Background: an optimization exercise with open tools, aiming at small area. Do not read the settings as production practice.
In this exercise RTL edits were held to simulation tests only and were not proved equivalent to the original.
Not every run is shown, and edits may drop behaviour that the tests do not exercise.
Power is estimated from default activity; no workload was simulated.

==> flow/design.v <==
module floppy (
	input        clk,
	input        clk8m_en,
	input        reset,           
	input        select,
	input        motor_on,
	input        step_in,
	input        step_out,
	input        inserted,
	input  [1:0] sector_size_code,
	input        sector_base,     
	input  [5:0] spt,             
	input  [9:0] sector_gap_len,  
	input        hd,
	input        ed,
	input        fm,
	output 	     dclk_en,       
	output [6:0] track,         
	output [5:0] sector,        
	output       sector_hdr,    
	output       sector_data,   
	output       ready,         
	output reg   index
);
parameter CLK_EN = 8000;
assign sector_hdr = (sec_state == SECTOR_STATE_HDR);
assign sector_data = (sec_state == SECTOR_STATE_DATA);
localparam RATESD          = 125000;
localparam RATEDD          = 250000;
localparam RATEHD          = 500000;
localparam RATEED          = 1000000;
localparam RPM             = 300;
localparam STEPBUSY        = 18;     
localparam SPINUP          = 500;    
localparam SPINDOWN        = 300;    
localparam INDEX_PULSE_LEN = 5;      
localparam SECTOR_HDR_LEN  = 6;      
localparam TRACKS          = 85;     
localparam BPTSD = RATESD*60/(8*RPM);
localparam BPTDD = RATEDD*60/(8*RPM);
localparam BPTHD = RATEHD*60/(8*RPM);
localparam BPTED = RATEED*60/(8*RPM);
wire [31:0] DISK_RATE = fm ? RATESD : ed ? RATEED : hd ? RATEHD : RATEDD;
wire [31:0] DISK_BPT  = fm ? BPTSD : ed ? BPTED : hd ? BPTHD : BPTDD;
assign ready = select && (rate == DISK_RATE);
localparam INDEX_PULSE_CYCLES = INDEX_PULSE_LEN * CLK_EN;
reg [19:0] index_pulse_cnt;
always @(posedge clk) if(clk8m_en) begin
	if(index_pulse_start && (index_pulse_cnt == INDEX_PULSE_CYCLES-1)) begin
		index <= 1'b0;
		index_pulse_cnt <= 19'd0;
	end else if(index_pulse_cnt == INDEX_PULSE_CYCLES-1)
		index <= 1'b1;
	else
		index_pulse_cnt <= index_pulse_cnt + 1'd1;
	if(reset) begin
		index <= 1'b0;
		index_pulse_cnt <= 20'd0;
	end
end
localparam STEP_BUSY_CLKS = CLK_EN*STEPBUSY;   
assign track = current_track;
reg [6:0] current_track;
reg step_inD;
reg step_outD;
reg [19:0] step_busy;
always @(posedge clk) begin
	step_inD <= step_in;
	step_outD <= step_out;
	if(clk8m_en && step_busy != 0)
		step_busy <= step_busy - 18'd1;
	if(select) begin
		if(step_in && !step_inD) begin
			if(current_track != 0) current_track <= current_track - 7'd1;
				step_busy <= STEP_BUSY_CLKS[19:0];
		end
		if(step_out && !step_outD) begin
			if(current_track != TRACKS-1) current_track <= current_track + 7'd1;
				step_busy <= STEP_BUSY_CLKS[19:0];
		end
	end
	if(reset) begin
		step_inD <= 1'b0;
		step_outD <= 1'b0;
		step_busy <= 20'd0;
		current_track <= 7'd0;
	end
end
assign sector = current_sector;
localparam SECTOR_STATE_GAP  = 2'd0;
localparam SECTOR_STATE_HDR  = 2'd1;
localparam SECTOR_STATE_DATA = 2'd2;
wire [5:0] start_sector = 6'd1;
reg [1:0] sec_state;
reg [9:0] sec_byte_cnt;   
reg [5:0] current_sector;
always @(posedge clk) begin
	if (byte_clk_en) begin
		if(index_pulse_start) begin
			sec_byte_cnt <= sector_gap_len-1'd1;
			sec_state <= SECTOR_STATE_GAP;      
			current_sector <= start_sector;     
		end else begin
			if(sec_byte_cnt == 0) begin
				case(sec_state)
				SECTOR_STATE_GAP: begin
					sec_state <= SECTOR_STATE_HDR;
					sec_byte_cnt <= SECTOR_HDR_LEN[9:0]-1'd1;
				end
				SECTOR_STATE_HDR: begin
					sec_state <= SECTOR_STATE_DATA;
					sec_byte_cnt <= (10'd128 << sector_size_code) - 1'd1;
				end
				SECTOR_STATE_DATA: begin
					sec_state <= SECTOR_STATE_GAP;
					sec_byte_cnt <= sector_gap_len-1'd1;
					if(current_sector == sector_base+spt-1) 
						current_sector <= sector_base;
					else
						current_sector <= sector + 1'd1;
					end
				default:
					sec_state <= SECTOR_STATE_GAP;
				endcase
			end else
				sec_byte_cnt <= sec_byte_cnt - 10'd1;
		end
	end
	if(reset) begin
		sec_state <= SECTOR_STATE_GAP;
		sec_byte_cnt <= 10'd0;
		current_sector <= 6'd1;
	end
end
reg [14:0] byte_cnt;
reg 	   index_pulse_start;
always @(posedge clk) begin
	if (byte_clk_en) begin
		index_pulse_start <= 1'b0;
		if(byte_cnt == (DISK_BPT - 1'd1)) begin
			byte_cnt <= 0;
			index_pulse_start <= 1'b1;
		end else
			byte_cnt <= byte_cnt + 1'd1;
	end
	if(reset) begin
		byte_cnt <= 15'd0;
		index_pulse_start <= 1'b0;
	end
end
assign dclk_en = byte_clk_en;
reg byte_clk_en;
reg [2:0] clk_cnt2;
always @(posedge clk) begin
	byte_clk_en <= 0;
	if (data_clk_en) begin
		clk_cnt2 <= clk_cnt2 + 1'd1;
		if (clk_cnt2 == 3'b011) byte_clk_en <= 1;
	end
	if(reset) begin
		byte_clk_en <= 1'b0;
		clk_cnt2 <= 3'd0;
	end
end
localparam SPIN_UP_CLKS = CLK_EN*SPINUP;
localparam SPIN_DOWN_CLKS = CLK_EN*SPINDOWN;
reg [31:0] spin_up_counter;
wire motor_on_sel = motor_on && select;
reg [31:0] rate;
reg motor_onD;
always @(posedge clk) begin
	motor_onD <= motor_on_sel;
	if(motor_onD != motor_on_sel)
		spin_up_counter <= 32'd0;
	else if(clk8m_en) begin
		spin_up_counter <= spin_up_counter + DISK_RATE;
		if(motor_on_sel) begin
			if(spin_up_counter > SPIN_UP_CLKS) begin
				if(rate < DISK_RATE)
					rate <= rate + 32'd1;
				spin_up_counter <= spin_up_counter - (SPIN_UP_CLKS - DISK_RATE);
			end
		end else begin
			if(spin_up_counter > SPIN_DOWN_CLKS) begin
				if(rate > 0)
					rate <= rate - 32'd1;
				spin_up_counter <= spin_up_counter - (SPIN_DOWN_CLKS - DISK_RATE);
			end
		end  
	end  
	if(reset) begin
		motor_onD <= 1'b0;
		spin_up_counter <= 32'd0;
		rate <= 32'd0;
	end
end
reg data_clk;
reg data_clk_en;
reg [31:0] clk_cnt;
always @(posedge clk) begin
	data_clk_en <= 0;
	if(clk8m_en) begin
		if(clk_cnt + rate > CLK_EN*1000/2) begin
			clk_cnt <= clk_cnt - (CLK_EN*1000/2 - rate);
			data_clk <= !data_clk;
			if (~data_clk) data_clk_en <= 1;
		end else
			clk_cnt <= clk_cnt + rate;
	end
	if(reset) begin
		data_clk <= 1'b0;
		data_clk_en <= 1'b0;
		clk_cnt <= 32'd0;
	end
end
endmodule
module fdc1772 #(
	parameter CLK_EN           = 16'd2000,  
	parameter FD_NUM           = 2,     
	parameter MODEL            = 2,     
	parameter EXT_MOTOR        = 1'b0,  
	parameter INVERT_HEAD_RA   = 1'b0   
) (
	input            clkcpu,  
	input            clk8m_en,
	input      [FD_NUM-1:0] floppy_drive,
	input            floppy_side, 
	input            floppy_reset,
	output           floppy_step,
	input            floppy_motor,
	output           floppy_ready,
	output reg       irq,
	output reg       drq,  
	input      [1:0] cpu_addr,
	input            cpu_sel,
	input            cpu_rw,
	input      [7:0] cpu_din,
	output reg [7:0] cpu_dout,
	input      [2:0] img_type,
	input      [FD_NUM-1:0] img_mounted,  
	input      [FD_NUM-1:0] img_wp,       
	input            img_ds,       
	input     [31:0] img_size,     
	output reg[31:0] sd_lba,
	output reg [FD_NUM-1:0] sd_rd,
	output reg [FD_NUM-1:0] sd_wr,
	input            sd_ack,
	input      [8:0] sd_buff_addr,
	input      [7:0] sd_dout,
	output     [7:0] sd_din,
	input            sd_dout_strobe,
	output     [9:0] fifo_a_addr,   
	output           fifo_a_we,
	input      [7:0] fifo_a_q,
	output     [9:0] fifo_b_addr,   
	output     [7:0] fifo_b_data,
	output           fifo_b_we,
	input      [7:0] fifo_b_q
);
localparam IMG_ARCHIE      = 0;
localparam IMG_ST          = 1;
localparam IMG_BBC         = 2;  
localparam IMG_TI99        = 3;  
localparam IMG_BETA        = 4;  
localparam IMG_PLUSD_IMG   = 5;  
localparam IMG_COCO        = 6;  
localparam W    = FD_NUM - 1;
localparam WIDX = $clog2(FD_NUM);
reg   [5:0] fdn_spt[FD_NUM];      
reg   [9:0] fdn_gap_len[FD_NUM];  
reg         fdn_doubleside[FD_NUM];
reg         fdn_hd[FD_NUM];
reg         fdn_ed[FD_NUM];
reg         fdn_fm[FD_NUM];
reg         fdn_present[FD_NUM];
reg   [1:0] fdn_sector_size_code[FD_NUM];  
reg         fdn_sector_base[FD_NUM];
reg   [2:0] fdn_type[FD_NUM];
reg  [12:0] image_sectors;
reg  [12:0] image_sps;  
reg   [5:0] image_spt;  
reg   [9:0] image_gap_len;
reg         image_doubleside;
wire        image_hd = img_size[20];  
wire        image_ed = img_size[21];  
reg         image_fm;
reg   [1:0] image_sector_size_code;  
reg         image_sector_base;  
always @(*) begin
	image_sps = 0;
	case (img_type)
	IMG_ARCHIE: begin
		image_sector_size_code = 2'd3;
		image_sector_base = 0;
		image_fm = 0;
		image_sectors = img_size[22:10];
		image_doubleside = 1'b1;
		image_spt = image_hd ? 6'd10 : 6'd5;
		image_gap_len = 10'd220;
	end
	IMG_ST, IMG_PLUSD_IMG: begin
		image_sector_size_code = 2'd2;
		image_sector_base = 1;
		image_fm = 0;
		image_sectors = img_size[21:9];
		image_doubleside = 1'b0;
		image_sps = image_sectors;
		if (image_sectors > (85*12)) begin
			image_doubleside = 1'b1;
			image_sps = image_sectors >> 1'b1;
		end
		if (image_ed) image_sps = image_sps >> 2'd2; else
		if (image_hd) image_sps = image_sps >> 1'd1;
		case (image_sps)
			711,720,729,738,747,756,765   : image_spt = 6'd9;
			790,800,810,820,830,840,850   : image_spt = 6'd10;
			948,960,972,984,996,1008,1020 : image_spt = 6'd12;
			default : image_spt = 6'd11;
		endcase;
		if (image_ed) image_spt = image_spt << 2'd2; else
		if (image_hd) image_spt = image_spt << 2'd1;
		case (image_spt)
			6'd9, 6'd18, 6'd36: image_gap_len = 10'd176;
			6'd10,6'd20, 6'd40: image_gap_len = 10'd107;
			6'd11,6'd22, 6'd44: image_gap_len = 10'd50;
			default : image_gap_len = 10'd2;
		endcase;
	end
	IMG_BBC, IMG_TI99, IMG_BETA, IMG_COCO: begin
		image_sector_size_code = 2'd1;
		image_sector_base = 0;
		image_fm = 1;
		if (img_type == IMG_COCO) begin
			image_spt = 18;
			image_sector_base = 1;
			image_fm = 0;
		end else if (img_type == IMG_BBC) begin
			image_spt = 10;
		end else if (img_type == IMG_TI99) begin
			image_spt = 9;
		end else begin
			image_sector_base = 1;
			image_spt = 16;
			image_fm = 0;
		end
		image_sectors = img_size[19:8];
		image_doubleside = img_ds;
		image_gap_len = 10'd50;
	end
	default: begin
		image_sector_size_code = 2'd0;
		image_sector_base = 0;
		image_fm = 0;
		image_sectors = 0;
		image_doubleside = 0;
		image_spt = 0;
		image_gap_len = 0;
	end
	endcase
end
always @(*) begin
	case (fd_type)
	IMG_ARCHIE:    sd_lba = {(16'd0 + (fd_spt*track[6:0]) << fd_doubleside) + (floppy_side ? 5'd0 : fd_spt) + sector[5:0], s_odd };
	IMG_ST:        sd_lba = ((fd_spt*track[6:0]) << fd_doubleside) + (floppy_side ? 6'd0 : fd_spt) + sector[5:0] - 1'd1;
	IMG_PLUSD_IMG: sd_lba = (floppy_side ? 16'd0 : 16'd800) + fd_spt*track[6:0] + sector[5:0] - 1'd1;
	IMG_BBC:       sd_lba = (((fd_spt*track[6:0]) << fd_doubleside) + (floppy_side ? 5'd0 : fd_spt) + sector[5:0]) >> 1;
	IMG_TI99:      sd_lba = (fd_spt*(floppy_side ? track[5:0] : 79-track[5:0]) + sector[5:0]) >> 1;
	IMG_BETA,
	IMG_COCO:      sd_lba = (((fd_spt*track[6:0]) << fd_doubleside) + (floppy_side ? 5'd0 : fd_spt) + sector[5:0] - 1'd1) >> 1;
	default:       sd_lba = 0;
	endcase
end
always @(posedge clkcpu) begin
	reg [W:0] img_mountedD;
	integer i;
	img_mountedD <= img_mounted;
	for(i = 0; i < FD_NUM; i = i+1'd1) begin
		if (~img_mountedD[i] && img_mounted[i]) begin
			fdn_present[i] <= |img_size;
			fdn_sector_size_code[i] <= image_sector_size_code;
			fdn_spt[i] <= image_spt;
			fdn_gap_len[i] <= image_gap_len;
			fdn_doubleside[i] <= image_doubleside;
			fdn_hd[i] <= image_hd;
			fdn_ed[i] <= image_ed;
			fdn_fm[i] <= image_fm;
			fdn_sector_base[i] <= image_sector_base;
			fdn_type[i] <= img_type;
		end
	end
end
reg cpu_selD;
reg cpu_rwD;
always @(posedge clkcpu) begin
	cpu_rwD <= cpu_sel & ~cpu_rw;
	cpu_selD <= cpu_sel;
	if(!floppy_reset) begin
		cpu_rwD <= 1'b0;
		cpu_selD <= 1'b0;
	end
end
wire cpu_we = cpu_sel & ~cpu_rw & ~cpu_rwD;
reg irq_set;
reg cpu_rw_cmdstatus;
always @(posedge clkcpu)
  cpu_rw_cmdstatus <= floppy_reset && ~cpu_selD && cpu_sel && cpu_addr == FDC_REG_CMDSTATUS;
wire irq_clr = !floppy_reset || cpu_rw_cmdstatus;
always @(posedge clkcpu) begin
	if(irq_clr) irq <= 1'b0;
	else if(irq_set) irq <= 1'b1;
end
reg drq_set;
reg cpu_rw_data;
always @(posedge clkcpu)
	cpu_rw_data <= floppy_reset && ~cpu_selD && cpu_sel && cpu_addr == FDC_REG_DATA;
wire drq_clr = !floppy_reset || cpu_rw_data;
always @(posedge clkcpu) begin
	if(drq_clr) drq <= 1'b0;
	else if(drq_set) drq <= 1'b1;
end
wire       fdn_index[FD_NUM];
wire       fdn_ready[FD_NUM];
wire [6:0] fdn_track[FD_NUM];
wire [5:0] fdn_sector[FD_NUM];
wire       fdn_sector_hdr[FD_NUM];
wire       fdn_sector_data[FD_NUM];
wire       fdn_dclk[FD_NUM];
generate
	genvar i;
	for(i=0; i < FD_NUM; i = i+1) begin :fdd
		floppy #(.CLK_EN(CLK_EN)) floppy
		(
			.clk         ( clkcpu             ),
			.clk8m_en    ( clk8m_en           ),
			.reset       ( !floppy_reset      ),
			.select      ( fd_any && fdn == i ),
			.motor_on    ( fd_motor           ),
			.step_in     ( step_in            ),
			.step_out    ( step_out           ),
			.inserted    ( fdn_present[i]     ),
			.sector_size_code ( fdn_sector_size_code[i]  ),
			.spt         ( fdn_spt[i]         ),
			.sector_gap_len ( fdn_gap_len[i]  ),
			.sector_base ( fdn_sector_base[i] ),
			.hd          ( fdn_hd[i]          ),
			.ed          ( fdn_ed[i]          ),
			.fm          ( fdn_fm[i]          ),
			.dclk_en     ( fdn_dclk[i]        ),
			.track       ( fdn_track[i]       ),
			.sector      ( fdn_sector[i]      ),
			.sector_hdr  ( fdn_sector_hdr[i]  ),
			.sector_data ( fdn_sector_data[i] ),
			.ready       ( fdn_ready[i]       ),
			.index       ( fdn_index[i]       )
		);
	end
endgenerate
reg [WIDX:0] fdn;
always @(*) begin
	integer i;
	fdn = 0;
	for(i = FD_NUM-1; i >= 0; i = i - 1) if(!floppy_drive[i]) fdn = i[WIDX:0];
end
wire        fd_any         = ~&floppy_drive;
wire        fd_index       = fd_any ? fdn_index[fdn]       : 1'b0;
wire        fd_ready       = fd_any ? fdn_ready[fdn]       : 1'b0;
wire  [6:0] fd_track       = fd_any ? fdn_track[fdn]       : 7'd0;
wire  [5:0] fd_sector      = fd_any ? fdn_sector[fdn]      : 5'd0;
wire        fd_sector_hdr  = fd_any ? fdn_sector_hdr[fdn]  : 1'b0;
wire        fd_dclk_en     = fd_any ? fdn_dclk[fdn]        : 1'b0;
wire        fd_present     = fd_any ? fdn_present[fdn]     : 1'b0;
wire        fd_writeprot   = fd_any ? img_wp[fdn]          : 1'b1;
wire        fd_doubleside  = fdn_doubleside[fdn];
wire  [5:0] fd_spt         = fdn_spt[fdn];
wire  [1:0] fd_sector_size_code = fdn_sector_size_code[fdn];
wire [10:0] fd_sector_size = 11'd128 << fdn_sector_size_code[fdn];
wire        fd_sector_base = fdn_sector_base[fdn];
wire  [2:0] fd_type        = fdn_type[fdn];
assign floppy_ready = fd_ready && fd_present;
localparam MOTOR_IDLE_COUNTER = 4'd10;
reg [3:0] motor_timeout_index;
reg indexD;
reg busy;
reg step_in, step_out;
reg [3:0] motor_spin_up_sequence;
wire fd_motor = EXT_MOTOR ? floppy_motor : motor_on;
wire motor_spin_up_done = (!motor_on) || (motor_on && (motor_spin_up_sequence == 0));
localparam STEP_PULSE_LEN = 16'd1;
localparam STEP_PULSE_CLKS = STEP_PULSE_LEN * CLK_EN;
reg [15:0] step_pulse_cnt;
wire [19:0] step_rate_clk = 
           (cmd[1:0]==2'b00)               ? (16'd6 *CLK_EN-1'd1):    
           (cmd[1:0]==2'b01)               ? (16'd12*CLK_EN-1'd1):    
           (MODEL == 2 && cmd[1:0]==2'b10) ? (16'd2 *CLK_EN-1'd1):    
           (cmd[1:0]==2'b10)               ? (16'd20*CLK_EN-1'd1):    
           (MODEL == 2)                    ? (16'd3 *CLK_EN-1'd1):    
                                             (16'd30*CLK_EN-1'd1);    
reg [19:0] step_rate_cnt;
reg [23:0] delay_cnt;
assign floppy_step = step_in | step_out;
wire step_busy = (step_rate_cnt != 0);
wire delaying = (delay_cnt != 0);
wire fd_track0 = (fd_track == 0);
reg [7:0] step_to;
reg RNF;
reg sector_inc_strobe;
reg track_inc_strobe;
reg track_dec_strobe;
reg track_clear_strobe;
always @(posedge clkcpu) begin
	reg [1:0] seek_state;
	reg notready_wait;
	reg sector_not_found;
	reg irq_at_index;
	reg [1:0] data_transfer_state;
	sector_inc_strobe <= 1'b0;
	track_inc_strobe <= 1'b0;
	track_dec_strobe <= 1'b0;
	track_clear_strobe <= 1'b0;
	irq_set <= 1'b0;
	if(!floppy_reset) begin
		motor_on <= 1'b0;
		busy <= 1'b0;
		step_in <= 1'b0;
		step_out <= 1'b0;
		sd_card_read <= 0;
		sd_card_write <= 0;
		data_transfer_start <= 1'b0;
		seek_state <= 0;
		notready_wait <= 1'b0;
		sector_not_found <= 1'b0;
		irq_at_index <= 1'b0;
		data_transfer_state <= 2'b00;
		RNF <= 1'b0;
		motor_spin_up_sequence <= 4'd0;
		motor_timeout_index <= 4'd0;
		step_pulse_cnt <= 16'd0;
		step_rate_cnt <= 20'd0;
		delay_cnt <= 24'd0;
		step_dir <= 1'b0;
		indexD <= 1'b0;
	end else if (clk8m_en) begin
		sd_card_read <= 0;
		sd_card_write <= 0;
		data_transfer_start <= 1'b0;
		if(step_pulse_cnt != 0) 
			step_pulse_cnt <= step_pulse_cnt - 16'd1;
		else begin
			step_in <= 1'b0;
			step_out <= 1'b0;
		end
		if(step_rate_cnt != 0) 
			step_rate_cnt <= step_rate_cnt - 16'd1;
		if(delay_cnt != 0) 
			delay_cnt <= delay_cnt - 1'd1;
		if(cmd_rx) begin
			busy <= 1'b1;
			notready_wait <= 1'b0;
			sector_not_found <= 1'b0;
			data_transfer_state <= 2'b00;
			if(cmd_type_1 || cmd_type_2 || cmd_type_3) begin
				RNF <= 1'b0;
				motor_on <= 1'b1;
				if (!motor_on && !cmd[3]) motor_spin_up_sequence <= 6;    
			end
			if(cmd_type_4) begin
				busy <= 1'b0;
				if(cmd[3]) irq_set <= 1'b1;
				if(cmd[3:2] == 2'b01) irq_at_index <= 1'b1;
				if (!busy) motor_on <= 1'b1;
			end
		end
		if(busy && motor_spin_up_done && !step_busy && !delaying) begin
			if(cmd_type_1) begin
				if(!fd_present) begin
					if (!notready_wait) begin
						delay_cnt <= 16'd6*CLK_EN;
						notready_wait <= 1'b1;
					end else begin
						RNF <= 1'b1;
						busy <= 1'b0;
						irq_set <= 1'b1;  
					end
				end else
				case (seek_state)
				0: begin
					if(cmd[7:4] == 4'b0000) begin
						if (fd_track0) begin
							track_clear_strobe <= 1'b1;
							seek_state <= 2;
						end else begin
							step_dir <= 1'b1;
							seek_state <= 1;
						end
					end
					if(cmd[7:4] == 4'b0001) begin
						if (track == step_to) seek_state <= 2;
						else begin
							step_dir <= (step_to < track);
							seek_state <= 1;
						end
					end
					if(cmd[7:5] == 3'b001) seek_state <= 1;
					if(cmd[7:5] == 3'b010) begin
						step_dir <= 1'b0;
						seek_state <= 1;
					end
					if(cmd[7:5] == 3'b011) begin
						step_dir <= 1'b1;
						seek_state <= 1;
					end
				   end
				1: begin
					if (step_dir)
						step_in <= 1'b1;
					else
						step_out <= 1'b1;
					if( (!cmd[6] && !cmd[5]) || ((cmd[6] || cmd[5]) && cmd[4]))
						if (step_dir)
							track_dec_strobe <= 1'b1;
						else
							track_inc_strobe <= 1'b1;
					step_pulse_cnt <= STEP_PULSE_CLKS - 1'd1;
					step_rate_cnt <= step_rate_clk;
					seek_state <= (!cmd[6] && !cmd[5]) ? 0 : 2;  
				   end
				2: begin
					if (cmd[2]) begin
						delay_cnt <= 16'd3*CLK_EN;  
					end
					seek_state <= 3;
				   end
				3: begin
					busy <= 1'b0;
					irq_set <= 1'b1;  
					seek_state <= 0;
				   end
				endcase
			end  
			if(cmd_type_2) begin
				if(!fd_present) begin
					if (!notready_wait) begin
						delay_cnt <= 16'd6*CLK_EN;
						notready_wait <= 1'b1;
					end else begin
						RNF <= 1'b1;
						busy <= 1'b0;
						irq_set <= 1'b1;  
					end
				end else if (sector_not_found) begin
					busy <= 1'b0;
					irq_set <= 1'b1;  
					RNF <= 1'b1;
				end else if (cmd[2] && !notready_wait) begin
					delay_cnt <= 16'd15*CLK_EN;
					notready_wait <= 1'b1;
				end else begin
					if(cmd[7:5] == 3'b100) begin
						if ((sector - fd_sector_base) >= fd_spt) begin
							sector_not_found <= 1'b1;
							delay_cnt <= 24'd1000 * CLK_EN;
						end else if (sd_state == SD_IDLE) begin
							case (data_transfer_state)
							2'b00: if (fifo_cpuptr == 0) begin
								sd_card_read <= 1;
								data_transfer_state <= 2'b01;
							end
							2'b01: begin
								if(fd_ready && fd_sector_hdr && (fd_sector == sector)) data_transfer_start <= 1'b1;
								if(data_transfer_done) begin
									data_transfer_state <= 2'b00;
									if (cmd[4]) sector_inc_strobe <= 1'b1;  
									else begin
										busy <= 1'b0;
										irq_set <= 1'b1;  
									end
								end
							end
							default :;
							endcase
						end
					end
					if(cmd[7:5] == 3'b101) begin
						if ((sector - fd_sector_base) >= fd_spt) begin
							sector_not_found <= 1'b1;
							delay_cnt <= 24'd1000 * CLK_EN;
						end else if (sd_state == SD_IDLE) begin
							case (data_transfer_state)
							2'b00: begin
									if (fd_sector_size_code < 2) sd_card_read <= 1;
									data_transfer_state <= 2'b10;
								end
							2'b10: begin
								if (fifo_cpuptr == 0 && fd_ready && fd_sector_hdr && (fd_sector == sector)) data_transfer_start <= 1'b1;
								if (data_transfer_done) begin
									sd_card_write <= 1;
									data_transfer_state <= 2'b11;
								end
							end
							2'b11: begin
								data_transfer_state <= 2'b00;
								if (cmd[4]) sector_inc_strobe <= 1'b1;  
								else begin
									busy <= 1'b0;
									irq_set <= 1'b1;  
								end
							end
							default: ;
							endcase
						end
					end
				end
			end
			if(cmd_type_3) begin
				if(!fd_present) begin
					RNF <= 1'b1;
					busy <= 1'b0; 
					irq_set <= 1'b1;  
				end else begin
					if(cmd[7:4] == 4'b1110) begin
						busy <= 1'b0;
						irq_set <= 1'b1;  
					end
					if(cmd[7:4] == 4'b1111) begin
						busy <= 1'b0;
						irq_set <= 1'b1;  
					end
					if(cmd[7:4] == 4'b1100) begin
						if(fd_ready && fd_sector_hdr)
							data_transfer_start <= 1'b1;
						if(data_transfer_done) begin
							busy <= 1'b0;
							irq_set <= 1'b1;  
						end
					end
				end
			end
		end
		indexD <= fd_index;
		if(indexD && !fd_index) begin
			irq_at_index <= 1'b0;
			if (irq_at_index) irq_set <= 1'b1;
			if(!busy && motor_spin_up_done) begin
				if(motor_timeout_index != 0)
					motor_timeout_index <= motor_timeout_index - 4'd1;
				else if(motor_on)
					motor_timeout_index <= MOTOR_IDLE_COUNTER;
				if(motor_timeout_index == 1)
					motor_on <= 1'b0;
			end
			if(motor_spin_up_sequence != 0)
				motor_spin_up_sequence <= motor_spin_up_sequence - 4'd1;
		end
		if(busy) motor_timeout_index <= 0;
	end
end
reg data_transfer_start;
reg data_transfer_done;
reg  [10:0] fifo_cpuptr;
reg  [9:0] fifo_cpuptr_adj;
wire [7:0] fifo_q;
reg        s_odd;  
reg  [9:0] fifo_sdptr;
always @(*) begin
	if (fd_sector_size_code == 3)
		fifo_sdptr = { s_odd, sd_buff_addr };
	else
		fifo_sdptr = { 1'b0, sd_buff_addr };
	if (fd_sector_size_code == 1)
		fifo_cpuptr_adj = { 1'b0, (fd_spt[0] & (track[0] ^ !floppy_side)) ^ sector[0] ^ fd_sector_base, fifo_cpuptr[7:0] };
	else
		fifo_cpuptr_adj = fifo_cpuptr[9:0];
end
assign fifo_a_addr = fifo_sdptr;
assign fifo_a_we   = sd_dout_strobe & sd_ack;
assign sd_din      = fifo_a_q;
assign fifo_b_addr = fifo_cpuptr_adj;
assign fifo_b_data = data_in;
assign fifo_b_we   = data_in_strobe;
assign fifo_q      = fifo_b_q;
localparam SD_IDLE = 0;
localparam SD_READ = 1;
localparam SD_WRITE = 2;
reg [1:0] sd_state;
reg       sd_card_write;
reg       sd_card_read;
always @(posedge clkcpu) begin
	reg sd_ackD;
	reg sd_card_readD;
	reg sd_card_writeD;
	sd_card_readD <= sd_card_read;
	sd_card_writeD <= sd_card_write;
	sd_ackD <= sd_ack;
	if (sd_ack) {sd_rd, sd_wr} <= 0;
	case (sd_state)
	SD_IDLE:
	begin
		s_odd <= 1'b0;
		if (~sd_card_readD & sd_card_read) begin
			sd_rd[fdn] <= 1;
			sd_state <= SD_READ;
		end
		else if (~sd_card_writeD & sd_card_write) begin
			sd_wr[fdn] <= 1;
			sd_state <= SD_WRITE;
		end
	end
	SD_READ:
	if (sd_ackD & ~sd_ack) begin
		if (s_odd || fd_sector_size_code != 3) begin
			sd_state <= SD_IDLE;
		end else begin
			s_odd <= 1;
			sd_rd[fdn] <= 1;
		end
	end
	SD_WRITE:
	if (sd_ackD & ~sd_ack) begin
		if (s_odd || fd_sector_size_code != 3) begin
			sd_state <= SD_IDLE;
		end else begin
			s_odd <= 1;
			sd_wr[fdn] <= 1;
		end
	end
	default: ;
	endcase
	if(!floppy_reset) begin
		sd_ackD <= 1'b0;
		sd_card_readD <= 1'b0;
		sd_card_writeD <= 1'b0;
		sd_rd <= 0;
		sd_wr <= 0;
		sd_state <= SD_IDLE;
		s_odd <= 1'b0;
	end
end
reg data_in_strobe;
reg data_in_valid;
function [15:0] crc;
	input [15:0] curcrc;
	input  [7:0] val;
	reg    [3:0] i;
	begin
		crc = {curcrc[15:8] ^ val, 8'h00};
		for (i = 0; i < 8; i=i+1'd1) begin
			if(crc[15]) begin
				crc = crc << 1;
				crc = crc ^ 16'h1021;
			end
			else crc = crc << 1;
		end
		crc = {curcrc[7:0] ^ crc[15:8], crc[7:0]};
	end
endfunction
always @(posedge clkcpu) begin
	reg        data_transfer_startD;
	reg [10:0] data_transfer_cnt;
	reg [15:0] crcval;
	reg        crc_en;
	crc_en <= 0;
	if(crc_en) crcval <= crc(crcval, data_out);
	if (cpu_we && cpu_addr == FDC_REG_DATA) begin
		data_out <= data_in;
		data_in_valid <= 1;
	end
	if(cmd_rx || sector_inc_strobe) begin
		data_in_valid <= 0;
		data_transfer_cnt <= 0;
		fifo_cpuptr <= 0;
	end
	drq_set <= 1'b0;
	if (clk8m_en) data_transfer_done <= 0;
	data_transfer_startD <= data_transfer_start;
	if(~data_transfer_startD & data_transfer_start) begin
		if(cmd[7:4] == 4'b1100) begin
			crcval <= 16'hB230;
			data_transfer_cnt <= 11'd6+11'd1;
		end
		if(cmd[7:6] == 2'b10)
			data_transfer_cnt <= fd_sector_size + 1'd1;
		if(cmd[7:5] == 3'b101) drq_set <= !data_in_valid;
	end
	data_in_strobe <= 1'b0;
	if(cmd[7:5] == 3'b101 && data_in_strobe) fifo_cpuptr <= fifo_cpuptr + 1'd1;
	if(fd_dclk_en) begin
		if(data_transfer_cnt != 0) begin
			if(data_transfer_cnt != 1) begin
				data_lost <= 1'b0;
				if (drq) data_lost <= 1'b1;
				if (cmd[7:5] != 3'b101 || data_transfer_cnt != 2) drq_set <= 1'b1;
				if(cmd[7:4] == 4'b1100) begin
					case(data_transfer_cnt)
						7: begin data_out <= fd_track; crc_en <= 1; end
						6: begin data_out <= { 7'b0000000, (INVERT_HEAD_RA != 0) ^ floppy_side }; crc_en <= 1; end
						5: begin data_out <= fd_sector; crc_en <= 1; end
						4: begin data_out <= fd_sector_size_code[1:0]; crc_en <= 1; end  
						3: data_out <= crcval[15:8];
						2: data_out <= crcval[7:0];
					endcase  
				end
				if(cmd[7:5] == 3'b100 && fifo_cpuptr != fd_sector_size) begin
					data_out <= fifo_q;
					fifo_cpuptr <= fifo_cpuptr + 1'd1;
				end
				if(cmd[7:5] == 3'b101 && fifo_cpuptr != fd_sector_size) begin
					data_in_strobe <= 1;
					data_in_valid <= 0;
				end
			end
			data_transfer_cnt <= data_transfer_cnt - 11'd1;
			if(data_transfer_cnt == 1)
				data_transfer_done <= 1'b1;
		end
	end
	if(!floppy_reset) begin
		crc_en <= 1'b0;
		crcval <= 16'd0;
		data_out <= 8'd0;
		data_in_valid <= 1'b0;
		data_transfer_cnt <= 11'd0;
		fifo_cpuptr <= 11'd0;
		drq_set <= 1'b0;
		data_transfer_done <= 1'b0;
		data_transfer_startD <= 1'b0;
		data_in_strobe <= 1'b0;
		data_lost <= 1'b0;
	end
end
wire [7:0] status = { (MODEL == 1 || MODEL == 3) ? !floppy_ready : motor_on,
		      (cmd[7:5] == 3'b101 || cmd[7:4] == 4'b1111 || cmd_type_1) && fd_writeprot,  
		      cmd_type_1?motor_spin_up_done:1'b0,   
		      RNF,                                  
		      1'b0,                                 
		      (cmd_type_1 | cmd_type_4)?fd_track0:data_lost,  
		      (cmd_type_1 | cmd_type_4)?~fd_index:drq,        
		      busy }  ;
reg [7:0] track;
reg [7:0] sector;
reg [7:0] data_in;
reg [7:0] data_out;
reg step_dir;
reg motor_on;
reg data_lost;
reg [7:0] cmd;
wire cmd_type_1 = (cmd[7] == 1'b0);
wire cmd_type_2 = (cmd[7:6] == 2'b10);
wire cmd_type_3 = (cmd[7:5] == 3'b111) || (cmd[7:4] == 4'b1100);
wire cmd_type_4 = (cmd[7:4] == 4'b1101);
localparam FDC_REG_CMDSTATUS    = 0;
localparam FDC_REG_TRACK        = 1;
localparam FDC_REG_SECTOR       = 2;
localparam FDC_REG_DATA         = 3;
always @(*) begin
	cpu_dout = 8'h00;
	if(cpu_sel && cpu_rw) begin
		case(cpu_addr)
			FDC_REG_CMDSTATUS: cpu_dout = status;
			FDC_REG_TRACK:     cpu_dout = track;
			FDC_REG_SECTOR:    cpu_dout = sector;
			FDC_REG_DATA:      cpu_dout = data_out;
		endcase
	end
end
reg cmd_rx;
reg cmd_rx_i;
always @(posedge clkcpu) begin
	if(!floppy_reset) begin
		cmd <= 8'h00;
		track <= 8'h00;
		sector <= 8'h00;
		step_to <= 8'h00;
		data_in <= 8'h00;
		cmd_rx_i <= 1'b0;
		cmd_rx <= 1'b0;
	end else begin
		cmd_rx <= cmd_rx_i;
		if((!cmd_type_4 && busy) || (clk8m_en && cmd_type_4 && !busy)) cmd_rx_i <= 1'b0;
		if(cpu_we) begin
			if(cpu_addr == FDC_REG_CMDSTATUS) begin        
				cmd <= cpu_din;
				cmd_rx_i <= 1'b1;
				if(cpu_din[7:4] == 4'b0000) begin                
					step_to <= 8'd0;
					track <= 8'hff;
				end
				if(cpu_din[7:4] == 4'b0001) begin                
					step_to <= data_in;
				end
				if(cpu_din[7:5] == 3'b001) begin                 
				end
				if(cpu_din[7:5] == 3'b010) begin                 
				end
				if(cpu_din[7:5] == 3'b011) begin                 
				end
				if(cpu_din[7:5] == 3'b100) begin                 
				end
				if(cpu_din[7:5] == 3'b101) begin                 
				end
				if(cpu_din[7:4] == 4'b1100) begin                
				end
				if(cpu_din[7:4] == 4'b1110) begin                
				end
				if(cpu_din[7:4] == 4'b1111) begin                
				end
				if(cpu_din[7:4] == 4'b1101) begin                
				end
			end
			if(cpu_addr == FDC_REG_TRACK)                     
				track <= cpu_din;
			if(cpu_addr == FDC_REG_SECTOR)                    
				sector <= cpu_din;
			if(cpu_addr == FDC_REG_DATA) begin                
				data_in <= cpu_din;
			end
		end
		if (sector_inc_strobe) sector <= sector + 1'd1;
		if (track_inc_strobe) track <= track + 1'd1;
		if (track_dec_strobe) track <= track - 1'd1;
		if (track_clear_strobe) track <= 8'd0;
	end
end
endmodule
==> flow/run.sh <==
#!/bin/bash
# synth_recipe.tcl (not shown) runs the flow's synth.tcl, then flattens the netlist and writes it again
# the make line also repeats each setting of config.mk as NAME=value (left out here)
make -C /OpenROAD-flow-scripts/flow DESIGN_CONFIG=/design/flow/config.mk WORK_HOME=/design/flow/orfs CLKGATE_MAP_FILE= SYNTH_SCRIPT=/design/flow/synth_recipe.tcl finish
==> flow/config.mk <==
export PLATFORM = sky130hd
export DESIGN_NAME = fdc1772
export DESIGN_NICKNAME = fdc1772
export VERILOG_FILES = /design/flow/design.v
export SDC_FILE = /design/flow/constraint.sdc
export NUM_CORES = 4
export LEC_CHECK = 0
export CAP_MARGIN = 20
export CORE_MARGIN = 2
export CORE_UTILIZATION = 40
export PLACE_DENSITY = 0.6
export SLEW_MARGIN = 20
==> flow/constraint.sdc <==
create_clock -name core_clock -period 13.0 [get_ports {clkcpu}]
set_input_delay 2.6000 -clock core_clock [delete_from_list [all_inputs] [get_ports {clkcpu}]]
set_output_delay 2.6000 -clock core_clock [all_outputs]
set_load 0.01 [all_outputs]
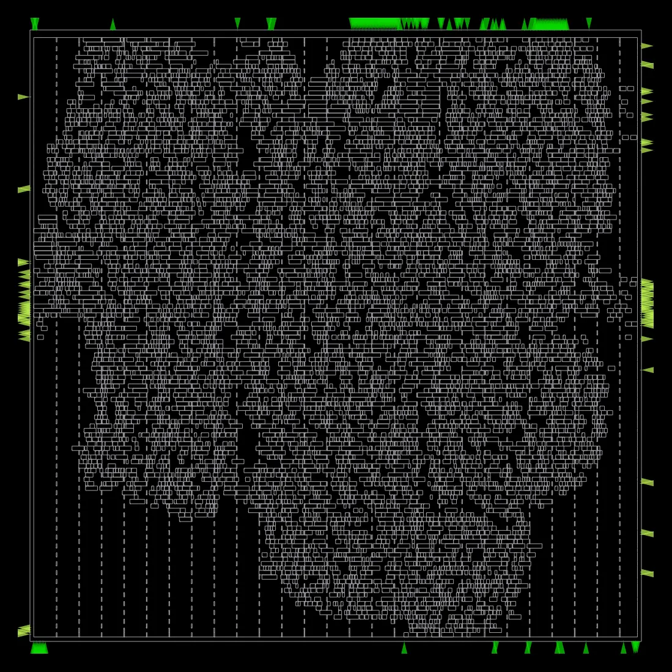
**Above:** run 1 (cell placement).
tap cells: 1,781
Core Rows: 135
final std cells w/o fill: 8,984
fraction of area in registers: 20.4%
# fillers: 13,600

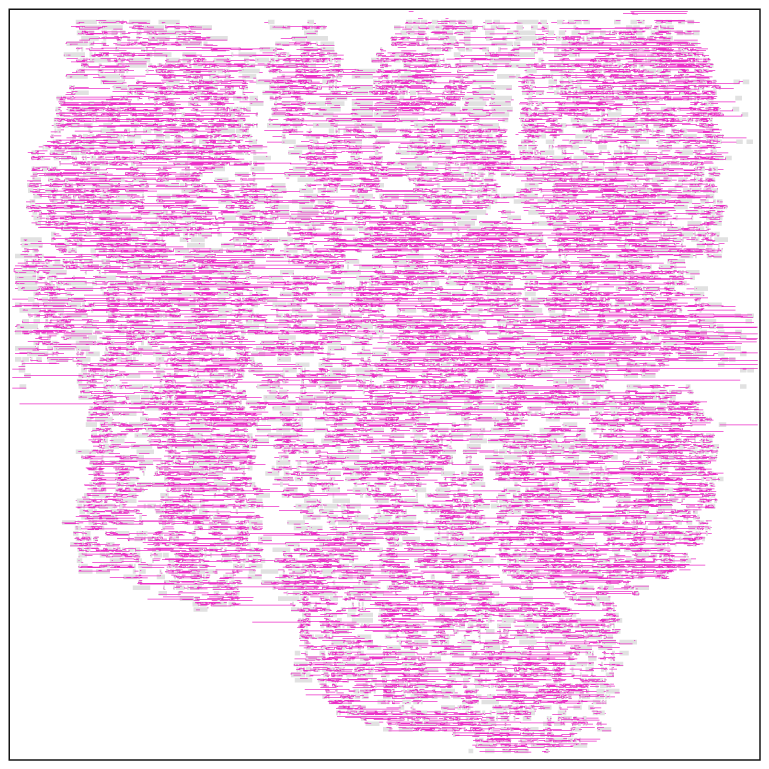
**Above:** run 1 (metal 1).
(2 px per um)
longest straight run: 104 um
wire length on this layer: 81.4 mm

==> flow_metrics.tcl, run 1 <==
set metrics [dict create \
    status "no timing/DRC/antenna violations" \
    track_usage_pct 23.4 \
    powerDensity_mw_per_mm2 206 \
    multi_input_area_share_pct 64.5 \
    p_clk_share_pct 18.1 \
    n_all_inverters 575 \
    synth_cells 7101 \
    syn-num-nets 7907 \
    cp_data_required_time_ns 10.40 \
    pg_clk_mw 2.27 \
    detailed_place.area_mm2 0.0582 \
    overflow 0 \
    p_comb_share_pct 61.6 \
    pin_count 180 \
    nNonClkBuffers 232 \
    routed_via_density 5.77 \
    hp-class "flop to flop" \
    clk_pin_slew_ns 0.06 \
    synthFlopType "dfxtp_1" \
    hold_viol 0 \
    synthToLayoutAreaGrowth_pct 10.9 \
    grt_pass1_vias 48500 \
    crit_buf_inv 8 \
    fin_crit_sh_pct 97.2 \
    utilization_pct 44.9 \
    hp-start "cpu_rw_data" \
    reg2regPathDepth 17 \
    wl_per_cell_um 19.0 \
    synth_fa_ha_area_share_pct 17.7 \
    slew_headroom_pct 26.0 \
    cp_common_cell "fa_1" \
    power_frac_seq_pct 20.3 \
    port_buffers 136 \
    p_int_mw 6.70 \
    syn_avg_cell_area_um2 7.74 \
    synth-compound-area-share_pct 22.3 \
    cts_buffer_depth 3 \
    synth.cell_area_mm2 0.0549 \
    async_flop_share_pct 0 \
    final-clk-cell-share_pct 4.38 \
    synth_area_leaders "dfxtp_1, ha_1, nor2_1" \
    yosys_warnings 22 \
    insertion_delay_ns 0.70 \
    vdd_drop_max_v 0.000105 \
    dpl.hpwl_um 128000 \
    reg2reg_slack_ns 6.80 \
    flops_and_latches 577 \
    min_period_ns 12.64 \
    finalSetupTns_ns 0 \
    synth_top_area_share_pct 17.7 \
    vias 51900 \
    start_util_pct 40.4 \
    seq_power_mw 2.54 \
    top_regs "fdd.floppy.clk_cnt (64), fdd.floppy.rate (64), fdd.floppy.spin_up_counter (58)" \
    synth-xor-area-share_pct 7.91 \
    nets 7950 \
    cts_tree "yes" \
]
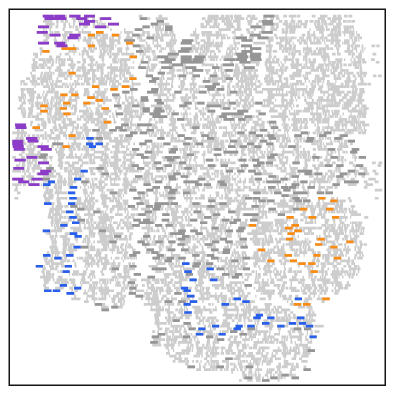
**Above:** run 1 (register map, names as in the netlist).
(1 px per um)
legend:
  fdd.floppy.index_pulse_cnt:
    colour: purple
    flops: 40
  fdd.floppy.rate:
    colour: blue
    flops: 64
  fdd.floppy.spin_up_counter:
    colour: orange
    flops: 58
not coloured: 415

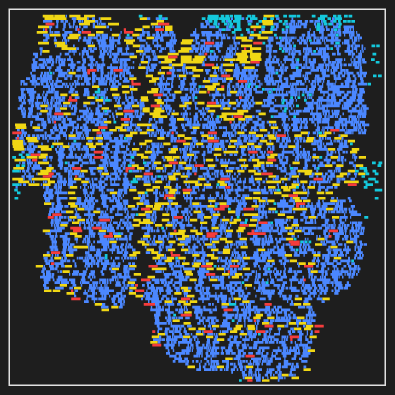
**Above:** run 1 (placement by cell class).
(1 px per um)
legend:
  flip-flops:
    colour: yellow
    cells: 577
    share_of_their_area: 21%
  clock drivers and dummy loads:
    colour: red
    cells: 135
    share_of_their_area: 4.5%
  other buffers and delay cells:
    colour: cyan
    cells: 232
    share_of_their_area: 3.6%
  all other logic:
    colour: blue
    cells: 6,257
    share_of_their_area: 71%

run 1: what timing repair did:
item | CTS | global route
resized for setup | 0 | 17
endpoints found under the setup margin | 0 | 21
setup buffers | 0 | 4
hold buffers | 0 | 0
run 1: cells in the mapped netlist (17+ instances only):
library cell,count
a311oi_1,31
or3_1,62
o21a_1,71
nand4_1,84
nor2_1,790
nand2b_1,83
ha_1,607
o21bai_1,50
o21ai_0,422
and2_1,48
or2_2,22
a21oi_1,539
dfxtp_1,487
buf_4,25
and3_1,83
o211ai_1,57
a211oi_1,100
a21o_1,120
nor2b_1,77
o22ai_1,56
inv_1,563
o31ai_1,35
a22oi_1,42
a221oi_1,43
buf_1,17
nand2_1,615
a221o_1,17
o221ai_1,23
xor2_1,189
nand3_1,192
or4_1,20
edfxtp_1,90
xnor2_1,305
nor3_1,162
nand3b_1,39
a31oi_1,82
nor4_1,75
fa_1,105
mux2i_1,113
clkbuf_1,210
o2111ai_1,18
o21ai_1,17
run 1: per-layer routing:
metal	track usage (%)	up-vias	routed length [um]
met5	0	-	8
met4	6.75	2	4220
met3	3.27	255	11200
met2	36.3	1571	73500
met1	33.6	24600	81400
li1	-	25400	-
**Run 1: pin placement**

(1 px per um) Pins as bars across the die edge, other pins in grey.
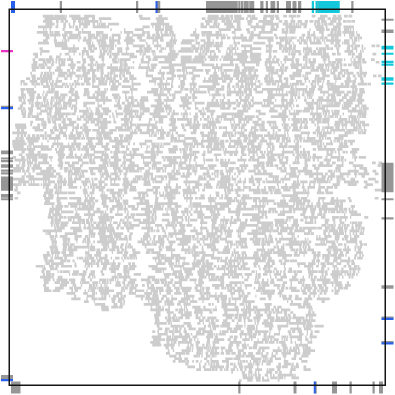

==> run 2, diff against run 1 <==
--- a/flow/config.mk
+++ b/flow/config.mk
@@ -5,6 +5,7 @@
 export SDC_FILE = /design/flow/constraint.sdc
 export NUM_CORES = 4
 export LEC_CHECK = 0
+export ABC_AREA = 1
 export CAP_MARGIN = 20
 export CORE_MARGIN = 2
 export CORE_UTILIZATION = 40
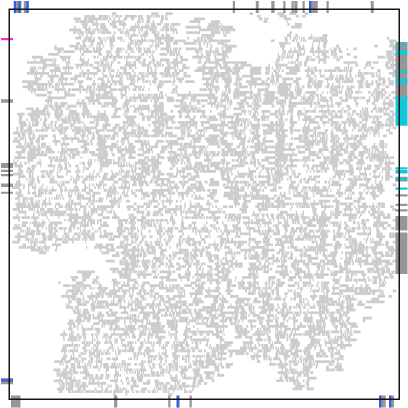
**Above:** run 2 (pin placement).
(1 px per um) Pins as bars across the die edge, other pins in grey.
legend:
  clkcpu:
    colour: magenta
    pins: 1
    direction: input
    edge: west
  fifo_a_q:
    colour: blue
    pins: 8
    direction: input
    edge: 4 north, 3 south, 1 west
  sd_lba:
    colour: cyan
    pins: 32
    direction: output
    edge: east

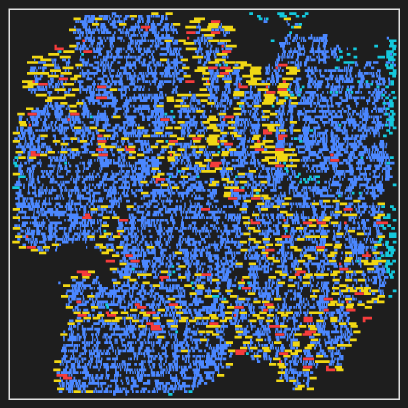
**Above:** run 2 (placement by cell class).
(1 px per um)
legend:
  all other logic:
    colour: blue
    cells: 8,295
    share_of_their_area: 73%
  flip-flops:
    colour: yellow
    cells: 577
    share_of_their_area: 20%
  clock drivers and dummy loads:
    colour: red
    cells: 143
    share_of_their_area: 4.4%
  other buffers and delay cells:
    colour: cyan
    cells: 205
    share_of_their_area: 3.0%

==> flow_metrics.tcl, run 2 <==
set metrics [dict create \
    status "no timing/DRC/antenna violations" \
    overflow 0 \
    setup_viol 0 \
    hp-start "cpu_rw_cmdstatus" \
    top_regs "fdd.floppy.clk_cnt (64), fdd.floppy.rate (64), fdd.floppy.spin_up_counter (58)" \
    p_int_mw 6.58 \
    power_frac_seq_pct 18.5 \
    row_count 141 \
    slew_headroom_pct 32.6 \
    clk_pin_slew_ns 0.05 \
    synth.most_common_cell "nand2_1" \
    dpl.hpwl_um 159000 \
    critPathMaxFanout 7 \
    use_met2_pct 42.7 \
    routed_via_density 5.46 \
    layoutNonFillerInstCount 11200 \
    dp_cells 11000 \
    synthFlopType "dfxtp_1" \
    p_clk_share_pct 17.1 \
    synth_cells 9071 \
    hold_buffers 0 \
    hold_viol 0 \
    pg_comb_mw 8.80 \
    cap_viol_max_count 0 \
    pin_count 180 \
    reg2regPathDepth 21 \
    powerDensity_mw_per_mm2 209 \
    met3_usage_pct 3.16 \
    vdd_drop_max_v 0.000170 \
    synth-edff-count 90 \
    seq_power_mw 2.53 \
    synth_top_area_share_pct 16.5 \
    wl_per_cell_um 18.2 \
    utilization_pct 44.3 \
    cts_buffer_depth 3 \
    synthToLayoutAreaGrowth_pct 10.5 \
    fin_crit_sh_pct 96.0 \
    reg2reg_slack_ns 6.61 \
    use_met1_pct 35.7 \
    insertion_delay_ns 0.71 \
    async_flop_share_pct 0 \
    detailed_place.area_mm2 0.0625 \
    min_period_ns 12.48 \
    nets 9963 \
    busiest_layer "met2" \
    synth_area_leaders "dfxtp_1, ha_1, nand2_1" \
    yosys_warnings 22 \
    syn-num-nets 9877 \
    cp_data_required_time_ns 10.40 \
    cp_common_cell "inv_1" \
    hp-class "flop to flop" \
    track_usage_pct 26.1 \
    syn_avg_cell_area_um2 6.52 \
    synth.cell_area_mm2 0.0591 \
]
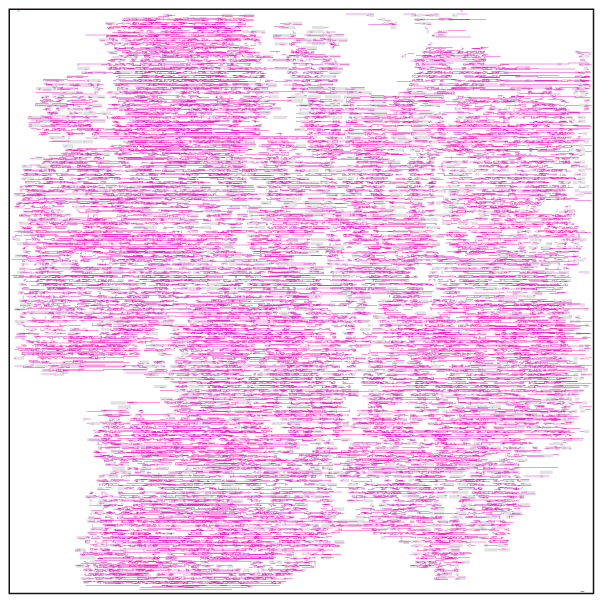
**Above:** run 2 (metal 1).
(1.5 px per um)
wire length on this layer: 92.6 mm
nets with wire on the layer: 9,413
main direction: horizontal

## run 2: cell type report
| cell class | count | area [um2] |
|---|---|---|
| clock inverter | 34 | 518 |
| tap | 1930 | 2410 |
| inverter | 1444 | 5430 |
| sequential | 577 | 12500 |
| fill | 15500 | 82000 |
| multi-input combinational | 6851 | 40400 |
| antenna | 1 | 2.50 |
| clock buffer | 109 | 2230 |
| timing repair buffer | 205 | 1900 |
## run 2: layer usage
layer,vias up,wire (um)
met5,-,34
met4,6,5700
met3,293,13400
met2,1952,91000
met1,28400,92600
li1,30200,-
## run 2: cell families after synthesis
logic type                 Yosys count  share of synthesized area (%)
buffers and inverters             1643                           10.7
muxes                                1                         0.0169
DFF                                577                           21.1
AOI/OAI and AO/OA                 1878                           17.8
and+or+nand+nor                   3845                           27.8
adders and majority gates          712                           16.4
xor gates and xnor gates           415                           6.15
## run 2: what timing repair did
item | CTS | global route
gates resized for setup | 0 | 8
setup endpoints to repair | 0 | 22
buffers inserted | 0 | 2
## run 2: critical path: cells and delay by family
kind,cells,cell delay (ns)
fa+ha+maj,6,2.79
simple gates,12,1.46
buf+inv,11,1.78
compound gates,6,0.76
xor+xnor,2,0.46
**Run 2: cell placement**

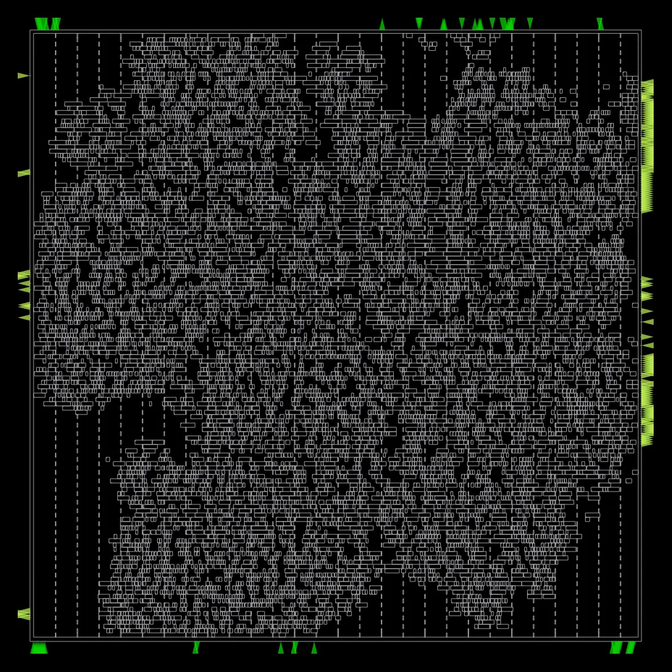

==> run 3: a larger rewrite; changed files in full <==
==> flow/design.v <==
module floppy (
	input        clk,
	input        clk8m_en,
	input        reset,           
	input        select,
	input        motor_on,
	input        step_in,
	input        step_out,
	input        inserted,
	input  [1:0] sector_size_code,
	input        sector_base,     
	input  [5:0] spt,             
	input  [9:0] sector_gap_len,  
	input        hd,
	input        ed,
	input        fm,
	output 	     dclk_en,       
	output [6:0] track,         
	output [5:0] sector,        
	output       sector_hdr,    
	output       sector_data,   
	output       ready,         
	output reg   index
);
parameter CLK_EN = 8000;
assign sector_hdr = (sec_state == SECTOR_STATE_HDR);
assign sector_data = (sec_state == SECTOR_STATE_DATA);
localparam RATESD          = 125000;
localparam RATEDD          = 250000;
localparam RATEHD          = 500000;
localparam RATEED          = 1000000;
localparam RPM             = 300;
localparam STEPBUSY        = 18;     
localparam SPINUP          = 500;    
localparam SPINDOWN        = 300;    
localparam INDEX_PULSE_LEN = 5;      
localparam SECTOR_HDR_LEN  = 6;      
localparam TRACKS          = 85;     
localparam BPTSD = RATESD*60/(8*RPM);
localparam BPTDD = RATEDD*60/(8*RPM);
localparam BPTHD = RATEHD*60/(8*RPM);
localparam BPTED = RATEED*60/(8*RPM);
wire [31:0] DISK_RATE = fm ? RATESD : ed ? RATEED : hd ? RATEHD : RATEDD;
wire [31:0] DISK_BPT  = fm ? BPTSD : ed ? BPTED : hd ? BPTHD : BPTDD;
assign ready = select && (rate == DISK_RATE[19:0]);
localparam INDEX_PULSE_CYCLES = INDEX_PULSE_LEN * CLK_EN;
reg [13:0] index_pulse_cnt;
always @(posedge clk) if(clk8m_en) begin
	if(index_pulse_start && (index_pulse_cnt == INDEX_PULSE_CYCLES-1)) begin
		index <= 1'b0;
		index_pulse_cnt <= 14'd0;
	end else if(index_pulse_cnt == INDEX_PULSE_CYCLES-1)
		index <= 1'b1;
	else
		index_pulse_cnt <= index_pulse_cnt + 1'd1;
	if(reset) begin
		index <= 1'b0;
		index_pulse_cnt <= 14'd0;
	end
end
localparam STEP_BUSY_CLKS = CLK_EN*STEPBUSY;   
assign track = current_track;
reg [6:0] current_track;
reg step_inD;
reg step_outD;
always @(posedge clk) begin
	step_inD <= step_in;
	step_outD <= step_out;
	if(select) begin
		if(step_in && !step_inD) begin
			if(current_track != 0) current_track <= current_track - 7'd1;
		end
		if(step_out && !step_outD) begin
			if(current_track != TRACKS-1) current_track <= current_track + 7'd1;
		end
	end
	if(reset) begin
		step_inD <= 1'b0;
		step_outD <= 1'b0;
		current_track <= 7'd0;
	end
end
assign sector = current_sector;
localparam SECTOR_STATE_GAP  = 2'd0;
localparam SECTOR_STATE_HDR  = 2'd1;
localparam SECTOR_STATE_DATA = 2'd2;
wire [5:0] start_sector = 6'd1;
reg [1:0] sec_state;
reg [9:0] sec_byte_cnt;   
reg [5:0] current_sector;
always @(posedge clk) begin
	if (byte_clk_en) begin
		if(index_pulse_start) begin
			sec_byte_cnt <= sector_gap_len-1'd1;
			sec_state <= SECTOR_STATE_GAP;      
			current_sector <= start_sector;     
		end else begin
			if(sec_byte_cnt == 0) begin
				case(sec_state)
				SECTOR_STATE_GAP: begin
					sec_state <= SECTOR_STATE_HDR;
					sec_byte_cnt <= SECTOR_HDR_LEN[9:0]-1'd1;
				end
				SECTOR_STATE_HDR: begin
					sec_state <= SECTOR_STATE_DATA;
					sec_byte_cnt <= (10'd128 << sector_size_code) - 1'd1;
				end
				SECTOR_STATE_DATA: begin
					sec_state <= SECTOR_STATE_GAP;
					sec_byte_cnt <= sector_gap_len-1'd1;
					if(current_sector == sector_base+spt-1) 
						current_sector <= sector_base;
					else
						current_sector <= sector + 1'd1;
					end
				default:
					sec_state <= SECTOR_STATE_GAP;
				endcase
			end else
				sec_byte_cnt <= sec_byte_cnt - 10'd1;
		end
	end
	if(reset) begin
		sec_state <= SECTOR_STATE_GAP;
		sec_byte_cnt <= 10'd0;
		current_sector <= 6'd1;
	end
end
reg [14:0] byte_cnt;
reg 	   index_pulse_start;
always @(posedge clk) begin
	if (byte_clk_en) begin
		index_pulse_start <= 1'b0;
		if(byte_cnt == (DISK_BPT - 1'd1)) begin
			byte_cnt <= 0;
			index_pulse_start <= 1'b1;
		end else
			byte_cnt <= byte_cnt + 1'd1;
	end
	if(reset) begin
		byte_cnt <= 15'd0;
		index_pulse_start <= 1'b0;
	end
end
assign dclk_en = byte_clk_en;
reg byte_clk_en;
reg [2:0] clk_cnt2;
always @(posedge clk) begin
	byte_clk_en <= 0;
	if (data_clk_en) begin
		clk_cnt2 <= clk_cnt2 + 1'd1;
		if (clk_cnt2 == 3'b011) byte_clk_en <= 1;
	end
	if(reset) begin
		byte_clk_en <= 1'b0;
		clk_cnt2 <= 3'd0;
	end
end
localparam SPIN_UP_CLKS = CLK_EN*SPINUP;
localparam SPIN_DOWN_CLKS = CLK_EN*SPINDOWN;
reg [28:0] spin_up_counter;
wire motor_on_sel = motor_on && select;
reg [19:0] rate;
reg motor_onD;
wire [19:0] DISK_RATE20 = DISK_RATE[19:0];
wire spin_over = motor_on_sel ? (spin_up_counter > SPIN_UP_CLKS/8) : (spin_up_counter > SPIN_DOWN_CLKS/8);
reg [28:0] spin_add;
always @(*) begin
	case ({spin_over, motor_on_sel})
	2'b10:   spin_add = (DISK_RATE[28:0] >> 3) - SPIN_DOWN_CLKS/8;
	2'b11:   spin_add = (DISK_RATE[28:0] >> 3) - SPIN_UP_CLKS/8;
	default: spin_add = DISK_RATE[28:0] >> 3;
	endcase
end
always @(posedge clk) begin
	motor_onD <= motor_on_sel;
	if(motor_onD != motor_on_sel)
		spin_up_counter <= 29'd0;
	else if(clk8m_en) begin
		spin_up_counter <= spin_up_counter + spin_add;
		if(spin_over) begin
			if(motor_on_sel) begin
				if(rate < DISK_RATE20)
					rate <= rate + 20'd1;
			end else begin
				if(rate != 0)
					rate <= rate - 20'd1;
			end
		end
	end
	if(reset) begin
		motor_onD <= 1'b0;
		spin_up_counter <= 29'd0;
		rate <= 20'd0;
	end
end
reg data_clk;
reg data_clk_en;
reg [19:0] clk_cnt;
wire [20:0] clk_sum = clk_cnt + rate;
always @(posedge clk) begin
	data_clk_en <= 0;
	if(clk8m_en) begin
		if(clk_sum > CLK_EN*1000/2) begin
			clk_cnt <= clk_sum - CLK_EN*1000/2;
			data_clk <= !data_clk;
			if (~data_clk) data_clk_en <= 1;
		end else
			clk_cnt <= clk_sum[19:0];
	end
	if(reset) begin
		data_clk <= 1'b0;
		data_clk_en <= 1'b0;
		clk_cnt <= 20'd0;
	end
end
endmodule
module fdc1772 #(
	parameter CLK_EN           = 16'd2000,  
	parameter FD_NUM           = 2,     
	parameter MODEL            = 2,     
	parameter EXT_MOTOR        = 1'b0,  
	parameter INVERT_HEAD_RA   = 1'b0   
) (
	input            clkcpu,  
	input            clk8m_en,
	input      [FD_NUM-1:0] floppy_drive,
	input            floppy_side, 
	input            floppy_reset,
	output           floppy_step,
	input            floppy_motor,
	output           floppy_ready,
	output reg       irq,
	output reg       drq,  
	input      [1:0] cpu_addr,
	input            cpu_sel,
	input            cpu_rw,
	input      [7:0] cpu_din,
	output reg [7:0] cpu_dout,
	input      [2:0] img_type,
	input      [FD_NUM-1:0] img_mounted,  
	input      [FD_NUM-1:0] img_wp,       
	input            img_ds,       
	input     [31:0] img_size,     
	output reg[31:0] sd_lba,
	output reg [FD_NUM-1:0] sd_rd,
	output reg [FD_NUM-1:0] sd_wr,
	input            sd_ack,
	input      [8:0] sd_buff_addr,
	input      [7:0] sd_dout,
	output     [7:0] sd_din,
	input            sd_dout_strobe,
	output     [9:0] fifo_a_addr,   
	output           fifo_a_we,
	input      [7:0] fifo_a_q,
	output     [9:0] fifo_b_addr,   
	output     [7:0] fifo_b_data,
	output           fifo_b_we,
	input      [7:0] fifo_b_q
);
localparam IMG_ARCHIE      = 0;
localparam IMG_ST          = 1;
localparam IMG_BBC         = 2;  
localparam IMG_TI99        = 3;  
localparam IMG_BETA        = 4;  
localparam IMG_PLUSD_IMG   = 5;  
localparam IMG_COCO        = 6;  
localparam W    = FD_NUM - 1;
localparam WIDX = $clog2(FD_NUM);
reg         fdn_doubleside[FD_NUM];
reg         fdn_hd[FD_NUM];
reg         fdn_ed[FD_NUM];
reg         fdn_present[FD_NUM];
reg   [1:0] fdn_cls[FD_NUM];   
reg   [2:0] fdn_type[FD_NUM];
function [5:0] spt_of(input [2:0] t, input hd, input ed, input [1:0] cls);
	reg [5:0] b;
	begin
		b = 6'd9 + {4'd0, cls};
		case (t)
		IMG_ARCHIE:              spt_of = hd ? 6'd10 : 6'd5;
		IMG_ST, IMG_PLUSD_IMG:   spt_of = ed ? (b << 2) : hd ? (b << 1) : b;
		IMG_BBC:                 spt_of = 6'd10;
		IMG_TI99:                spt_of = 6'd9;
		IMG_BETA:                spt_of = 6'd16;
		IMG_COCO:                spt_of = 6'd18;
		default:                 spt_of = 6'd0;
		endcase
	end
endfunction
function [9:0] gap_of(input [2:0] t, input [1:0] cls);
	begin
		case (t)
		IMG_ARCHIE:              gap_of = 10'd220;
		IMG_ST, IMG_PLUSD_IMG:   gap_of = cls == 0 ? 10'd176 : cls == 1 ? 10'd107 : cls == 2 ? 10'd50 : 10'd2;
		IMG_BBC, IMG_TI99,
		IMG_BETA, IMG_COCO:      gap_of = 10'd50;
		default:                 gap_of = 10'd0;
		endcase
	end
endfunction
function [1:0] ssc_of(input [2:0] t);
	begin
		case (t)
		IMG_ARCHIE:              ssc_of = 2'd3;
		IMG_ST, IMG_PLUSD_IMG:   ssc_of = 2'd2;
		IMG_BBC, IMG_TI99,
		IMG_BETA, IMG_COCO:      ssc_of = 2'd1;
		default:                 ssc_of = 2'd0;
		endcase
	end
endfunction
function base_of(input [2:0] t);
	base_of = (t == IMG_ST) || (t == IMG_PLUSD_IMG) || (t == IMG_BETA) || (t == IMG_COCO);
endfunction
function fm_of(input [2:0] t);
	fm_of = (t == IMG_BBC) || (t == IMG_TI99);
endfunction
reg  [12:0] image_sectors;
reg  [12:0] image_sps;  
reg   [1:0] image_cls;  
reg         image_doubleside;
wire        image_hd = img_size[20];  
wire        image_ed = img_size[21];  
always @(*) begin
	image_sps = 0;
	image_cls = 2'd0;
	image_sectors = img_size[21:9];
	case (img_type)
	IMG_ARCHIE: begin
		image_doubleside = 1'b1;
	end
	IMG_ST, IMG_PLUSD_IMG: begin
		image_doubleside = 1'b0;
		image_sps = image_sectors;
		if (image_sectors > (85*12)) begin
			image_doubleside = 1'b1;
			image_sps = image_sectors >> 1'b1;
		end
		if (image_ed) image_sps = image_sps >> 2'd2; else
		if (image_hd) image_sps = image_sps >> 1'd1;
		case (image_sps)
			711,720,729,738,747,756,765   : image_cls = 2'd0;
			790,800,810,820,830,840,850   : image_cls = 2'd1;
			948,960,972,984,996,1008,1020 : image_cls = 2'd3;
			default : image_cls = 2'd2;
		endcase;
	end
	IMG_BBC, IMG_TI99, IMG_BETA, IMG_COCO: begin
		image_doubleside = img_ds;
	end
	default: begin
		image_doubleside = 0;
	end
	endcase
end
reg   [3:0] lba_o;
reg   [2:0] lba_sh;
wire  [1:0] fd_cls = fdn_cls[fdn];
wire        fd_hd  = fdn_hd[fdn];
wire        fd_ed  = fdn_ed[fdn];
always @(*) begin
	lba_o = 4'd1;
	lba_sh = 3'd0;
	case (fd_type)
	IMG_ARCHIE: begin lba_o = 4'd5; lba_sh = {2'b00, fd_hd}; end
	IMG_ST, IMG_PLUSD_IMG: begin
		case (fd_cls)
		2'd0: begin lba_o = 4'd9;  lba_sh = 3'd0; end
		2'd1: begin lba_o = 4'd5;  lba_sh = 3'd1; end
		2'd2: begin lba_o = 4'd11; lba_sh = 3'd0; end
		2'd3: begin lba_o = 4'd3;  lba_sh = 3'd2; end
		endcase
		if (fd_ed) lba_sh = lba_sh + 3'd2; else
		if (fd_hd) lba_sh = lba_sh + 3'd1;
	end
	IMG_BBC:  begin lba_o = 4'd5; lba_sh = 3'd1; end
	IMG_TI99: begin lba_o = 4'd9; lba_sh = 3'd0; end
	IMG_BETA: begin lba_o = 4'd1; lba_sh = 3'd4; end
	IMG_COCO: begin lba_o = 4'd9; lba_sh = 3'd1; end
	default:  begin lba_o = 4'd1; lba_sh = 3'd0; end
	endcase
end
wire        lba_plusd = (fd_type == IMG_PLUSD_IMG);
wire        lba_ti99  = (fd_type == IMG_TI99);
wire  [6:0] lba_trk   = lba_ti99 ? (floppy_side ? {1'b0, track[5:0]} : 7'd79 - {1'b0, track[5:0]}) : track[6:0];
wire [10:0] lba_mo    = {4'd0, lba_trk} + (lba_o[1] ? {3'd0, lba_trk, 1'b0} : 11'd0) +
                        (lba_o[2] ? {2'd0, lba_trk, 2'b00} : lba_o[3] ? {1'd0, lba_trk, 3'b000} : 11'd0);
wire  [2:0] lba_shift = lba_sh + {2'b00, fd_doubleside & !lba_plusd & !lba_ti99};
wire [13:0] lba_prod  = {3'd0, lba_mo} << lba_shift;
wire  [9:0] lba_add   = lba_plusd ? (floppy_side ? 10'd0 : 10'd800) :
                        (lba_ti99 || floppy_side) ? 10'd0 : {4'd0, fd_spt};
wire        lba_dec   = (fd_type == IMG_ST) || lba_plusd || (fd_type == IMG_BETA) || (fd_type == IMG_COCO);
wire [13:0] lba_sum   = lba_prod + {4'd0, lba_add} + {8'd0, sector[5:0]};
wire [14:0] lba_q     = {1'b0, lba_sum} - {14'd0, lba_dec};
wire [31:0] lba_q32   = {{17{lba_q[14]}}, lba_q};
always @(*) begin
	case (fd_type)
	IMG_ARCHIE:    sd_lba = {lba_q32[30:0], s_odd};
	IMG_ST,
	IMG_PLUSD_IMG: sd_lba = lba_q32;
	IMG_BBC,
	IMG_TI99,
	IMG_BETA,
	IMG_COCO:      sd_lba = {1'b0, lba_q32[31:1]};
	default:       sd_lba = 0;
	endcase
end
always @(posedge clkcpu) begin
	reg [W:0] img_mountedD;
	integer i;
	img_mountedD <= img_mounted;
	for(i = 0; i < FD_NUM; i = i+1'd1) begin
		if (~img_mountedD[i] && img_mounted[i]) begin
			fdn_present[i] <= |img_size;
			fdn_cls[i] <= image_cls;
			fdn_doubleside[i] <= image_doubleside;
			fdn_hd[i] <= image_hd;
			fdn_ed[i] <= image_ed;
			fdn_type[i] <= img_type;
		end
	end
end
reg cpu_selD;
reg cpu_rwD;
always @(posedge clkcpu) begin
	cpu_rwD <= cpu_sel & ~cpu_rw;
	cpu_selD <= cpu_sel;
	if(!floppy_reset) begin
		cpu_rwD <= 1'b0;
		cpu_selD <= 1'b0;
	end
end
wire cpu_we = cpu_sel & ~cpu_rw & ~cpu_rwD;
reg irq_set;
reg cpu_rw_cmdstatus;
always @(posedge clkcpu)
  cpu_rw_cmdstatus <= floppy_reset && ~cpu_selD && cpu_sel && cpu_addr == FDC_REG_CMDSTATUS;
wire irq_clr = !floppy_reset || cpu_rw_cmdstatus;
always @(posedge clkcpu) begin
	if(irq_clr) irq <= 1'b0;
	else if(irq_set) irq <= 1'b1;
end
reg drq_set;
reg cpu_rw_data;
always @(posedge clkcpu)
	cpu_rw_data <= floppy_reset && ~cpu_selD && cpu_sel && cpu_addr == FDC_REG_DATA;
wire drq_clr = !floppy_reset || cpu_rw_data;
always @(posedge clkcpu) begin
	if(drq_clr) drq <= 1'b0;
	else if(drq_set) drq <= 1'b1;
end
wire       fdn_index[FD_NUM];
wire       fdn_ready[FD_NUM];
wire [6:0] fdn_track[FD_NUM];
wire [5:0] fdn_sector[FD_NUM];
wire       fdn_sector_hdr[FD_NUM];
wire       fdn_sector_data[FD_NUM];
wire       fdn_dclk[FD_NUM];
generate
	genvar i;
	for(i=0; i < FD_NUM; i = i+1) begin :fdd
		floppy #(.CLK_EN(CLK_EN)) floppy
		(
			.clk         ( clkcpu             ),
			.clk8m_en    ( clk8m_en           ),
			.reset       ( !floppy_reset      ),
			.select      ( fd_any && fdn == i ),
			.motor_on    ( fd_motor           ),
			.step_in     ( step_in            ),
			.step_out    ( step_out           ),
			.inserted    ( fdn_present[i]     ),
			.sector_size_code ( ssc_of(fdn_type[i]) ),
			.spt         ( spt_of(fdn_type[i], fdn_hd[i], fdn_ed[i], fdn_cls[i]) ),
			.sector_gap_len ( gap_of(fdn_type[i], fdn_cls[i]) ),
			.sector_base ( base_of(fdn_type[i]) ),
			.hd          ( fdn_hd[i]          ),
			.ed          ( fdn_ed[i]          ),
			.fm          ( fm_of(fdn_type[i]) ),
			.dclk_en     ( fdn_dclk[i]        ),
			.track       ( fdn_track[i]       ),
			.sector      ( fdn_sector[i]      ),
			.sector_hdr  ( fdn_sector_hdr[i]  ),
			.sector_data ( fdn_sector_data[i] ),
			.ready       ( fdn_ready[i]       ),
			.index       ( fdn_index[i]       )
		);
	end
endgenerate
reg [WIDX:0] fdn;
always @(*) begin
	integer i;
	fdn = 0;
	for(i = FD_NUM-1; i >= 0; i = i - 1) if(!floppy_drive[i]) fdn = i[WIDX:0];
end
wire        fd_any         = ~&floppy_drive;
wire        fd_index       = fd_any ? fdn_index[fdn]       : 1'b0;
wire        fd_ready       = fd_any ? fdn_ready[fdn]       : 1'b0;
wire  [6:0] fd_track       = fd_any ? fdn_track[fdn]       : 7'd0;
wire  [5:0] fd_sector      = fd_any ? fdn_sector[fdn]      : 5'd0;
wire        fd_sector_hdr  = fd_any ? fdn_sector_hdr[fdn]  : 1'b0;
wire        fd_dclk_en     = fd_any ? fdn_dclk[fdn]        : 1'b0;
wire        fd_present     = fd_any ? fdn_present[fdn]     : 1'b0;
wire        fd_writeprot   = fd_any ? img_wp[fdn]          : 1'b1;
wire        fd_doubleside  = fdn_doubleside[fdn];
wire  [2:0] fd_type        = fdn_type[fdn];
wire  [5:0] fd_spt         = spt_of(fd_type, fdn_hd[fdn], fdn_ed[fdn], fdn_cls[fdn]);
wire  [1:0] fd_sector_size_code = ssc_of(fd_type);
wire [10:0] fd_sector_size = 11'd128 << fd_sector_size_code;
wire        fd_sector_base = base_of(fd_type);
assign floppy_ready = fd_ready && fd_present;
localparam MOTOR_IDLE_COUNTER = 4'd10;
reg [3:0] motor_timeout_index;
reg indexD;
reg busy;
reg step_in, step_out;
reg [2:0] motor_spin_up_sequence;
wire fd_motor = EXT_MOTOR ? floppy_motor : motor_on;
wire motor_spin_up_done = (!motor_on) || (motor_on && (motor_spin_up_sequence == 0));
localparam STEP_PULSE_LEN = 16'd1;
localparam STEP_PULSE_CLKS = STEP_PULSE_LEN * CLK_EN;
reg [20:0] tmr;
reg        tmr_pulse;
reg  [1:0] tmr_rs;
wire [20:0] step_rest_clk =
           (tmr_rs==2'b00)               ? (16'd6 *CLK_EN-16'd1-STEP_PULSE_CLKS):    
           (tmr_rs==2'b01)               ? (16'd12*CLK_EN-16'd1-STEP_PULSE_CLKS):    
           (MODEL == 2 && tmr_rs==2'b10) ? (16'd2 *CLK_EN-16'd1-STEP_PULSE_CLKS):    
           (tmr_rs==2'b10)               ? (16'd20*CLK_EN-16'd1-STEP_PULSE_CLKS):    
           (MODEL == 2)                  ? (16'd3 *CLK_EN-16'd1-STEP_PULSE_CLKS):    
                                           (16'd30*CLK_EN-16'd1-STEP_PULSE_CLKS);    
assign floppy_step = step_in | step_out;
wire tmr_zero = (tmr == 0);
wire step_pulse_done = !tmr_pulse || tmr_zero;
wire tmr_idle = !tmr_pulse && tmr_zero;
wire fd_track0 = (fd_track == 0);
reg [7:0] step_to;
reg RNF;
reg sector_inc_strobe;
reg track_inc_strobe;
reg track_dec_strobe;
reg track_clear_strobe;
always @(posedge clkcpu) begin
	reg [1:0] seek_state;
	reg notready_wait;
	reg sector_not_found;
	reg irq_at_index;
	reg [1:0] data_transfer_state;
	sector_inc_strobe <= 1'b0;
	track_inc_strobe <= 1'b0;
	track_dec_strobe <= 1'b0;
	track_clear_strobe <= 1'b0;
	irq_set <= 1'b0;
	if(!floppy_reset) begin
		motor_on <= 1'b0;
		busy <= 1'b0;
		step_in <= 1'b0;
		step_out <= 1'b0;
		sd_card_read <= 0;
		sd_card_write <= 0;
		data_transfer_start <= 1'b0;
		seek_state <= 0;
		notready_wait <= 1'b0;
		sector_not_found <= 1'b0;
		irq_at_index <= 1'b0;
		data_transfer_state <= 2'b00;
		RNF <= 1'b0;
		motor_spin_up_sequence <= 3'd0;
		motor_timeout_index <= 4'd0;
		tmr <= 21'd0;
		tmr_pulse <= 1'b0;
		tmr_rs <= 2'd0;
		step_dir <= 1'b0;
		indexD <= 1'b0;
	end else if (clk8m_en) begin
		sd_card_read <= 0;
		sd_card_write <= 0;
		data_transfer_start <= 1'b0;
		if(step_pulse_done) begin
			step_in <= 1'b0;
			step_out <= 1'b0;
		end
		if(tmr_pulse && tmr_zero) begin
			tmr_pulse <= 1'b0;
			tmr <= step_rest_clk;
		end else if(!tmr_zero)
			tmr <= tmr - 21'd1;
		if(cmd_rx) begin
			busy <= 1'b1;
			notready_wait <= 1'b0;
			sector_not_found <= 1'b0;
			data_transfer_state <= 2'b00;
			if(cmd_type_1 || cmd_type_2 || cmd_type_3) begin
				RNF <= 1'b0;
				motor_on <= 1'b1;
				if (!motor_on && !cmd[3]) motor_spin_up_sequence <= 6;    
			end
			if(cmd_type_4) begin
				busy <= 1'b0;
				if(cmd[3]) irq_set <= 1'b1;
				if(cmd[3:2] == 2'b01) irq_at_index <= 1'b1;
				if (!busy) motor_on <= 1'b1;
			end
		end
		if(busy && motor_spin_up_done && tmr_idle) begin
			if(cmd_type_1) begin
				if(!fd_present) begin
					if (!notready_wait) begin
						tmr <= 16'd6*CLK_EN;
						notready_wait <= 1'b1;
					end else begin
						RNF <= 1'b1;
						busy <= 1'b0;
						irq_set <= 1'b1;  
					end
				end else
				case (seek_state)
				0: begin
					if(cmd[7:4] == 4'b0000) begin
						if (fd_track0) begin
							track_clear_strobe <= 1'b1;
							seek_state <= 2;
						end else begin
							step_dir <= 1'b1;
							seek_state <= 1;
						end
					end
					if(cmd[7:4] == 4'b0001) begin
						if (track == step_to) seek_state <= 2;
						else begin
							step_dir <= (step_to < track);
							seek_state <= 1;
						end
					end
					if(cmd[7:5] == 3'b001) seek_state <= 1;
					if(cmd[7:5] == 3'b010) begin
						step_dir <= 1'b0;
						seek_state <= 1;
					end
					if(cmd[7:5] == 3'b011) begin
						step_dir <= 1'b1;
						seek_state <= 1;
					end
				   end
				1: begin
					if (step_dir)
						step_in <= 1'b1;
					else
						step_out <= 1'b1;
					if( (!cmd[6] && !cmd[5]) || ((cmd[6] || cmd[5]) && cmd[4]))
						if (step_dir)
							track_dec_strobe <= 1'b1;
						else
							track_inc_strobe <= 1'b1;
					tmr <= STEP_PULSE_CLKS - 1'd1;
					tmr_pulse <= 1'b1;
					tmr_rs <= cmd[1:0];
					seek_state <= (!cmd[6] && !cmd[5]) ? 0 : 2;  
				   end
				2: begin
					if (cmd[2]) begin
						tmr <= 16'd3*CLK_EN;  
					end
					seek_state <= 3;
				   end
				3: begin
					busy <= 1'b0;
					irq_set <= 1'b1;  
					seek_state <= 0;
				   end
				endcase
			end  
			if(cmd_type_2) begin
				if(!fd_present) begin
					if (!notready_wait) begin
						tmr <= 16'd6*CLK_EN;
						notready_wait <= 1'b1;
					end else begin
						RNF <= 1'b1;
						busy <= 1'b0;
						irq_set <= 1'b1;  
					end
				end else if (sector_not_found) begin
					busy <= 1'b0;
					irq_set <= 1'b1;  
					RNF <= 1'b1;
				end else if (cmd[2] && !notready_wait) begin
					tmr <= 16'd15*CLK_EN;
					notready_wait <= 1'b1;
				end else begin
					if(cmd[7:5] == 3'b100) begin
						if ((sector - fd_sector_base) >= fd_spt) begin
							sector_not_found <= 1'b1;
							tmr <= 24'd1000 * CLK_EN;
						end else if (sd_state == SD_IDLE) begin
							case (data_transfer_state)
							2'b00: if (fifo_cpuptr == 0) begin
								sd_card_read <= 1;
								data_transfer_state <= 2'b01;
							end
							2'b01: begin
								if(fd_ready && fd_sector_hdr && (fd_sector == sector)) data_transfer_start <= 1'b1;
								if(data_transfer_done) begin
									data_transfer_state <= 2'b00;
									if (cmd[4]) sector_inc_strobe <= 1'b1;  
									else begin
										busy <= 1'b0;
										irq_set <= 1'b1;  
									end
								end
							end
							default :;
							endcase
						end
					end
					if(cmd[7:5] == 3'b101) begin
						if ((sector - fd_sector_base) >= fd_spt) begin
							sector_not_found <= 1'b1;
							tmr <= 24'd1000 * CLK_EN;
						end else if (sd_state == SD_IDLE) begin
							case (data_transfer_state)
							2'b00: begin
									if (fd_sector_size_code < 2) sd_card_read <= 1;
									data_transfer_state <= 2'b10;
								end
							2'b10: begin
								if (fifo_cpuptr == 0 && fd_ready && fd_sector_hdr && (fd_sector == sector)) data_transfer_start <= 1'b1;
								if (data_transfer_done) begin
									sd_card_write <= 1;
									data_transfer_state <= 2'b11;
								end
							end
							2'b11: begin
								data_transfer_state <= 2'b00;
								if (cmd[4]) sector_inc_strobe <= 1'b1;  
								else begin
									busy <= 1'b0;
									irq_set <= 1'b1;  
								end
							end
							default: ;
							endcase
						end
					end
				end
			end
			if(cmd_type_3) begin
				if(!fd_present) begin
					RNF <= 1'b1;
					busy <= 1'b0; 
					irq_set <= 1'b1;  
				end else begin
					if(cmd[7:4] == 4'b1110) begin
						busy <= 1'b0;
						irq_set <= 1'b1;  
					end
					if(cmd[7:4] == 4'b1111) begin
						busy <= 1'b0;
						irq_set <= 1'b1;  
					end
					if(cmd[7:4] == 4'b1100) begin
						if(fd_ready && fd_sector_hdr)
							data_transfer_start <= 1'b1;
						if(data_transfer_done) begin
							busy <= 1'b0;
							irq_set <= 1'b1;  
						end
					end
				end
			end
		end
		indexD <= fd_index;
		if(indexD && !fd_index) begin
			irq_at_index <= 1'b0;
			if (irq_at_index) irq_set <= 1'b1;
			if(!busy && motor_spin_up_done) begin
				if(motor_timeout_index != 0)
					motor_timeout_index <= motor_timeout_index - 4'd1;
				else if(motor_on)
					motor_timeout_index <= MOTOR_IDLE_COUNTER;
				if(motor_timeout_index == 1)
					motor_on <= 1'b0;
			end
			if(motor_spin_up_sequence != 0)
				motor_spin_up_sequence <= motor_spin_up_sequence - 3'd1;
		end
		if(busy) motor_timeout_index <= 0;
	end
end
reg data_transfer_start;
reg data_transfer_done;
reg  [10:0] fifo_cpuptr;
reg  [9:0] fifo_cpuptr_adj;
wire [7:0] fifo_q;
reg        s_odd;  
reg  [9:0] fifo_sdptr;
always @(*) begin
	if (fd_sector_size_code == 3)
		fifo_sdptr = { s_odd, sd_buff_addr };
	else
		fifo_sdptr = { 1'b0, sd_buff_addr };
	if (fd_sector_size_code == 1)
		fifo_cpuptr_adj = { 1'b0, (fd_spt[0] & (track[0] ^ !floppy_side)) ^ sector[0] ^ fd_sector_base, fifo_cpuptr[7:0] };
	else
		fifo_cpuptr_adj = fifo_cpuptr[9:0];
end
assign fifo_a_addr = fifo_sdptr;
assign fifo_a_we   = sd_dout_strobe & sd_ack;
assign sd_din      = fifo_a_q;
assign fifo_b_addr = fifo_cpuptr_adj;
assign fifo_b_data = data_in;
assign fifo_b_we   = data_in_strobe;
assign fifo_q      = fifo_b_q;
localparam SD_IDLE = 0;
localparam SD_READ = 1;
localparam SD_WRITE = 2;
reg [1:0] sd_state;
reg       sd_card_write;
reg       sd_card_read;
always @(posedge clkcpu) begin
	reg sd_ackD;
	reg sd_card_readD;
	reg sd_card_writeD;
	sd_card_readD <= sd_card_read;
	sd_card_writeD <= sd_card_write;
	sd_ackD <= sd_ack;
	if (sd_ack) {sd_rd, sd_wr} <= 0;
	case (sd_state)
	SD_IDLE:
	begin
		s_odd <= 1'b0;
		if (~sd_card_readD & sd_card_read) begin
			sd_rd[fdn] <= 1;
			sd_state <= SD_READ;
		end
		else if (~sd_card_writeD & sd_card_write) begin
			sd_wr[fdn] <= 1;
			sd_state <= SD_WRITE;
		end
	end
	SD_READ:
	if (sd_ackD & ~sd_ack) begin
		if (s_odd || fd_sector_size_code != 3) begin
			sd_state <= SD_IDLE;
		end else begin
			s_odd <= 1;
			sd_rd[fdn] <= 1;
		end
	end
	SD_WRITE:
	if (sd_ackD & ~sd_ack) begin
		if (s_odd || fd_sector_size_code != 3) begin
			sd_state <= SD_IDLE;
		end else begin
			s_odd <= 1;
			sd_wr[fdn] <= 1;
		end
	end
	default: ;
	endcase
	if(!floppy_reset) begin
		sd_ackD <= 1'b0;
		sd_card_readD <= 1'b0;
		sd_card_writeD <= 1'b0;
		sd_rd <= 0;
		sd_wr <= 0;
		sd_state <= SD_IDLE;
		s_odd <= 1'b0;
	end
end
reg data_in_strobe;
reg data_in_valid;
function [15:0] crc;
	input [15:0] curcrc;
	input  [7:0] val;
	reg    [3:0] i;
	begin
		crc = {curcrc[15:8] ^ val, 8'h00};
		for (i = 0; i < 8; i=i+1'd1) begin
			if(crc[15]) begin
				crc = crc << 1;
				crc = crc ^ 16'h1021;
			end
			else crc = crc << 1;
		end
		crc = {curcrc[7:0] ^ crc[15:8], crc[7:0]};
	end
endfunction
always @(posedge clkcpu) begin
	reg        data_transfer_startD;
	reg [10:0] data_transfer_cnt;
	reg [15:0] crcval;
	reg        crc_en;
	crc_en <= 0;
	if(crc_en) crcval <= crc(crcval, data_out);
	if (cpu_we && cpu_addr == FDC_REG_DATA) begin
		data_out <= data_in;
		data_in_valid <= 1;
	end
	if(cmd_rx || sector_inc_strobe) begin
		data_in_valid <= 0;
		data_transfer_cnt <= 0;
		fifo_cpuptr <= 0;
	end
	drq_set <= 1'b0;
	if (clk8m_en) data_transfer_done <= 0;
	data_transfer_startD <= data_transfer_start;
	if(~data_transfer_startD & data_transfer_start) begin
		if(cmd[7:4] == 4'b1100) begin
			crcval <= 16'hB230;
			data_transfer_cnt <= 11'd6+11'd1;
		end
		if(cmd[7:6] == 2'b10)
			data_transfer_cnt <= fd_sector_size + 1'd1;
		if(cmd[7:5] == 3'b101) drq_set <= !data_in_valid;
	end
	data_in_strobe <= 1'b0;
	if(cmd[7:5] == 3'b101 && data_in_strobe) fifo_cpuptr <= fifo_cpuptr + 1'd1;
	if(fd_dclk_en) begin
		if(data_transfer_cnt != 0) begin
			if(data_transfer_cnt != 1) begin
				data_lost <= 1'b0;
				if (drq) data_lost <= 1'b1;
				if (cmd[7:5] != 3'b101 || data_transfer_cnt != 2) drq_set <= 1'b1;
				if(cmd[7:4] == 4'b1100) begin
					case(data_transfer_cnt)
						7: begin data_out <= fd_track; crc_en <= 1; end
						6: begin data_out <= { 7'b0000000, (INVERT_HEAD_RA != 0) ^ floppy_side }; crc_en <= 1; end
						5: begin data_out <= fd_sector; crc_en <= 1; end
						4: begin data_out <= fd_sector_size_code[1:0]; crc_en <= 1; end  
						3: data_out <= crcval[15:8];
						2: data_out <= crcval[7:0];
					endcase  
				end
				if(cmd[7:5] == 3'b100 && fifo_cpuptr != fd_sector_size) begin
					data_out <= fifo_q;
					fifo_cpuptr <= fifo_cpuptr + 1'd1;
				end
				if(cmd[7:5] == 3'b101 && fifo_cpuptr != fd_sector_size) begin
					data_in_strobe <= 1;
					data_in_valid <= 0;
				end
			end
			data_transfer_cnt <= data_transfer_cnt - 11'd1;
			if(data_transfer_cnt == 1)
				data_transfer_done <= 1'b1;
		end
	end
	if(!floppy_reset) begin
		crc_en <= 1'b0;
		crcval <= 16'd0;
		data_out <= 8'd0;
		data_in_valid <= 1'b0;
		data_transfer_cnt <= 11'd0;
		fifo_cpuptr <= 11'd0;
		drq_set <= 1'b0;
		data_transfer_done <= 1'b0;
		data_transfer_startD <= 1'b0;
		data_in_strobe <= 1'b0;
		data_lost <= 1'b0;
	end
end
wire [7:0] status = { (MODEL == 1 || MODEL == 3) ? !floppy_ready : motor_on,
		      (cmd[7:5] == 3'b101 || cmd[7:4] == 4'b1111 || cmd_type_1) && fd_writeprot,  
		      cmd_type_1?motor_spin_up_done:1'b0,   
		      RNF,                                  
		      1'b0,                                 
		      (cmd_type_1 | cmd_type_4)?fd_track0:data_lost,  
		      (cmd_type_1 | cmd_type_4)?~fd_index:drq,        
		      busy }  ;
reg [7:0] track;
reg [7:0] sector;
reg [7:0] data_in;
reg [7:0] data_out;
reg step_dir;
reg motor_on;
reg data_lost;
reg [7:0] cmd;
wire cmd_type_1 = (cmd[7] == 1'b0);
wire cmd_type_2 = (cmd[7:6] == 2'b10);
wire cmd_type_3 = (cmd[7:5] == 3'b111) || (cmd[7:4] == 4'b1100);
wire cmd_type_4 = (cmd[7:4] == 4'b1101);
localparam FDC_REG_CMDSTATUS    = 0;
localparam FDC_REG_TRACK        = 1;
localparam FDC_REG_SECTOR       = 2;
localparam FDC_REG_DATA         = 3;
always @(*) begin
	cpu_dout = 8'h00;
	if(cpu_sel && cpu_rw) begin
		case(cpu_addr)
			FDC_REG_CMDSTATUS: cpu_dout = status;
			FDC_REG_TRACK:     cpu_dout = track;
			FDC_REG_SECTOR:    cpu_dout = sector;
			FDC_REG_DATA:      cpu_dout = data_out;
		endcase
	end
end
reg cmd_rx;
reg cmd_rx_i;
always @(posedge clkcpu) begin
	if(!floppy_reset) begin
		cmd <= 8'h00;
		track <= 8'h00;
		sector <= 8'h00;
		step_to <= 8'h00;
		data_in <= 8'h00;
		cmd_rx_i <= 1'b0;
		cmd_rx <= 1'b0;
	end else begin
		cmd_rx <= cmd_rx_i;
		if((!cmd_type_4 && busy) || (clk8m_en && cmd_type_4 && !busy)) cmd_rx_i <= 1'b0;
		if(cpu_we) begin
			if(cpu_addr == FDC_REG_CMDSTATUS) begin        
				cmd <= cpu_din;
				cmd_rx_i <= 1'b1;
				if(cpu_din[7:4] == 4'b0000) begin                
					step_to <= 8'd0;
					track <= 8'hff;
				end
				if(cpu_din[7:4] == 4'b0001) begin                
					step_to <= data_in;
				end
				if(cpu_din[7:5] == 3'b001) begin                 
				end
				if(cpu_din[7:5] == 3'b010) begin                 
				end
				if(cpu_din[7:5] == 3'b011) begin                 
				end
				if(cpu_din[7:5] == 3'b100) begin                 
				end
				if(cpu_din[7:5] == 3'b101) begin                 
				end
				if(cpu_din[7:4] == 4'b1100) begin                
				end
				if(cpu_din[7:4] == 4'b1110) begin                
				end
				if(cpu_din[7:4] == 4'b1111) begin                
				end
				if(cpu_din[7:4] == 4'b1101) begin                
				end
			end
			if(cpu_addr == FDC_REG_TRACK)                     
				track <= cpu_din;
			if(cpu_addr == FDC_REG_SECTOR)                    
				sector <= cpu_din;
			if(cpu_addr == FDC_REG_DATA) begin                
				data_in <= cpu_din;
			end
		end
		if (sector_inc_strobe) sector <= sector + 1'd1;
		if (track_inc_strobe) track <= track + 1'd1;
		if (track_dec_strobe) track <= track - 1'd1;
		if (track_clear_strobe) track <= 8'd0;
	end
end
endmodule
==> flow/config.mk <==
export PLATFORM = sky130hd
export DESIGN_NAME = fdc1772
export DESIGN_NICKNAME = fdc1772
export VERILOG_FILES = /design/flow/design.v
export SDC_FILE = /design/flow/constraint.sdc
export NUM_CORES = 4
export LEC_CHECK = 0
export CAP_MARGIN = 20
export CORE_MARGIN = 2
export CORE_UTILIZATION = 40
export PLACE_DENSITY = 0.6
export SLEW_MARGIN = 20
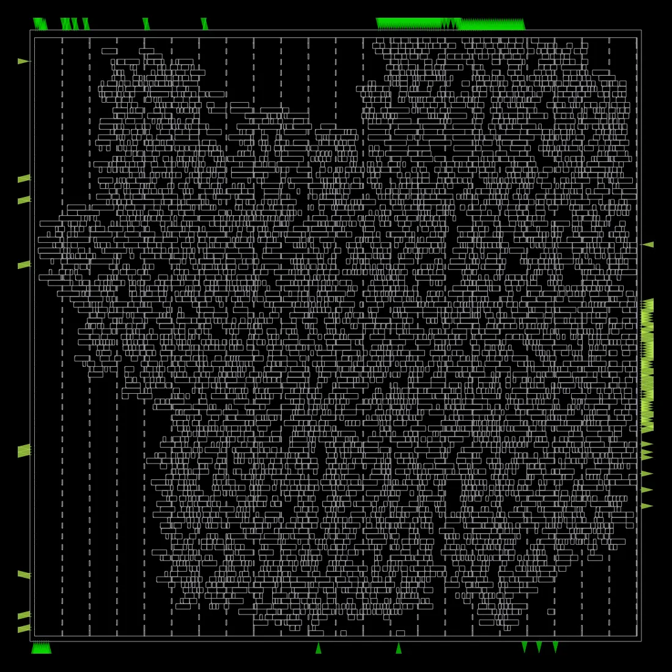
**Above:** run 3 (cell placement).
Layout Utilization: 45.5%
final std cells w/o fill: 6,198
fraction of area in registers: 22.7%
core area: 0.0918 mm2
Core Rows: 111

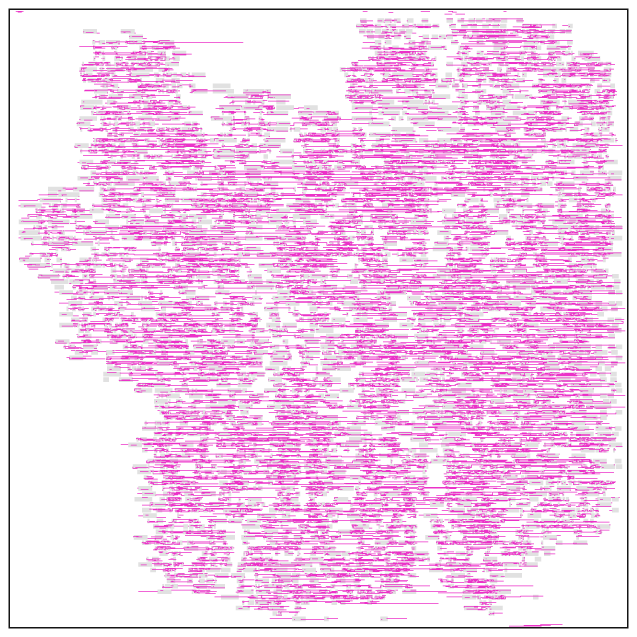
**Above:** run 3 (metal 1).
(2 px per um)
main direction: horizontal
longest straight run: 66.7 um
nets with wire on the layer: 5,002
wire length on this layer: 51.3 mm

==> flow_metrics.tcl, run 3 <==
set metrics [dict create \
    cp_top_family "compound AO/OA/AOI/OAI gates" \
    routed-wl-met3_um 4880 \
    hp-class "flop to flop" \
    async_flop_share_pct 0 \
    synth.cell_area_mm2 0.0371 \
    synth_fa_ha_area_share_pct 11.1 \
    crit_buf_inv 6 \
    synthFlopType "dfxtp_1" \
    reg2regPathDepth 27 \
    cap_viol_max_count 0 \
    busiest_layer "met2" \
    insertion_delay_ns 0.64 \
    hold_buffers 0 \
    cts_buffer_depth 3 \
    synth_cells 4864 \
    synth-edff-count 48 \
    n_antenna_cell 0 \
    cp.depth 33 \
    wl_per_cell_um 17.7 \
    hold_viol 0 \
    fin_crit_sh_pct 95.2 \
    routed_via_density 5.72 \
    synth-compound-area-share_pct 22.8 \
    reg2reg_slack_ns 6.15 \
    top_layer_used "met5" \
    met3_usage_pct 2.44 \
    use_met1_pct 30.2 \
    yosys_warnings 14 \
    slew_headroom_pct 24.1 \
    synth.most_common_cell "nor2_1" \
    overflow 0 \
    clk_pin_slew_ns 0.06 \
    synth_top_area_share_pct 21.7 \
    top_regs "fdd.floppy.spin_up_counter (58), fdd.floppy.clk_cnt (40), fdd.floppy.rate (40)" \
    status "no timing/DRC/antenna violations" \
    critPathMaxFanout 5 \
    synth_area_leaders "dfxtp_1, ha_1, nor2_1" \
    pin_count 180 \
    track_usage_pct 22.4 \
    hp-start "cpu_rw_cmdstatus" \
    syn-num-nets 5275 \
    route.met2.wl_um 50400 \
]
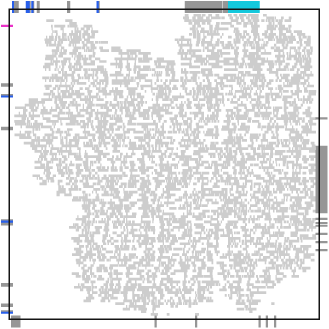
**Above:** run 3 (pin placement).
(1 px per um) Pins as bars across the die edge, other pins in grey.
legend:
  sd_lba:
    colour: cyan
    pins: 32
    direction: output
    edge: north
  clkcpu:
    colour: magenta
    pins: 1
    direction: input
    edge: west
  fifo_a_q:
    colour: blue
    pins: 8
    direction: input
    edge: 5 north, 3 west
all pins by edge: 93 north, 56 east, 17 west, 14 south

==> run 3: where the power goes <==
group / internal, mW / total, mW / switching, mW
Clock: 0.937 / 1.60 / 0.658
Sequential: 1.57 / 1.78 / 0.203
Combinational: 1.36 / 3.08 / 1.72
Total: 3.87 / 6.45 / 2.58
==> run 3: through the flow <==
stage / instances / power [mW] / area, um2 / hold slack [ns]
3_5_place_dp: 6095 / 4.85 / 39700 / 0.381
5_1_grt: 6198 / 6.98 / 41800 / 0.404
6_report: 6198 / 6.45 / 41800 / 0.385
4_1_cts: 6196 / 6.48 / 41600 / 0.388
2_1_floorplan: 4864 / 4.18 / 37100 / 0.373
3_3_place_gp: 6095 / 4.81 / 39700 / 0.376
==> run 3: area by class of cell <==
type | count | area, um2 | share of cell area [%]
Multi-Input combinational cell | 3956 | 25900 | 62.0
Sequential cell | 450 | 9490 | 22.7
Timing Repair Buffer | 241 | 2170 | 5.20
Clock buffer | 76 | 1590 | 3.82
Tap cell | 1243 | 1560 | 3.72
Inverter | 207 | 783 | 1.88
Clock inverter | 25 | 280 | 0.671
==> run 3: what timing repair did <==
item,CTS,global route
gates cloned,0,0
setup endpoints to repair,20,25
resized for setup,2,33
pin swaps,0,3
buffers inserted,0,2
**Run 3: placement by cell class**

(1.5 px per um)
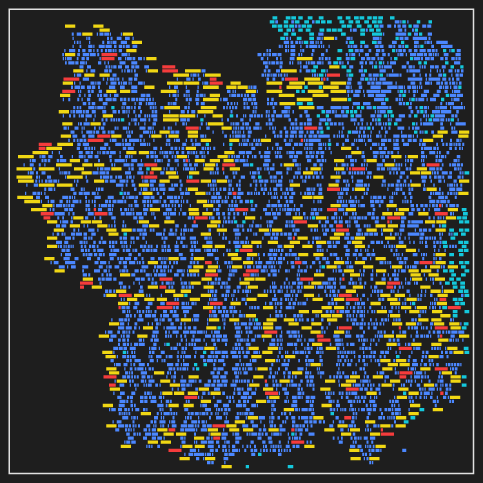

==> run 4, diff against run 3 <==
--- a/flow/design.v
+++ b/flow/design.v
@@ -6,11 +6,10 @@
 	input        motor_on,
 	input        step_in,
 	input        step_out,
-	input        inserted,
 	input  [1:0] sector_size_code,
 	input        sector_base,     
-	input  [5:0] spt,             
-	input  [9:0] sector_gap_len,  
+	input  [6:0] sector_last,     
+	input  [9:0] sector_gap_m1,   
 	input        hd,
 	input        ed,
 	input        fm,
@@ -18,19 +17,15 @@
 	output [6:0] track,         
 	output [5:0] sector,        
 	output       sector_hdr,    
-	output       sector_data,   
 	output       ready,         
 	output reg   index
 );
 parameter CLK_EN = 8000;
-assign sector_hdr = (sec_state == SECTOR_STATE_HDR);
-assign sector_data = (sec_state == SECTOR_STATE_DATA);
 localparam RATESD          = 125000;
 localparam RATEDD          = 250000;
 localparam RATEHD          = 500000;
 localparam RATEED          = 1000000;
 localparam RPM             = 300;
-localparam STEPBUSY        = 18;     
 localparam SPINUP          = 500;    
 localparam SPINDOWN        = 300;    
 localparam INDEX_PULSE_LEN = 5;      
@@ -40,25 +35,25 @@
 localparam BPTDD = RATEDD*60/(8*RPM);
 localparam BPTHD = RATEHD*60/(8*RPM);
 localparam BPTED = RATEED*60/(8*RPM);
-wire [31:0] DISK_RATE = fm ? RATESD : ed ? RATEED : hd ? RATEHD : RATEDD;
-wire [31:0] DISK_BPT  = fm ? BPTSD : ed ? BPTED : hd ? BPTHD : BPTDD;
-assign ready = select && (rate == DISK_RATE[19:0]);
+wire [19:0] rate_max = fm ? RATESD : ed ? RATEED : hd ? RATEHD : RATEDD;
+wire [14:0] bpt_m1   = fm ? BPTSD-1 : ed ? BPTED-1 : hd ? BPTHD-1 : BPTDD-1;
+assign ready = select && (rate == rate_max);
 localparam INDEX_PULSE_CYCLES = INDEX_PULSE_LEN * CLK_EN;
-reg [13:0] index_pulse_cnt;
+reg [13:0] index_pulse_cnt;   
+wire index_pulse_end = (index_pulse_cnt == INDEX_PULSE_CYCLES-1);
 always @(posedge clk) if(clk8m_en) begin
-	if(index_pulse_start && (index_pulse_cnt == INDEX_PULSE_CYCLES-1)) begin
+	if(index_pulse_start && index_pulse_end) begin
 		index <= 1'b0;
 		index_pulse_cnt <= 14'd0;
-	end else if(index_pulse_cnt == INDEX_PULSE_CYCLES-1)
+	end else if(index_pulse_end)
 		index <= 1'b1;
 	else
-		index_pulse_cnt <= index_pulse_cnt + 1'd1;
+		index_pulse_cnt <= index_pulse_cnt + 14'd1;
 	if(reset) begin
 		index <= 1'b0;
 		index_pulse_cnt <= 14'd0;
 	end
 end
-localparam STEP_BUSY_CLKS = CLK_EN*STEPBUSY;   
 assign track = current_track;
 reg [6:0] current_track;
 reg step_inD;
@@ -88,10 +83,20 @@
 reg [1:0] sec_state;
 reg [9:0] sec_byte_cnt;   
 reg [5:0] current_sector;
+assign sector_hdr = (sec_state == SECTOR_STATE_HDR);
+reg [9:0] sec_len_m1;
+always @(*) begin
+	case (sector_size_code)
+	2'd0: sec_len_m1 = 10'd127;
+	2'd1: sec_len_m1 = 10'd255;
+	2'd2: sec_len_m1 = 10'd511;
+	2'd3: sec_len_m1 = 10'd1023;
+	endcase
+end
 always @(posedge clk) begin
 	if (byte_clk_en) begin
 		if(index_pulse_start) begin
-			sec_byte_cnt <= sector_gap_len-1'd1;
+			sec_byte_cnt <= sector_gap_m1;
 			sec_state <= SECTOR_STATE_GAP;      
 			current_sector <= start_sector;     
 		end else begin
@@ -99,19 +104,19 @@
 				case(sec_state)
 				SECTOR_STATE_GAP: begin
 					sec_state <= SECTOR_STATE_HDR;
-					sec_byte_cnt <= SECTOR_HDR_LEN[9:0]-1'd1;
+					sec_byte_cnt <= SECTOR_HDR_LEN[9:0]-10'd1;
 				end
 				SECTOR_STATE_HDR: begin
 					sec_state <= SECTOR_STATE_DATA;
-					sec_byte_cnt <= (10'd128 << sector_size_code) - 1'd1;
+					sec_byte_cnt <= sec_len_m1;
 				end
 				SECTOR_STATE_DATA: begin
 					sec_state <= SECTOR_STATE_GAP;
-					sec_byte_cnt <= sector_gap_len-1'd1;
-					if(current_sector == sector_base+spt-1) 
-						current_sector <= sector_base;
+					sec_byte_cnt <= sector_gap_m1;
+					if({1'b0, current_sector} == sector_last)
+						current_sector <= {5'd0, sector_base};
 					else
-						current_sector <= sector + 1'd1;
+						current_sector <= current_sector + 6'd1;
 					end
 				default:
 					sec_state <= SECTOR_STATE_GAP;
@@ -131,11 +136,11 @@
 always @(posedge clk) begin
 	if (byte_clk_en) begin
 		index_pulse_start <= 1'b0;
-		if(byte_cnt == (DISK_BPT - 1'd1)) begin
+		if(byte_cnt == bpt_m1) begin
 			byte_cnt <= 0;
 			index_pulse_start <= 1'b1;
 		end else
-			byte_cnt <= byte_cnt + 1'd1;
+			byte_cnt <= byte_cnt + 15'd1;
 	end
 	if(reset) begin
 		byte_cnt <= 15'd0;
@@ -158,63 +163,100 @@
 end
 localparam SPIN_UP_CLKS = CLK_EN*SPINUP;
 localparam SPIN_DOWN_CLKS = CLK_EN*SPINDOWN;
-reg [28:0] spin_up_counter;
+localparam SPIN_UNIT = 25000;
+localparam [5:0] SPIN_UP_Q   = SPIN_UP_CLKS/SPIN_UNIT;     
+localparam [5:0] SPIN_DOWN_Q = SPIN_DOWN_CLKS/SPIN_UNIT;   
+localparam [17:0] WRAP_Q = (33'd1 << 32) / SPIN_UNIT;     
+localparam [11:0] WRAP_R = ((33'd1 << 32) % SPIN_UNIT) / 8;  
+localparam [11:0] UNIT_R = SPIN_UNIT / 8;                  
+reg [17:0] spin_q;
+reg [11:0] spin_r;
 wire motor_on_sel = motor_on && select;
 reg [19:0] rate;
 reg motor_onD;
-wire [19:0] DISK_RATE20 = DISK_RATE[19:0];
-wire spin_over = motor_on_sel ? (spin_up_counter > SPIN_UP_CLKS/8) : (spin_up_counter > SPIN_DOWN_CLKS/8);
-reg [28:0] spin_add;
-always @(*) begin
-	case ({spin_over, motor_on_sel})
-	2'b10:   spin_add = (DISK_RATE[28:0] >> 3) - SPIN_DOWN_CLKS/8;
-	2'b11:   spin_add = (DISK_RATE[28:0] >> 3) - SPIN_UP_CLKS/8;
-	default: spin_add = DISK_RATE[28:0] >> 3;
-	endcase
-end
+wire [5:0] rate_q = fm ? RATESD/SPIN_UNIT : ed ? RATEED/SPIN_UNIT : hd ? RATEHD/SPIN_UNIT : RATEDD/SPIN_UNIT;
+wire [5:0] spin_lim = motor_on_sel ? SPIN_UP_Q : SPIN_DOWN_Q;
+wire spin_q_hi = |spin_q[17:6];
+wire spin_over = spin_q_hi || (spin_q[5:0] > spin_lim) || ((spin_q[5:0] == spin_lim) && (spin_r != 0));
+wire [6:0] spin_step = {1'b0, rate_q} - (spin_over ? {1'b0, spin_lim} : 7'd0);
+wire [17:0] spin_qn;
+floppy_rca #(18) spin_add (.a(spin_q), .b({{11{spin_step[6]}}, spin_step}), .ci(1'b0), .s(spin_qn), .co());
+wire spin_r_hi = (spin_r >= WRAP_R);
+wire spin_wrap = (spin_qn > WRAP_Q) || ((spin_qn == WRAP_Q) && spin_r_hi);
+wire [11:0] spin_rn;
+floppy_rca #(12) spin_radd (.a(spin_r), .b(spin_r_hi ? -WRAP_R : UNIT_R - WRAP_R), .ci(1'b0), .s(spin_rn), .co());
+wire [5:0] spin_qw = spin_qn[5:0] - WRAP_Q[5:0] - {5'd0, !spin_r_hi};
+wire rate_dn = !motor_on_sel;
+wire rate_ge_max;
+floppy_rca #(20) rate_cmp (.a(rate), .b(~rate_max), .ci(1'b1), .s(), .co(rate_ge_max));
+wire rate_step = spin_over && (motor_on_sel ? !rate_ge_max : (rate != 0));
+wire [19:0] rate_next;
+floppy_rca #(20) rate_add (.a(rate), .b({{19{rate_dn}}, 1'b1}), .ci(1'b0), .s(rate_next), .co());
 always @(posedge clk) begin
 	motor_onD <= motor_on_sel;
-	if(motor_onD != motor_on_sel)
-		spin_up_counter <= 29'd0;
-	else if(clk8m_en) begin
-		spin_up_counter <= spin_up_counter + spin_add;
-		if(spin_over) begin
-			if(motor_on_sel) begin
-				if(rate < DISK_RATE20)
-					rate <= rate + 20'd1;
-			end else begin
-				if(rate != 0)
-					rate <= rate - 20'd1;
-			end
-		end
+	if(motor_onD != motor_on_sel) begin
+		spin_q <= 18'd0;
+		spin_r <= 12'd0;
+	end else if(clk8m_en) begin
+		if (spin_wrap) begin
+			spin_q <= {12'd0, spin_qw};
+			spin_r <= spin_rn;
+		end else
+			spin_q <= spin_qn;
+		if(rate_step)
+			rate <= rate_next;
 	end
 	if(reset) begin
 		motor_onD <= 1'b0;
-		spin_up_counter <= 29'd0;
+		spin_q <= 18'd0;
+		spin_r <= 12'd0;
 		rate <= 20'd0;
 	end
 end
+localparam [20:0] CLK_HALF = CLK_EN*1000/2;
+localparam [20:0] CLK_OFS = CLK_HALF + 21'd1;
 reg data_clk;
 reg data_clk_en;
-reg [19:0] clk_cnt;
-wire [20:0] clk_sum = clk_cnt + rate;
+reg [20:0] clk_ofs;
+wire [20:0] clk_sum;
+wire [20:0] clk_sub;
+floppy_rca #(21) clk_add_rate (.a(clk_ofs), .b({1'b0, rate}), .ci(1'b0), .s(clk_sum), .co());
+floppy_rca #(21) clk_add_half (.a(clk_sum), .b(~CLK_HALF), .ci(1'b1), .s(clk_sub), .co());
 always @(posedge clk) begin
 	data_clk_en <= 0;
 	if(clk8m_en) begin
-		if(clk_sum > CLK_EN*1000/2) begin
-			clk_cnt <= clk_sum - CLK_EN*1000/2;
+		if(!clk_sum[20]) begin
+			clk_ofs <= clk_sub;
 			data_clk <= !data_clk;
 			if (~data_clk) data_clk_en <= 1;
 		end else
-			clk_cnt <= clk_sum[19:0];
+			clk_ofs <= clk_sum;
 	end
 	if(reset) begin
 		data_clk <= 1'b0;
 		data_clk_en <= 1'b0;
-		clk_cnt <= 20'd0;
+		clk_ofs <= -CLK_OFS;
 	end
 end
 endmodule
+module floppy_rca #(parameter W = 8) (
+	input  [W-1:0] a,
+	input  [W-1:0] b,
+	input          ci,
+	output [W-1:0] s,
+	output         co
+);
+	wire [W:0] c;
+	assign c[0] = ci;
+	genvar k;
+	generate
+		for (k = 0; k < W; k = k + 1) begin : bits
+			assign s[k] = a[k] ^ b[k] ^ c[k];
+			assign c[k+1] = (a[k] & b[k]) | (c[k] & (a[k] ^ b[k]));
+		end
+	endgenerate
+	assign co = c[W];
+endmodule
 module fdc1772 #(
 	parameter CLK_EN           = 16'd2000,  
 	parameter FD_NUM           = 2,     
@@ -316,6 +358,16 @@
 function fm_of(input [2:0] t);
 	fm_of = (t == IMG_BBC) || (t == IMG_TI99);
 endfunction
+function [6:0] last_of(input [2:0] t, input hd, input ed, input [1:0] cls);
+	reg [5:0] n;
+	reg       b;
+	begin
+		n = spt_of(t, hd, ed, cls);
+		b = base_of(t);
+		if (n == 0 && !b) last_of = 7'h40;
+		else last_of = {1'b0, n + {5'd0, b} - 6'd1};
+	end
+endfunction
 reg  [12:0] image_sectors;
 reg  [12:0] image_sps;  
 reg   [1:0] image_cls;  
@@ -469,10 +521,9 @@
 			.motor_on    ( fd_motor           ),
 			.step_in     ( step_in            ),
 			.step_out    ( step_out           ),
-			.inserted    ( fdn_present[i]     ),
 			.sector_size_code ( ssc_of(fdn_type[i]) ),
-			.spt         ( spt_of(fdn_type[i], fdn_hd[i], fdn_ed[i], fdn_cls[i]) ),
-			.sector_gap_len ( gap_of(fdn_type[i], fdn_cls[i]) ),
+			.sector_last ( last_of(fdn_type[i], fdn_hd[i], fdn_ed[i], fdn_cls[i]) ),
+			.sector_gap_m1 ( gap_of(fdn_type[i], fdn_cls[i]) - 10'd1 ),
 			.sector_base ( base_of(fdn_type[i]) ),
 			.hd          ( fdn_hd[i]          ),
 			.ed          ( fdn_ed[i]          ),
@@ -481,7 +532,6 @@
 			.track       ( fdn_track[i]       ),
 			.sector      ( fdn_sector[i]      ),
 			.sector_hdr  ( fdn_sector_hdr[i]  ),
-			.sector_data ( fdn_sector_data[i] ),
 			.ready       ( fdn_ready[i]       ),
 			.index       ( fdn_index[i]       )
 		);
--- a/flow/config.mk
+++ b/flow/config.mk
@@ -8,5 +8,8 @@
 export CAP_MARGIN = 20
 export CORE_MARGIN = 2
 export CORE_UTILIZATION = 40
+export CTS_BUF_LIST = sky130_fd_sc_hd__clkbuf_8
+export CTS_CLUSTER_DIAMETER = 60
+export CTS_CLUSTER_SIZE = 16
 export PLACE_DENSITY = 0.6
 export SLEW_MARGIN = 20
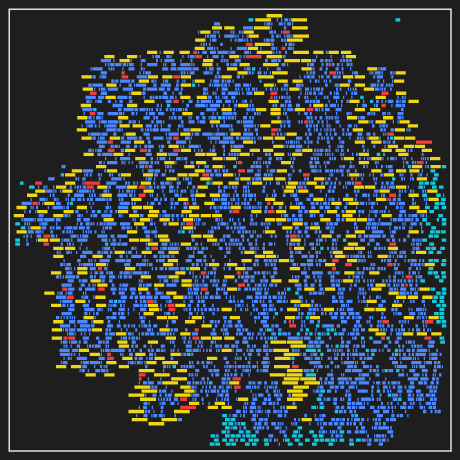
**Above:** run 4 (placement by cell class).
(1.5 px per um)
legend:
  clock drivers and dummy loads:
    colour: red
    cells: 94
    share_of_their_area: 3.3%
  other buffers and delay cells:
    colour: cyan
    cells: 198
    share_of_their_area: 5.2%
  flip-flops:
    colour: yellow
    cells: 454
    share_of_their_area: 27%
  all other logic:
    colour: blue
    cells: 3,459
    share_of_their_area: 65%

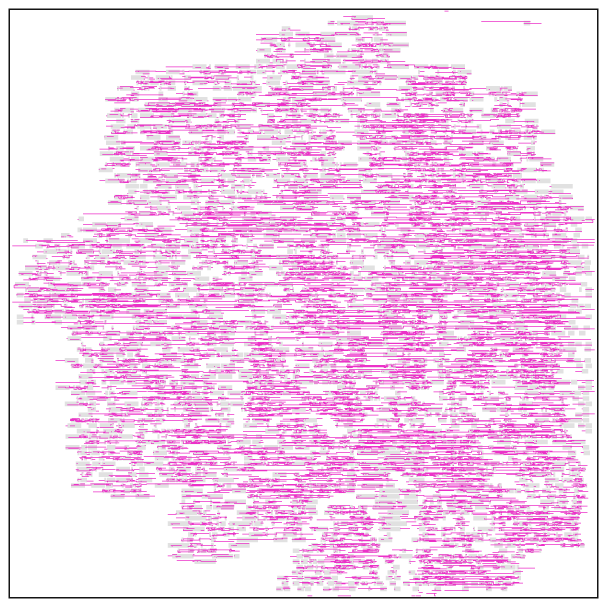
**Above:** run 4 (metal 1).
(2 px per um)
longest straight run: 57.5 um
share of all routed wire: 47%

==> flow_metrics.tcl, run 4 <==
set metrics [dict create \
    synth_cells 4164 \
    p_int_mw 3.30 \
    slew_headroom_pct 31.5 \
    power_mw 5.62 \
    insertion_delay_ns 0.71 \
    crit_buf_inv 7 \
    yosys_warnings 14 \
    seq_power_mw 1.74 \
    critPathMaxFanout 16 \
    power_leader "combinational logic" \
    pg_clk_mw 1.13 \
    detailed_place.area_mm2 0.0355 \
    setup_viol 0 \
    p_clk_share_pct 20.1 \
    met3_usage_pct 2.24 \
    synth-edff-count 48 \
    pg_comb_mw 2.75 \
    cp_top_family "adder cells" \
    top_regs "fdd.floppy.clk_ofs (42), fdd.floppy.rate (40), fdd.floppy.spin_q (36)" \
    layoutNonFillerInstCount 5286 \
    synth_area_leaders "dfxtp_1, ha_1, fa_1" \
    routed_via_density 5.59 \
    hp-class "flop to flop" \
    reg2reg_slack_ns 3.07 \
    hold_viol 0 \
    routed_wl_um 91600 \
    cp.depth 29 \
    design_area_mm2 0.0368 \
    busiest_layer "met2" \
    row_count 106 \
    track_usage_pct 20.9 \
    cts_buffer_depth 3 \
    powerDensity_mw_per_mm2 153 \
    p_comb_share_pct 48.9 \
    use_met1_pct 29.0 \
    synth_cell_type_count 97 \
    wl_per_cell_um 17.3 \
    p_sw_mw 2.33 \
    routed-wl-met3_um 4800 \
    synth_top_area_share_pct 24.2 \
    yosys_register_bits 454 \
    synthFlopType "dfxtp_1" \
    reg2regPathDepth 29 \
    fin_crit_sh_pct 96.8 \
    status "no timing/DRC/antenna violations" \
    hold_buffers 0 \
    start_util_pct 40.3 \
    dp_cells 5184 \
    top_layer_used "met4" \
    route.met2.wl_um 41300 \
    grt_start_max_net_pins 86 \
    power_frac_seq_pct 30.9 \
    cap_viol_max_count 0 \
    post_cts_buffers 0 \
    syn-num-nets 4591 \
    synth.most_common_cell "nor2_1" \
    antenna_left 0 \
    async_flop_share_pct 0 \
    hold_ws_ns 0.404 \
    synth.cell_area_mm2 0.0335 \
]
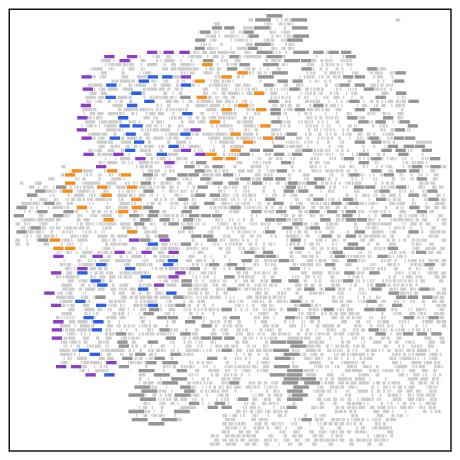
**Above:** run 4 (register map, names as in the netlist).
(1.5 px per um)
legend:
  fdd.floppy.rate:
    colour: blue
    flops: 40
  fdd.floppy.clk_ofs:
    colour: purple
    flops: 42
  fdd.floppy.spin_q:
    colour: orange
    flops: 36
not coloured: 336

## run 4: worst min-delay path by stage
stage                           startpoint     endpoint  slack (ns)  cells after the start
final                     cpu_rw_cmdstatus          irq        0.40                      1
after CTS                      cpu_rw_data          drq        0.41                      1
after global routing              cpu_selD  cpu_rw_data        0.44                      1
after floorplan                cpu_rw_data          drq        0.37                      1
after global placement         cpu_rw_data          drq        0.38                      1
after detailed placement       cpu_rw_data          drq        0.39                      1
## run 4: area by class of cell
type | instances | area [um2] | share of cell area [%]
clock inverter | 42 | 438 | 1.19
sequential | 454 | 9570 | 26.0
multi-input combinational | 3147 | 21700 | 59.0
timing repair buffer | 198 | 1850 | 5.01
clock buffer | 52 | 716 | 1.94
tap | 1080 | 1350 | 3.67
antenna | 1 | 2.50 | 0.00679
inverter | 312 | 1180 | 3.19
## run 4: kinds of logic after synthesis
group | after synthesis | share of synthesized area [%]
and+or+nand+nor | 1528 | 21.9
AOI/OAI and AO/OA | 970 | 18.6
buffers and inverters | 563 | 6.89
DFF | 454 | 28.5
adders and majority gates | 333 | 15.1
xor gates and xnor gates | 196 | 5.14
muxes | 120 | 3.89
**Run 4: cell placement**

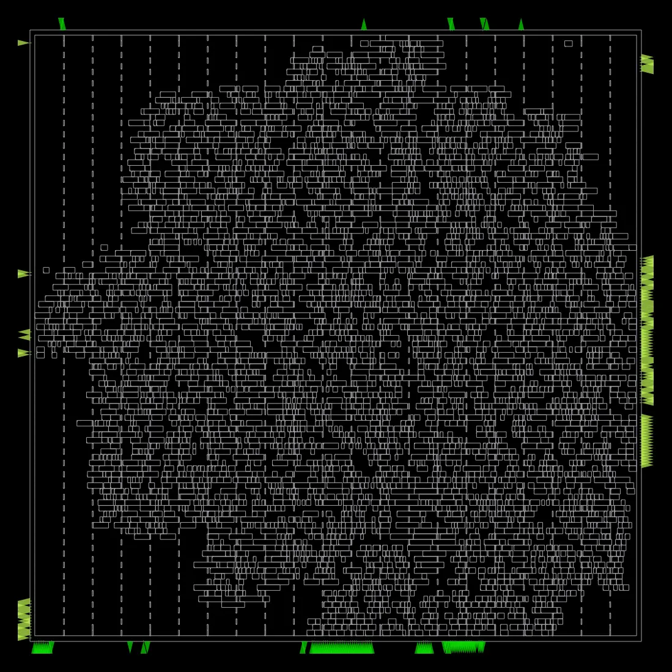

==> run 5, diff against run 4 <==
--- a/flow/config.mk
+++ b/flow/config.mk
@@ -8,8 +8,5 @@
 export CAP_MARGIN = 20
 export CORE_MARGIN = 2
 export CORE_UTILIZATION = 40
-export CTS_BUF_LIST = sky130_fd_sc_hd__clkbuf_8
-export CTS_CLUSTER_DIAMETER = 60
-export CTS_CLUSTER_SIZE = 16
 export PLACE_DENSITY = 0.6
 export SLEW_MARGIN = 20
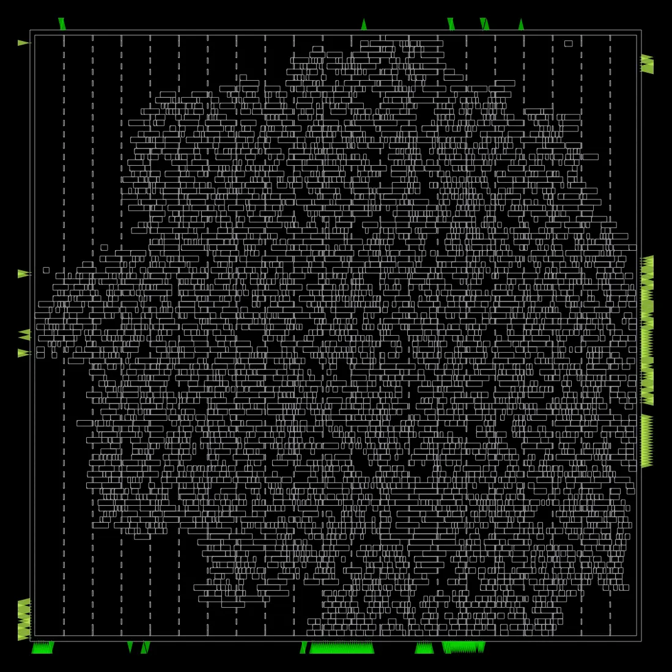
**Above:** run 5 (cell placement).
seq_cells: 454
# fillers: 8,310
tap cells: 1,080
Core Rows: 106

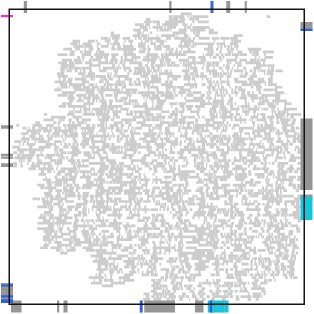
**Above:** run 5 (pin placement).
(1 px per um) Pins as bars across the die edge, other pins in grey.
legend:
  clkcpu:
    colour: magenta
    pins: 1
    direction: input
    edge: west
  fifo_a_q:
    colour: blue
    pins: 8
    direction: input
    edge: 4 west, 2 south, 1 east, 1 north
  sd_lba:
    colour: cyan
    pins: 32
    direction: output
    edge: 16 south, 16 east

==> flow_metrics.tcl, run 5 <==
set metrics [dict create \
    status "no timing/DRC/antenna violations" \
    n_antenna_cell 0 \
    detailed_place.area_mm2 0.0355 \
    synth.most_common_cell "nor2_1" \
    powerDensity_mw_per_mm2 162 \
    wl_per_cell_um 17.3 \
    start_util_pct 40.3 \
    synth_top_area_share_pct 24.2 \
    nNonClkBuffers 198 \
    busiest_layer "met2" \
    synth-xor-area-share_pct 5.14 \
    hp-class "flop to flop" \
    layoutNonFillerInstCount 5293 \
    area_dominant_class "multi-input combinational cells" \
    grt_start_max_net_pins 86 \
    seq_area_mm2 0.00957 \
    track_usage_pct 20.9 \
    cts_buffer_depth 3 \
    met3_usage_pct 2.38 \
    power_frac_seq_pct 28.5 \
    muxShareOfSynthArea_pct 3.89 \
    top_layer_used "met4" \
    synth-edff-count 48 \
    yosys_register_bits 454 \
    routed_via_density 5.60 \
    yosys.area_share.simple_pct 21.9 \
    synth-compound-area-share_pct 18.6 \
    seq_power_mw 1.74 \
    p_sw_mw 2.36 \
    synth_area_leaders "dfxtp_1, ha_1, fa_1" \
    critPathMaxFanout 16 \
    final-nonclk-buf-share_pct 4.91 \
    yosys_warnings 14 \
    synthFlopType "dfxtp_1" \
    pg_comb_mw 2.75 \
    synth_cells 4164 \
    p_clk_share_pct 26.3 \
    top_regs "fdd.floppy.clk_ofs (42), fdd.floppy.rate (40), fdd.floppy.spin_q (36)" \
    p_comb_share_pct 45.1 \
    setup_viol 0 \
    synth_cell_type_count 97 \
    synth_top_family_by_area "simple AND/OR/NAND/NOR gates" \
    pg_clk_mw 1.61 \
    p_int_mw 3.74 \
    async_flop_share_pct 0 \
    cap_viol_max_count 0 \
    routed_wl_um 91700 \
    syn-num-nets 4591 \
    multi_input_area_share_pct 57.9 \
]
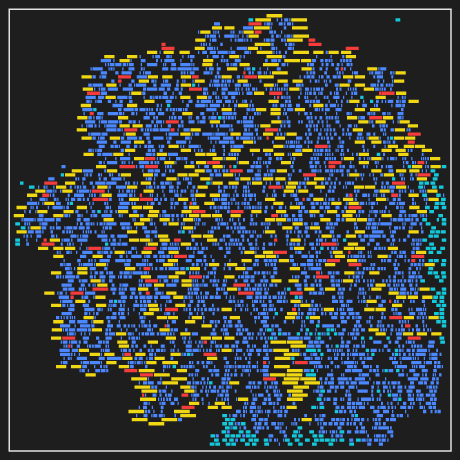
**Above:** run 5 (placement by cell class).
(1.5 px per um)
Layout Utilization: 45.1%
fraction of area in registers: 25.5%
Finished Cell Area: 0.0376 mm2
core area: 0.0833 mm2

[run 5: cell count changes in the layout (fill, tap and decap cells not counted), sizes merged]
cell | before | now
clkbuf | 52 | 75
inv | 334 | 318
clkinvlp | 4 | 7
clkinv | 12 | 10
diode | 1 | 0
[run 5: worst paths after layout]
path | from | depth (start not counted) | end | slack [ns]
worst max register to register | fdd[1].floppy.rate[0] | 29 | fdd[1].floppy.clk_ofs[13] | 3.06
worst min-delay path | cpu_rw_cmdstatus | 1 | irq | 0.39
worst max-delay path | floppy_drive[1] | 29 | sd_lba[24] | 0.42
worst min register to register | cpu_rw_cmdstatus | 1 | irq | 0.39
[run 5: repair_timing]
item,CTS,global route
setup endpoints to repair,0,23
gates resized for setup,0,8
buffers inserted,0,7
[run 5: worst max-delay path: cells and delay by family]
kind,cells,cell delay (ns)
mux,2,0.36
xor+xnor,2,0.38
buf+inv,7,1.68
simple gates,5,1.49
compound gates,9,1.57
fa+ha+maj,4,1.86
[run 5: kinds of logic (layout without fill, tap and decap cells)]
group	Yosys count	after routing
adders and majority gates	333	333
DFF	454	454
AOI/OAI and AO/OA	970	970
xor gates and xnor gates	196	196
muxes	120	120
buffers and inverters	563	612
and+or+nand+nor	1528	1528
**Run 5: metal 1**

(2 px per um)
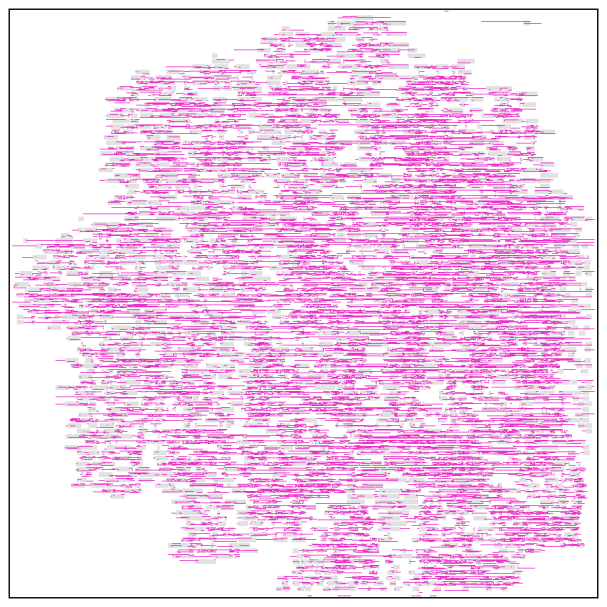

==> run 6, diff against run 5 <==
--- a/flow/config.mk
+++ b/flow/config.mk
@@ -8,5 +8,8 @@
 export CAP_MARGIN = 20
 export CORE_MARGIN = 2
 export CORE_UTILIZATION = 40
+export CTS_BUF_LIST = sky130_fd_sc_hd__clkbuf_16
+export CTS_CLUSTER_DIAMETER = 100
+export CTS_CLUSTER_SIZE = 30
 export PLACE_DENSITY = 0.6
 export SLEW_MARGIN = 20
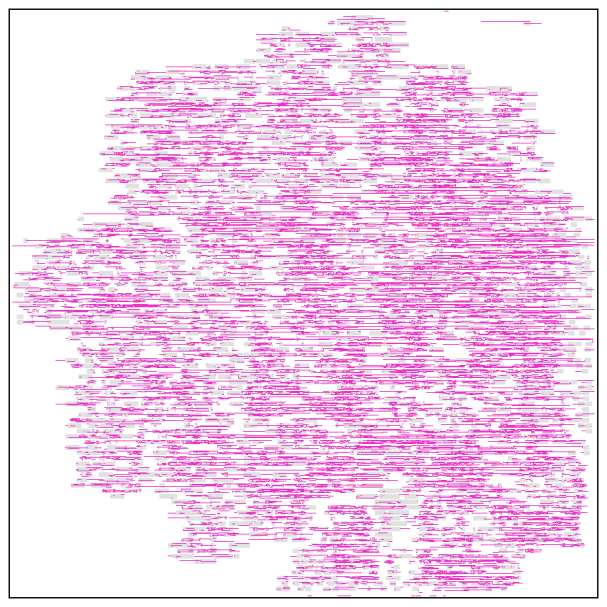
**Above:** run 6 (metal 1).
(2 px per um)
nets with wire on the layer: 4,254
main direction: horizontal
longest straight run: 57.0 um

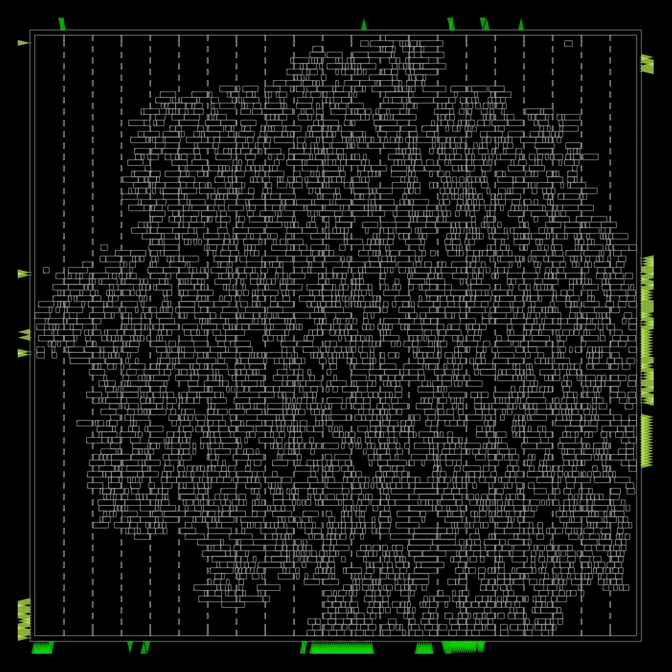
**Above:** run 6 (cell placement).
# fillers: 8,388
fraction of area in registers: 26.1%

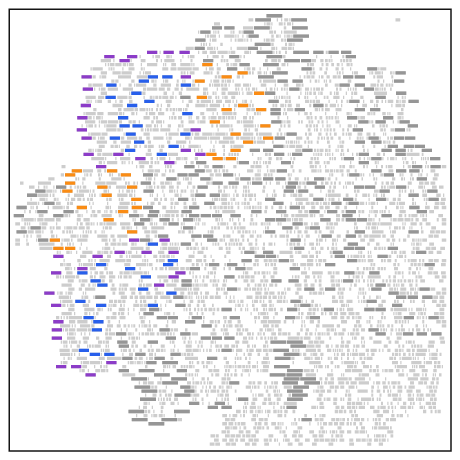
**Above:** run 6 (register map, names as in the netlist).
(1.5 px per um)
legend:
  fdd.floppy.spin_q:
    colour: orange
    flops: 36
  fdd.floppy.clk_ofs:
    colour: purple
    flops: 42
  fdd.floppy.rate:
    colour: blue
    flops: 40

==> flow_metrics.tcl, run 6 <==
set metrics [dict create \
    status "no timing/DRC/antenna violations" \
    area_dominant_class "multi-input combinational cells" \
    cts_buffer_depth 3 \
    synth_top_family_by_area "simple AND/OR/NAND/NOR gates" \
    clockBufferCount 27 \
    synth_area_leaders "dfxtp_1, ha_1, fa_1" \
    reg2regPathDepth 29 \
    crit_buf_inv 7 \
    flops_and_latches 454 \
    top_regs "fdd.floppy.clk_ofs (42), fdd.floppy.rate (40), fdd.floppy.spin_q (36)" \
    wl_per_cell_um 17.3 \
    reg2reg_to "fdd[1].floppy.clk_ofs[13]" \
    muxShareOfSynthArea_pct 3.89 \
    n_antenna_cell 0 \
    nNonClkBuffers 198 \
    yosys_warnings 14 \
    grt_start_max_net_pins 86 \
    multi_input_area_share_pct 59.4 \
    r2r-start "fdd[1].floppy.rate[0]" \
    hold_depth 1 \
    synth-compound-area-share_pct 18.6 \
    track_usage_pct 20.6 \
    detailed_place.area_mm2 0.0355 \
    yosys.area_share.simple_pct 21.9 \
    setup_viol 0 \
    hp-start "cpu_rw_cmdstatus" \
    powerDensity_mw_per_mm2 150 \
    synth-xor-area-share_pct 5.14 \
    utilization_pct 44.0 \
    reg2reg_slack_ns 3.09 \
    syn-num-nets 4591 \
    layoutNonFillerInstCount 5238 \
    cap_viol_max_count 0 \
    row_count 106 \
    min_to "irq" \
    yosys_register_bits 454 \
    p_clk_share_pct 18.2 \
    routed_via_density 5.60 \
    synth_cells 4164 \
    p_comb_share_pct 50.1 \
    synthFlopType "dfxtp_1" \
    synth_cell_type_count 97 \
    coreArea_mm2 0.0833 \
    p_int_mw 3.22 \
    seq_area_mm2 0.00957 \
    numCtsBuffers 26 \
    p_sw_mw 2.27 \
    routed_wl_um 90500 \
    critPathMaxFanout 16 \
    design_area_mm2 0.0366 \
    start_util_pct 40.3 \
]
## run 6: cell counts after synthesis
Identical to the previous run, type by type.
## run 6: how the worst max path moves through the flow
| stage | slack, ns | to | startpoint | cells after the start |
|---|---|---|---|---|
| finish | 0.42 | sd_lba[24] | floppy_drive[1] | 29 |
| global route | -0.003 | sd_lba[24] | floppy_drive[1] | 32 |
| CTS | 0.10 | sd_lba[24] | floppy_drive[1] | 30 |
| detailed placement | 0.11 | sd_lba[24] | floppy_drive[1] | 30 |
| global placement | 0.20 | sd_lba[20] | floppy_drive[1] | 30 |
| floorplan | 0.85 | sd_lba[16] | floppy_drive[0] | 30 |
## run 6: power by group through the flow
stage               registers [mW]  logic (mW)  clock network [mW]
global placement              1.77        2.69                   0
CTS                           1.74        2.78                1.04
detailed placement            1.77        2.76                   0
global route                  1.77        3.22                1.08
floorplan                     1.72        2.20                   0
finish                        1.74        2.75                1.00
## run 6: layer usage
layer  GRT usage [%]  wire [um]
met5               0          0
met4            5.84       2680
met3            1.63       4090
met2            33.7      40900
met1            29.0      42900
## run 6: repair_timing
action                                 4_1_cts  5_1_grt
resized for setup                            0        8
endpoints found under the hold margin        0        0
setup endpoints to repair                    0       23
buffers inserted                             0        7
**Run 6: placement by cell class**

(1.5 px per um)
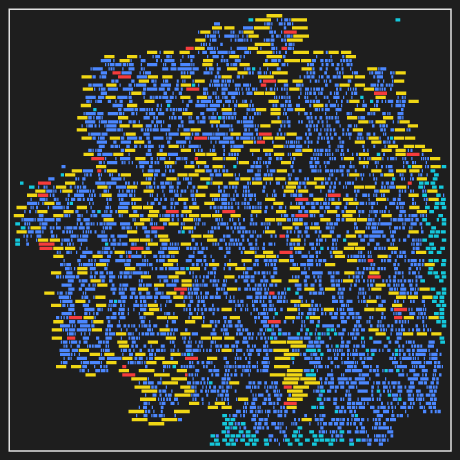

==> run 7, diff against run 6 <==
--- a/flow/design.v
+++ b/flow/design.v
@@ -368,42 +368,34 @@
 		else last_of = {1'b0, n + {5'd0, b} - 6'd1};
 	end
 endfunction
-reg  [12:0] image_sectors;
-reg  [12:0] image_sps;  
 reg   [1:0] image_cls;  
 reg         image_doubleside;
 wire        image_hd = img_size[20];  
 wire        image_ed = img_size[21];  
+wire [12:0] image_sectors = img_size[21:9];
+wire        image_st_ds = (image_sectors > (85*12));
+wire  [9:0] image_sps = image_ed ? image_sectors[12:3] :
+                        image_hd ? image_sectors[11:2] :
+                        image_st_ds ? image_sectors[10:1] : image_sectors[9:0];
+wire  [3:0] sps_hi = image_sps[9:6];
+wire  [5:0] sps_lo = image_sps[5:0];
+always @(*) begin
+	image_cls = 2'd2;
+	case (sps_hi)
+	4'b1011: if (sps_lo == 7 || sps_lo == 16 || sps_lo == 25 || sps_lo == 34 || sps_lo == 43 || sps_lo == 52 || sps_lo == 61) image_cls = 2'd0;
+	4'b1100: if (sps_lo == 22 || sps_lo == 32 || sps_lo == 42 || sps_lo == 52 || sps_lo == 62) image_cls = 2'd1;
+	4'b1101: if (sps_lo == 8 || sps_lo == 18) image_cls = 2'd1;
+	4'b1110: if (sps_lo == 52) image_cls = 2'd3;
+	4'b1111: if (sps_lo == 0 || sps_lo == 12 || sps_lo == 24 || sps_lo == 36 || sps_lo == 48 || sps_lo == 60) image_cls = 2'd3;
+	default: ;
+	endcase
+end
 always @(*) begin
-	image_sps = 0;
-	image_cls = 2'd0;
-	image_sectors = img_size[21:9];
 	case (img_type)
-	IMG_ARCHIE: begin
-		image_doubleside = 1'b1;
-	end
-	IMG_ST, IMG_PLUSD_IMG: begin
-		image_doubleside = 1'b0;
-		image_sps = image_sectors;
-		if (image_sectors > (85*12)) begin
-			image_doubleside = 1'b1;
-			image_sps = image_sectors >> 1'b1;
-		end
-		if (image_ed) image_sps = image_sps >> 2'd2; else
-		if (image_hd) image_sps = image_sps >> 1'd1;
-		case (image_sps)
-			711,720,729,738,747,756,765   : image_cls = 2'd0;
-			790,800,810,820,830,840,850   : image_cls = 2'd1;
-			948,960,972,984,996,1008,1020 : image_cls = 2'd3;
-			default : image_cls = 2'd2;
-		endcase;
-	end
-	IMG_BBC, IMG_TI99, IMG_BETA, IMG_COCO: begin
-		image_doubleside = img_ds;
-	end
-	default: begin
-		image_doubleside = 0;
-	end
+	IMG_ARCHIE:                            image_doubleside = 1'b1;
+	IMG_ST, IMG_PLUSD_IMG:                 image_doubleside = image_st_ds;
+	IMG_BBC, IMG_TI99, IMG_BETA, IMG_COCO: image_doubleside = img_ds;
+	default:                               image_doubleside = 1'b0;
 	endcase
 end
 reg   [3:0] lba_o;
--- a/flow/config.mk
+++ b/flow/config.mk
@@ -7,9 +7,9 @@
 export LEC_CHECK = 0
 export CAP_MARGIN = 20
 export CORE_MARGIN = 2
-export CORE_UTILIZATION = 40
+export CORE_UTILIZATION = 60
 export CTS_BUF_LIST = sky130_fd_sc_hd__clkbuf_16
 export CTS_CLUSTER_DIAMETER = 100
 export CTS_CLUSTER_SIZE = 30
-export PLACE_DENSITY = 0.6
+export PLACE_DENSITY = 0.75
 export SLEW_MARGIN = 20
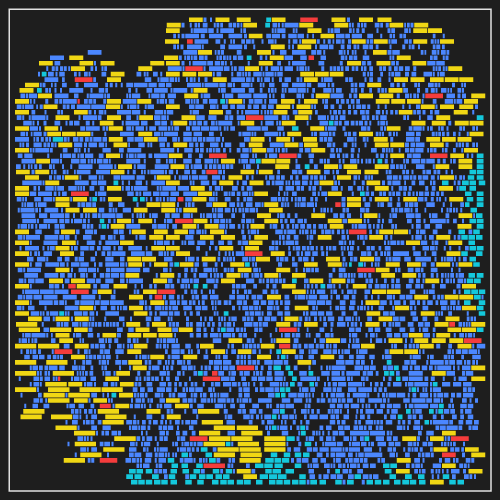
**Above:** run 7 (placement by cell class).
(2 px per um)
Layout Utilization: 65.5%
Finished Cell Area: 0.0361 mm2

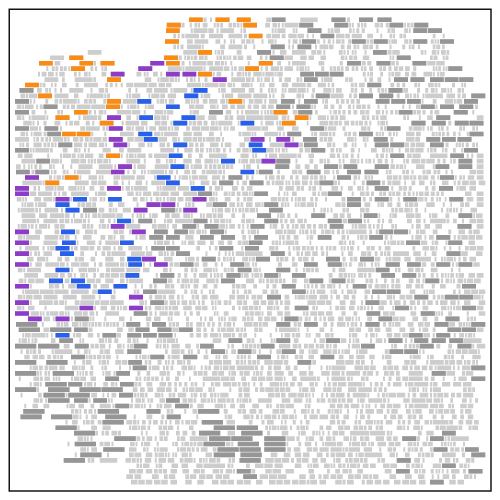
**Above:** run 7 (register map, names as in the netlist).
(2 px per um)
legend:
  fdd.floppy.spin_q:
    colour: orange
    flops: 36
  fdd.floppy.clk_ofs:
    colour: purple
    flops: 42
  fdd.floppy.rate:
    colour: blue
    flops: 40

==> flow_metrics.tcl, run 7 <==
set metrics [dict create \
    status "no timing/DRC/antenna violations" \
    syn-num-nets 4582 \
    powerDensity_mw_per_mm2 160 \
    synth_area_leaders "dfxtp_1, ha_1, fa_1" \
    p_comb_share_pct 53.8 \
    busiest_layer "met2" \
    nNonClkBuffers 201 \
    crit_buf_inv 6 \
    routed_via_density 6.05 \
    cts_buffer_depth 3 \
    route.met2.wl_um 39100 \
    row_count 86 \
    cap_viol_max_count 0 \
    layoutNonFillerInstCount 4892 \
    synthFlopType "dfxtp_1" \
    pg_comb_mw 3.12 \
    num-fill-cells 4876 \
    multi_input_area_share_pct 60.3 \
    seq_area_share_pct 26.5 \
    routed-wl-met3_um 4820 \
    synth_cells 4155 \
    wl_per_cell_um 17.5 \
    yosys_warnings 14 \
    coreArea_mm2 0.0551 \
    clockBufferCount 23 \
    numCtsBuffers 23 \
    grt_start_max_net_pins 86 \
    reg2reg_slack_ns 2.94 \
    top_regs "fdd.floppy.clk_ofs (42), fdd.floppy.rate (40), fdd.floppy.spin_q (36)" \
    seq_power_mw 1.79 \
    power_leader "combinational logic" \
    p_sw_mw 2.44 \
    pg_clk_mw 0.887 \
    yosys.area_share.simple_pct 21.2 \
    met3_usage_pct 2.86 \
    routed_wl_um 85700 \
    worstSetupStartpoint "floppy_drive[0]" \
    p_clk_share_pct 15.3 \
    critPathMaxFanout 16 \
    synth-xor-area-share_pct 5.28 \
    n_antenna_cell 0 \
    p_int_mw 3.36 \
    synth-compound-area-share_pct 19.3 \
    setup_viol 0 \
    muxShareOfSynthArea_pct 3.58 \
    seq_area_mm2 0.00957 \
    top_layer_used "met5" \
    synth_top_family_by_area "simple AND/OR/NAND/NOR gates" \
]
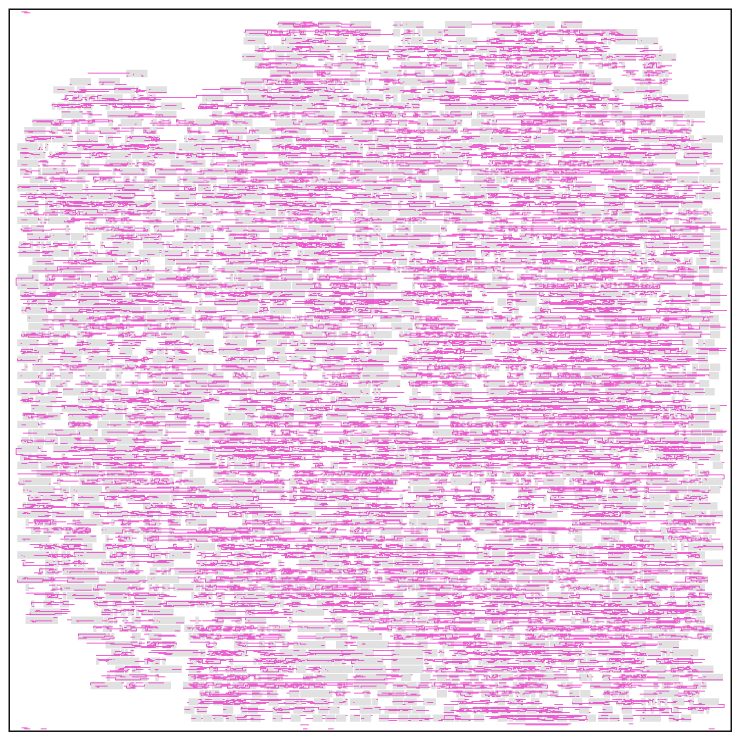
**Above:** run 7 (metal 1).
(3 px per um)
nets with wire on the layer: 4,285
main direction: horizontal
longest straight run: 49.7 um

-- run 7: cell types whose count changed after synthesis, sizes merged, moves of 11 or more --
cell and delta:
a21o -11, a22oi -12, nand2 +16, nand3 -33, nand3b +13, nand4 +12
nor2 -24, nor3b -18, o21a +26, o21ai +31, xnor2 +18, xor2 -13
-- run 7: metrics by stage --
stage | TNS [ns] | instance area (um2)
after floorplan | 0 | 33500
after global placement | 0 | 35100
after detailed placement | 0 | 35100
after CTS | 0 | 35900
after global routing | -0.0661 | 36100
final | 0 | 36100
-- run 7: what timing repair did --
item | in CTS | in global routing
buffers inserted | 0 | 1
resized for setup | 0 | 33
endpoints found under the setup margin | 0 | 22
-- run 7: path summary, 6_finish.rpt --
| kind | to | depth (start not counted) |
|---|---|---|
| worst max-delay path | sd_lba[30] | 30 |
| worst min-delay path | irq | 1 |
| worst max register to register | fdd[0].floppy.clk_ofs[19] | 29 |
| worst min register to register | irq | 1 |
-- run 7: worst register-to-register path, delay by kind of cell (launching register included) --
family | cells | cell delay [ns]
simple gates | 1 | 0.06
fa+ha+maj | 20 | 7.89
xor+xnor | 1 | 0.84
mux | 1 | 0.19
compound gates | 1 | 0.17
flops | 1 | 0.42
buf+inv | 5 | 0.32
**Run 7: pin placement**

(1.5 px per um) Pins as bars across the die edge, other pins in grey.
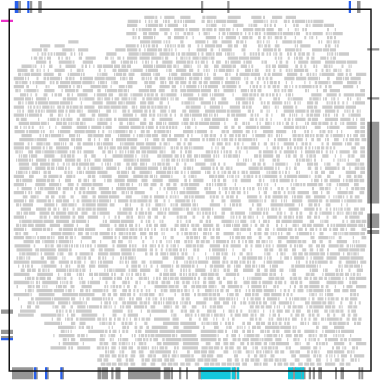

==> run 8, diff against run 7 <==
--- a/flow/design.v
+++ b/flow/design.v
@@ -36,11 +36,11 @@
 localparam BPTHD = RATEHD*60/(8*RPM);
 localparam BPTED = RATEED*60/(8*RPM);
 wire [19:0] rate_max = fm ? RATESD : ed ? RATEED : hd ? RATEHD : RATEDD;
-wire [14:0] bpt_m1   = fm ? BPTSD-1 : ed ? BPTED-1 : hd ? BPTHD-1 : BPTDD-1;
+wire [14:0] bpt_m1   = fm ? 15'd6834 : ed ? 15'd3173 : hd ? 15'd21041 : 15'd2678;
 assign ready = select && (rate == rate_max);
 localparam INDEX_PULSE_CYCLES = INDEX_PULSE_LEN * CLK_EN;
 reg [13:0] index_pulse_cnt;   
-wire index_pulse_end = (index_pulse_cnt == INDEX_PULSE_CYCLES-1);
+wire index_pulse_end = (index_pulse_cnt == 14'd8202);   
 always @(posedge clk) if(clk8m_en) begin
 	if(index_pulse_start && index_pulse_end) begin
 		index <= 1'b0;
@@ -48,7 +48,7 @@
 	end else if(index_pulse_end)
 		index <= 1'b1;
 	else
-		index_pulse_cnt <= index_pulse_cnt + 14'd1;
+		index_pulse_cnt <= floppy_up14(index_pulse_cnt);
 	if(reset) begin
 		index <= 1'b0;
 		index_pulse_cnt <= 14'd0;
@@ -87,10 +87,10 @@
 reg [9:0] sec_len_m1;
 always @(*) begin
 	case (sector_size_code)
-	2'd0: sec_len_m1 = 10'd127;
-	2'd1: sec_len_m1 = 10'd255;
-	2'd2: sec_len_m1 = 10'd511;
-	2'd3: sec_len_m1 = 10'd1023;
+	2'd0: sec_len_m1 = 10'd663;   
+	2'd1: sec_len_m1 = 10'd67;   
+	2'd2: sec_len_m1 = 10'd528;   
+	2'd3: sec_len_m1 = 10'd1;   
 	endcase
 end
 always @(posedge clk) begin
@@ -104,7 +104,7 @@
 				case(sec_state)
 				SECTOR_STATE_GAP: begin
 					sec_state <= SECTOR_STATE_HDR;
-					sec_byte_cnt <= SECTOR_HDR_LEN[9:0]-10'd1;
+					sec_byte_cnt <= 10'd288;   
 				end
 				SECTOR_STATE_HDR: begin
 					sec_state <= SECTOR_STATE_DATA;
@@ -122,7 +122,7 @@
 					sec_state <= SECTOR_STATE_GAP;
 				endcase
 			end else
-				sec_byte_cnt <= sec_byte_cnt - 10'd1;
+				sec_byte_cnt <= floppy_dn10(sec_byte_cnt);
 		end
 	end
 	if(reset) begin
@@ -131,7 +131,7 @@
 		current_sector <= 6'd1;
 	end
 end
-reg [14:0] byte_cnt;
+reg [14:0] byte_cnt;   
 reg 	   index_pulse_start;
 always @(posedge clk) begin
 	if (byte_clk_en) begin
@@ -140,7 +140,7 @@
 			byte_cnt <= 0;
 			index_pulse_start <= 1'b1;
 		end else
-			byte_cnt <= byte_cnt + 15'd1;
+			byte_cnt <= floppy_up15(byte_cnt);
 	end
 	if(reset) begin
 		byte_cnt <= 15'd0;
@@ -238,6 +238,15 @@
 		clk_ofs <= -CLK_OFS;
 	end
 end
+function [13:0] floppy_up14(input [13:0] c);
+	floppy_up14 = {c[12:0], c[13] ^ c[4] ^ c[2] ^ c[0] ^ (c[12:0] == 0)};
+endfunction
+function [14:0] floppy_up15(input [14:0] c);
+	floppy_up15 = {c[13:0], c[14] ^ c[13] ^ (c[13:0] == 0)};
+endfunction
+function [9:0] floppy_dn10(input [9:0] c);
+	floppy_dn10 = {c[8:0], c[9] ^ c[6] ^ (c[8:0] == 0)};
+endfunction
 endmodule
 module floppy_rca #(parameter W = 8) (
 	input  [W-1:0] a,
@@ -318,7 +327,12 @@
 function [5:0] spt_of(input [2:0] t, input hd, input ed, input [1:0] cls);
 	reg [5:0] b;
 	begin
-		b = 6'd9 + {4'd0, cls};
+		case (cls)
+		2'd0: b = 6'd9;
+		2'd1: b = 6'd10;
+		2'd2: b = 6'd11;
+		2'd3: b = 6'd12;
+		endcase
 		case (t)
 		IMG_ARCHIE:              spt_of = hd ? 6'd10 : 6'd5;
 		IMG_ST, IMG_PLUSD_IMG:   spt_of = ed ? (b << 2) : hd ? (b << 1) : b;
@@ -341,6 +355,17 @@
 		endcase
 	end
 endfunction
+function [9:0] gapc_of(input [2:0] t, input [1:0] cls);
+	begin
+		case (t)
+		IMG_ARCHIE:              gapc_of = 10'd339;   
+		IMG_ST, IMG_PLUSD_IMG:   gapc_of = cls == 0 ? 10'd549 : cls == 1 ? 10'd746 : cls == 2 ? 10'd881 : 10'd512;   
+		IMG_BBC, IMG_TI99,
+		IMG_BETA, IMG_COCO:      gapc_of = 10'd881;   
+		default:                 gapc_of = 10'd1;   
+		endcase
+	end
+endfunction
 function [1:0] ssc_of(input [2:0] t);
 	begin
 		case (t)
@@ -515,7 +540,7 @@
 			.step_out    ( step_out           ),
 			.sector_size_code ( ssc_of(fdn_type[i]) ),
 			.sector_last ( last_of(fdn_type[i], fdn_hd[i], fdn_ed[i], fdn_cls[i]) ),
-			.sector_gap_m1 ( gap_of(fdn_type[i], fdn_cls[i]) - 10'd1 ),
+			.sector_gap_m1 ( gapc_of(fdn_type[i], fdn_cls[i]) ),
 			.sector_base ( base_of(fdn_type[i]) ),
 			.hd          ( fdn_hd[i]          ),
 			.ed          ( fdn_ed[i]          ),
@@ -565,12 +590,10 @@
 reg        tmr_pulse;
 reg  [1:0] tmr_rs;
 wire [20:0] step_rest_clk =
-           (tmr_rs==2'b00)               ? (16'd6 *CLK_EN-16'd1-STEP_PULSE_CLKS):    
-           (tmr_rs==2'b01)               ? (16'd12*CLK_EN-16'd1-STEP_PULSE_CLKS):    
-           (MODEL == 2 && tmr_rs==2'b10) ? (16'd2 *CLK_EN-16'd1-STEP_PULSE_CLKS):    
-           (tmr_rs==2'b10)               ? (16'd20*CLK_EN-16'd1-STEP_PULSE_CLKS):    
-           (MODEL == 2)                  ? (16'd3 *CLK_EN-16'd1-STEP_PULSE_CLKS):    
-                                           (16'd30*CLK_EN-16'd1-STEP_PULSE_CLKS);    
+           (tmr_rs==2'b00)               ? 21'd1741002:    
+           (tmr_rs==2'b01)               ? 21'd239943:    
+           (tmr_rs==2'b10)               ? 21'd627764:    
+                                           21'd1905565;    
 assign floppy_step = step_in | step_out;
 wire tmr_zero = (tmr == 0);
 wire step_pulse_done = !tmr_pulse || tmr_zero;
@@ -626,7 +649,7 @@
 			tmr_pulse <= 1'b0;
 			tmr <= step_rest_clk;
 		end else if(!tmr_zero)
-			tmr <= tmr - 21'd1;
+			tmr <= fdc_dn21(tmr);
 		if(cmd_rx) begin
 			busy <= 1'b1;
 			notready_wait <= 1'b0;
@@ -648,7 +671,7 @@
 			if(cmd_type_1) begin
 				if(!fd_present) begin
 					if (!notready_wait) begin
-						tmr <= 16'd6*CLK_EN;
+						tmr <= 21'd519504;   
 						notready_wait <= 1'b1;
 					end else begin
 						RNF <= 1'b1;
@@ -694,14 +717,14 @@
 							track_dec_strobe <= 1'b1;
 						else
 							track_inc_strobe <= 1'b1;
-					tmr <= STEP_PULSE_CLKS - 1'd1;
+					tmr <= 21'd627764;   
 					tmr_pulse <= 1'b1;
 					tmr_rs <= cmd[1:0];
 					seek_state <= (!cmd[6] && !cmd[5]) ? 0 : 2;  
 				   end
 				2: begin
 					if (cmd[2]) begin
-						tmr <= 16'd3*CLK_EN;  
+						tmr <= 21'd328636;   
 					end
 					seek_state <= 3;
 				   end
@@ -715,7 +738,7 @@
 			if(cmd_type_2) begin
 				if(!fd_present) begin
 					if (!notready_wait) begin
-						tmr <= 16'd6*CLK_EN;
+						tmr <= 21'd519504;   
 						notready_wait <= 1'b1;
 					end else begin
 						RNF <= 1'b1;
@@ -727,13 +750,13 @@
 					irq_set <= 1'b1;  
 					RNF <= 1'b1;
 				end else if (cmd[2] && !notready_wait) begin
-					tmr <= 16'd15*CLK_EN;
+					tmr <= 21'd1509147;   
 					notready_wait <= 1'b1;
 				end else begin
 					if(cmd[7:5] == 3'b100) begin
 						if ((sector - fd_sector_base) >= fd_spt) begin
 							sector_not_found <= 1'b1;
-							tmr <= 24'd1000 * CLK_EN;
+							tmr <= 21'd106304;   
 						end else if (sd_state == SD_IDLE) begin
 							case (data_transfer_state)
 							2'b00: if (fifo_cpuptr == 0) begin
@@ -758,7 +781,7 @@
 					if(cmd[7:5] == 3'b101) begin
 						if ((sector - fd_sector_base) >= fd_spt) begin
 							sector_not_found <= 1'b1;
-							tmr <= 24'd1000 * CLK_EN;
+							tmr <= 21'd106304;   
 						end else if (sd_state == SD_IDLE) begin
 							case (data_transfer_state)
 							2'b00: begin
@@ -950,28 +973,28 @@
 	if(~data_transfer_startD & data_transfer_start) begin
 		if(cmd[7:4] == 4'b1100) begin
 			crcval <= 16'hB230;
-			data_transfer_cnt <= 11'd6+11'd1;
+			data_transfer_cnt <= 11'd1360;   
 		end
 		if(cmd[7:6] == 2'b10)
-			data_transfer_cnt <= fd_sector_size + 1'd1;
+			data_transfer_cnt <= dtc_len;   
 		if(cmd[7:5] == 3'b101) drq_set <= !data_in_valid;
 	end
 	data_in_strobe <= 1'b0;
 	if(cmd[7:5] == 3'b101 && data_in_strobe) fifo_cpuptr <= fifo_cpuptr + 1'd1;
 	if(fd_dclk_en) begin
 		if(data_transfer_cnt != 0) begin
-			if(data_transfer_cnt != 1) begin
+			if(data_transfer_cnt != 11'd1024) begin   
 				data_lost <= 1'b0;
 				if (drq) data_lost <= 1'b1;
-				if (cmd[7:5] != 3'b101 || data_transfer_cnt != 2) drq_set <= 1'b1;
+				if (cmd[7:5] != 3'b101 || data_transfer_cnt != 11'd512) drq_set <= 1'b1;   
 				if(cmd[7:4] == 4'b1100) begin
 					case(data_transfer_cnt)
-						7: begin data_out <= fd_track; crc_en <= 1; end
-						6: begin data_out <= { 7'b0000000, (INVERT_HEAD_RA != 0) ^ floppy_side }; crc_en <= 1; end
-						5: begin data_out <= fd_sector; crc_en <= 1; end
-						4: begin data_out <= fd_sector_size_code[1:0]; crc_en <= 1; end  
-						3: data_out <= crcval[15:8];
-						2: data_out <= crcval[7:0];
+						11'd1360: begin data_out <= fd_track; crc_en <= 1; end
+						11'd672: begin data_out <= { 7'b0000000, (INVERT_HEAD_RA != 0) ^ floppy_side }; crc_en <= 1; end
+						11'd1344: begin data_out <= fd_sector; crc_en <= 1; end
+						11'd640: begin data_out <= fd_sector_size_code[1:0]; crc_en <= 1; end  
+						11'd1280: data_out <= crcval[15:8];
+						11'd512: data_out <= crcval[7:0];
 					endcase  
 				end
 				if(cmd[7:5] == 3'b100 && fifo_cpuptr != fd_sector_size) begin
@@ -983,8 +1006,8 @@
 					data_in_valid <= 0;
 				end
 			end
-			data_transfer_cnt <= data_transfer_cnt - 11'd1;
-			if(data_transfer_cnt == 1)
+			data_transfer_cnt <= fdc_dn11(data_transfer_cnt);
+			if(data_transfer_cnt == 11'd1024)   
 				data_transfer_done <= 1'b1;
 		end
 	end
@@ -1002,6 +1025,21 @@
 		data_lost <= 1'b0;
 	end
 end
+reg [10:0] dtc_len;
+always @(*) begin
+	case (fd_sector_size_code)
+	2'd0: dtc_len = 11'd705;   
+	2'd1: dtc_len = 11'd1350;   
+	2'd2: dtc_len = 11'd1404;   
+	2'd3: dtc_len = 11'd2032;   
+	endcase
+end
+function [20:0] fdc_dn21(input [20:0] c);
+	fdc_dn21 = {c[19:0], c[20] ^ c[18] ^ (c[19:0] == 0)};
+endfunction
+function [10:0] fdc_dn11(input [10:0] c);
+	fdc_dn11 = {c[9:0], c[10] ^ c[8] ^ (c[9:0] == 0)};
+endfunction
 wire [7:0] status = { (MODEL == 1 || MODEL == 3) ? !floppy_ready : motor_on,
 		      (cmd[7:5] == 3'b101 || cmd[7:4] == 4'b1111 || cmd_type_1) && fd_writeprot,  
 		      cmd_type_1?motor_spin_up_done:1'b0,   
==> flow/flow/run.sh (new file) <==
#!/bin/bash
# The standard layout (standard.sh, with its standard synthesis),
# except:
#  - the input and output ports are buffered with the smallest buffer
#    (buf_1) instead of the delay buffer buffer_ports picks by default;
#  - clock tree synthesis inserts no dummy loads.
# Each tool's output goes to the logs under orfs/logs; the make output to
# standard.log.
export BUFFER_PORTS_ARGS="-buffer_cell sky130_fd_sc_hd__buf_1"
export CTS_ARGS="-sink_clustering_enable -repair_clock_nets -sink_clustering_size 30 -sink_clustering_max_diameter 100 -buf_list sky130_fd_sc_hd__clkbuf_16 -dont_use_dummy_load"
bash standard.sh > standard.log 2>&1
==> flow/standard.sh (new file) <==
#!/bin/bash
# synth_recipe.tcl (not shown) runs the flow's synth.tcl, then flattens the netlist and writes it again
# the make line also repeats each setting of config.mk as NAME=value (left out here)
make -C /OpenROAD-flow-scripts/flow DESIGN_CONFIG=/design/flow/config.mk WORK_HOME=/design/flow/orfs CLKGATE_MAP_FILE= SYNTH_SCRIPT=/design/flow/synth_recipe.tcl "${@:-finish}"
--- a/flow/config.mk
+++ b/flow/config.mk
@@ -7,9 +7,10 @@
 export LEC_CHECK = 0
 export CAP_MARGIN = 20
 export CORE_MARGIN = 2
-export CORE_UTILIZATION = 60
+export CORE_UTILIZATION = 40
 export CTS_BUF_LIST = sky130_fd_sc_hd__clkbuf_16
 export CTS_CLUSTER_DIAMETER = 100
 export CTS_CLUSTER_SIZE = 30
-export PLACE_DENSITY = 0.75
+export GPL_TIMING_DRIVEN = 0
+export PLACE_DENSITY = 0.6
 export SLEW_MARGIN = 20
removed: flow/run.sh
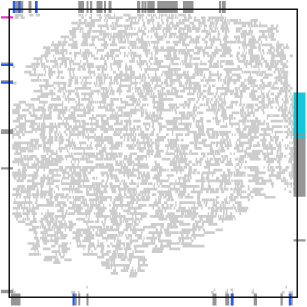
**Above:** run 8 (pin placement).
(1 px per um) Pins as bars across the die edge, other pins in grey.
legend:
  clkcpu:
    colour: magenta
    pins: 1
    direction: input
    edge: west
  fifo_a_q:
    colour: blue
    pins: 8
    direction: input
    edge: 3 south, 3 north, 2 west
  sd_lba:
    colour: cyan
    pins: 32
    direction: output
    edge: east

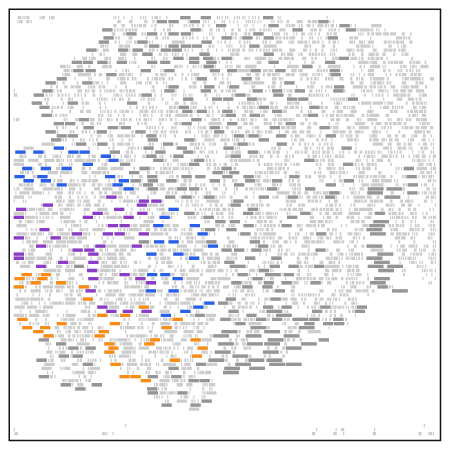
**Above:** run 8 (register map, names as in the netlist).
(1.5 px per um)
legend:
  fdd.floppy.clk_ofs:
    colour: purple
    flops: 42
    where: west
  fdd.floppy.rate:
    colour: blue
    flops: 40
  fdd.floppy.spin_q:
    colour: orange
    flops: 36
    where: south-west
not coloured: 336

==> flow_metrics.tcl, run 8 <==
set metrics [dict create \
    grt_pass1_wl_um 156000 \
    power.leakage_nw 13.3 \
    crit_buf_inv 10 \
    wl_per_cell_um 19.5 \
    synth_area_leaders "dfxtp_1, ha_1, fa_1" \
    finalSetupTns_ns 0 \
    synthFlopType "dfxtp_1" \
    synth_cell_type_count 98 \
    layoutNonFillerInstCount 5139 \
    min_to "drq" \
    finalMaxSlewViolations 0 \
    die_area_mm2 0.0821 \
    routed_wl_um 100000 \
    powerDensity_mw_per_mm2 151 \
    coreArea_mm2 0.0790 \
    status "no timing/DRC/antenna violations" \
    top_regs "fdd.floppy.clk_ofs (42), fdd.floppy.rate (40), fdd.floppy.spin_q (36)" \
    routed-wl-met3_um 7390 \
    synth_top_area_share_pct 25.5 \
    top_layer_used "met4" \
    yosys_register_bits 454 \
    reg2reg_slack_ns 2.56 \
    cp.depth 34 \
    setup_viol 0 \
    detailed_place.area_mm2 0.0338 \
    syn_avg_cell_area_um2 8.17 \
    cap_viol_max_count 0 \
    die_h_um 287 \
    grt_pass1_vias 26800 \
    final_common_cell "dfxtp_1" \
    synth_cells 3910 \
    met3_usage_pct 2.50 \
    worstSetupStartpoint "floppy_drive[0]" \
    utilization_pct 43.8 \
    cts_buffer_depth 3 \
    end_kind "output pin" \
    routed_via_density 5.68 \
    fp.dieW_um 287 \
    busiest_layer "met2" \
    numCtsBuffers 25 \
    grt_start_max_net_pins 31 \
    design_area_mm2 0.0346 \
    syn-num-nets 4329 \
    reg2reg_to "fdd[1].floppy.rate[19]" \
    pin_count 180 \
    r2r-start "motor_on" \
    antenna_found_initial 0 \
    cts_tree "yes" \
    reg2regPathDepth 23 \
    synth-edff-count 48 \
    critPathMaxFanout 16 \
    route.met2.wl_um 44600 \
    n_antenna_cell 0 \
    root_buffer "clkbuf_16" \
    hold_depth 1 \
    yosys_warnings 14 \
    insertion_delay_ns 0.62 \
    cp-endpoint "sd_lba[22]" \
]
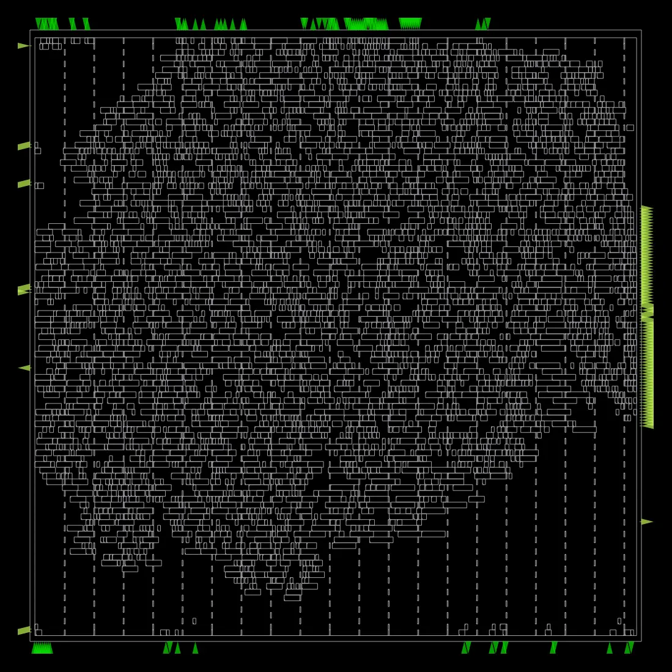
**Above:** run 8 (cell placement).
tap cells: 1,050
# fillers: 8,014
fraction of area in registers: 27.6%
Core Rows: 103

run 8: cell families (layout without fill, tap and decap cells):
group	count (synthesis)	after routing	synth area share (%)
AND/OR/NAND/NOR	1372	1372	20.6
buffers and inverters	529	708	6.74
adder cells (fa/ha/maj)	325	325	15.5
multiplexers	117	117	3.99
XOR/XNOR	150	150	4.14
flip-flops	454	454	30.0
AO/OA/AOI/OAI	963	963	19.1
run 8: power breakdown:
| group | total [mW] | internal (mW) | switching (mW) |
|---|---|---|---|
| clock | 0.829 | 0.343 | 0.486 |
| sequential | 1.73 | 1.58 | 0.151 |
| combinational | 2.67 | 1.13 | 1.54 |
run 8: final cells by class:
| class | count | area [um2] |
|---|---|---|
| buffer | 236 | 1070 |
| clock buffer | 25 | 626 |
| fill | 8014 | 44400 |
| inverter | 291 | 1100 |
| multi-input combinational | 2927 | 20300 |
| sequential | 454 | 9570 |
| tap | 1050 | 1310 |
| timing repair buffer | 156 | 636 |
run 8: timing repair:
| action | 4_1_cts | 5_1_grt |
|---|---|---|
| resized for setup | 8 | 28 |
| setup buffers | 4 | 1 |
| endpoints found under the hold margin | 0 | 0 |
| setup endpoints to repair | 27 | 35 |
| pin swaps | 2 | 2 |
| gates cloned | 0 | 0 |
**Run 8: metal 1**

(2 px per um)
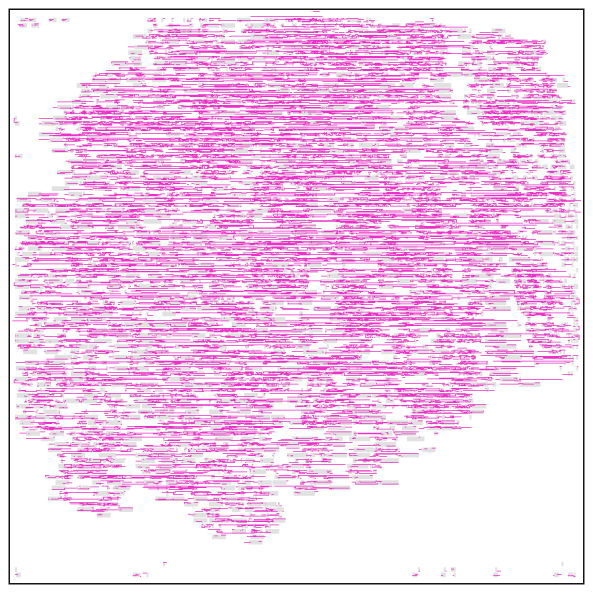

==> run 9, diff against run 8 <==
--- a/flow/config.mk
+++ b/flow/config.mk
@@ -11,6 +11,6 @@
 export CTS_BUF_LIST = sky130_fd_sc_hd__clkbuf_16
 export CTS_CLUSTER_DIAMETER = 100
 export CTS_CLUSTER_SIZE = 30
-export GPL_TIMING_DRIVEN = 0
+export GPL_ROUTABILITY_DRIVEN = 0
 export PLACE_DENSITY = 0.6
 export SLEW_MARGIN = 20
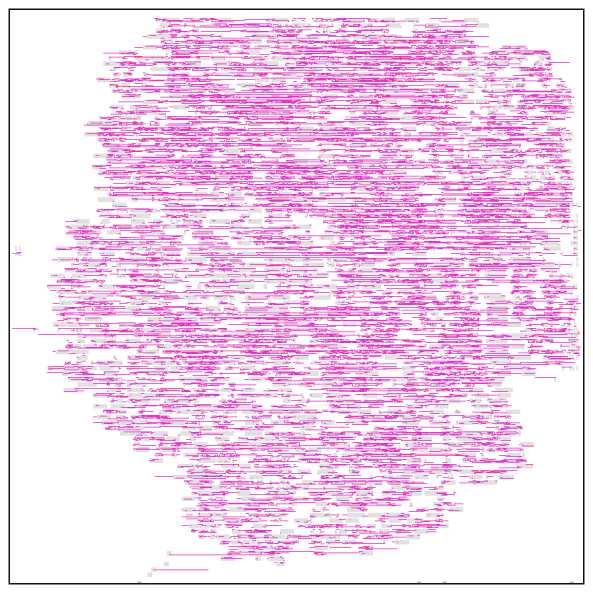
**Above:** run 9 (metal 1).
(2 px per um)
final wirelength: 84,700 um
GR Util met1: 29.9%
via count: 27,600

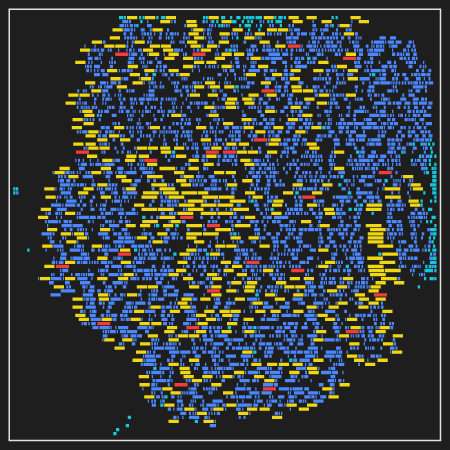
**Above:** run 9 (placement by cell class).
(1.5 px per um)
legend:
  other buffers and delay cells:
    colour: cyan
    cells: 176
    share_of_their_area: 2.5%
  flip-flops:
    colour: yellow
    cells: 454
    share_of_their_area: 30%
  cells driving clock nets:
    colour: red
    cells: 25
    share_of_their_area: 1.9%
  all other logic:
    colour: blue
    cells: 3,218
    share_of_their_area: 66%

==> flow_metrics.tcl, run 9 <==
set metrics [dict create \
    synth-edff-count 48 \
    die_h_um 287 \
    synth_top_area_share_pct 25.5 \
    worstSetupStartpoint "floppy_drive[0]" \
    p_int_mw 3.03 \
    fp.dieW_um 287 \
    synthFlopType "dfxtp_1" \
    syn_avg_cell_area_um2 8.17 \
    die_area_mm2 0.0821 \
    syn-num-nets 4329 \
    yosys_warnings 14 \
    p_sw_mw 2.07 \
    seq_power_mw 1.73 \
    design_area_mm2 0.0337 \
    row_count 103 \
    post_cts_buffers 0 \
    detailed_place.area_mm2 0.0330 \
    cts_resized 0 \
    power_leader "combinational logic" \
    insertion_delay_ns 0.60 \
    n_antenna_cell 0 \
    end_kind "output pin" \
    p_comb_share_pct 50.0 \
    cts_tree "yes" \
    yosys_register_bits 454 \
    power.leakage_nw 12.9 \
    grt_pass1_vias 25700 \
    r2r-start "fdn_type[0][1]" \
    critPathMaxFanout 9 \
    grt_pass1_wl_um 138000 \
    pg_comb_mw 2.55 \
    final_common_cell "dfxtp_1" \
    cap_viol_max_count 0 \
    p_clk_share_pct 16.1 \
    setup_viol 0 \
    grt_start_max_net_pins 144 \
    powerDensity_mw_per_mm2 151 \
    finalMaxSlewViolations 0 \
    routed_via_density 5.60 \
    status "no timing/DRC/antenna violations" \
    power_frac_seq_pct 34.0 \
]
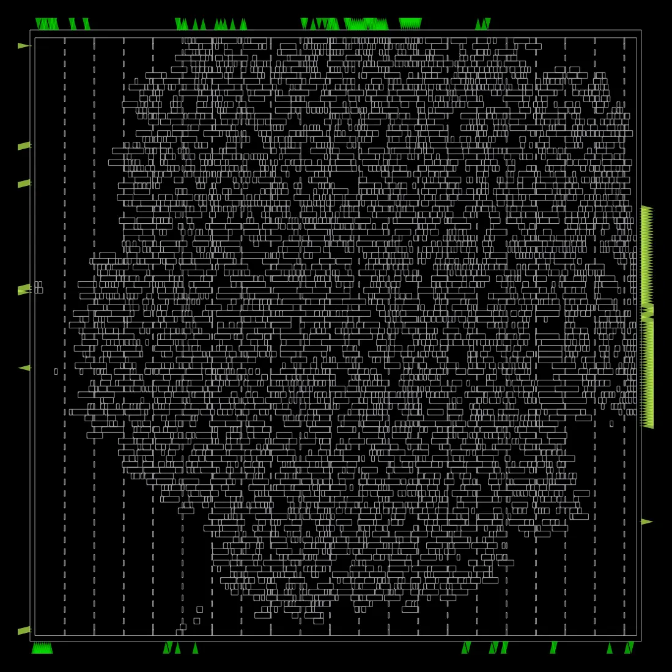
**Above:** run 9 (cell placement).
Layout Utilization: 42.7%
core area: 0.0790 mm2
final std cells w/o fill: 4,923
# fillers: 7,987

==> run 9: cell counts after synthesis <==
No cell type changed its count.
==> run 9: layer usage <==
layer	vias to the layer above	GRT usage (%)	share of wire [%]
met4	0	3.94	1.5
met2	673	31.9	44
met5	-	0	0
met1	13200	29.9	49
met3	73	1.88	5.4
li1	13600	-	-
==> run 9: final cells by class <==
| type | instances | area (um2) |
|---|---|---|
| Inverter | 291 | 1100 |
| Tap cell | 1050 | 1310 |
| Fill cell | 7987 | 45300 |
| Timing Repair Buffer | 176 | 818 |
| Sequential cell | 454 | 9570 |
| Multi-Input combinational cell | 2927 | 20300 |
| Clock buffer | 25 | 626 |
==> run 9: worst paths after layout <==
| path | depth (start not counted) | slack (ns) | end |
|---|---|---|---|
| max | 32 | 0.65 | sd_lba[12] |
| min | 1 | 0.39 | drq |
| max reg2reg | 31 | 3.03 | fdd[0].floppy.spin_q[3] |
| min reg2reg | 1 | 0.39 | drq |
==> run 9: kinds of logic after synthesis <==
family	after synthesis	synth area share, %
muxes	117	3.99
DFF	454	30.0
AOI/OAI and AO/OA	963	19.1
and+or+nand+nor	1372	20.6
xor gates and xnor gates	150	4.14
adders and majority gates	325	15.5
buffers and inverters	529	6.74
==> run 10, diff against run 9 <==
--- a/flow/config.mk
+++ b/flow/config.mk
@@ -11,6 +11,5 @@
 export CTS_BUF_LIST = sky130_fd_sc_hd__clkbuf_16
 export CTS_CLUSTER_DIAMETER = 100
 export CTS_CLUSTER_SIZE = 30
-export GPL_ROUTABILITY_DRIVEN = 0
 export PLACE_DENSITY = 0.6
 export SLEW_MARGIN = 20
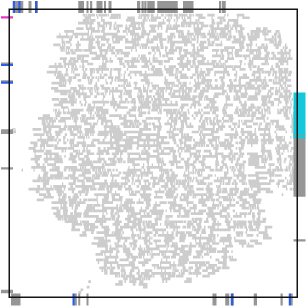
**Above:** run 10 (pin placement).
(1 px per um) Pins as bars across the die edge, other pins in grey.
legend:
  clkcpu:
    colour: magenta
    pins: 1
    direction: input
    edge: west
  sd_lba:
    colour: cyan
    pins: 32
    direction: output
    edge: east
  fifo_a_q:
    colour: blue
    pins: 8
    direction: input
    edge: 3 south, 3 north, 2 west
all pins by edge: 77 east, 68 north, 24 south, 11 west

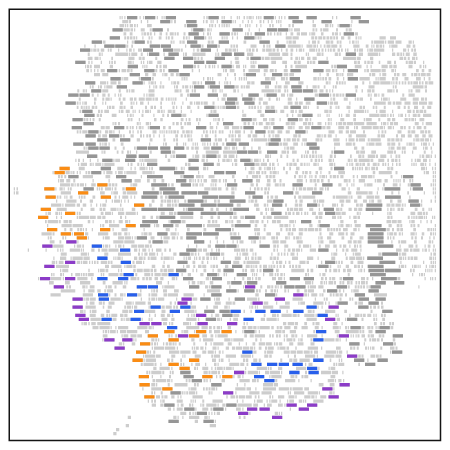
**Above:** run 10 (register map, names as in the netlist).
(1.5 px per um)
legend:
  fdd.floppy.clk_ofs:
    colour: purple
    flops: 42
  fdd.floppy.rate:
    colour: blue
    flops: 40
  fdd.floppy.spin_q:
    colour: orange
    flops: 36
not coloured: 336

==> flow_metrics.tcl, run 10 <==
set metrics [dict create \
    yosys_register_bits 454 \
    synthFlopType "dfxtp_1" \
    setup_viol 0 \
    layoutNonFillerInstCount 4923 \
    cts_tree "yes" \
    regMostFlops "fdd.floppy.clk_ofs" \
    drive_above_1_share_pct 3.54 \
    seq_area_mm2 0.00957 \
    cts_resized 0 \
    end_kind "output pin" \
    worstSetupStartpoint "floppy_drive[0]" \
    status "no timing/DRC/antenna violations" \
    synth.most_common_cell "dfxtp_1" \
    routed-wl-met3_um 4540 \
    hold_ws_ns 0.394 \
    grt_start_max_net_pins 144 \
    dr.pass1.iters 6 \
    use_met2_pct 31.9 \
    design_area_mm2 0.0337 \
    cap_viol_max_count 0 \
    coreArea_mm2 0.0790 \
    routed_wl_um 84700 \
    insertion_delay_ns 0.60 \
    num-fill-cells 7987 \
    powerDensity_mw_per_mm2 151 \
    row_count 103 \
    power.leakage_nw 12.9 \
    n_antenna_cell 0 \
    wl_met1_um 41200 \
    crit_arrival_ns 9.75 \
    largest_reg_flops 42 \
    route.met2.wl_um 37600 \
    r2r-start "fdn_type[0][1]" \
    die_area_mm2 0.0821 \
    synth_cells 3910 \
    top_layer_used "met4" \
    detailed_place.area_mm2 0.0330 \
    finalMaxSlewViolations 0 \
    final_common_cell "dfxtp_1" \
    met3_usage_pct 1.88 \
    synthToLayoutAreaGrowth_pct 5.58 \
    fp.dieW_um 287 \
    vias 27600 \
    grt_pass1_vias 25700 \
    grt_pass1_wl_um 138000 \
    syn_avg_cell_area_um2 8.17 \
    use_met1_pct 29.9 \
    synth-edff-count 48 \
    post_cts_buffers 0 \
    yosys_warnings 14 \
    die_h_um 287 \
    critPathMaxFanout 9 \
    synth_top_area_share_pct 25.5 \
    utilization_pct 42.7 \
]
-- run 10: worst paths after layout --
| kind | endpoint | cells after the start | slack, ns |
|---|---|---|---|
| max | sd_lba[12] | 32 | 0.65 |
| min | drq | 1 | 0.39 |
| max reg2reg | fdd[0].floppy.spin_q[3] | 31 | 3.03 |
| min reg2reg | drq | 1 | 0.39 |
-- run 10: power breakdown --
| part | internal (mW) | total, mW | switching (mW) |
|---|---|---|---|
| Clock | 0.343 | 0.820 | 0.477 |
| Combinational | 1.10 | 2.55 | 1.44 |
| Sequential | 1.58 | 1.73 | 0.148 |
-- run 10: cell families (layout without fill, tap and decap cells) --
family                   after synthesis  count (layout)  share of synthesized area, %
AND/OR/NAND/NOR                     1372            1372                          20.6
buffers and inverters                529             492                          6.74
multiplexers                         117             117                          3.99
flip-flops                           454             454                          30.0
XOR/XNOR                             150             150                          4.14
AO/OA/AOI/OAI                        963             963                          19.1
adder cells (fa/ha/maj)              325             325                          15.5
-- run 10: final cells by class --
type / count / area share (%)
clock buffers: 25 / 1.86
inverters: 291 / 3.26
multi-input cells: 2927 / 60.2
flip-flops and latches: 454 / 28.4
well taps: 1050 / 3.90
repair buffers: 176 / 2.43
==> run 11, diff against run 10 <==
--- a/flow/config.mk
+++ b/flow/config.mk
@@ -7,9 +7,9 @@
 export LEC_CHECK = 0
 export CAP_MARGIN = 20
 export CORE_MARGIN = 2
-export CORE_UTILIZATION = 40
+export CORE_UTILIZATION = 55
 export CTS_BUF_LIST = sky130_fd_sc_hd__clkbuf_16
 export CTS_CLUSTER_DIAMETER = 100
 export CTS_CLUSTER_SIZE = 30
-export PLACE_DENSITY = 0.6
+export PLACE_DENSITY = 0.7
 export SLEW_MARGIN = 20
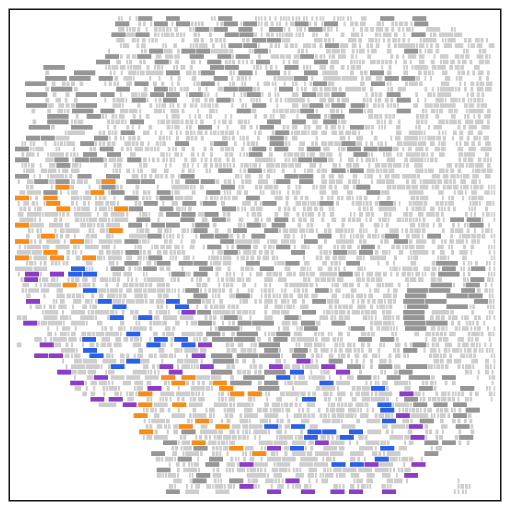
**Above:** run 11 (register map, names as in the netlist).
(2 px per um)
legend:
  fdd.floppy.rate:
    colour: blue
    flops: 40
  fdd.floppy.clk_ofs:
    colour: purple
    flops: 42
  fdd.floppy.spin_q:
    colour: orange
    flops: 36
not coloured: 336

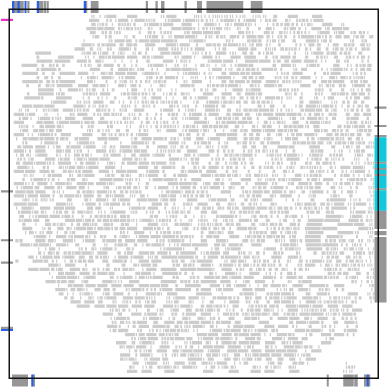
**Above:** run 11 (pin placement).
(1.5 px per um) Pins as bars across the die edge, other pins in grey.
DIE WIDTH: 245 um
# port buffers: 136
Die Y: 245 um

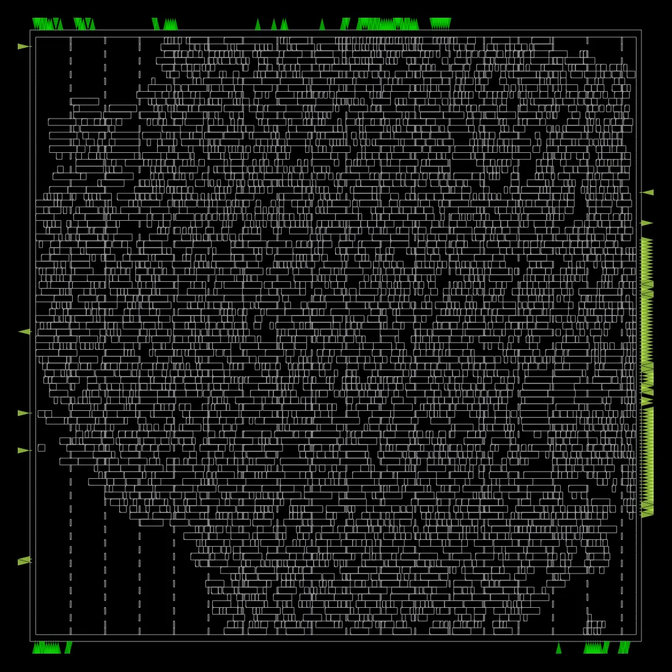
**Above:** run 11 (cell placement).
# fillers: 5,354
Layout Utilization: 57.9%

==> flow_metrics.tcl, run 11 <==
set metrics [dict create \
    hp-start "cpu_rw_data" \
    layoutNonFillerInstCount 4642 \
    reg2regPathDepth 31 \
    drive_above_1_share_pct 3.59 \
    yosys_register_bits 454 \
    reg2reg_slack_ns 3.12 \
    numCtsBuffers 23 \
    p_clk_share_pct 15.4 \
    synthFlopType "dfxtp_1" \
    finalMaxSlewViolations 0 \
    coreArea_mm2 0.0576 \
    p_comb_share_pct 50.6 \
    routed_wl_um 80400 \
    grt_pass1_vias 25500 \
    seq_power_mw 1.73 \
    cp-endpoint "sd_lba[30]" \
    yosys_warnings 14 \
    power_frac_seq_pct 34.1 \
    setup_viol 0 \
    cpPeakStageDelay_ns 0.50 \
    final_common_cell "dfxtp_1" \
    regMostFlops "fdd.floppy.clk_ofs" \
    hold_ws_ns 0.384 \
    cap_viol_max_count 0 \
    seq_area_mm2 0.00957 \
    synth_cells 3910 \
    dr.pass1.iters 8 \
    pg_clk_mw 0.781 \
    die_area_mm2 0.0600 \
    worstSetupStartpoint "floppy_drive[0]" \
    pg_comb_mw 2.57 \
    status "no timing/DRC/antenna violations" \
    syn-num-nets 4329 \
    cp.depth 33 \
    end_kind "output pin" \
    synth.most_common_cell "dfxtp_1" \
    n_antenna_cell 0 \
    power.leakage_nw 12.9 \
    detailed_place.area_mm2 0.0327 \
    p_sw_mw 2.07 \
    reg2reg_to "fdd[0].floppy.spin_q[3]" \
    powerDensity_mw_per_mm2 152 \
    critPathMaxFanout 16 \
    synth-edff-count 48 \
    row_count 88 \
    crit_arrival_ns 9.78 \
    design_area_mm2 0.0334 \
    hold_depth 1 \
    synthToLayoutAreaGrowth_pct 4.46 \
    largest_reg_flops 42 \
    grt_start_max_net_pins 106 \
    r2r-start "fdn_type[0][1]" \
    p_int_mw 3.01 \
    sw_frac_of_total_pct 40.7 \
    hold_viol 0 \
    power_leader "combinational logic" \
    vias 27500 \
]
-- run 11: cell count changes in the layout (fill, tap and decap cells not counted), moves of 2 or more --
cell | before | now
buf_4 | 40 | 43
nor4_1 | 62 | 60
clkbuf_16 | 25 | 23
buf_8 | 0 | 2
nand2_2 | 2 | 0
nor4_2 | 2 | 4
nand2_1 | 347 | 349
-- run 11: cell type report --
class                      instances  area share [%]
multi-input combinational       2927            60.8
clock buffer                      23            1.73
sequential                       454            28.7
timing repair buffer             182            2.63
tap                              765            2.87
inverter                         291            3.30
-- run 11: logic make-up after synthesis --
family	Yosys count	synth area share [%]
simple gates	1372	20.6
compound gates	963	19.1
buf+inv	529	6.74
flops	454	30.0
fa+ha+maj	325	15.5
xor+xnor	150	4.14
mux	117	3.99
-- run 11: layer usage --
layer	wire, um	up-vias	GRT usage [%]
met5	0	-	0
met3	4930	117	3.06
met1	37900	13000	38.2
met2	35500	750	41.5
met4	2070	0	6.89
li1	-	13600	-
-- run 11: what timing repair did --
action,in CTS,in global routing
setup buffers,0,0
endpoints found under the setup margin,0,17
gates resized for setup,0,2
**Run 11: metal 1**

(3 px per um)
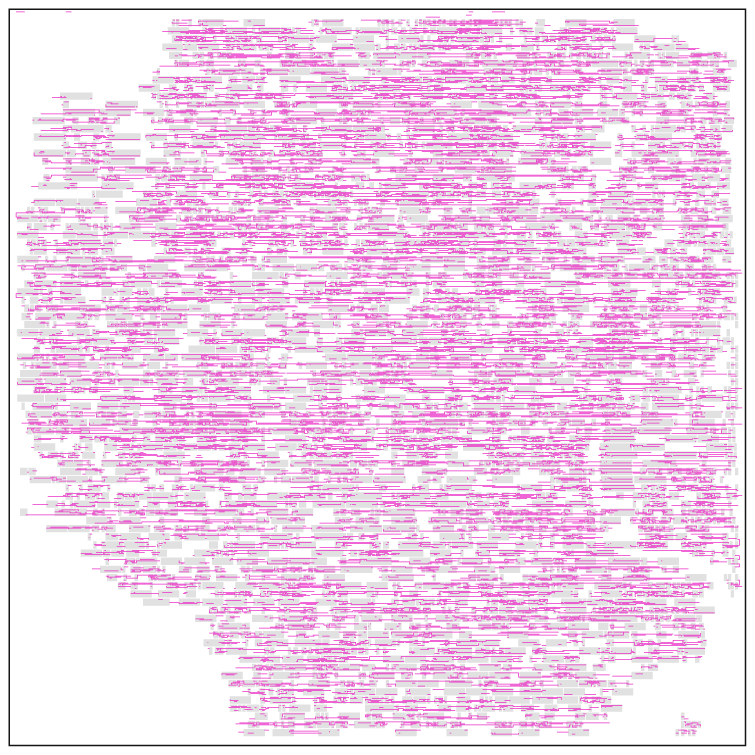

==> run 12, diff against run 11 <==
--- a/flow/flow/run.sh
+++ b/flow/flow/run.sh
@@ -7,5 +7,5 @@
 # Each tool's output goes to the logs under orfs/logs; the make output to
 # standard.log.
 export BUFFER_PORTS_ARGS="-buffer_cell sky130_fd_sc_hd__buf_1"
-export CTS_ARGS="-sink_clustering_enable -repair_clock_nets -sink_clustering_size 30 -sink_clustering_max_diameter 100 -buf_list sky130_fd_sc_hd__clkbuf_16 -dont_use_dummy_load"
+export CTS_ARGS="-sink_clustering_enable -repair_clock_nets -sink_clustering_size 24 -sink_clustering_max_diameter 80 -buf_list {sky130_fd_sc_hd__clkbuf_8 sky130_fd_sc_hd__clkbuf_16} -dont_use_dummy_load"
 bash standard.sh > standard.log 2>&1
--- a/flow/config.mk
+++ b/flow/config.mk
@@ -7,9 +7,9 @@
 export LEC_CHECK = 0
 export CAP_MARGIN = 20
 export CORE_MARGIN = 2
-export CORE_UTILIZATION = 55
+export CORE_UTILIZATION = 40
 export CTS_BUF_LIST = sky130_fd_sc_hd__clkbuf_16
 export CTS_CLUSTER_DIAMETER = 100
 export CTS_CLUSTER_SIZE = 30
-export PLACE_DENSITY = 0.7
+export PLACE_DENSITY = 0.6
 export SLEW_MARGIN = 20
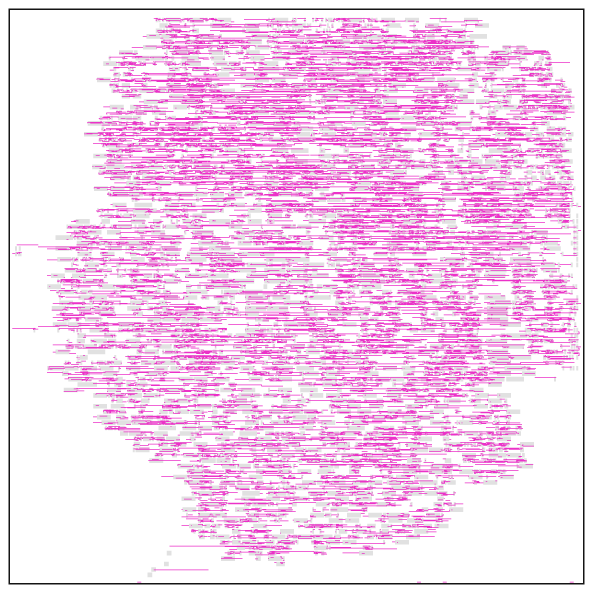
**Above:** run 12 (metal 1).
(2 px per um)
wire length on this layer: 41.3 mm
nets with wire on the layer: 3,981
share of all routed wire: 49%

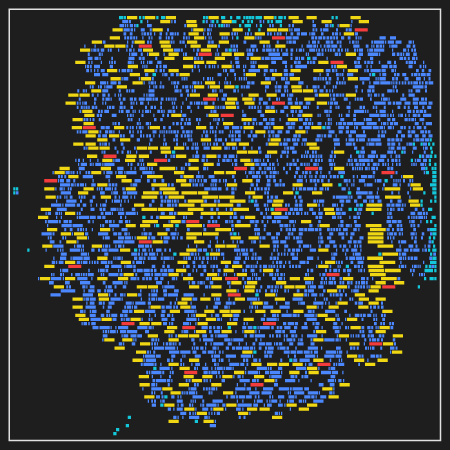
**Above:** run 12 (placement by cell class).
(1.5 px per um)
legend:
  other buffers and delay cells:
    colour: cyan
    cells: 176
    share_of_their_area: 2.5%
  all other logic:
    colour: blue
    cells: 3,218
    share_of_their_area: 66%
  flip-flops:
    colour: yellow
    cells: 454
    share_of_their_area: 29%
  cells driving clock nets:
    colour: red
    cells: 31
    share_of_their_area: 2.4%

==> flow_metrics.tcl, run 12 <==
set metrics [dict create \
    p_int_mw 3.11 \
    reg2regPathDepth 31 \
    crit_arrival_ns 9.73 \
    powerDensity_mw_per_mm2 153 \
    finalMaxSlewViolations 0 \
    die_h_um 287 \
    taps 1050 \
    die_area_mm2 0.0821 \
    synthToLayoutAreaGrowth_pct 6.05 \
    power_leader "combinational logic" \
    design_area_mm2 0.0339 \
    sw_frac_of_total_pct 40.2 \
    drive_above_1_share_pct 3.69 \
    reg2reg_to "fdd[0].floppy.spin_q[3]" \
    power.leakage_nw 13.0 \
    p_comb_share_pct 49.0 \
    syn-num-nets 4329 \
    yosys_register_bits 454 \
    regMostFlops "fdd.floppy.clk_ofs" \
    n_antenna_cell 0 \
    n_all_inverters 291 \
    status "no timing/DRC/antenna violations" \
    cts_resized 0 \
    final_common_cell "dfxtp_1" \
    seq_area_mm2 0.00957 \
    hold_depth 1 \
    final-nonclk-buf-share_pct 2.42 \
    routed_wl_um 84700 \
    detailed_place.area_mm2 0.0330 \
]
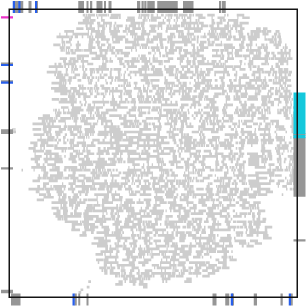
**Above:** run 12 (pin placement).
(1 px per um) Pins as bars across the die edge, other pins in grey.
legend:
  sd_lba:
    colour: cyan
    pins: 32
    direction: output
    edge: east
  fifo_a_q:
    colour: blue
    pins: 8
    direction: input
    edge: 3 south, 3 north, 2 west
  clkcpu:
    colour: magenta
    pins: 1
    direction: input
    edge: west

==> run 12: cell count changes in the layout (fill, tap and decap cells not counted), sizes merged <==
cell    previous run  this run
buf              179       174
clkbuf            26        33
==> run 12: metal layers <==
metal | up-vias | GRT usage, % | part of all wire [%]
met5 | - | 0 | 0
met4 | 0 | 3.99 | 1.4
met3 | 68 | 1.92 | 5.4
met2 | 663 | 32.1 | 44
met1 | 13200 | 29.9 | 49
li1 | 13600 | - | -
==> run 12: kinds of logic after synthesis <==
logic type,Yosys count,share of synthesized area [%]
DFF,454,30.0
muxes,117,3.99
and+or+nand+nor,1372,20.6
xor gates and xnor gates,150,4.14
adders and majority gates,325,15.5
buffers and inverters,529,6.74
AOI/OAI and AO/OA,963,19.1
==> run 12: how the worst max path moves through the flow <==
stage | depth (start not counted) | slack, ns | endpoint | from
global placement | 31 | 0.62 | sd_lba[28] | floppy_drive[0]
finish | 32 | 0.67 | sd_lba[12] | floppy_drive[0]
detailed placement | 28 | 0.60 | sd_lba[28] | floppy_drive[1]
floorplan | 32 | 0.73 | sd_lba[16] | floppy_drive[0]
CTS | 28 | 0.58 | sd_lba[28] | floppy_drive[1]
global route | 33 | 0.07 | sd_lba[28] | floppy_drive[0]
**Run 12: register map, names as in the netlist**

(1.5 px per um)
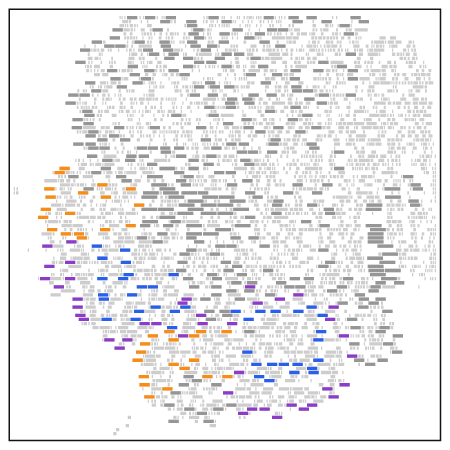

==> run 13, diff against run 12 <==
--- a/flow/flow/run.sh
+++ b/flow/flow/run.sh
@@ -7,5 +7,5 @@
 # Each tool's output goes to the logs under orfs/logs; the make output to
 # standard.log.
 export BUFFER_PORTS_ARGS="-buffer_cell sky130_fd_sc_hd__buf_1"
-export CTS_ARGS="-sink_clustering_enable -repair_clock_nets -sink_clustering_size 24 -sink_clustering_max_diameter 80 -buf_list {sky130_fd_sc_hd__clkbuf_8 sky130_fd_sc_hd__clkbuf_16} -dont_use_dummy_load"
+export CTS_ARGS="-sink_clustering_enable -repair_clock_nets -sink_clustering_size 16 -sink_clustering_max_diameter 60 -buf_list sky130_fd_sc_hd__clkbuf_8 -dont_use_dummy_load"
 bash standard.sh > standard.log 2>&1
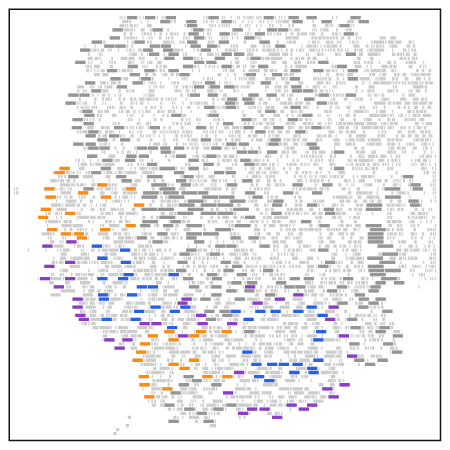
**Above:** run 13 (register map, names as in the netlist).
(1.5 px per um)
legend:
  fdd.floppy.clk_ofs:
    colour: purple
    flops: 42
  fdd.floppy.spin_q:
    colour: orange
    flops: 36
  fdd.floppy.rate:
    colour: blue
    flops: 40
not coloured: 336

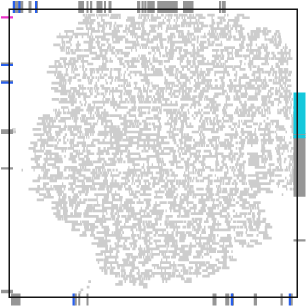
**Above:** run 13 (pin placement).
(1 px per um) Pins as bars across the die edge, other pins in grey.
legend:
  sd_lba:
    colour: cyan
    pins: 32
    direction: output
    edge: east
  clkcpu:
    colour: magenta
    pins: 1
    direction: input
    edge: west
  fifo_a_q:
    colour: blue
    pins: 8
    direction: input
    edge: 3 south, 3 north, 2 west
all pins by edge: 77 east, 68 north, 24 south, 11 west

==> flow_metrics.tcl, run 13 <==
set metrics [dict create \
    met3_usage_pct 2.61 \
    path_class "input port to output pin" \
    flops_and_latches 454 \
    power.leakage_nw 13.0 \
    die_area_mm2 0.0821 \
    crit_arrival_ns 9.77 \
    regMostFlops "fdd.floppy.clk_ofs" \
    drive_above_1_share_pct 4.06 \
    yosys_register_bits 454 \
    powerDensity_mw_per_mm2 151 \
    finalMaxSlewViolations 0 \
    dr.pass1.iters 6 \
    synthToLayoutAreaGrowth_pct 5.62 \
    detailed_place.area_mm2 0.0330 \
    seq_area_mm2 0.00957 \
    use_met1_pct 29.8 \
    final_common_cell "dfxtp_1" \
    cts_resized 0 \
    use_met2_pct 32.2 \
    busiest_layer "met2" \
    status "no timing/DRC/antenna violations" \
    routed_wl_um 85200 \
    yosysSeqAreaShare_pct 30.0 \
    final-nonclk-buf-share_pct 2.43 \
    n_antenna_cell 2 \
    syn-num-nets 4329 \
    skew_ns 0.0594 \
    die_h_um 287 \
    overflow 0 \
    taps 1050 \
]
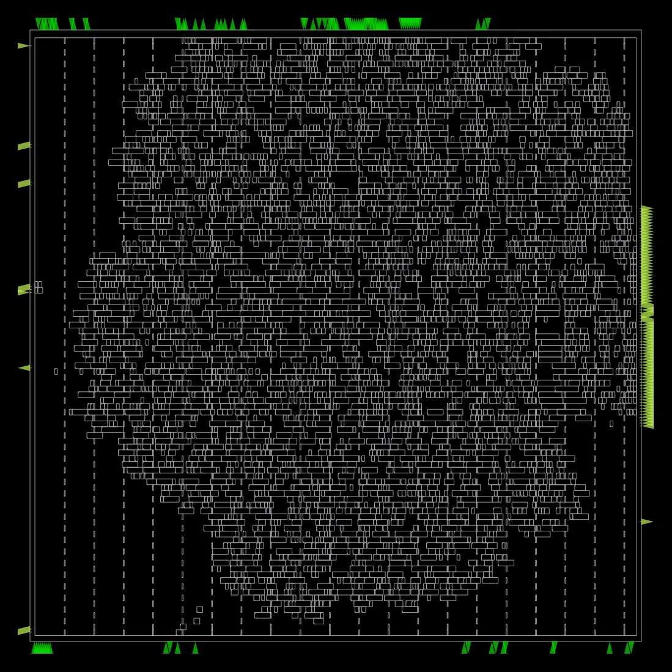
**Above:** run 13 (cell placement).
final std cells w/o fill: 4,946
fraction of area in registers: 28.4%
Layout Utilization: 42.7%
# fillers: 8,032

## run 13: cell types whose count changed in the layout (fill, tap and decap cells not counted)
cell	delta
clkbuf_8	+46
clkbuf_16	-31
diode_2	+2
## run 13: cells by family (layout without fill, tap and decap cells)
family,Yosys count,in the layout,share of synthesized area [%]
and+or+nand+nor,1372,1372,20.6
AOI/OAI and AO/OA,963,963,19.1
buffers and inverters,529,513,6.74
DFF,454,454,30.0
adders and majority gates,325,325,15.5
xor gates and xnor gates,150,150,4.14
muxes,117,117,3.99
other,0,2,0
## run 13: path summary, 6_finish.rpt
kind / slack [ns] / endpoint / startpoint / depth (start not counted)
worst max-delay path: 0.63 / sd_lba[12] / floppy_drive[0] / 32
worst min-delay path: 0.39 / drq / cpu_rw_data / 1
worst max register to register: 3.08 / fdd[0].floppy.spin_q[3] / fdn_type[0][1] / 31
worst min register to register: 0.39 / drq / cpu_rw_data / 1
## run 13: metal layers
layer  vias to the layer above  part of all wire [%]
li1                      13700                     -
met1                     13100                    48
met2                       685                    44
met3                        99                   5.8
met4                         0                   1.8
met5                         -                     0
## run 13: where the power goes
part	internal (mW)	switching [mW]
registers	1.58	0.149
clock network	0.315	0.496
logic	1.10	1.44
total	3.00	2.09

==> gallery <==
Placement by cell class.
panel A
(1.5 px per um)
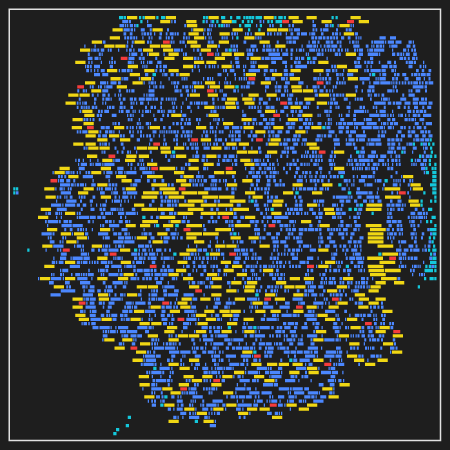
panel B
(2 px per um)
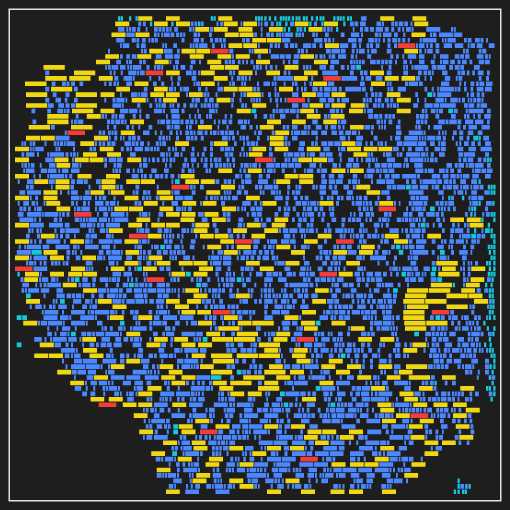
panel C
(1.5 px per um)
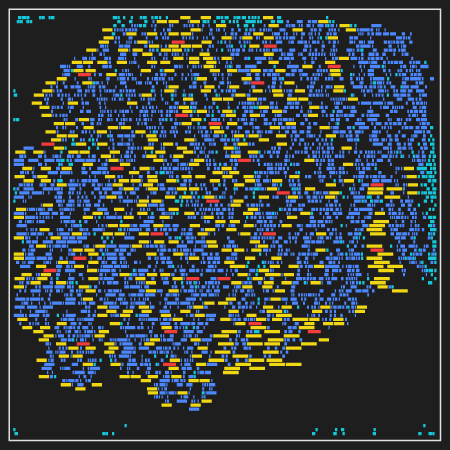
- highest utilization: panel B
- smallest die: panel B
- panel A = run 13
- panel C = run 8
- panel B = run 11

Key to panel B:
legend:
  all other logic:
    colour: blue
    cells: 3,218
    share_of_their_area: 66%
  flip-flops:
    colour: yellow
    cells: 454
    share_of_their_area: 30%
  other buffers and delay cells:
    colour: cyan
    cells: 182
    share_of_their_area: 2.7%
  cells driving clock nets:
    colour: red
    cells: 23
    share_of_their_area: 1.8%


==> gallery <==
Register map, names as in the netlist.
picture 1
(1.5 px per um)
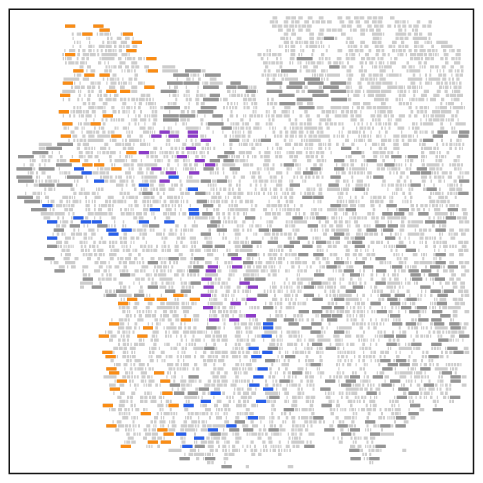
picture 2
(1 px per um)
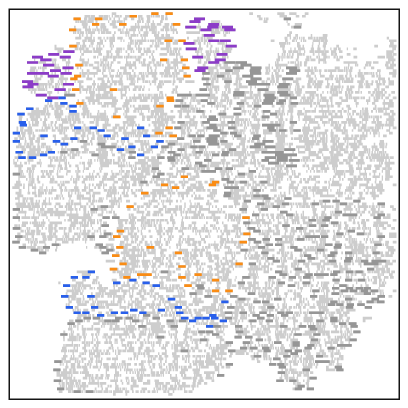
picture 3
(1.5 px per um)
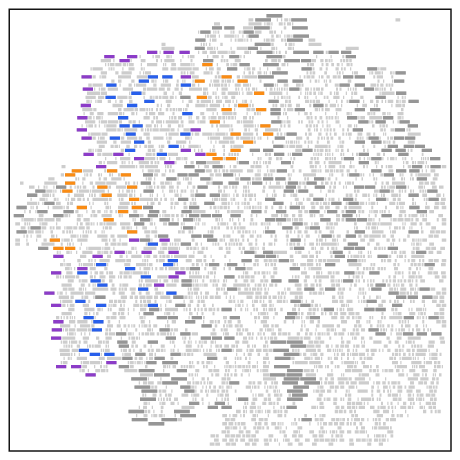
picture 2: run 2
picture 3: run 5
picture 1: run 3
Of these, fewest cells: picture 3
Of these, most cells: picture 2

==> afterwards: timing with drivers on the ports <==
The results above use ideal ports. As a check the final layouts listed here were re-extracted and re-timed, cells and wires unchanged.
Step 1 assumes that a clkbuf_16 drives the clock port and a buf_2 every other input.
Step 2, shift: input delay + t, output delay - t, t = (earliest + latest rising clock arrival at the registers) / 2. This alone moves slack from input paths to output paths.
Slacks: ideal ports / drivers / drivers and shift; pairs: ideal ports / drivers.
| run | t, ns | slack for setup (ns) | hold slack, ns |
|---|---|---|---|
| run 1 | 0.748 | 0.360 / 0.328 / 0.328 | 0.388 / 0.388 / 0.388 |
| run 2 | 0.764 | 0.523 / 0.497 / 0.497 | 0.385 / 0.385 / 0.385 |
| run 3 | 0.689 | 0.621 / 0.546 / 0.546 | 0.385 / 0.385 / 0.385 |
| run 4 | 0.745 | 0.414 / 0.350 / 0.310 | 0.404 / 0.404 / 0.404 |
| run 5 | 0.681 | 0.417 / 0.358 / 0.332 | 0.394 / 0.394 / 0.394 |
| run 6 | 0.661 | 0.419 / 0.355 / 0.336 | 0.403 / 0.403 / 0.403 |
| run 7 | 0.645 | 0.254 / 0.220 / 0.220 | 0.396 / 0.396 / 0.396 |
| run 8 | 0.653 | 0.308 / 0.276 / 0.087 | 0.398 / 0.398 / 0.398 |
| run 9 | 0.637 | 0.648 / 0.617 / 0.617 | 0.394 / 0.394 / 0.394 |
| run 10 | 0.637 | 0.648 / 0.617 / 0.617 | 0.394 / 0.394 / 0.394 |
| run 11 | 0.625 | 0.620 / 0.593 / 0.593 | 0.384 / 0.384 / 0.384 |
| run 12 | 0.662 | 0.669 / 0.638 / 0.638 | 0.392 / 0.392 / 0.392 |
| run 13 | 0.696 | 0.629 / 0.599 / 0.599 | 0.393 / 0.393 / 0.393 |
After both steps every run listed still meets setup and hold. For run 8, which loses most, drivers alone change the setup slack by -0.032 ns; drivers and shift together by -0.221 ns.
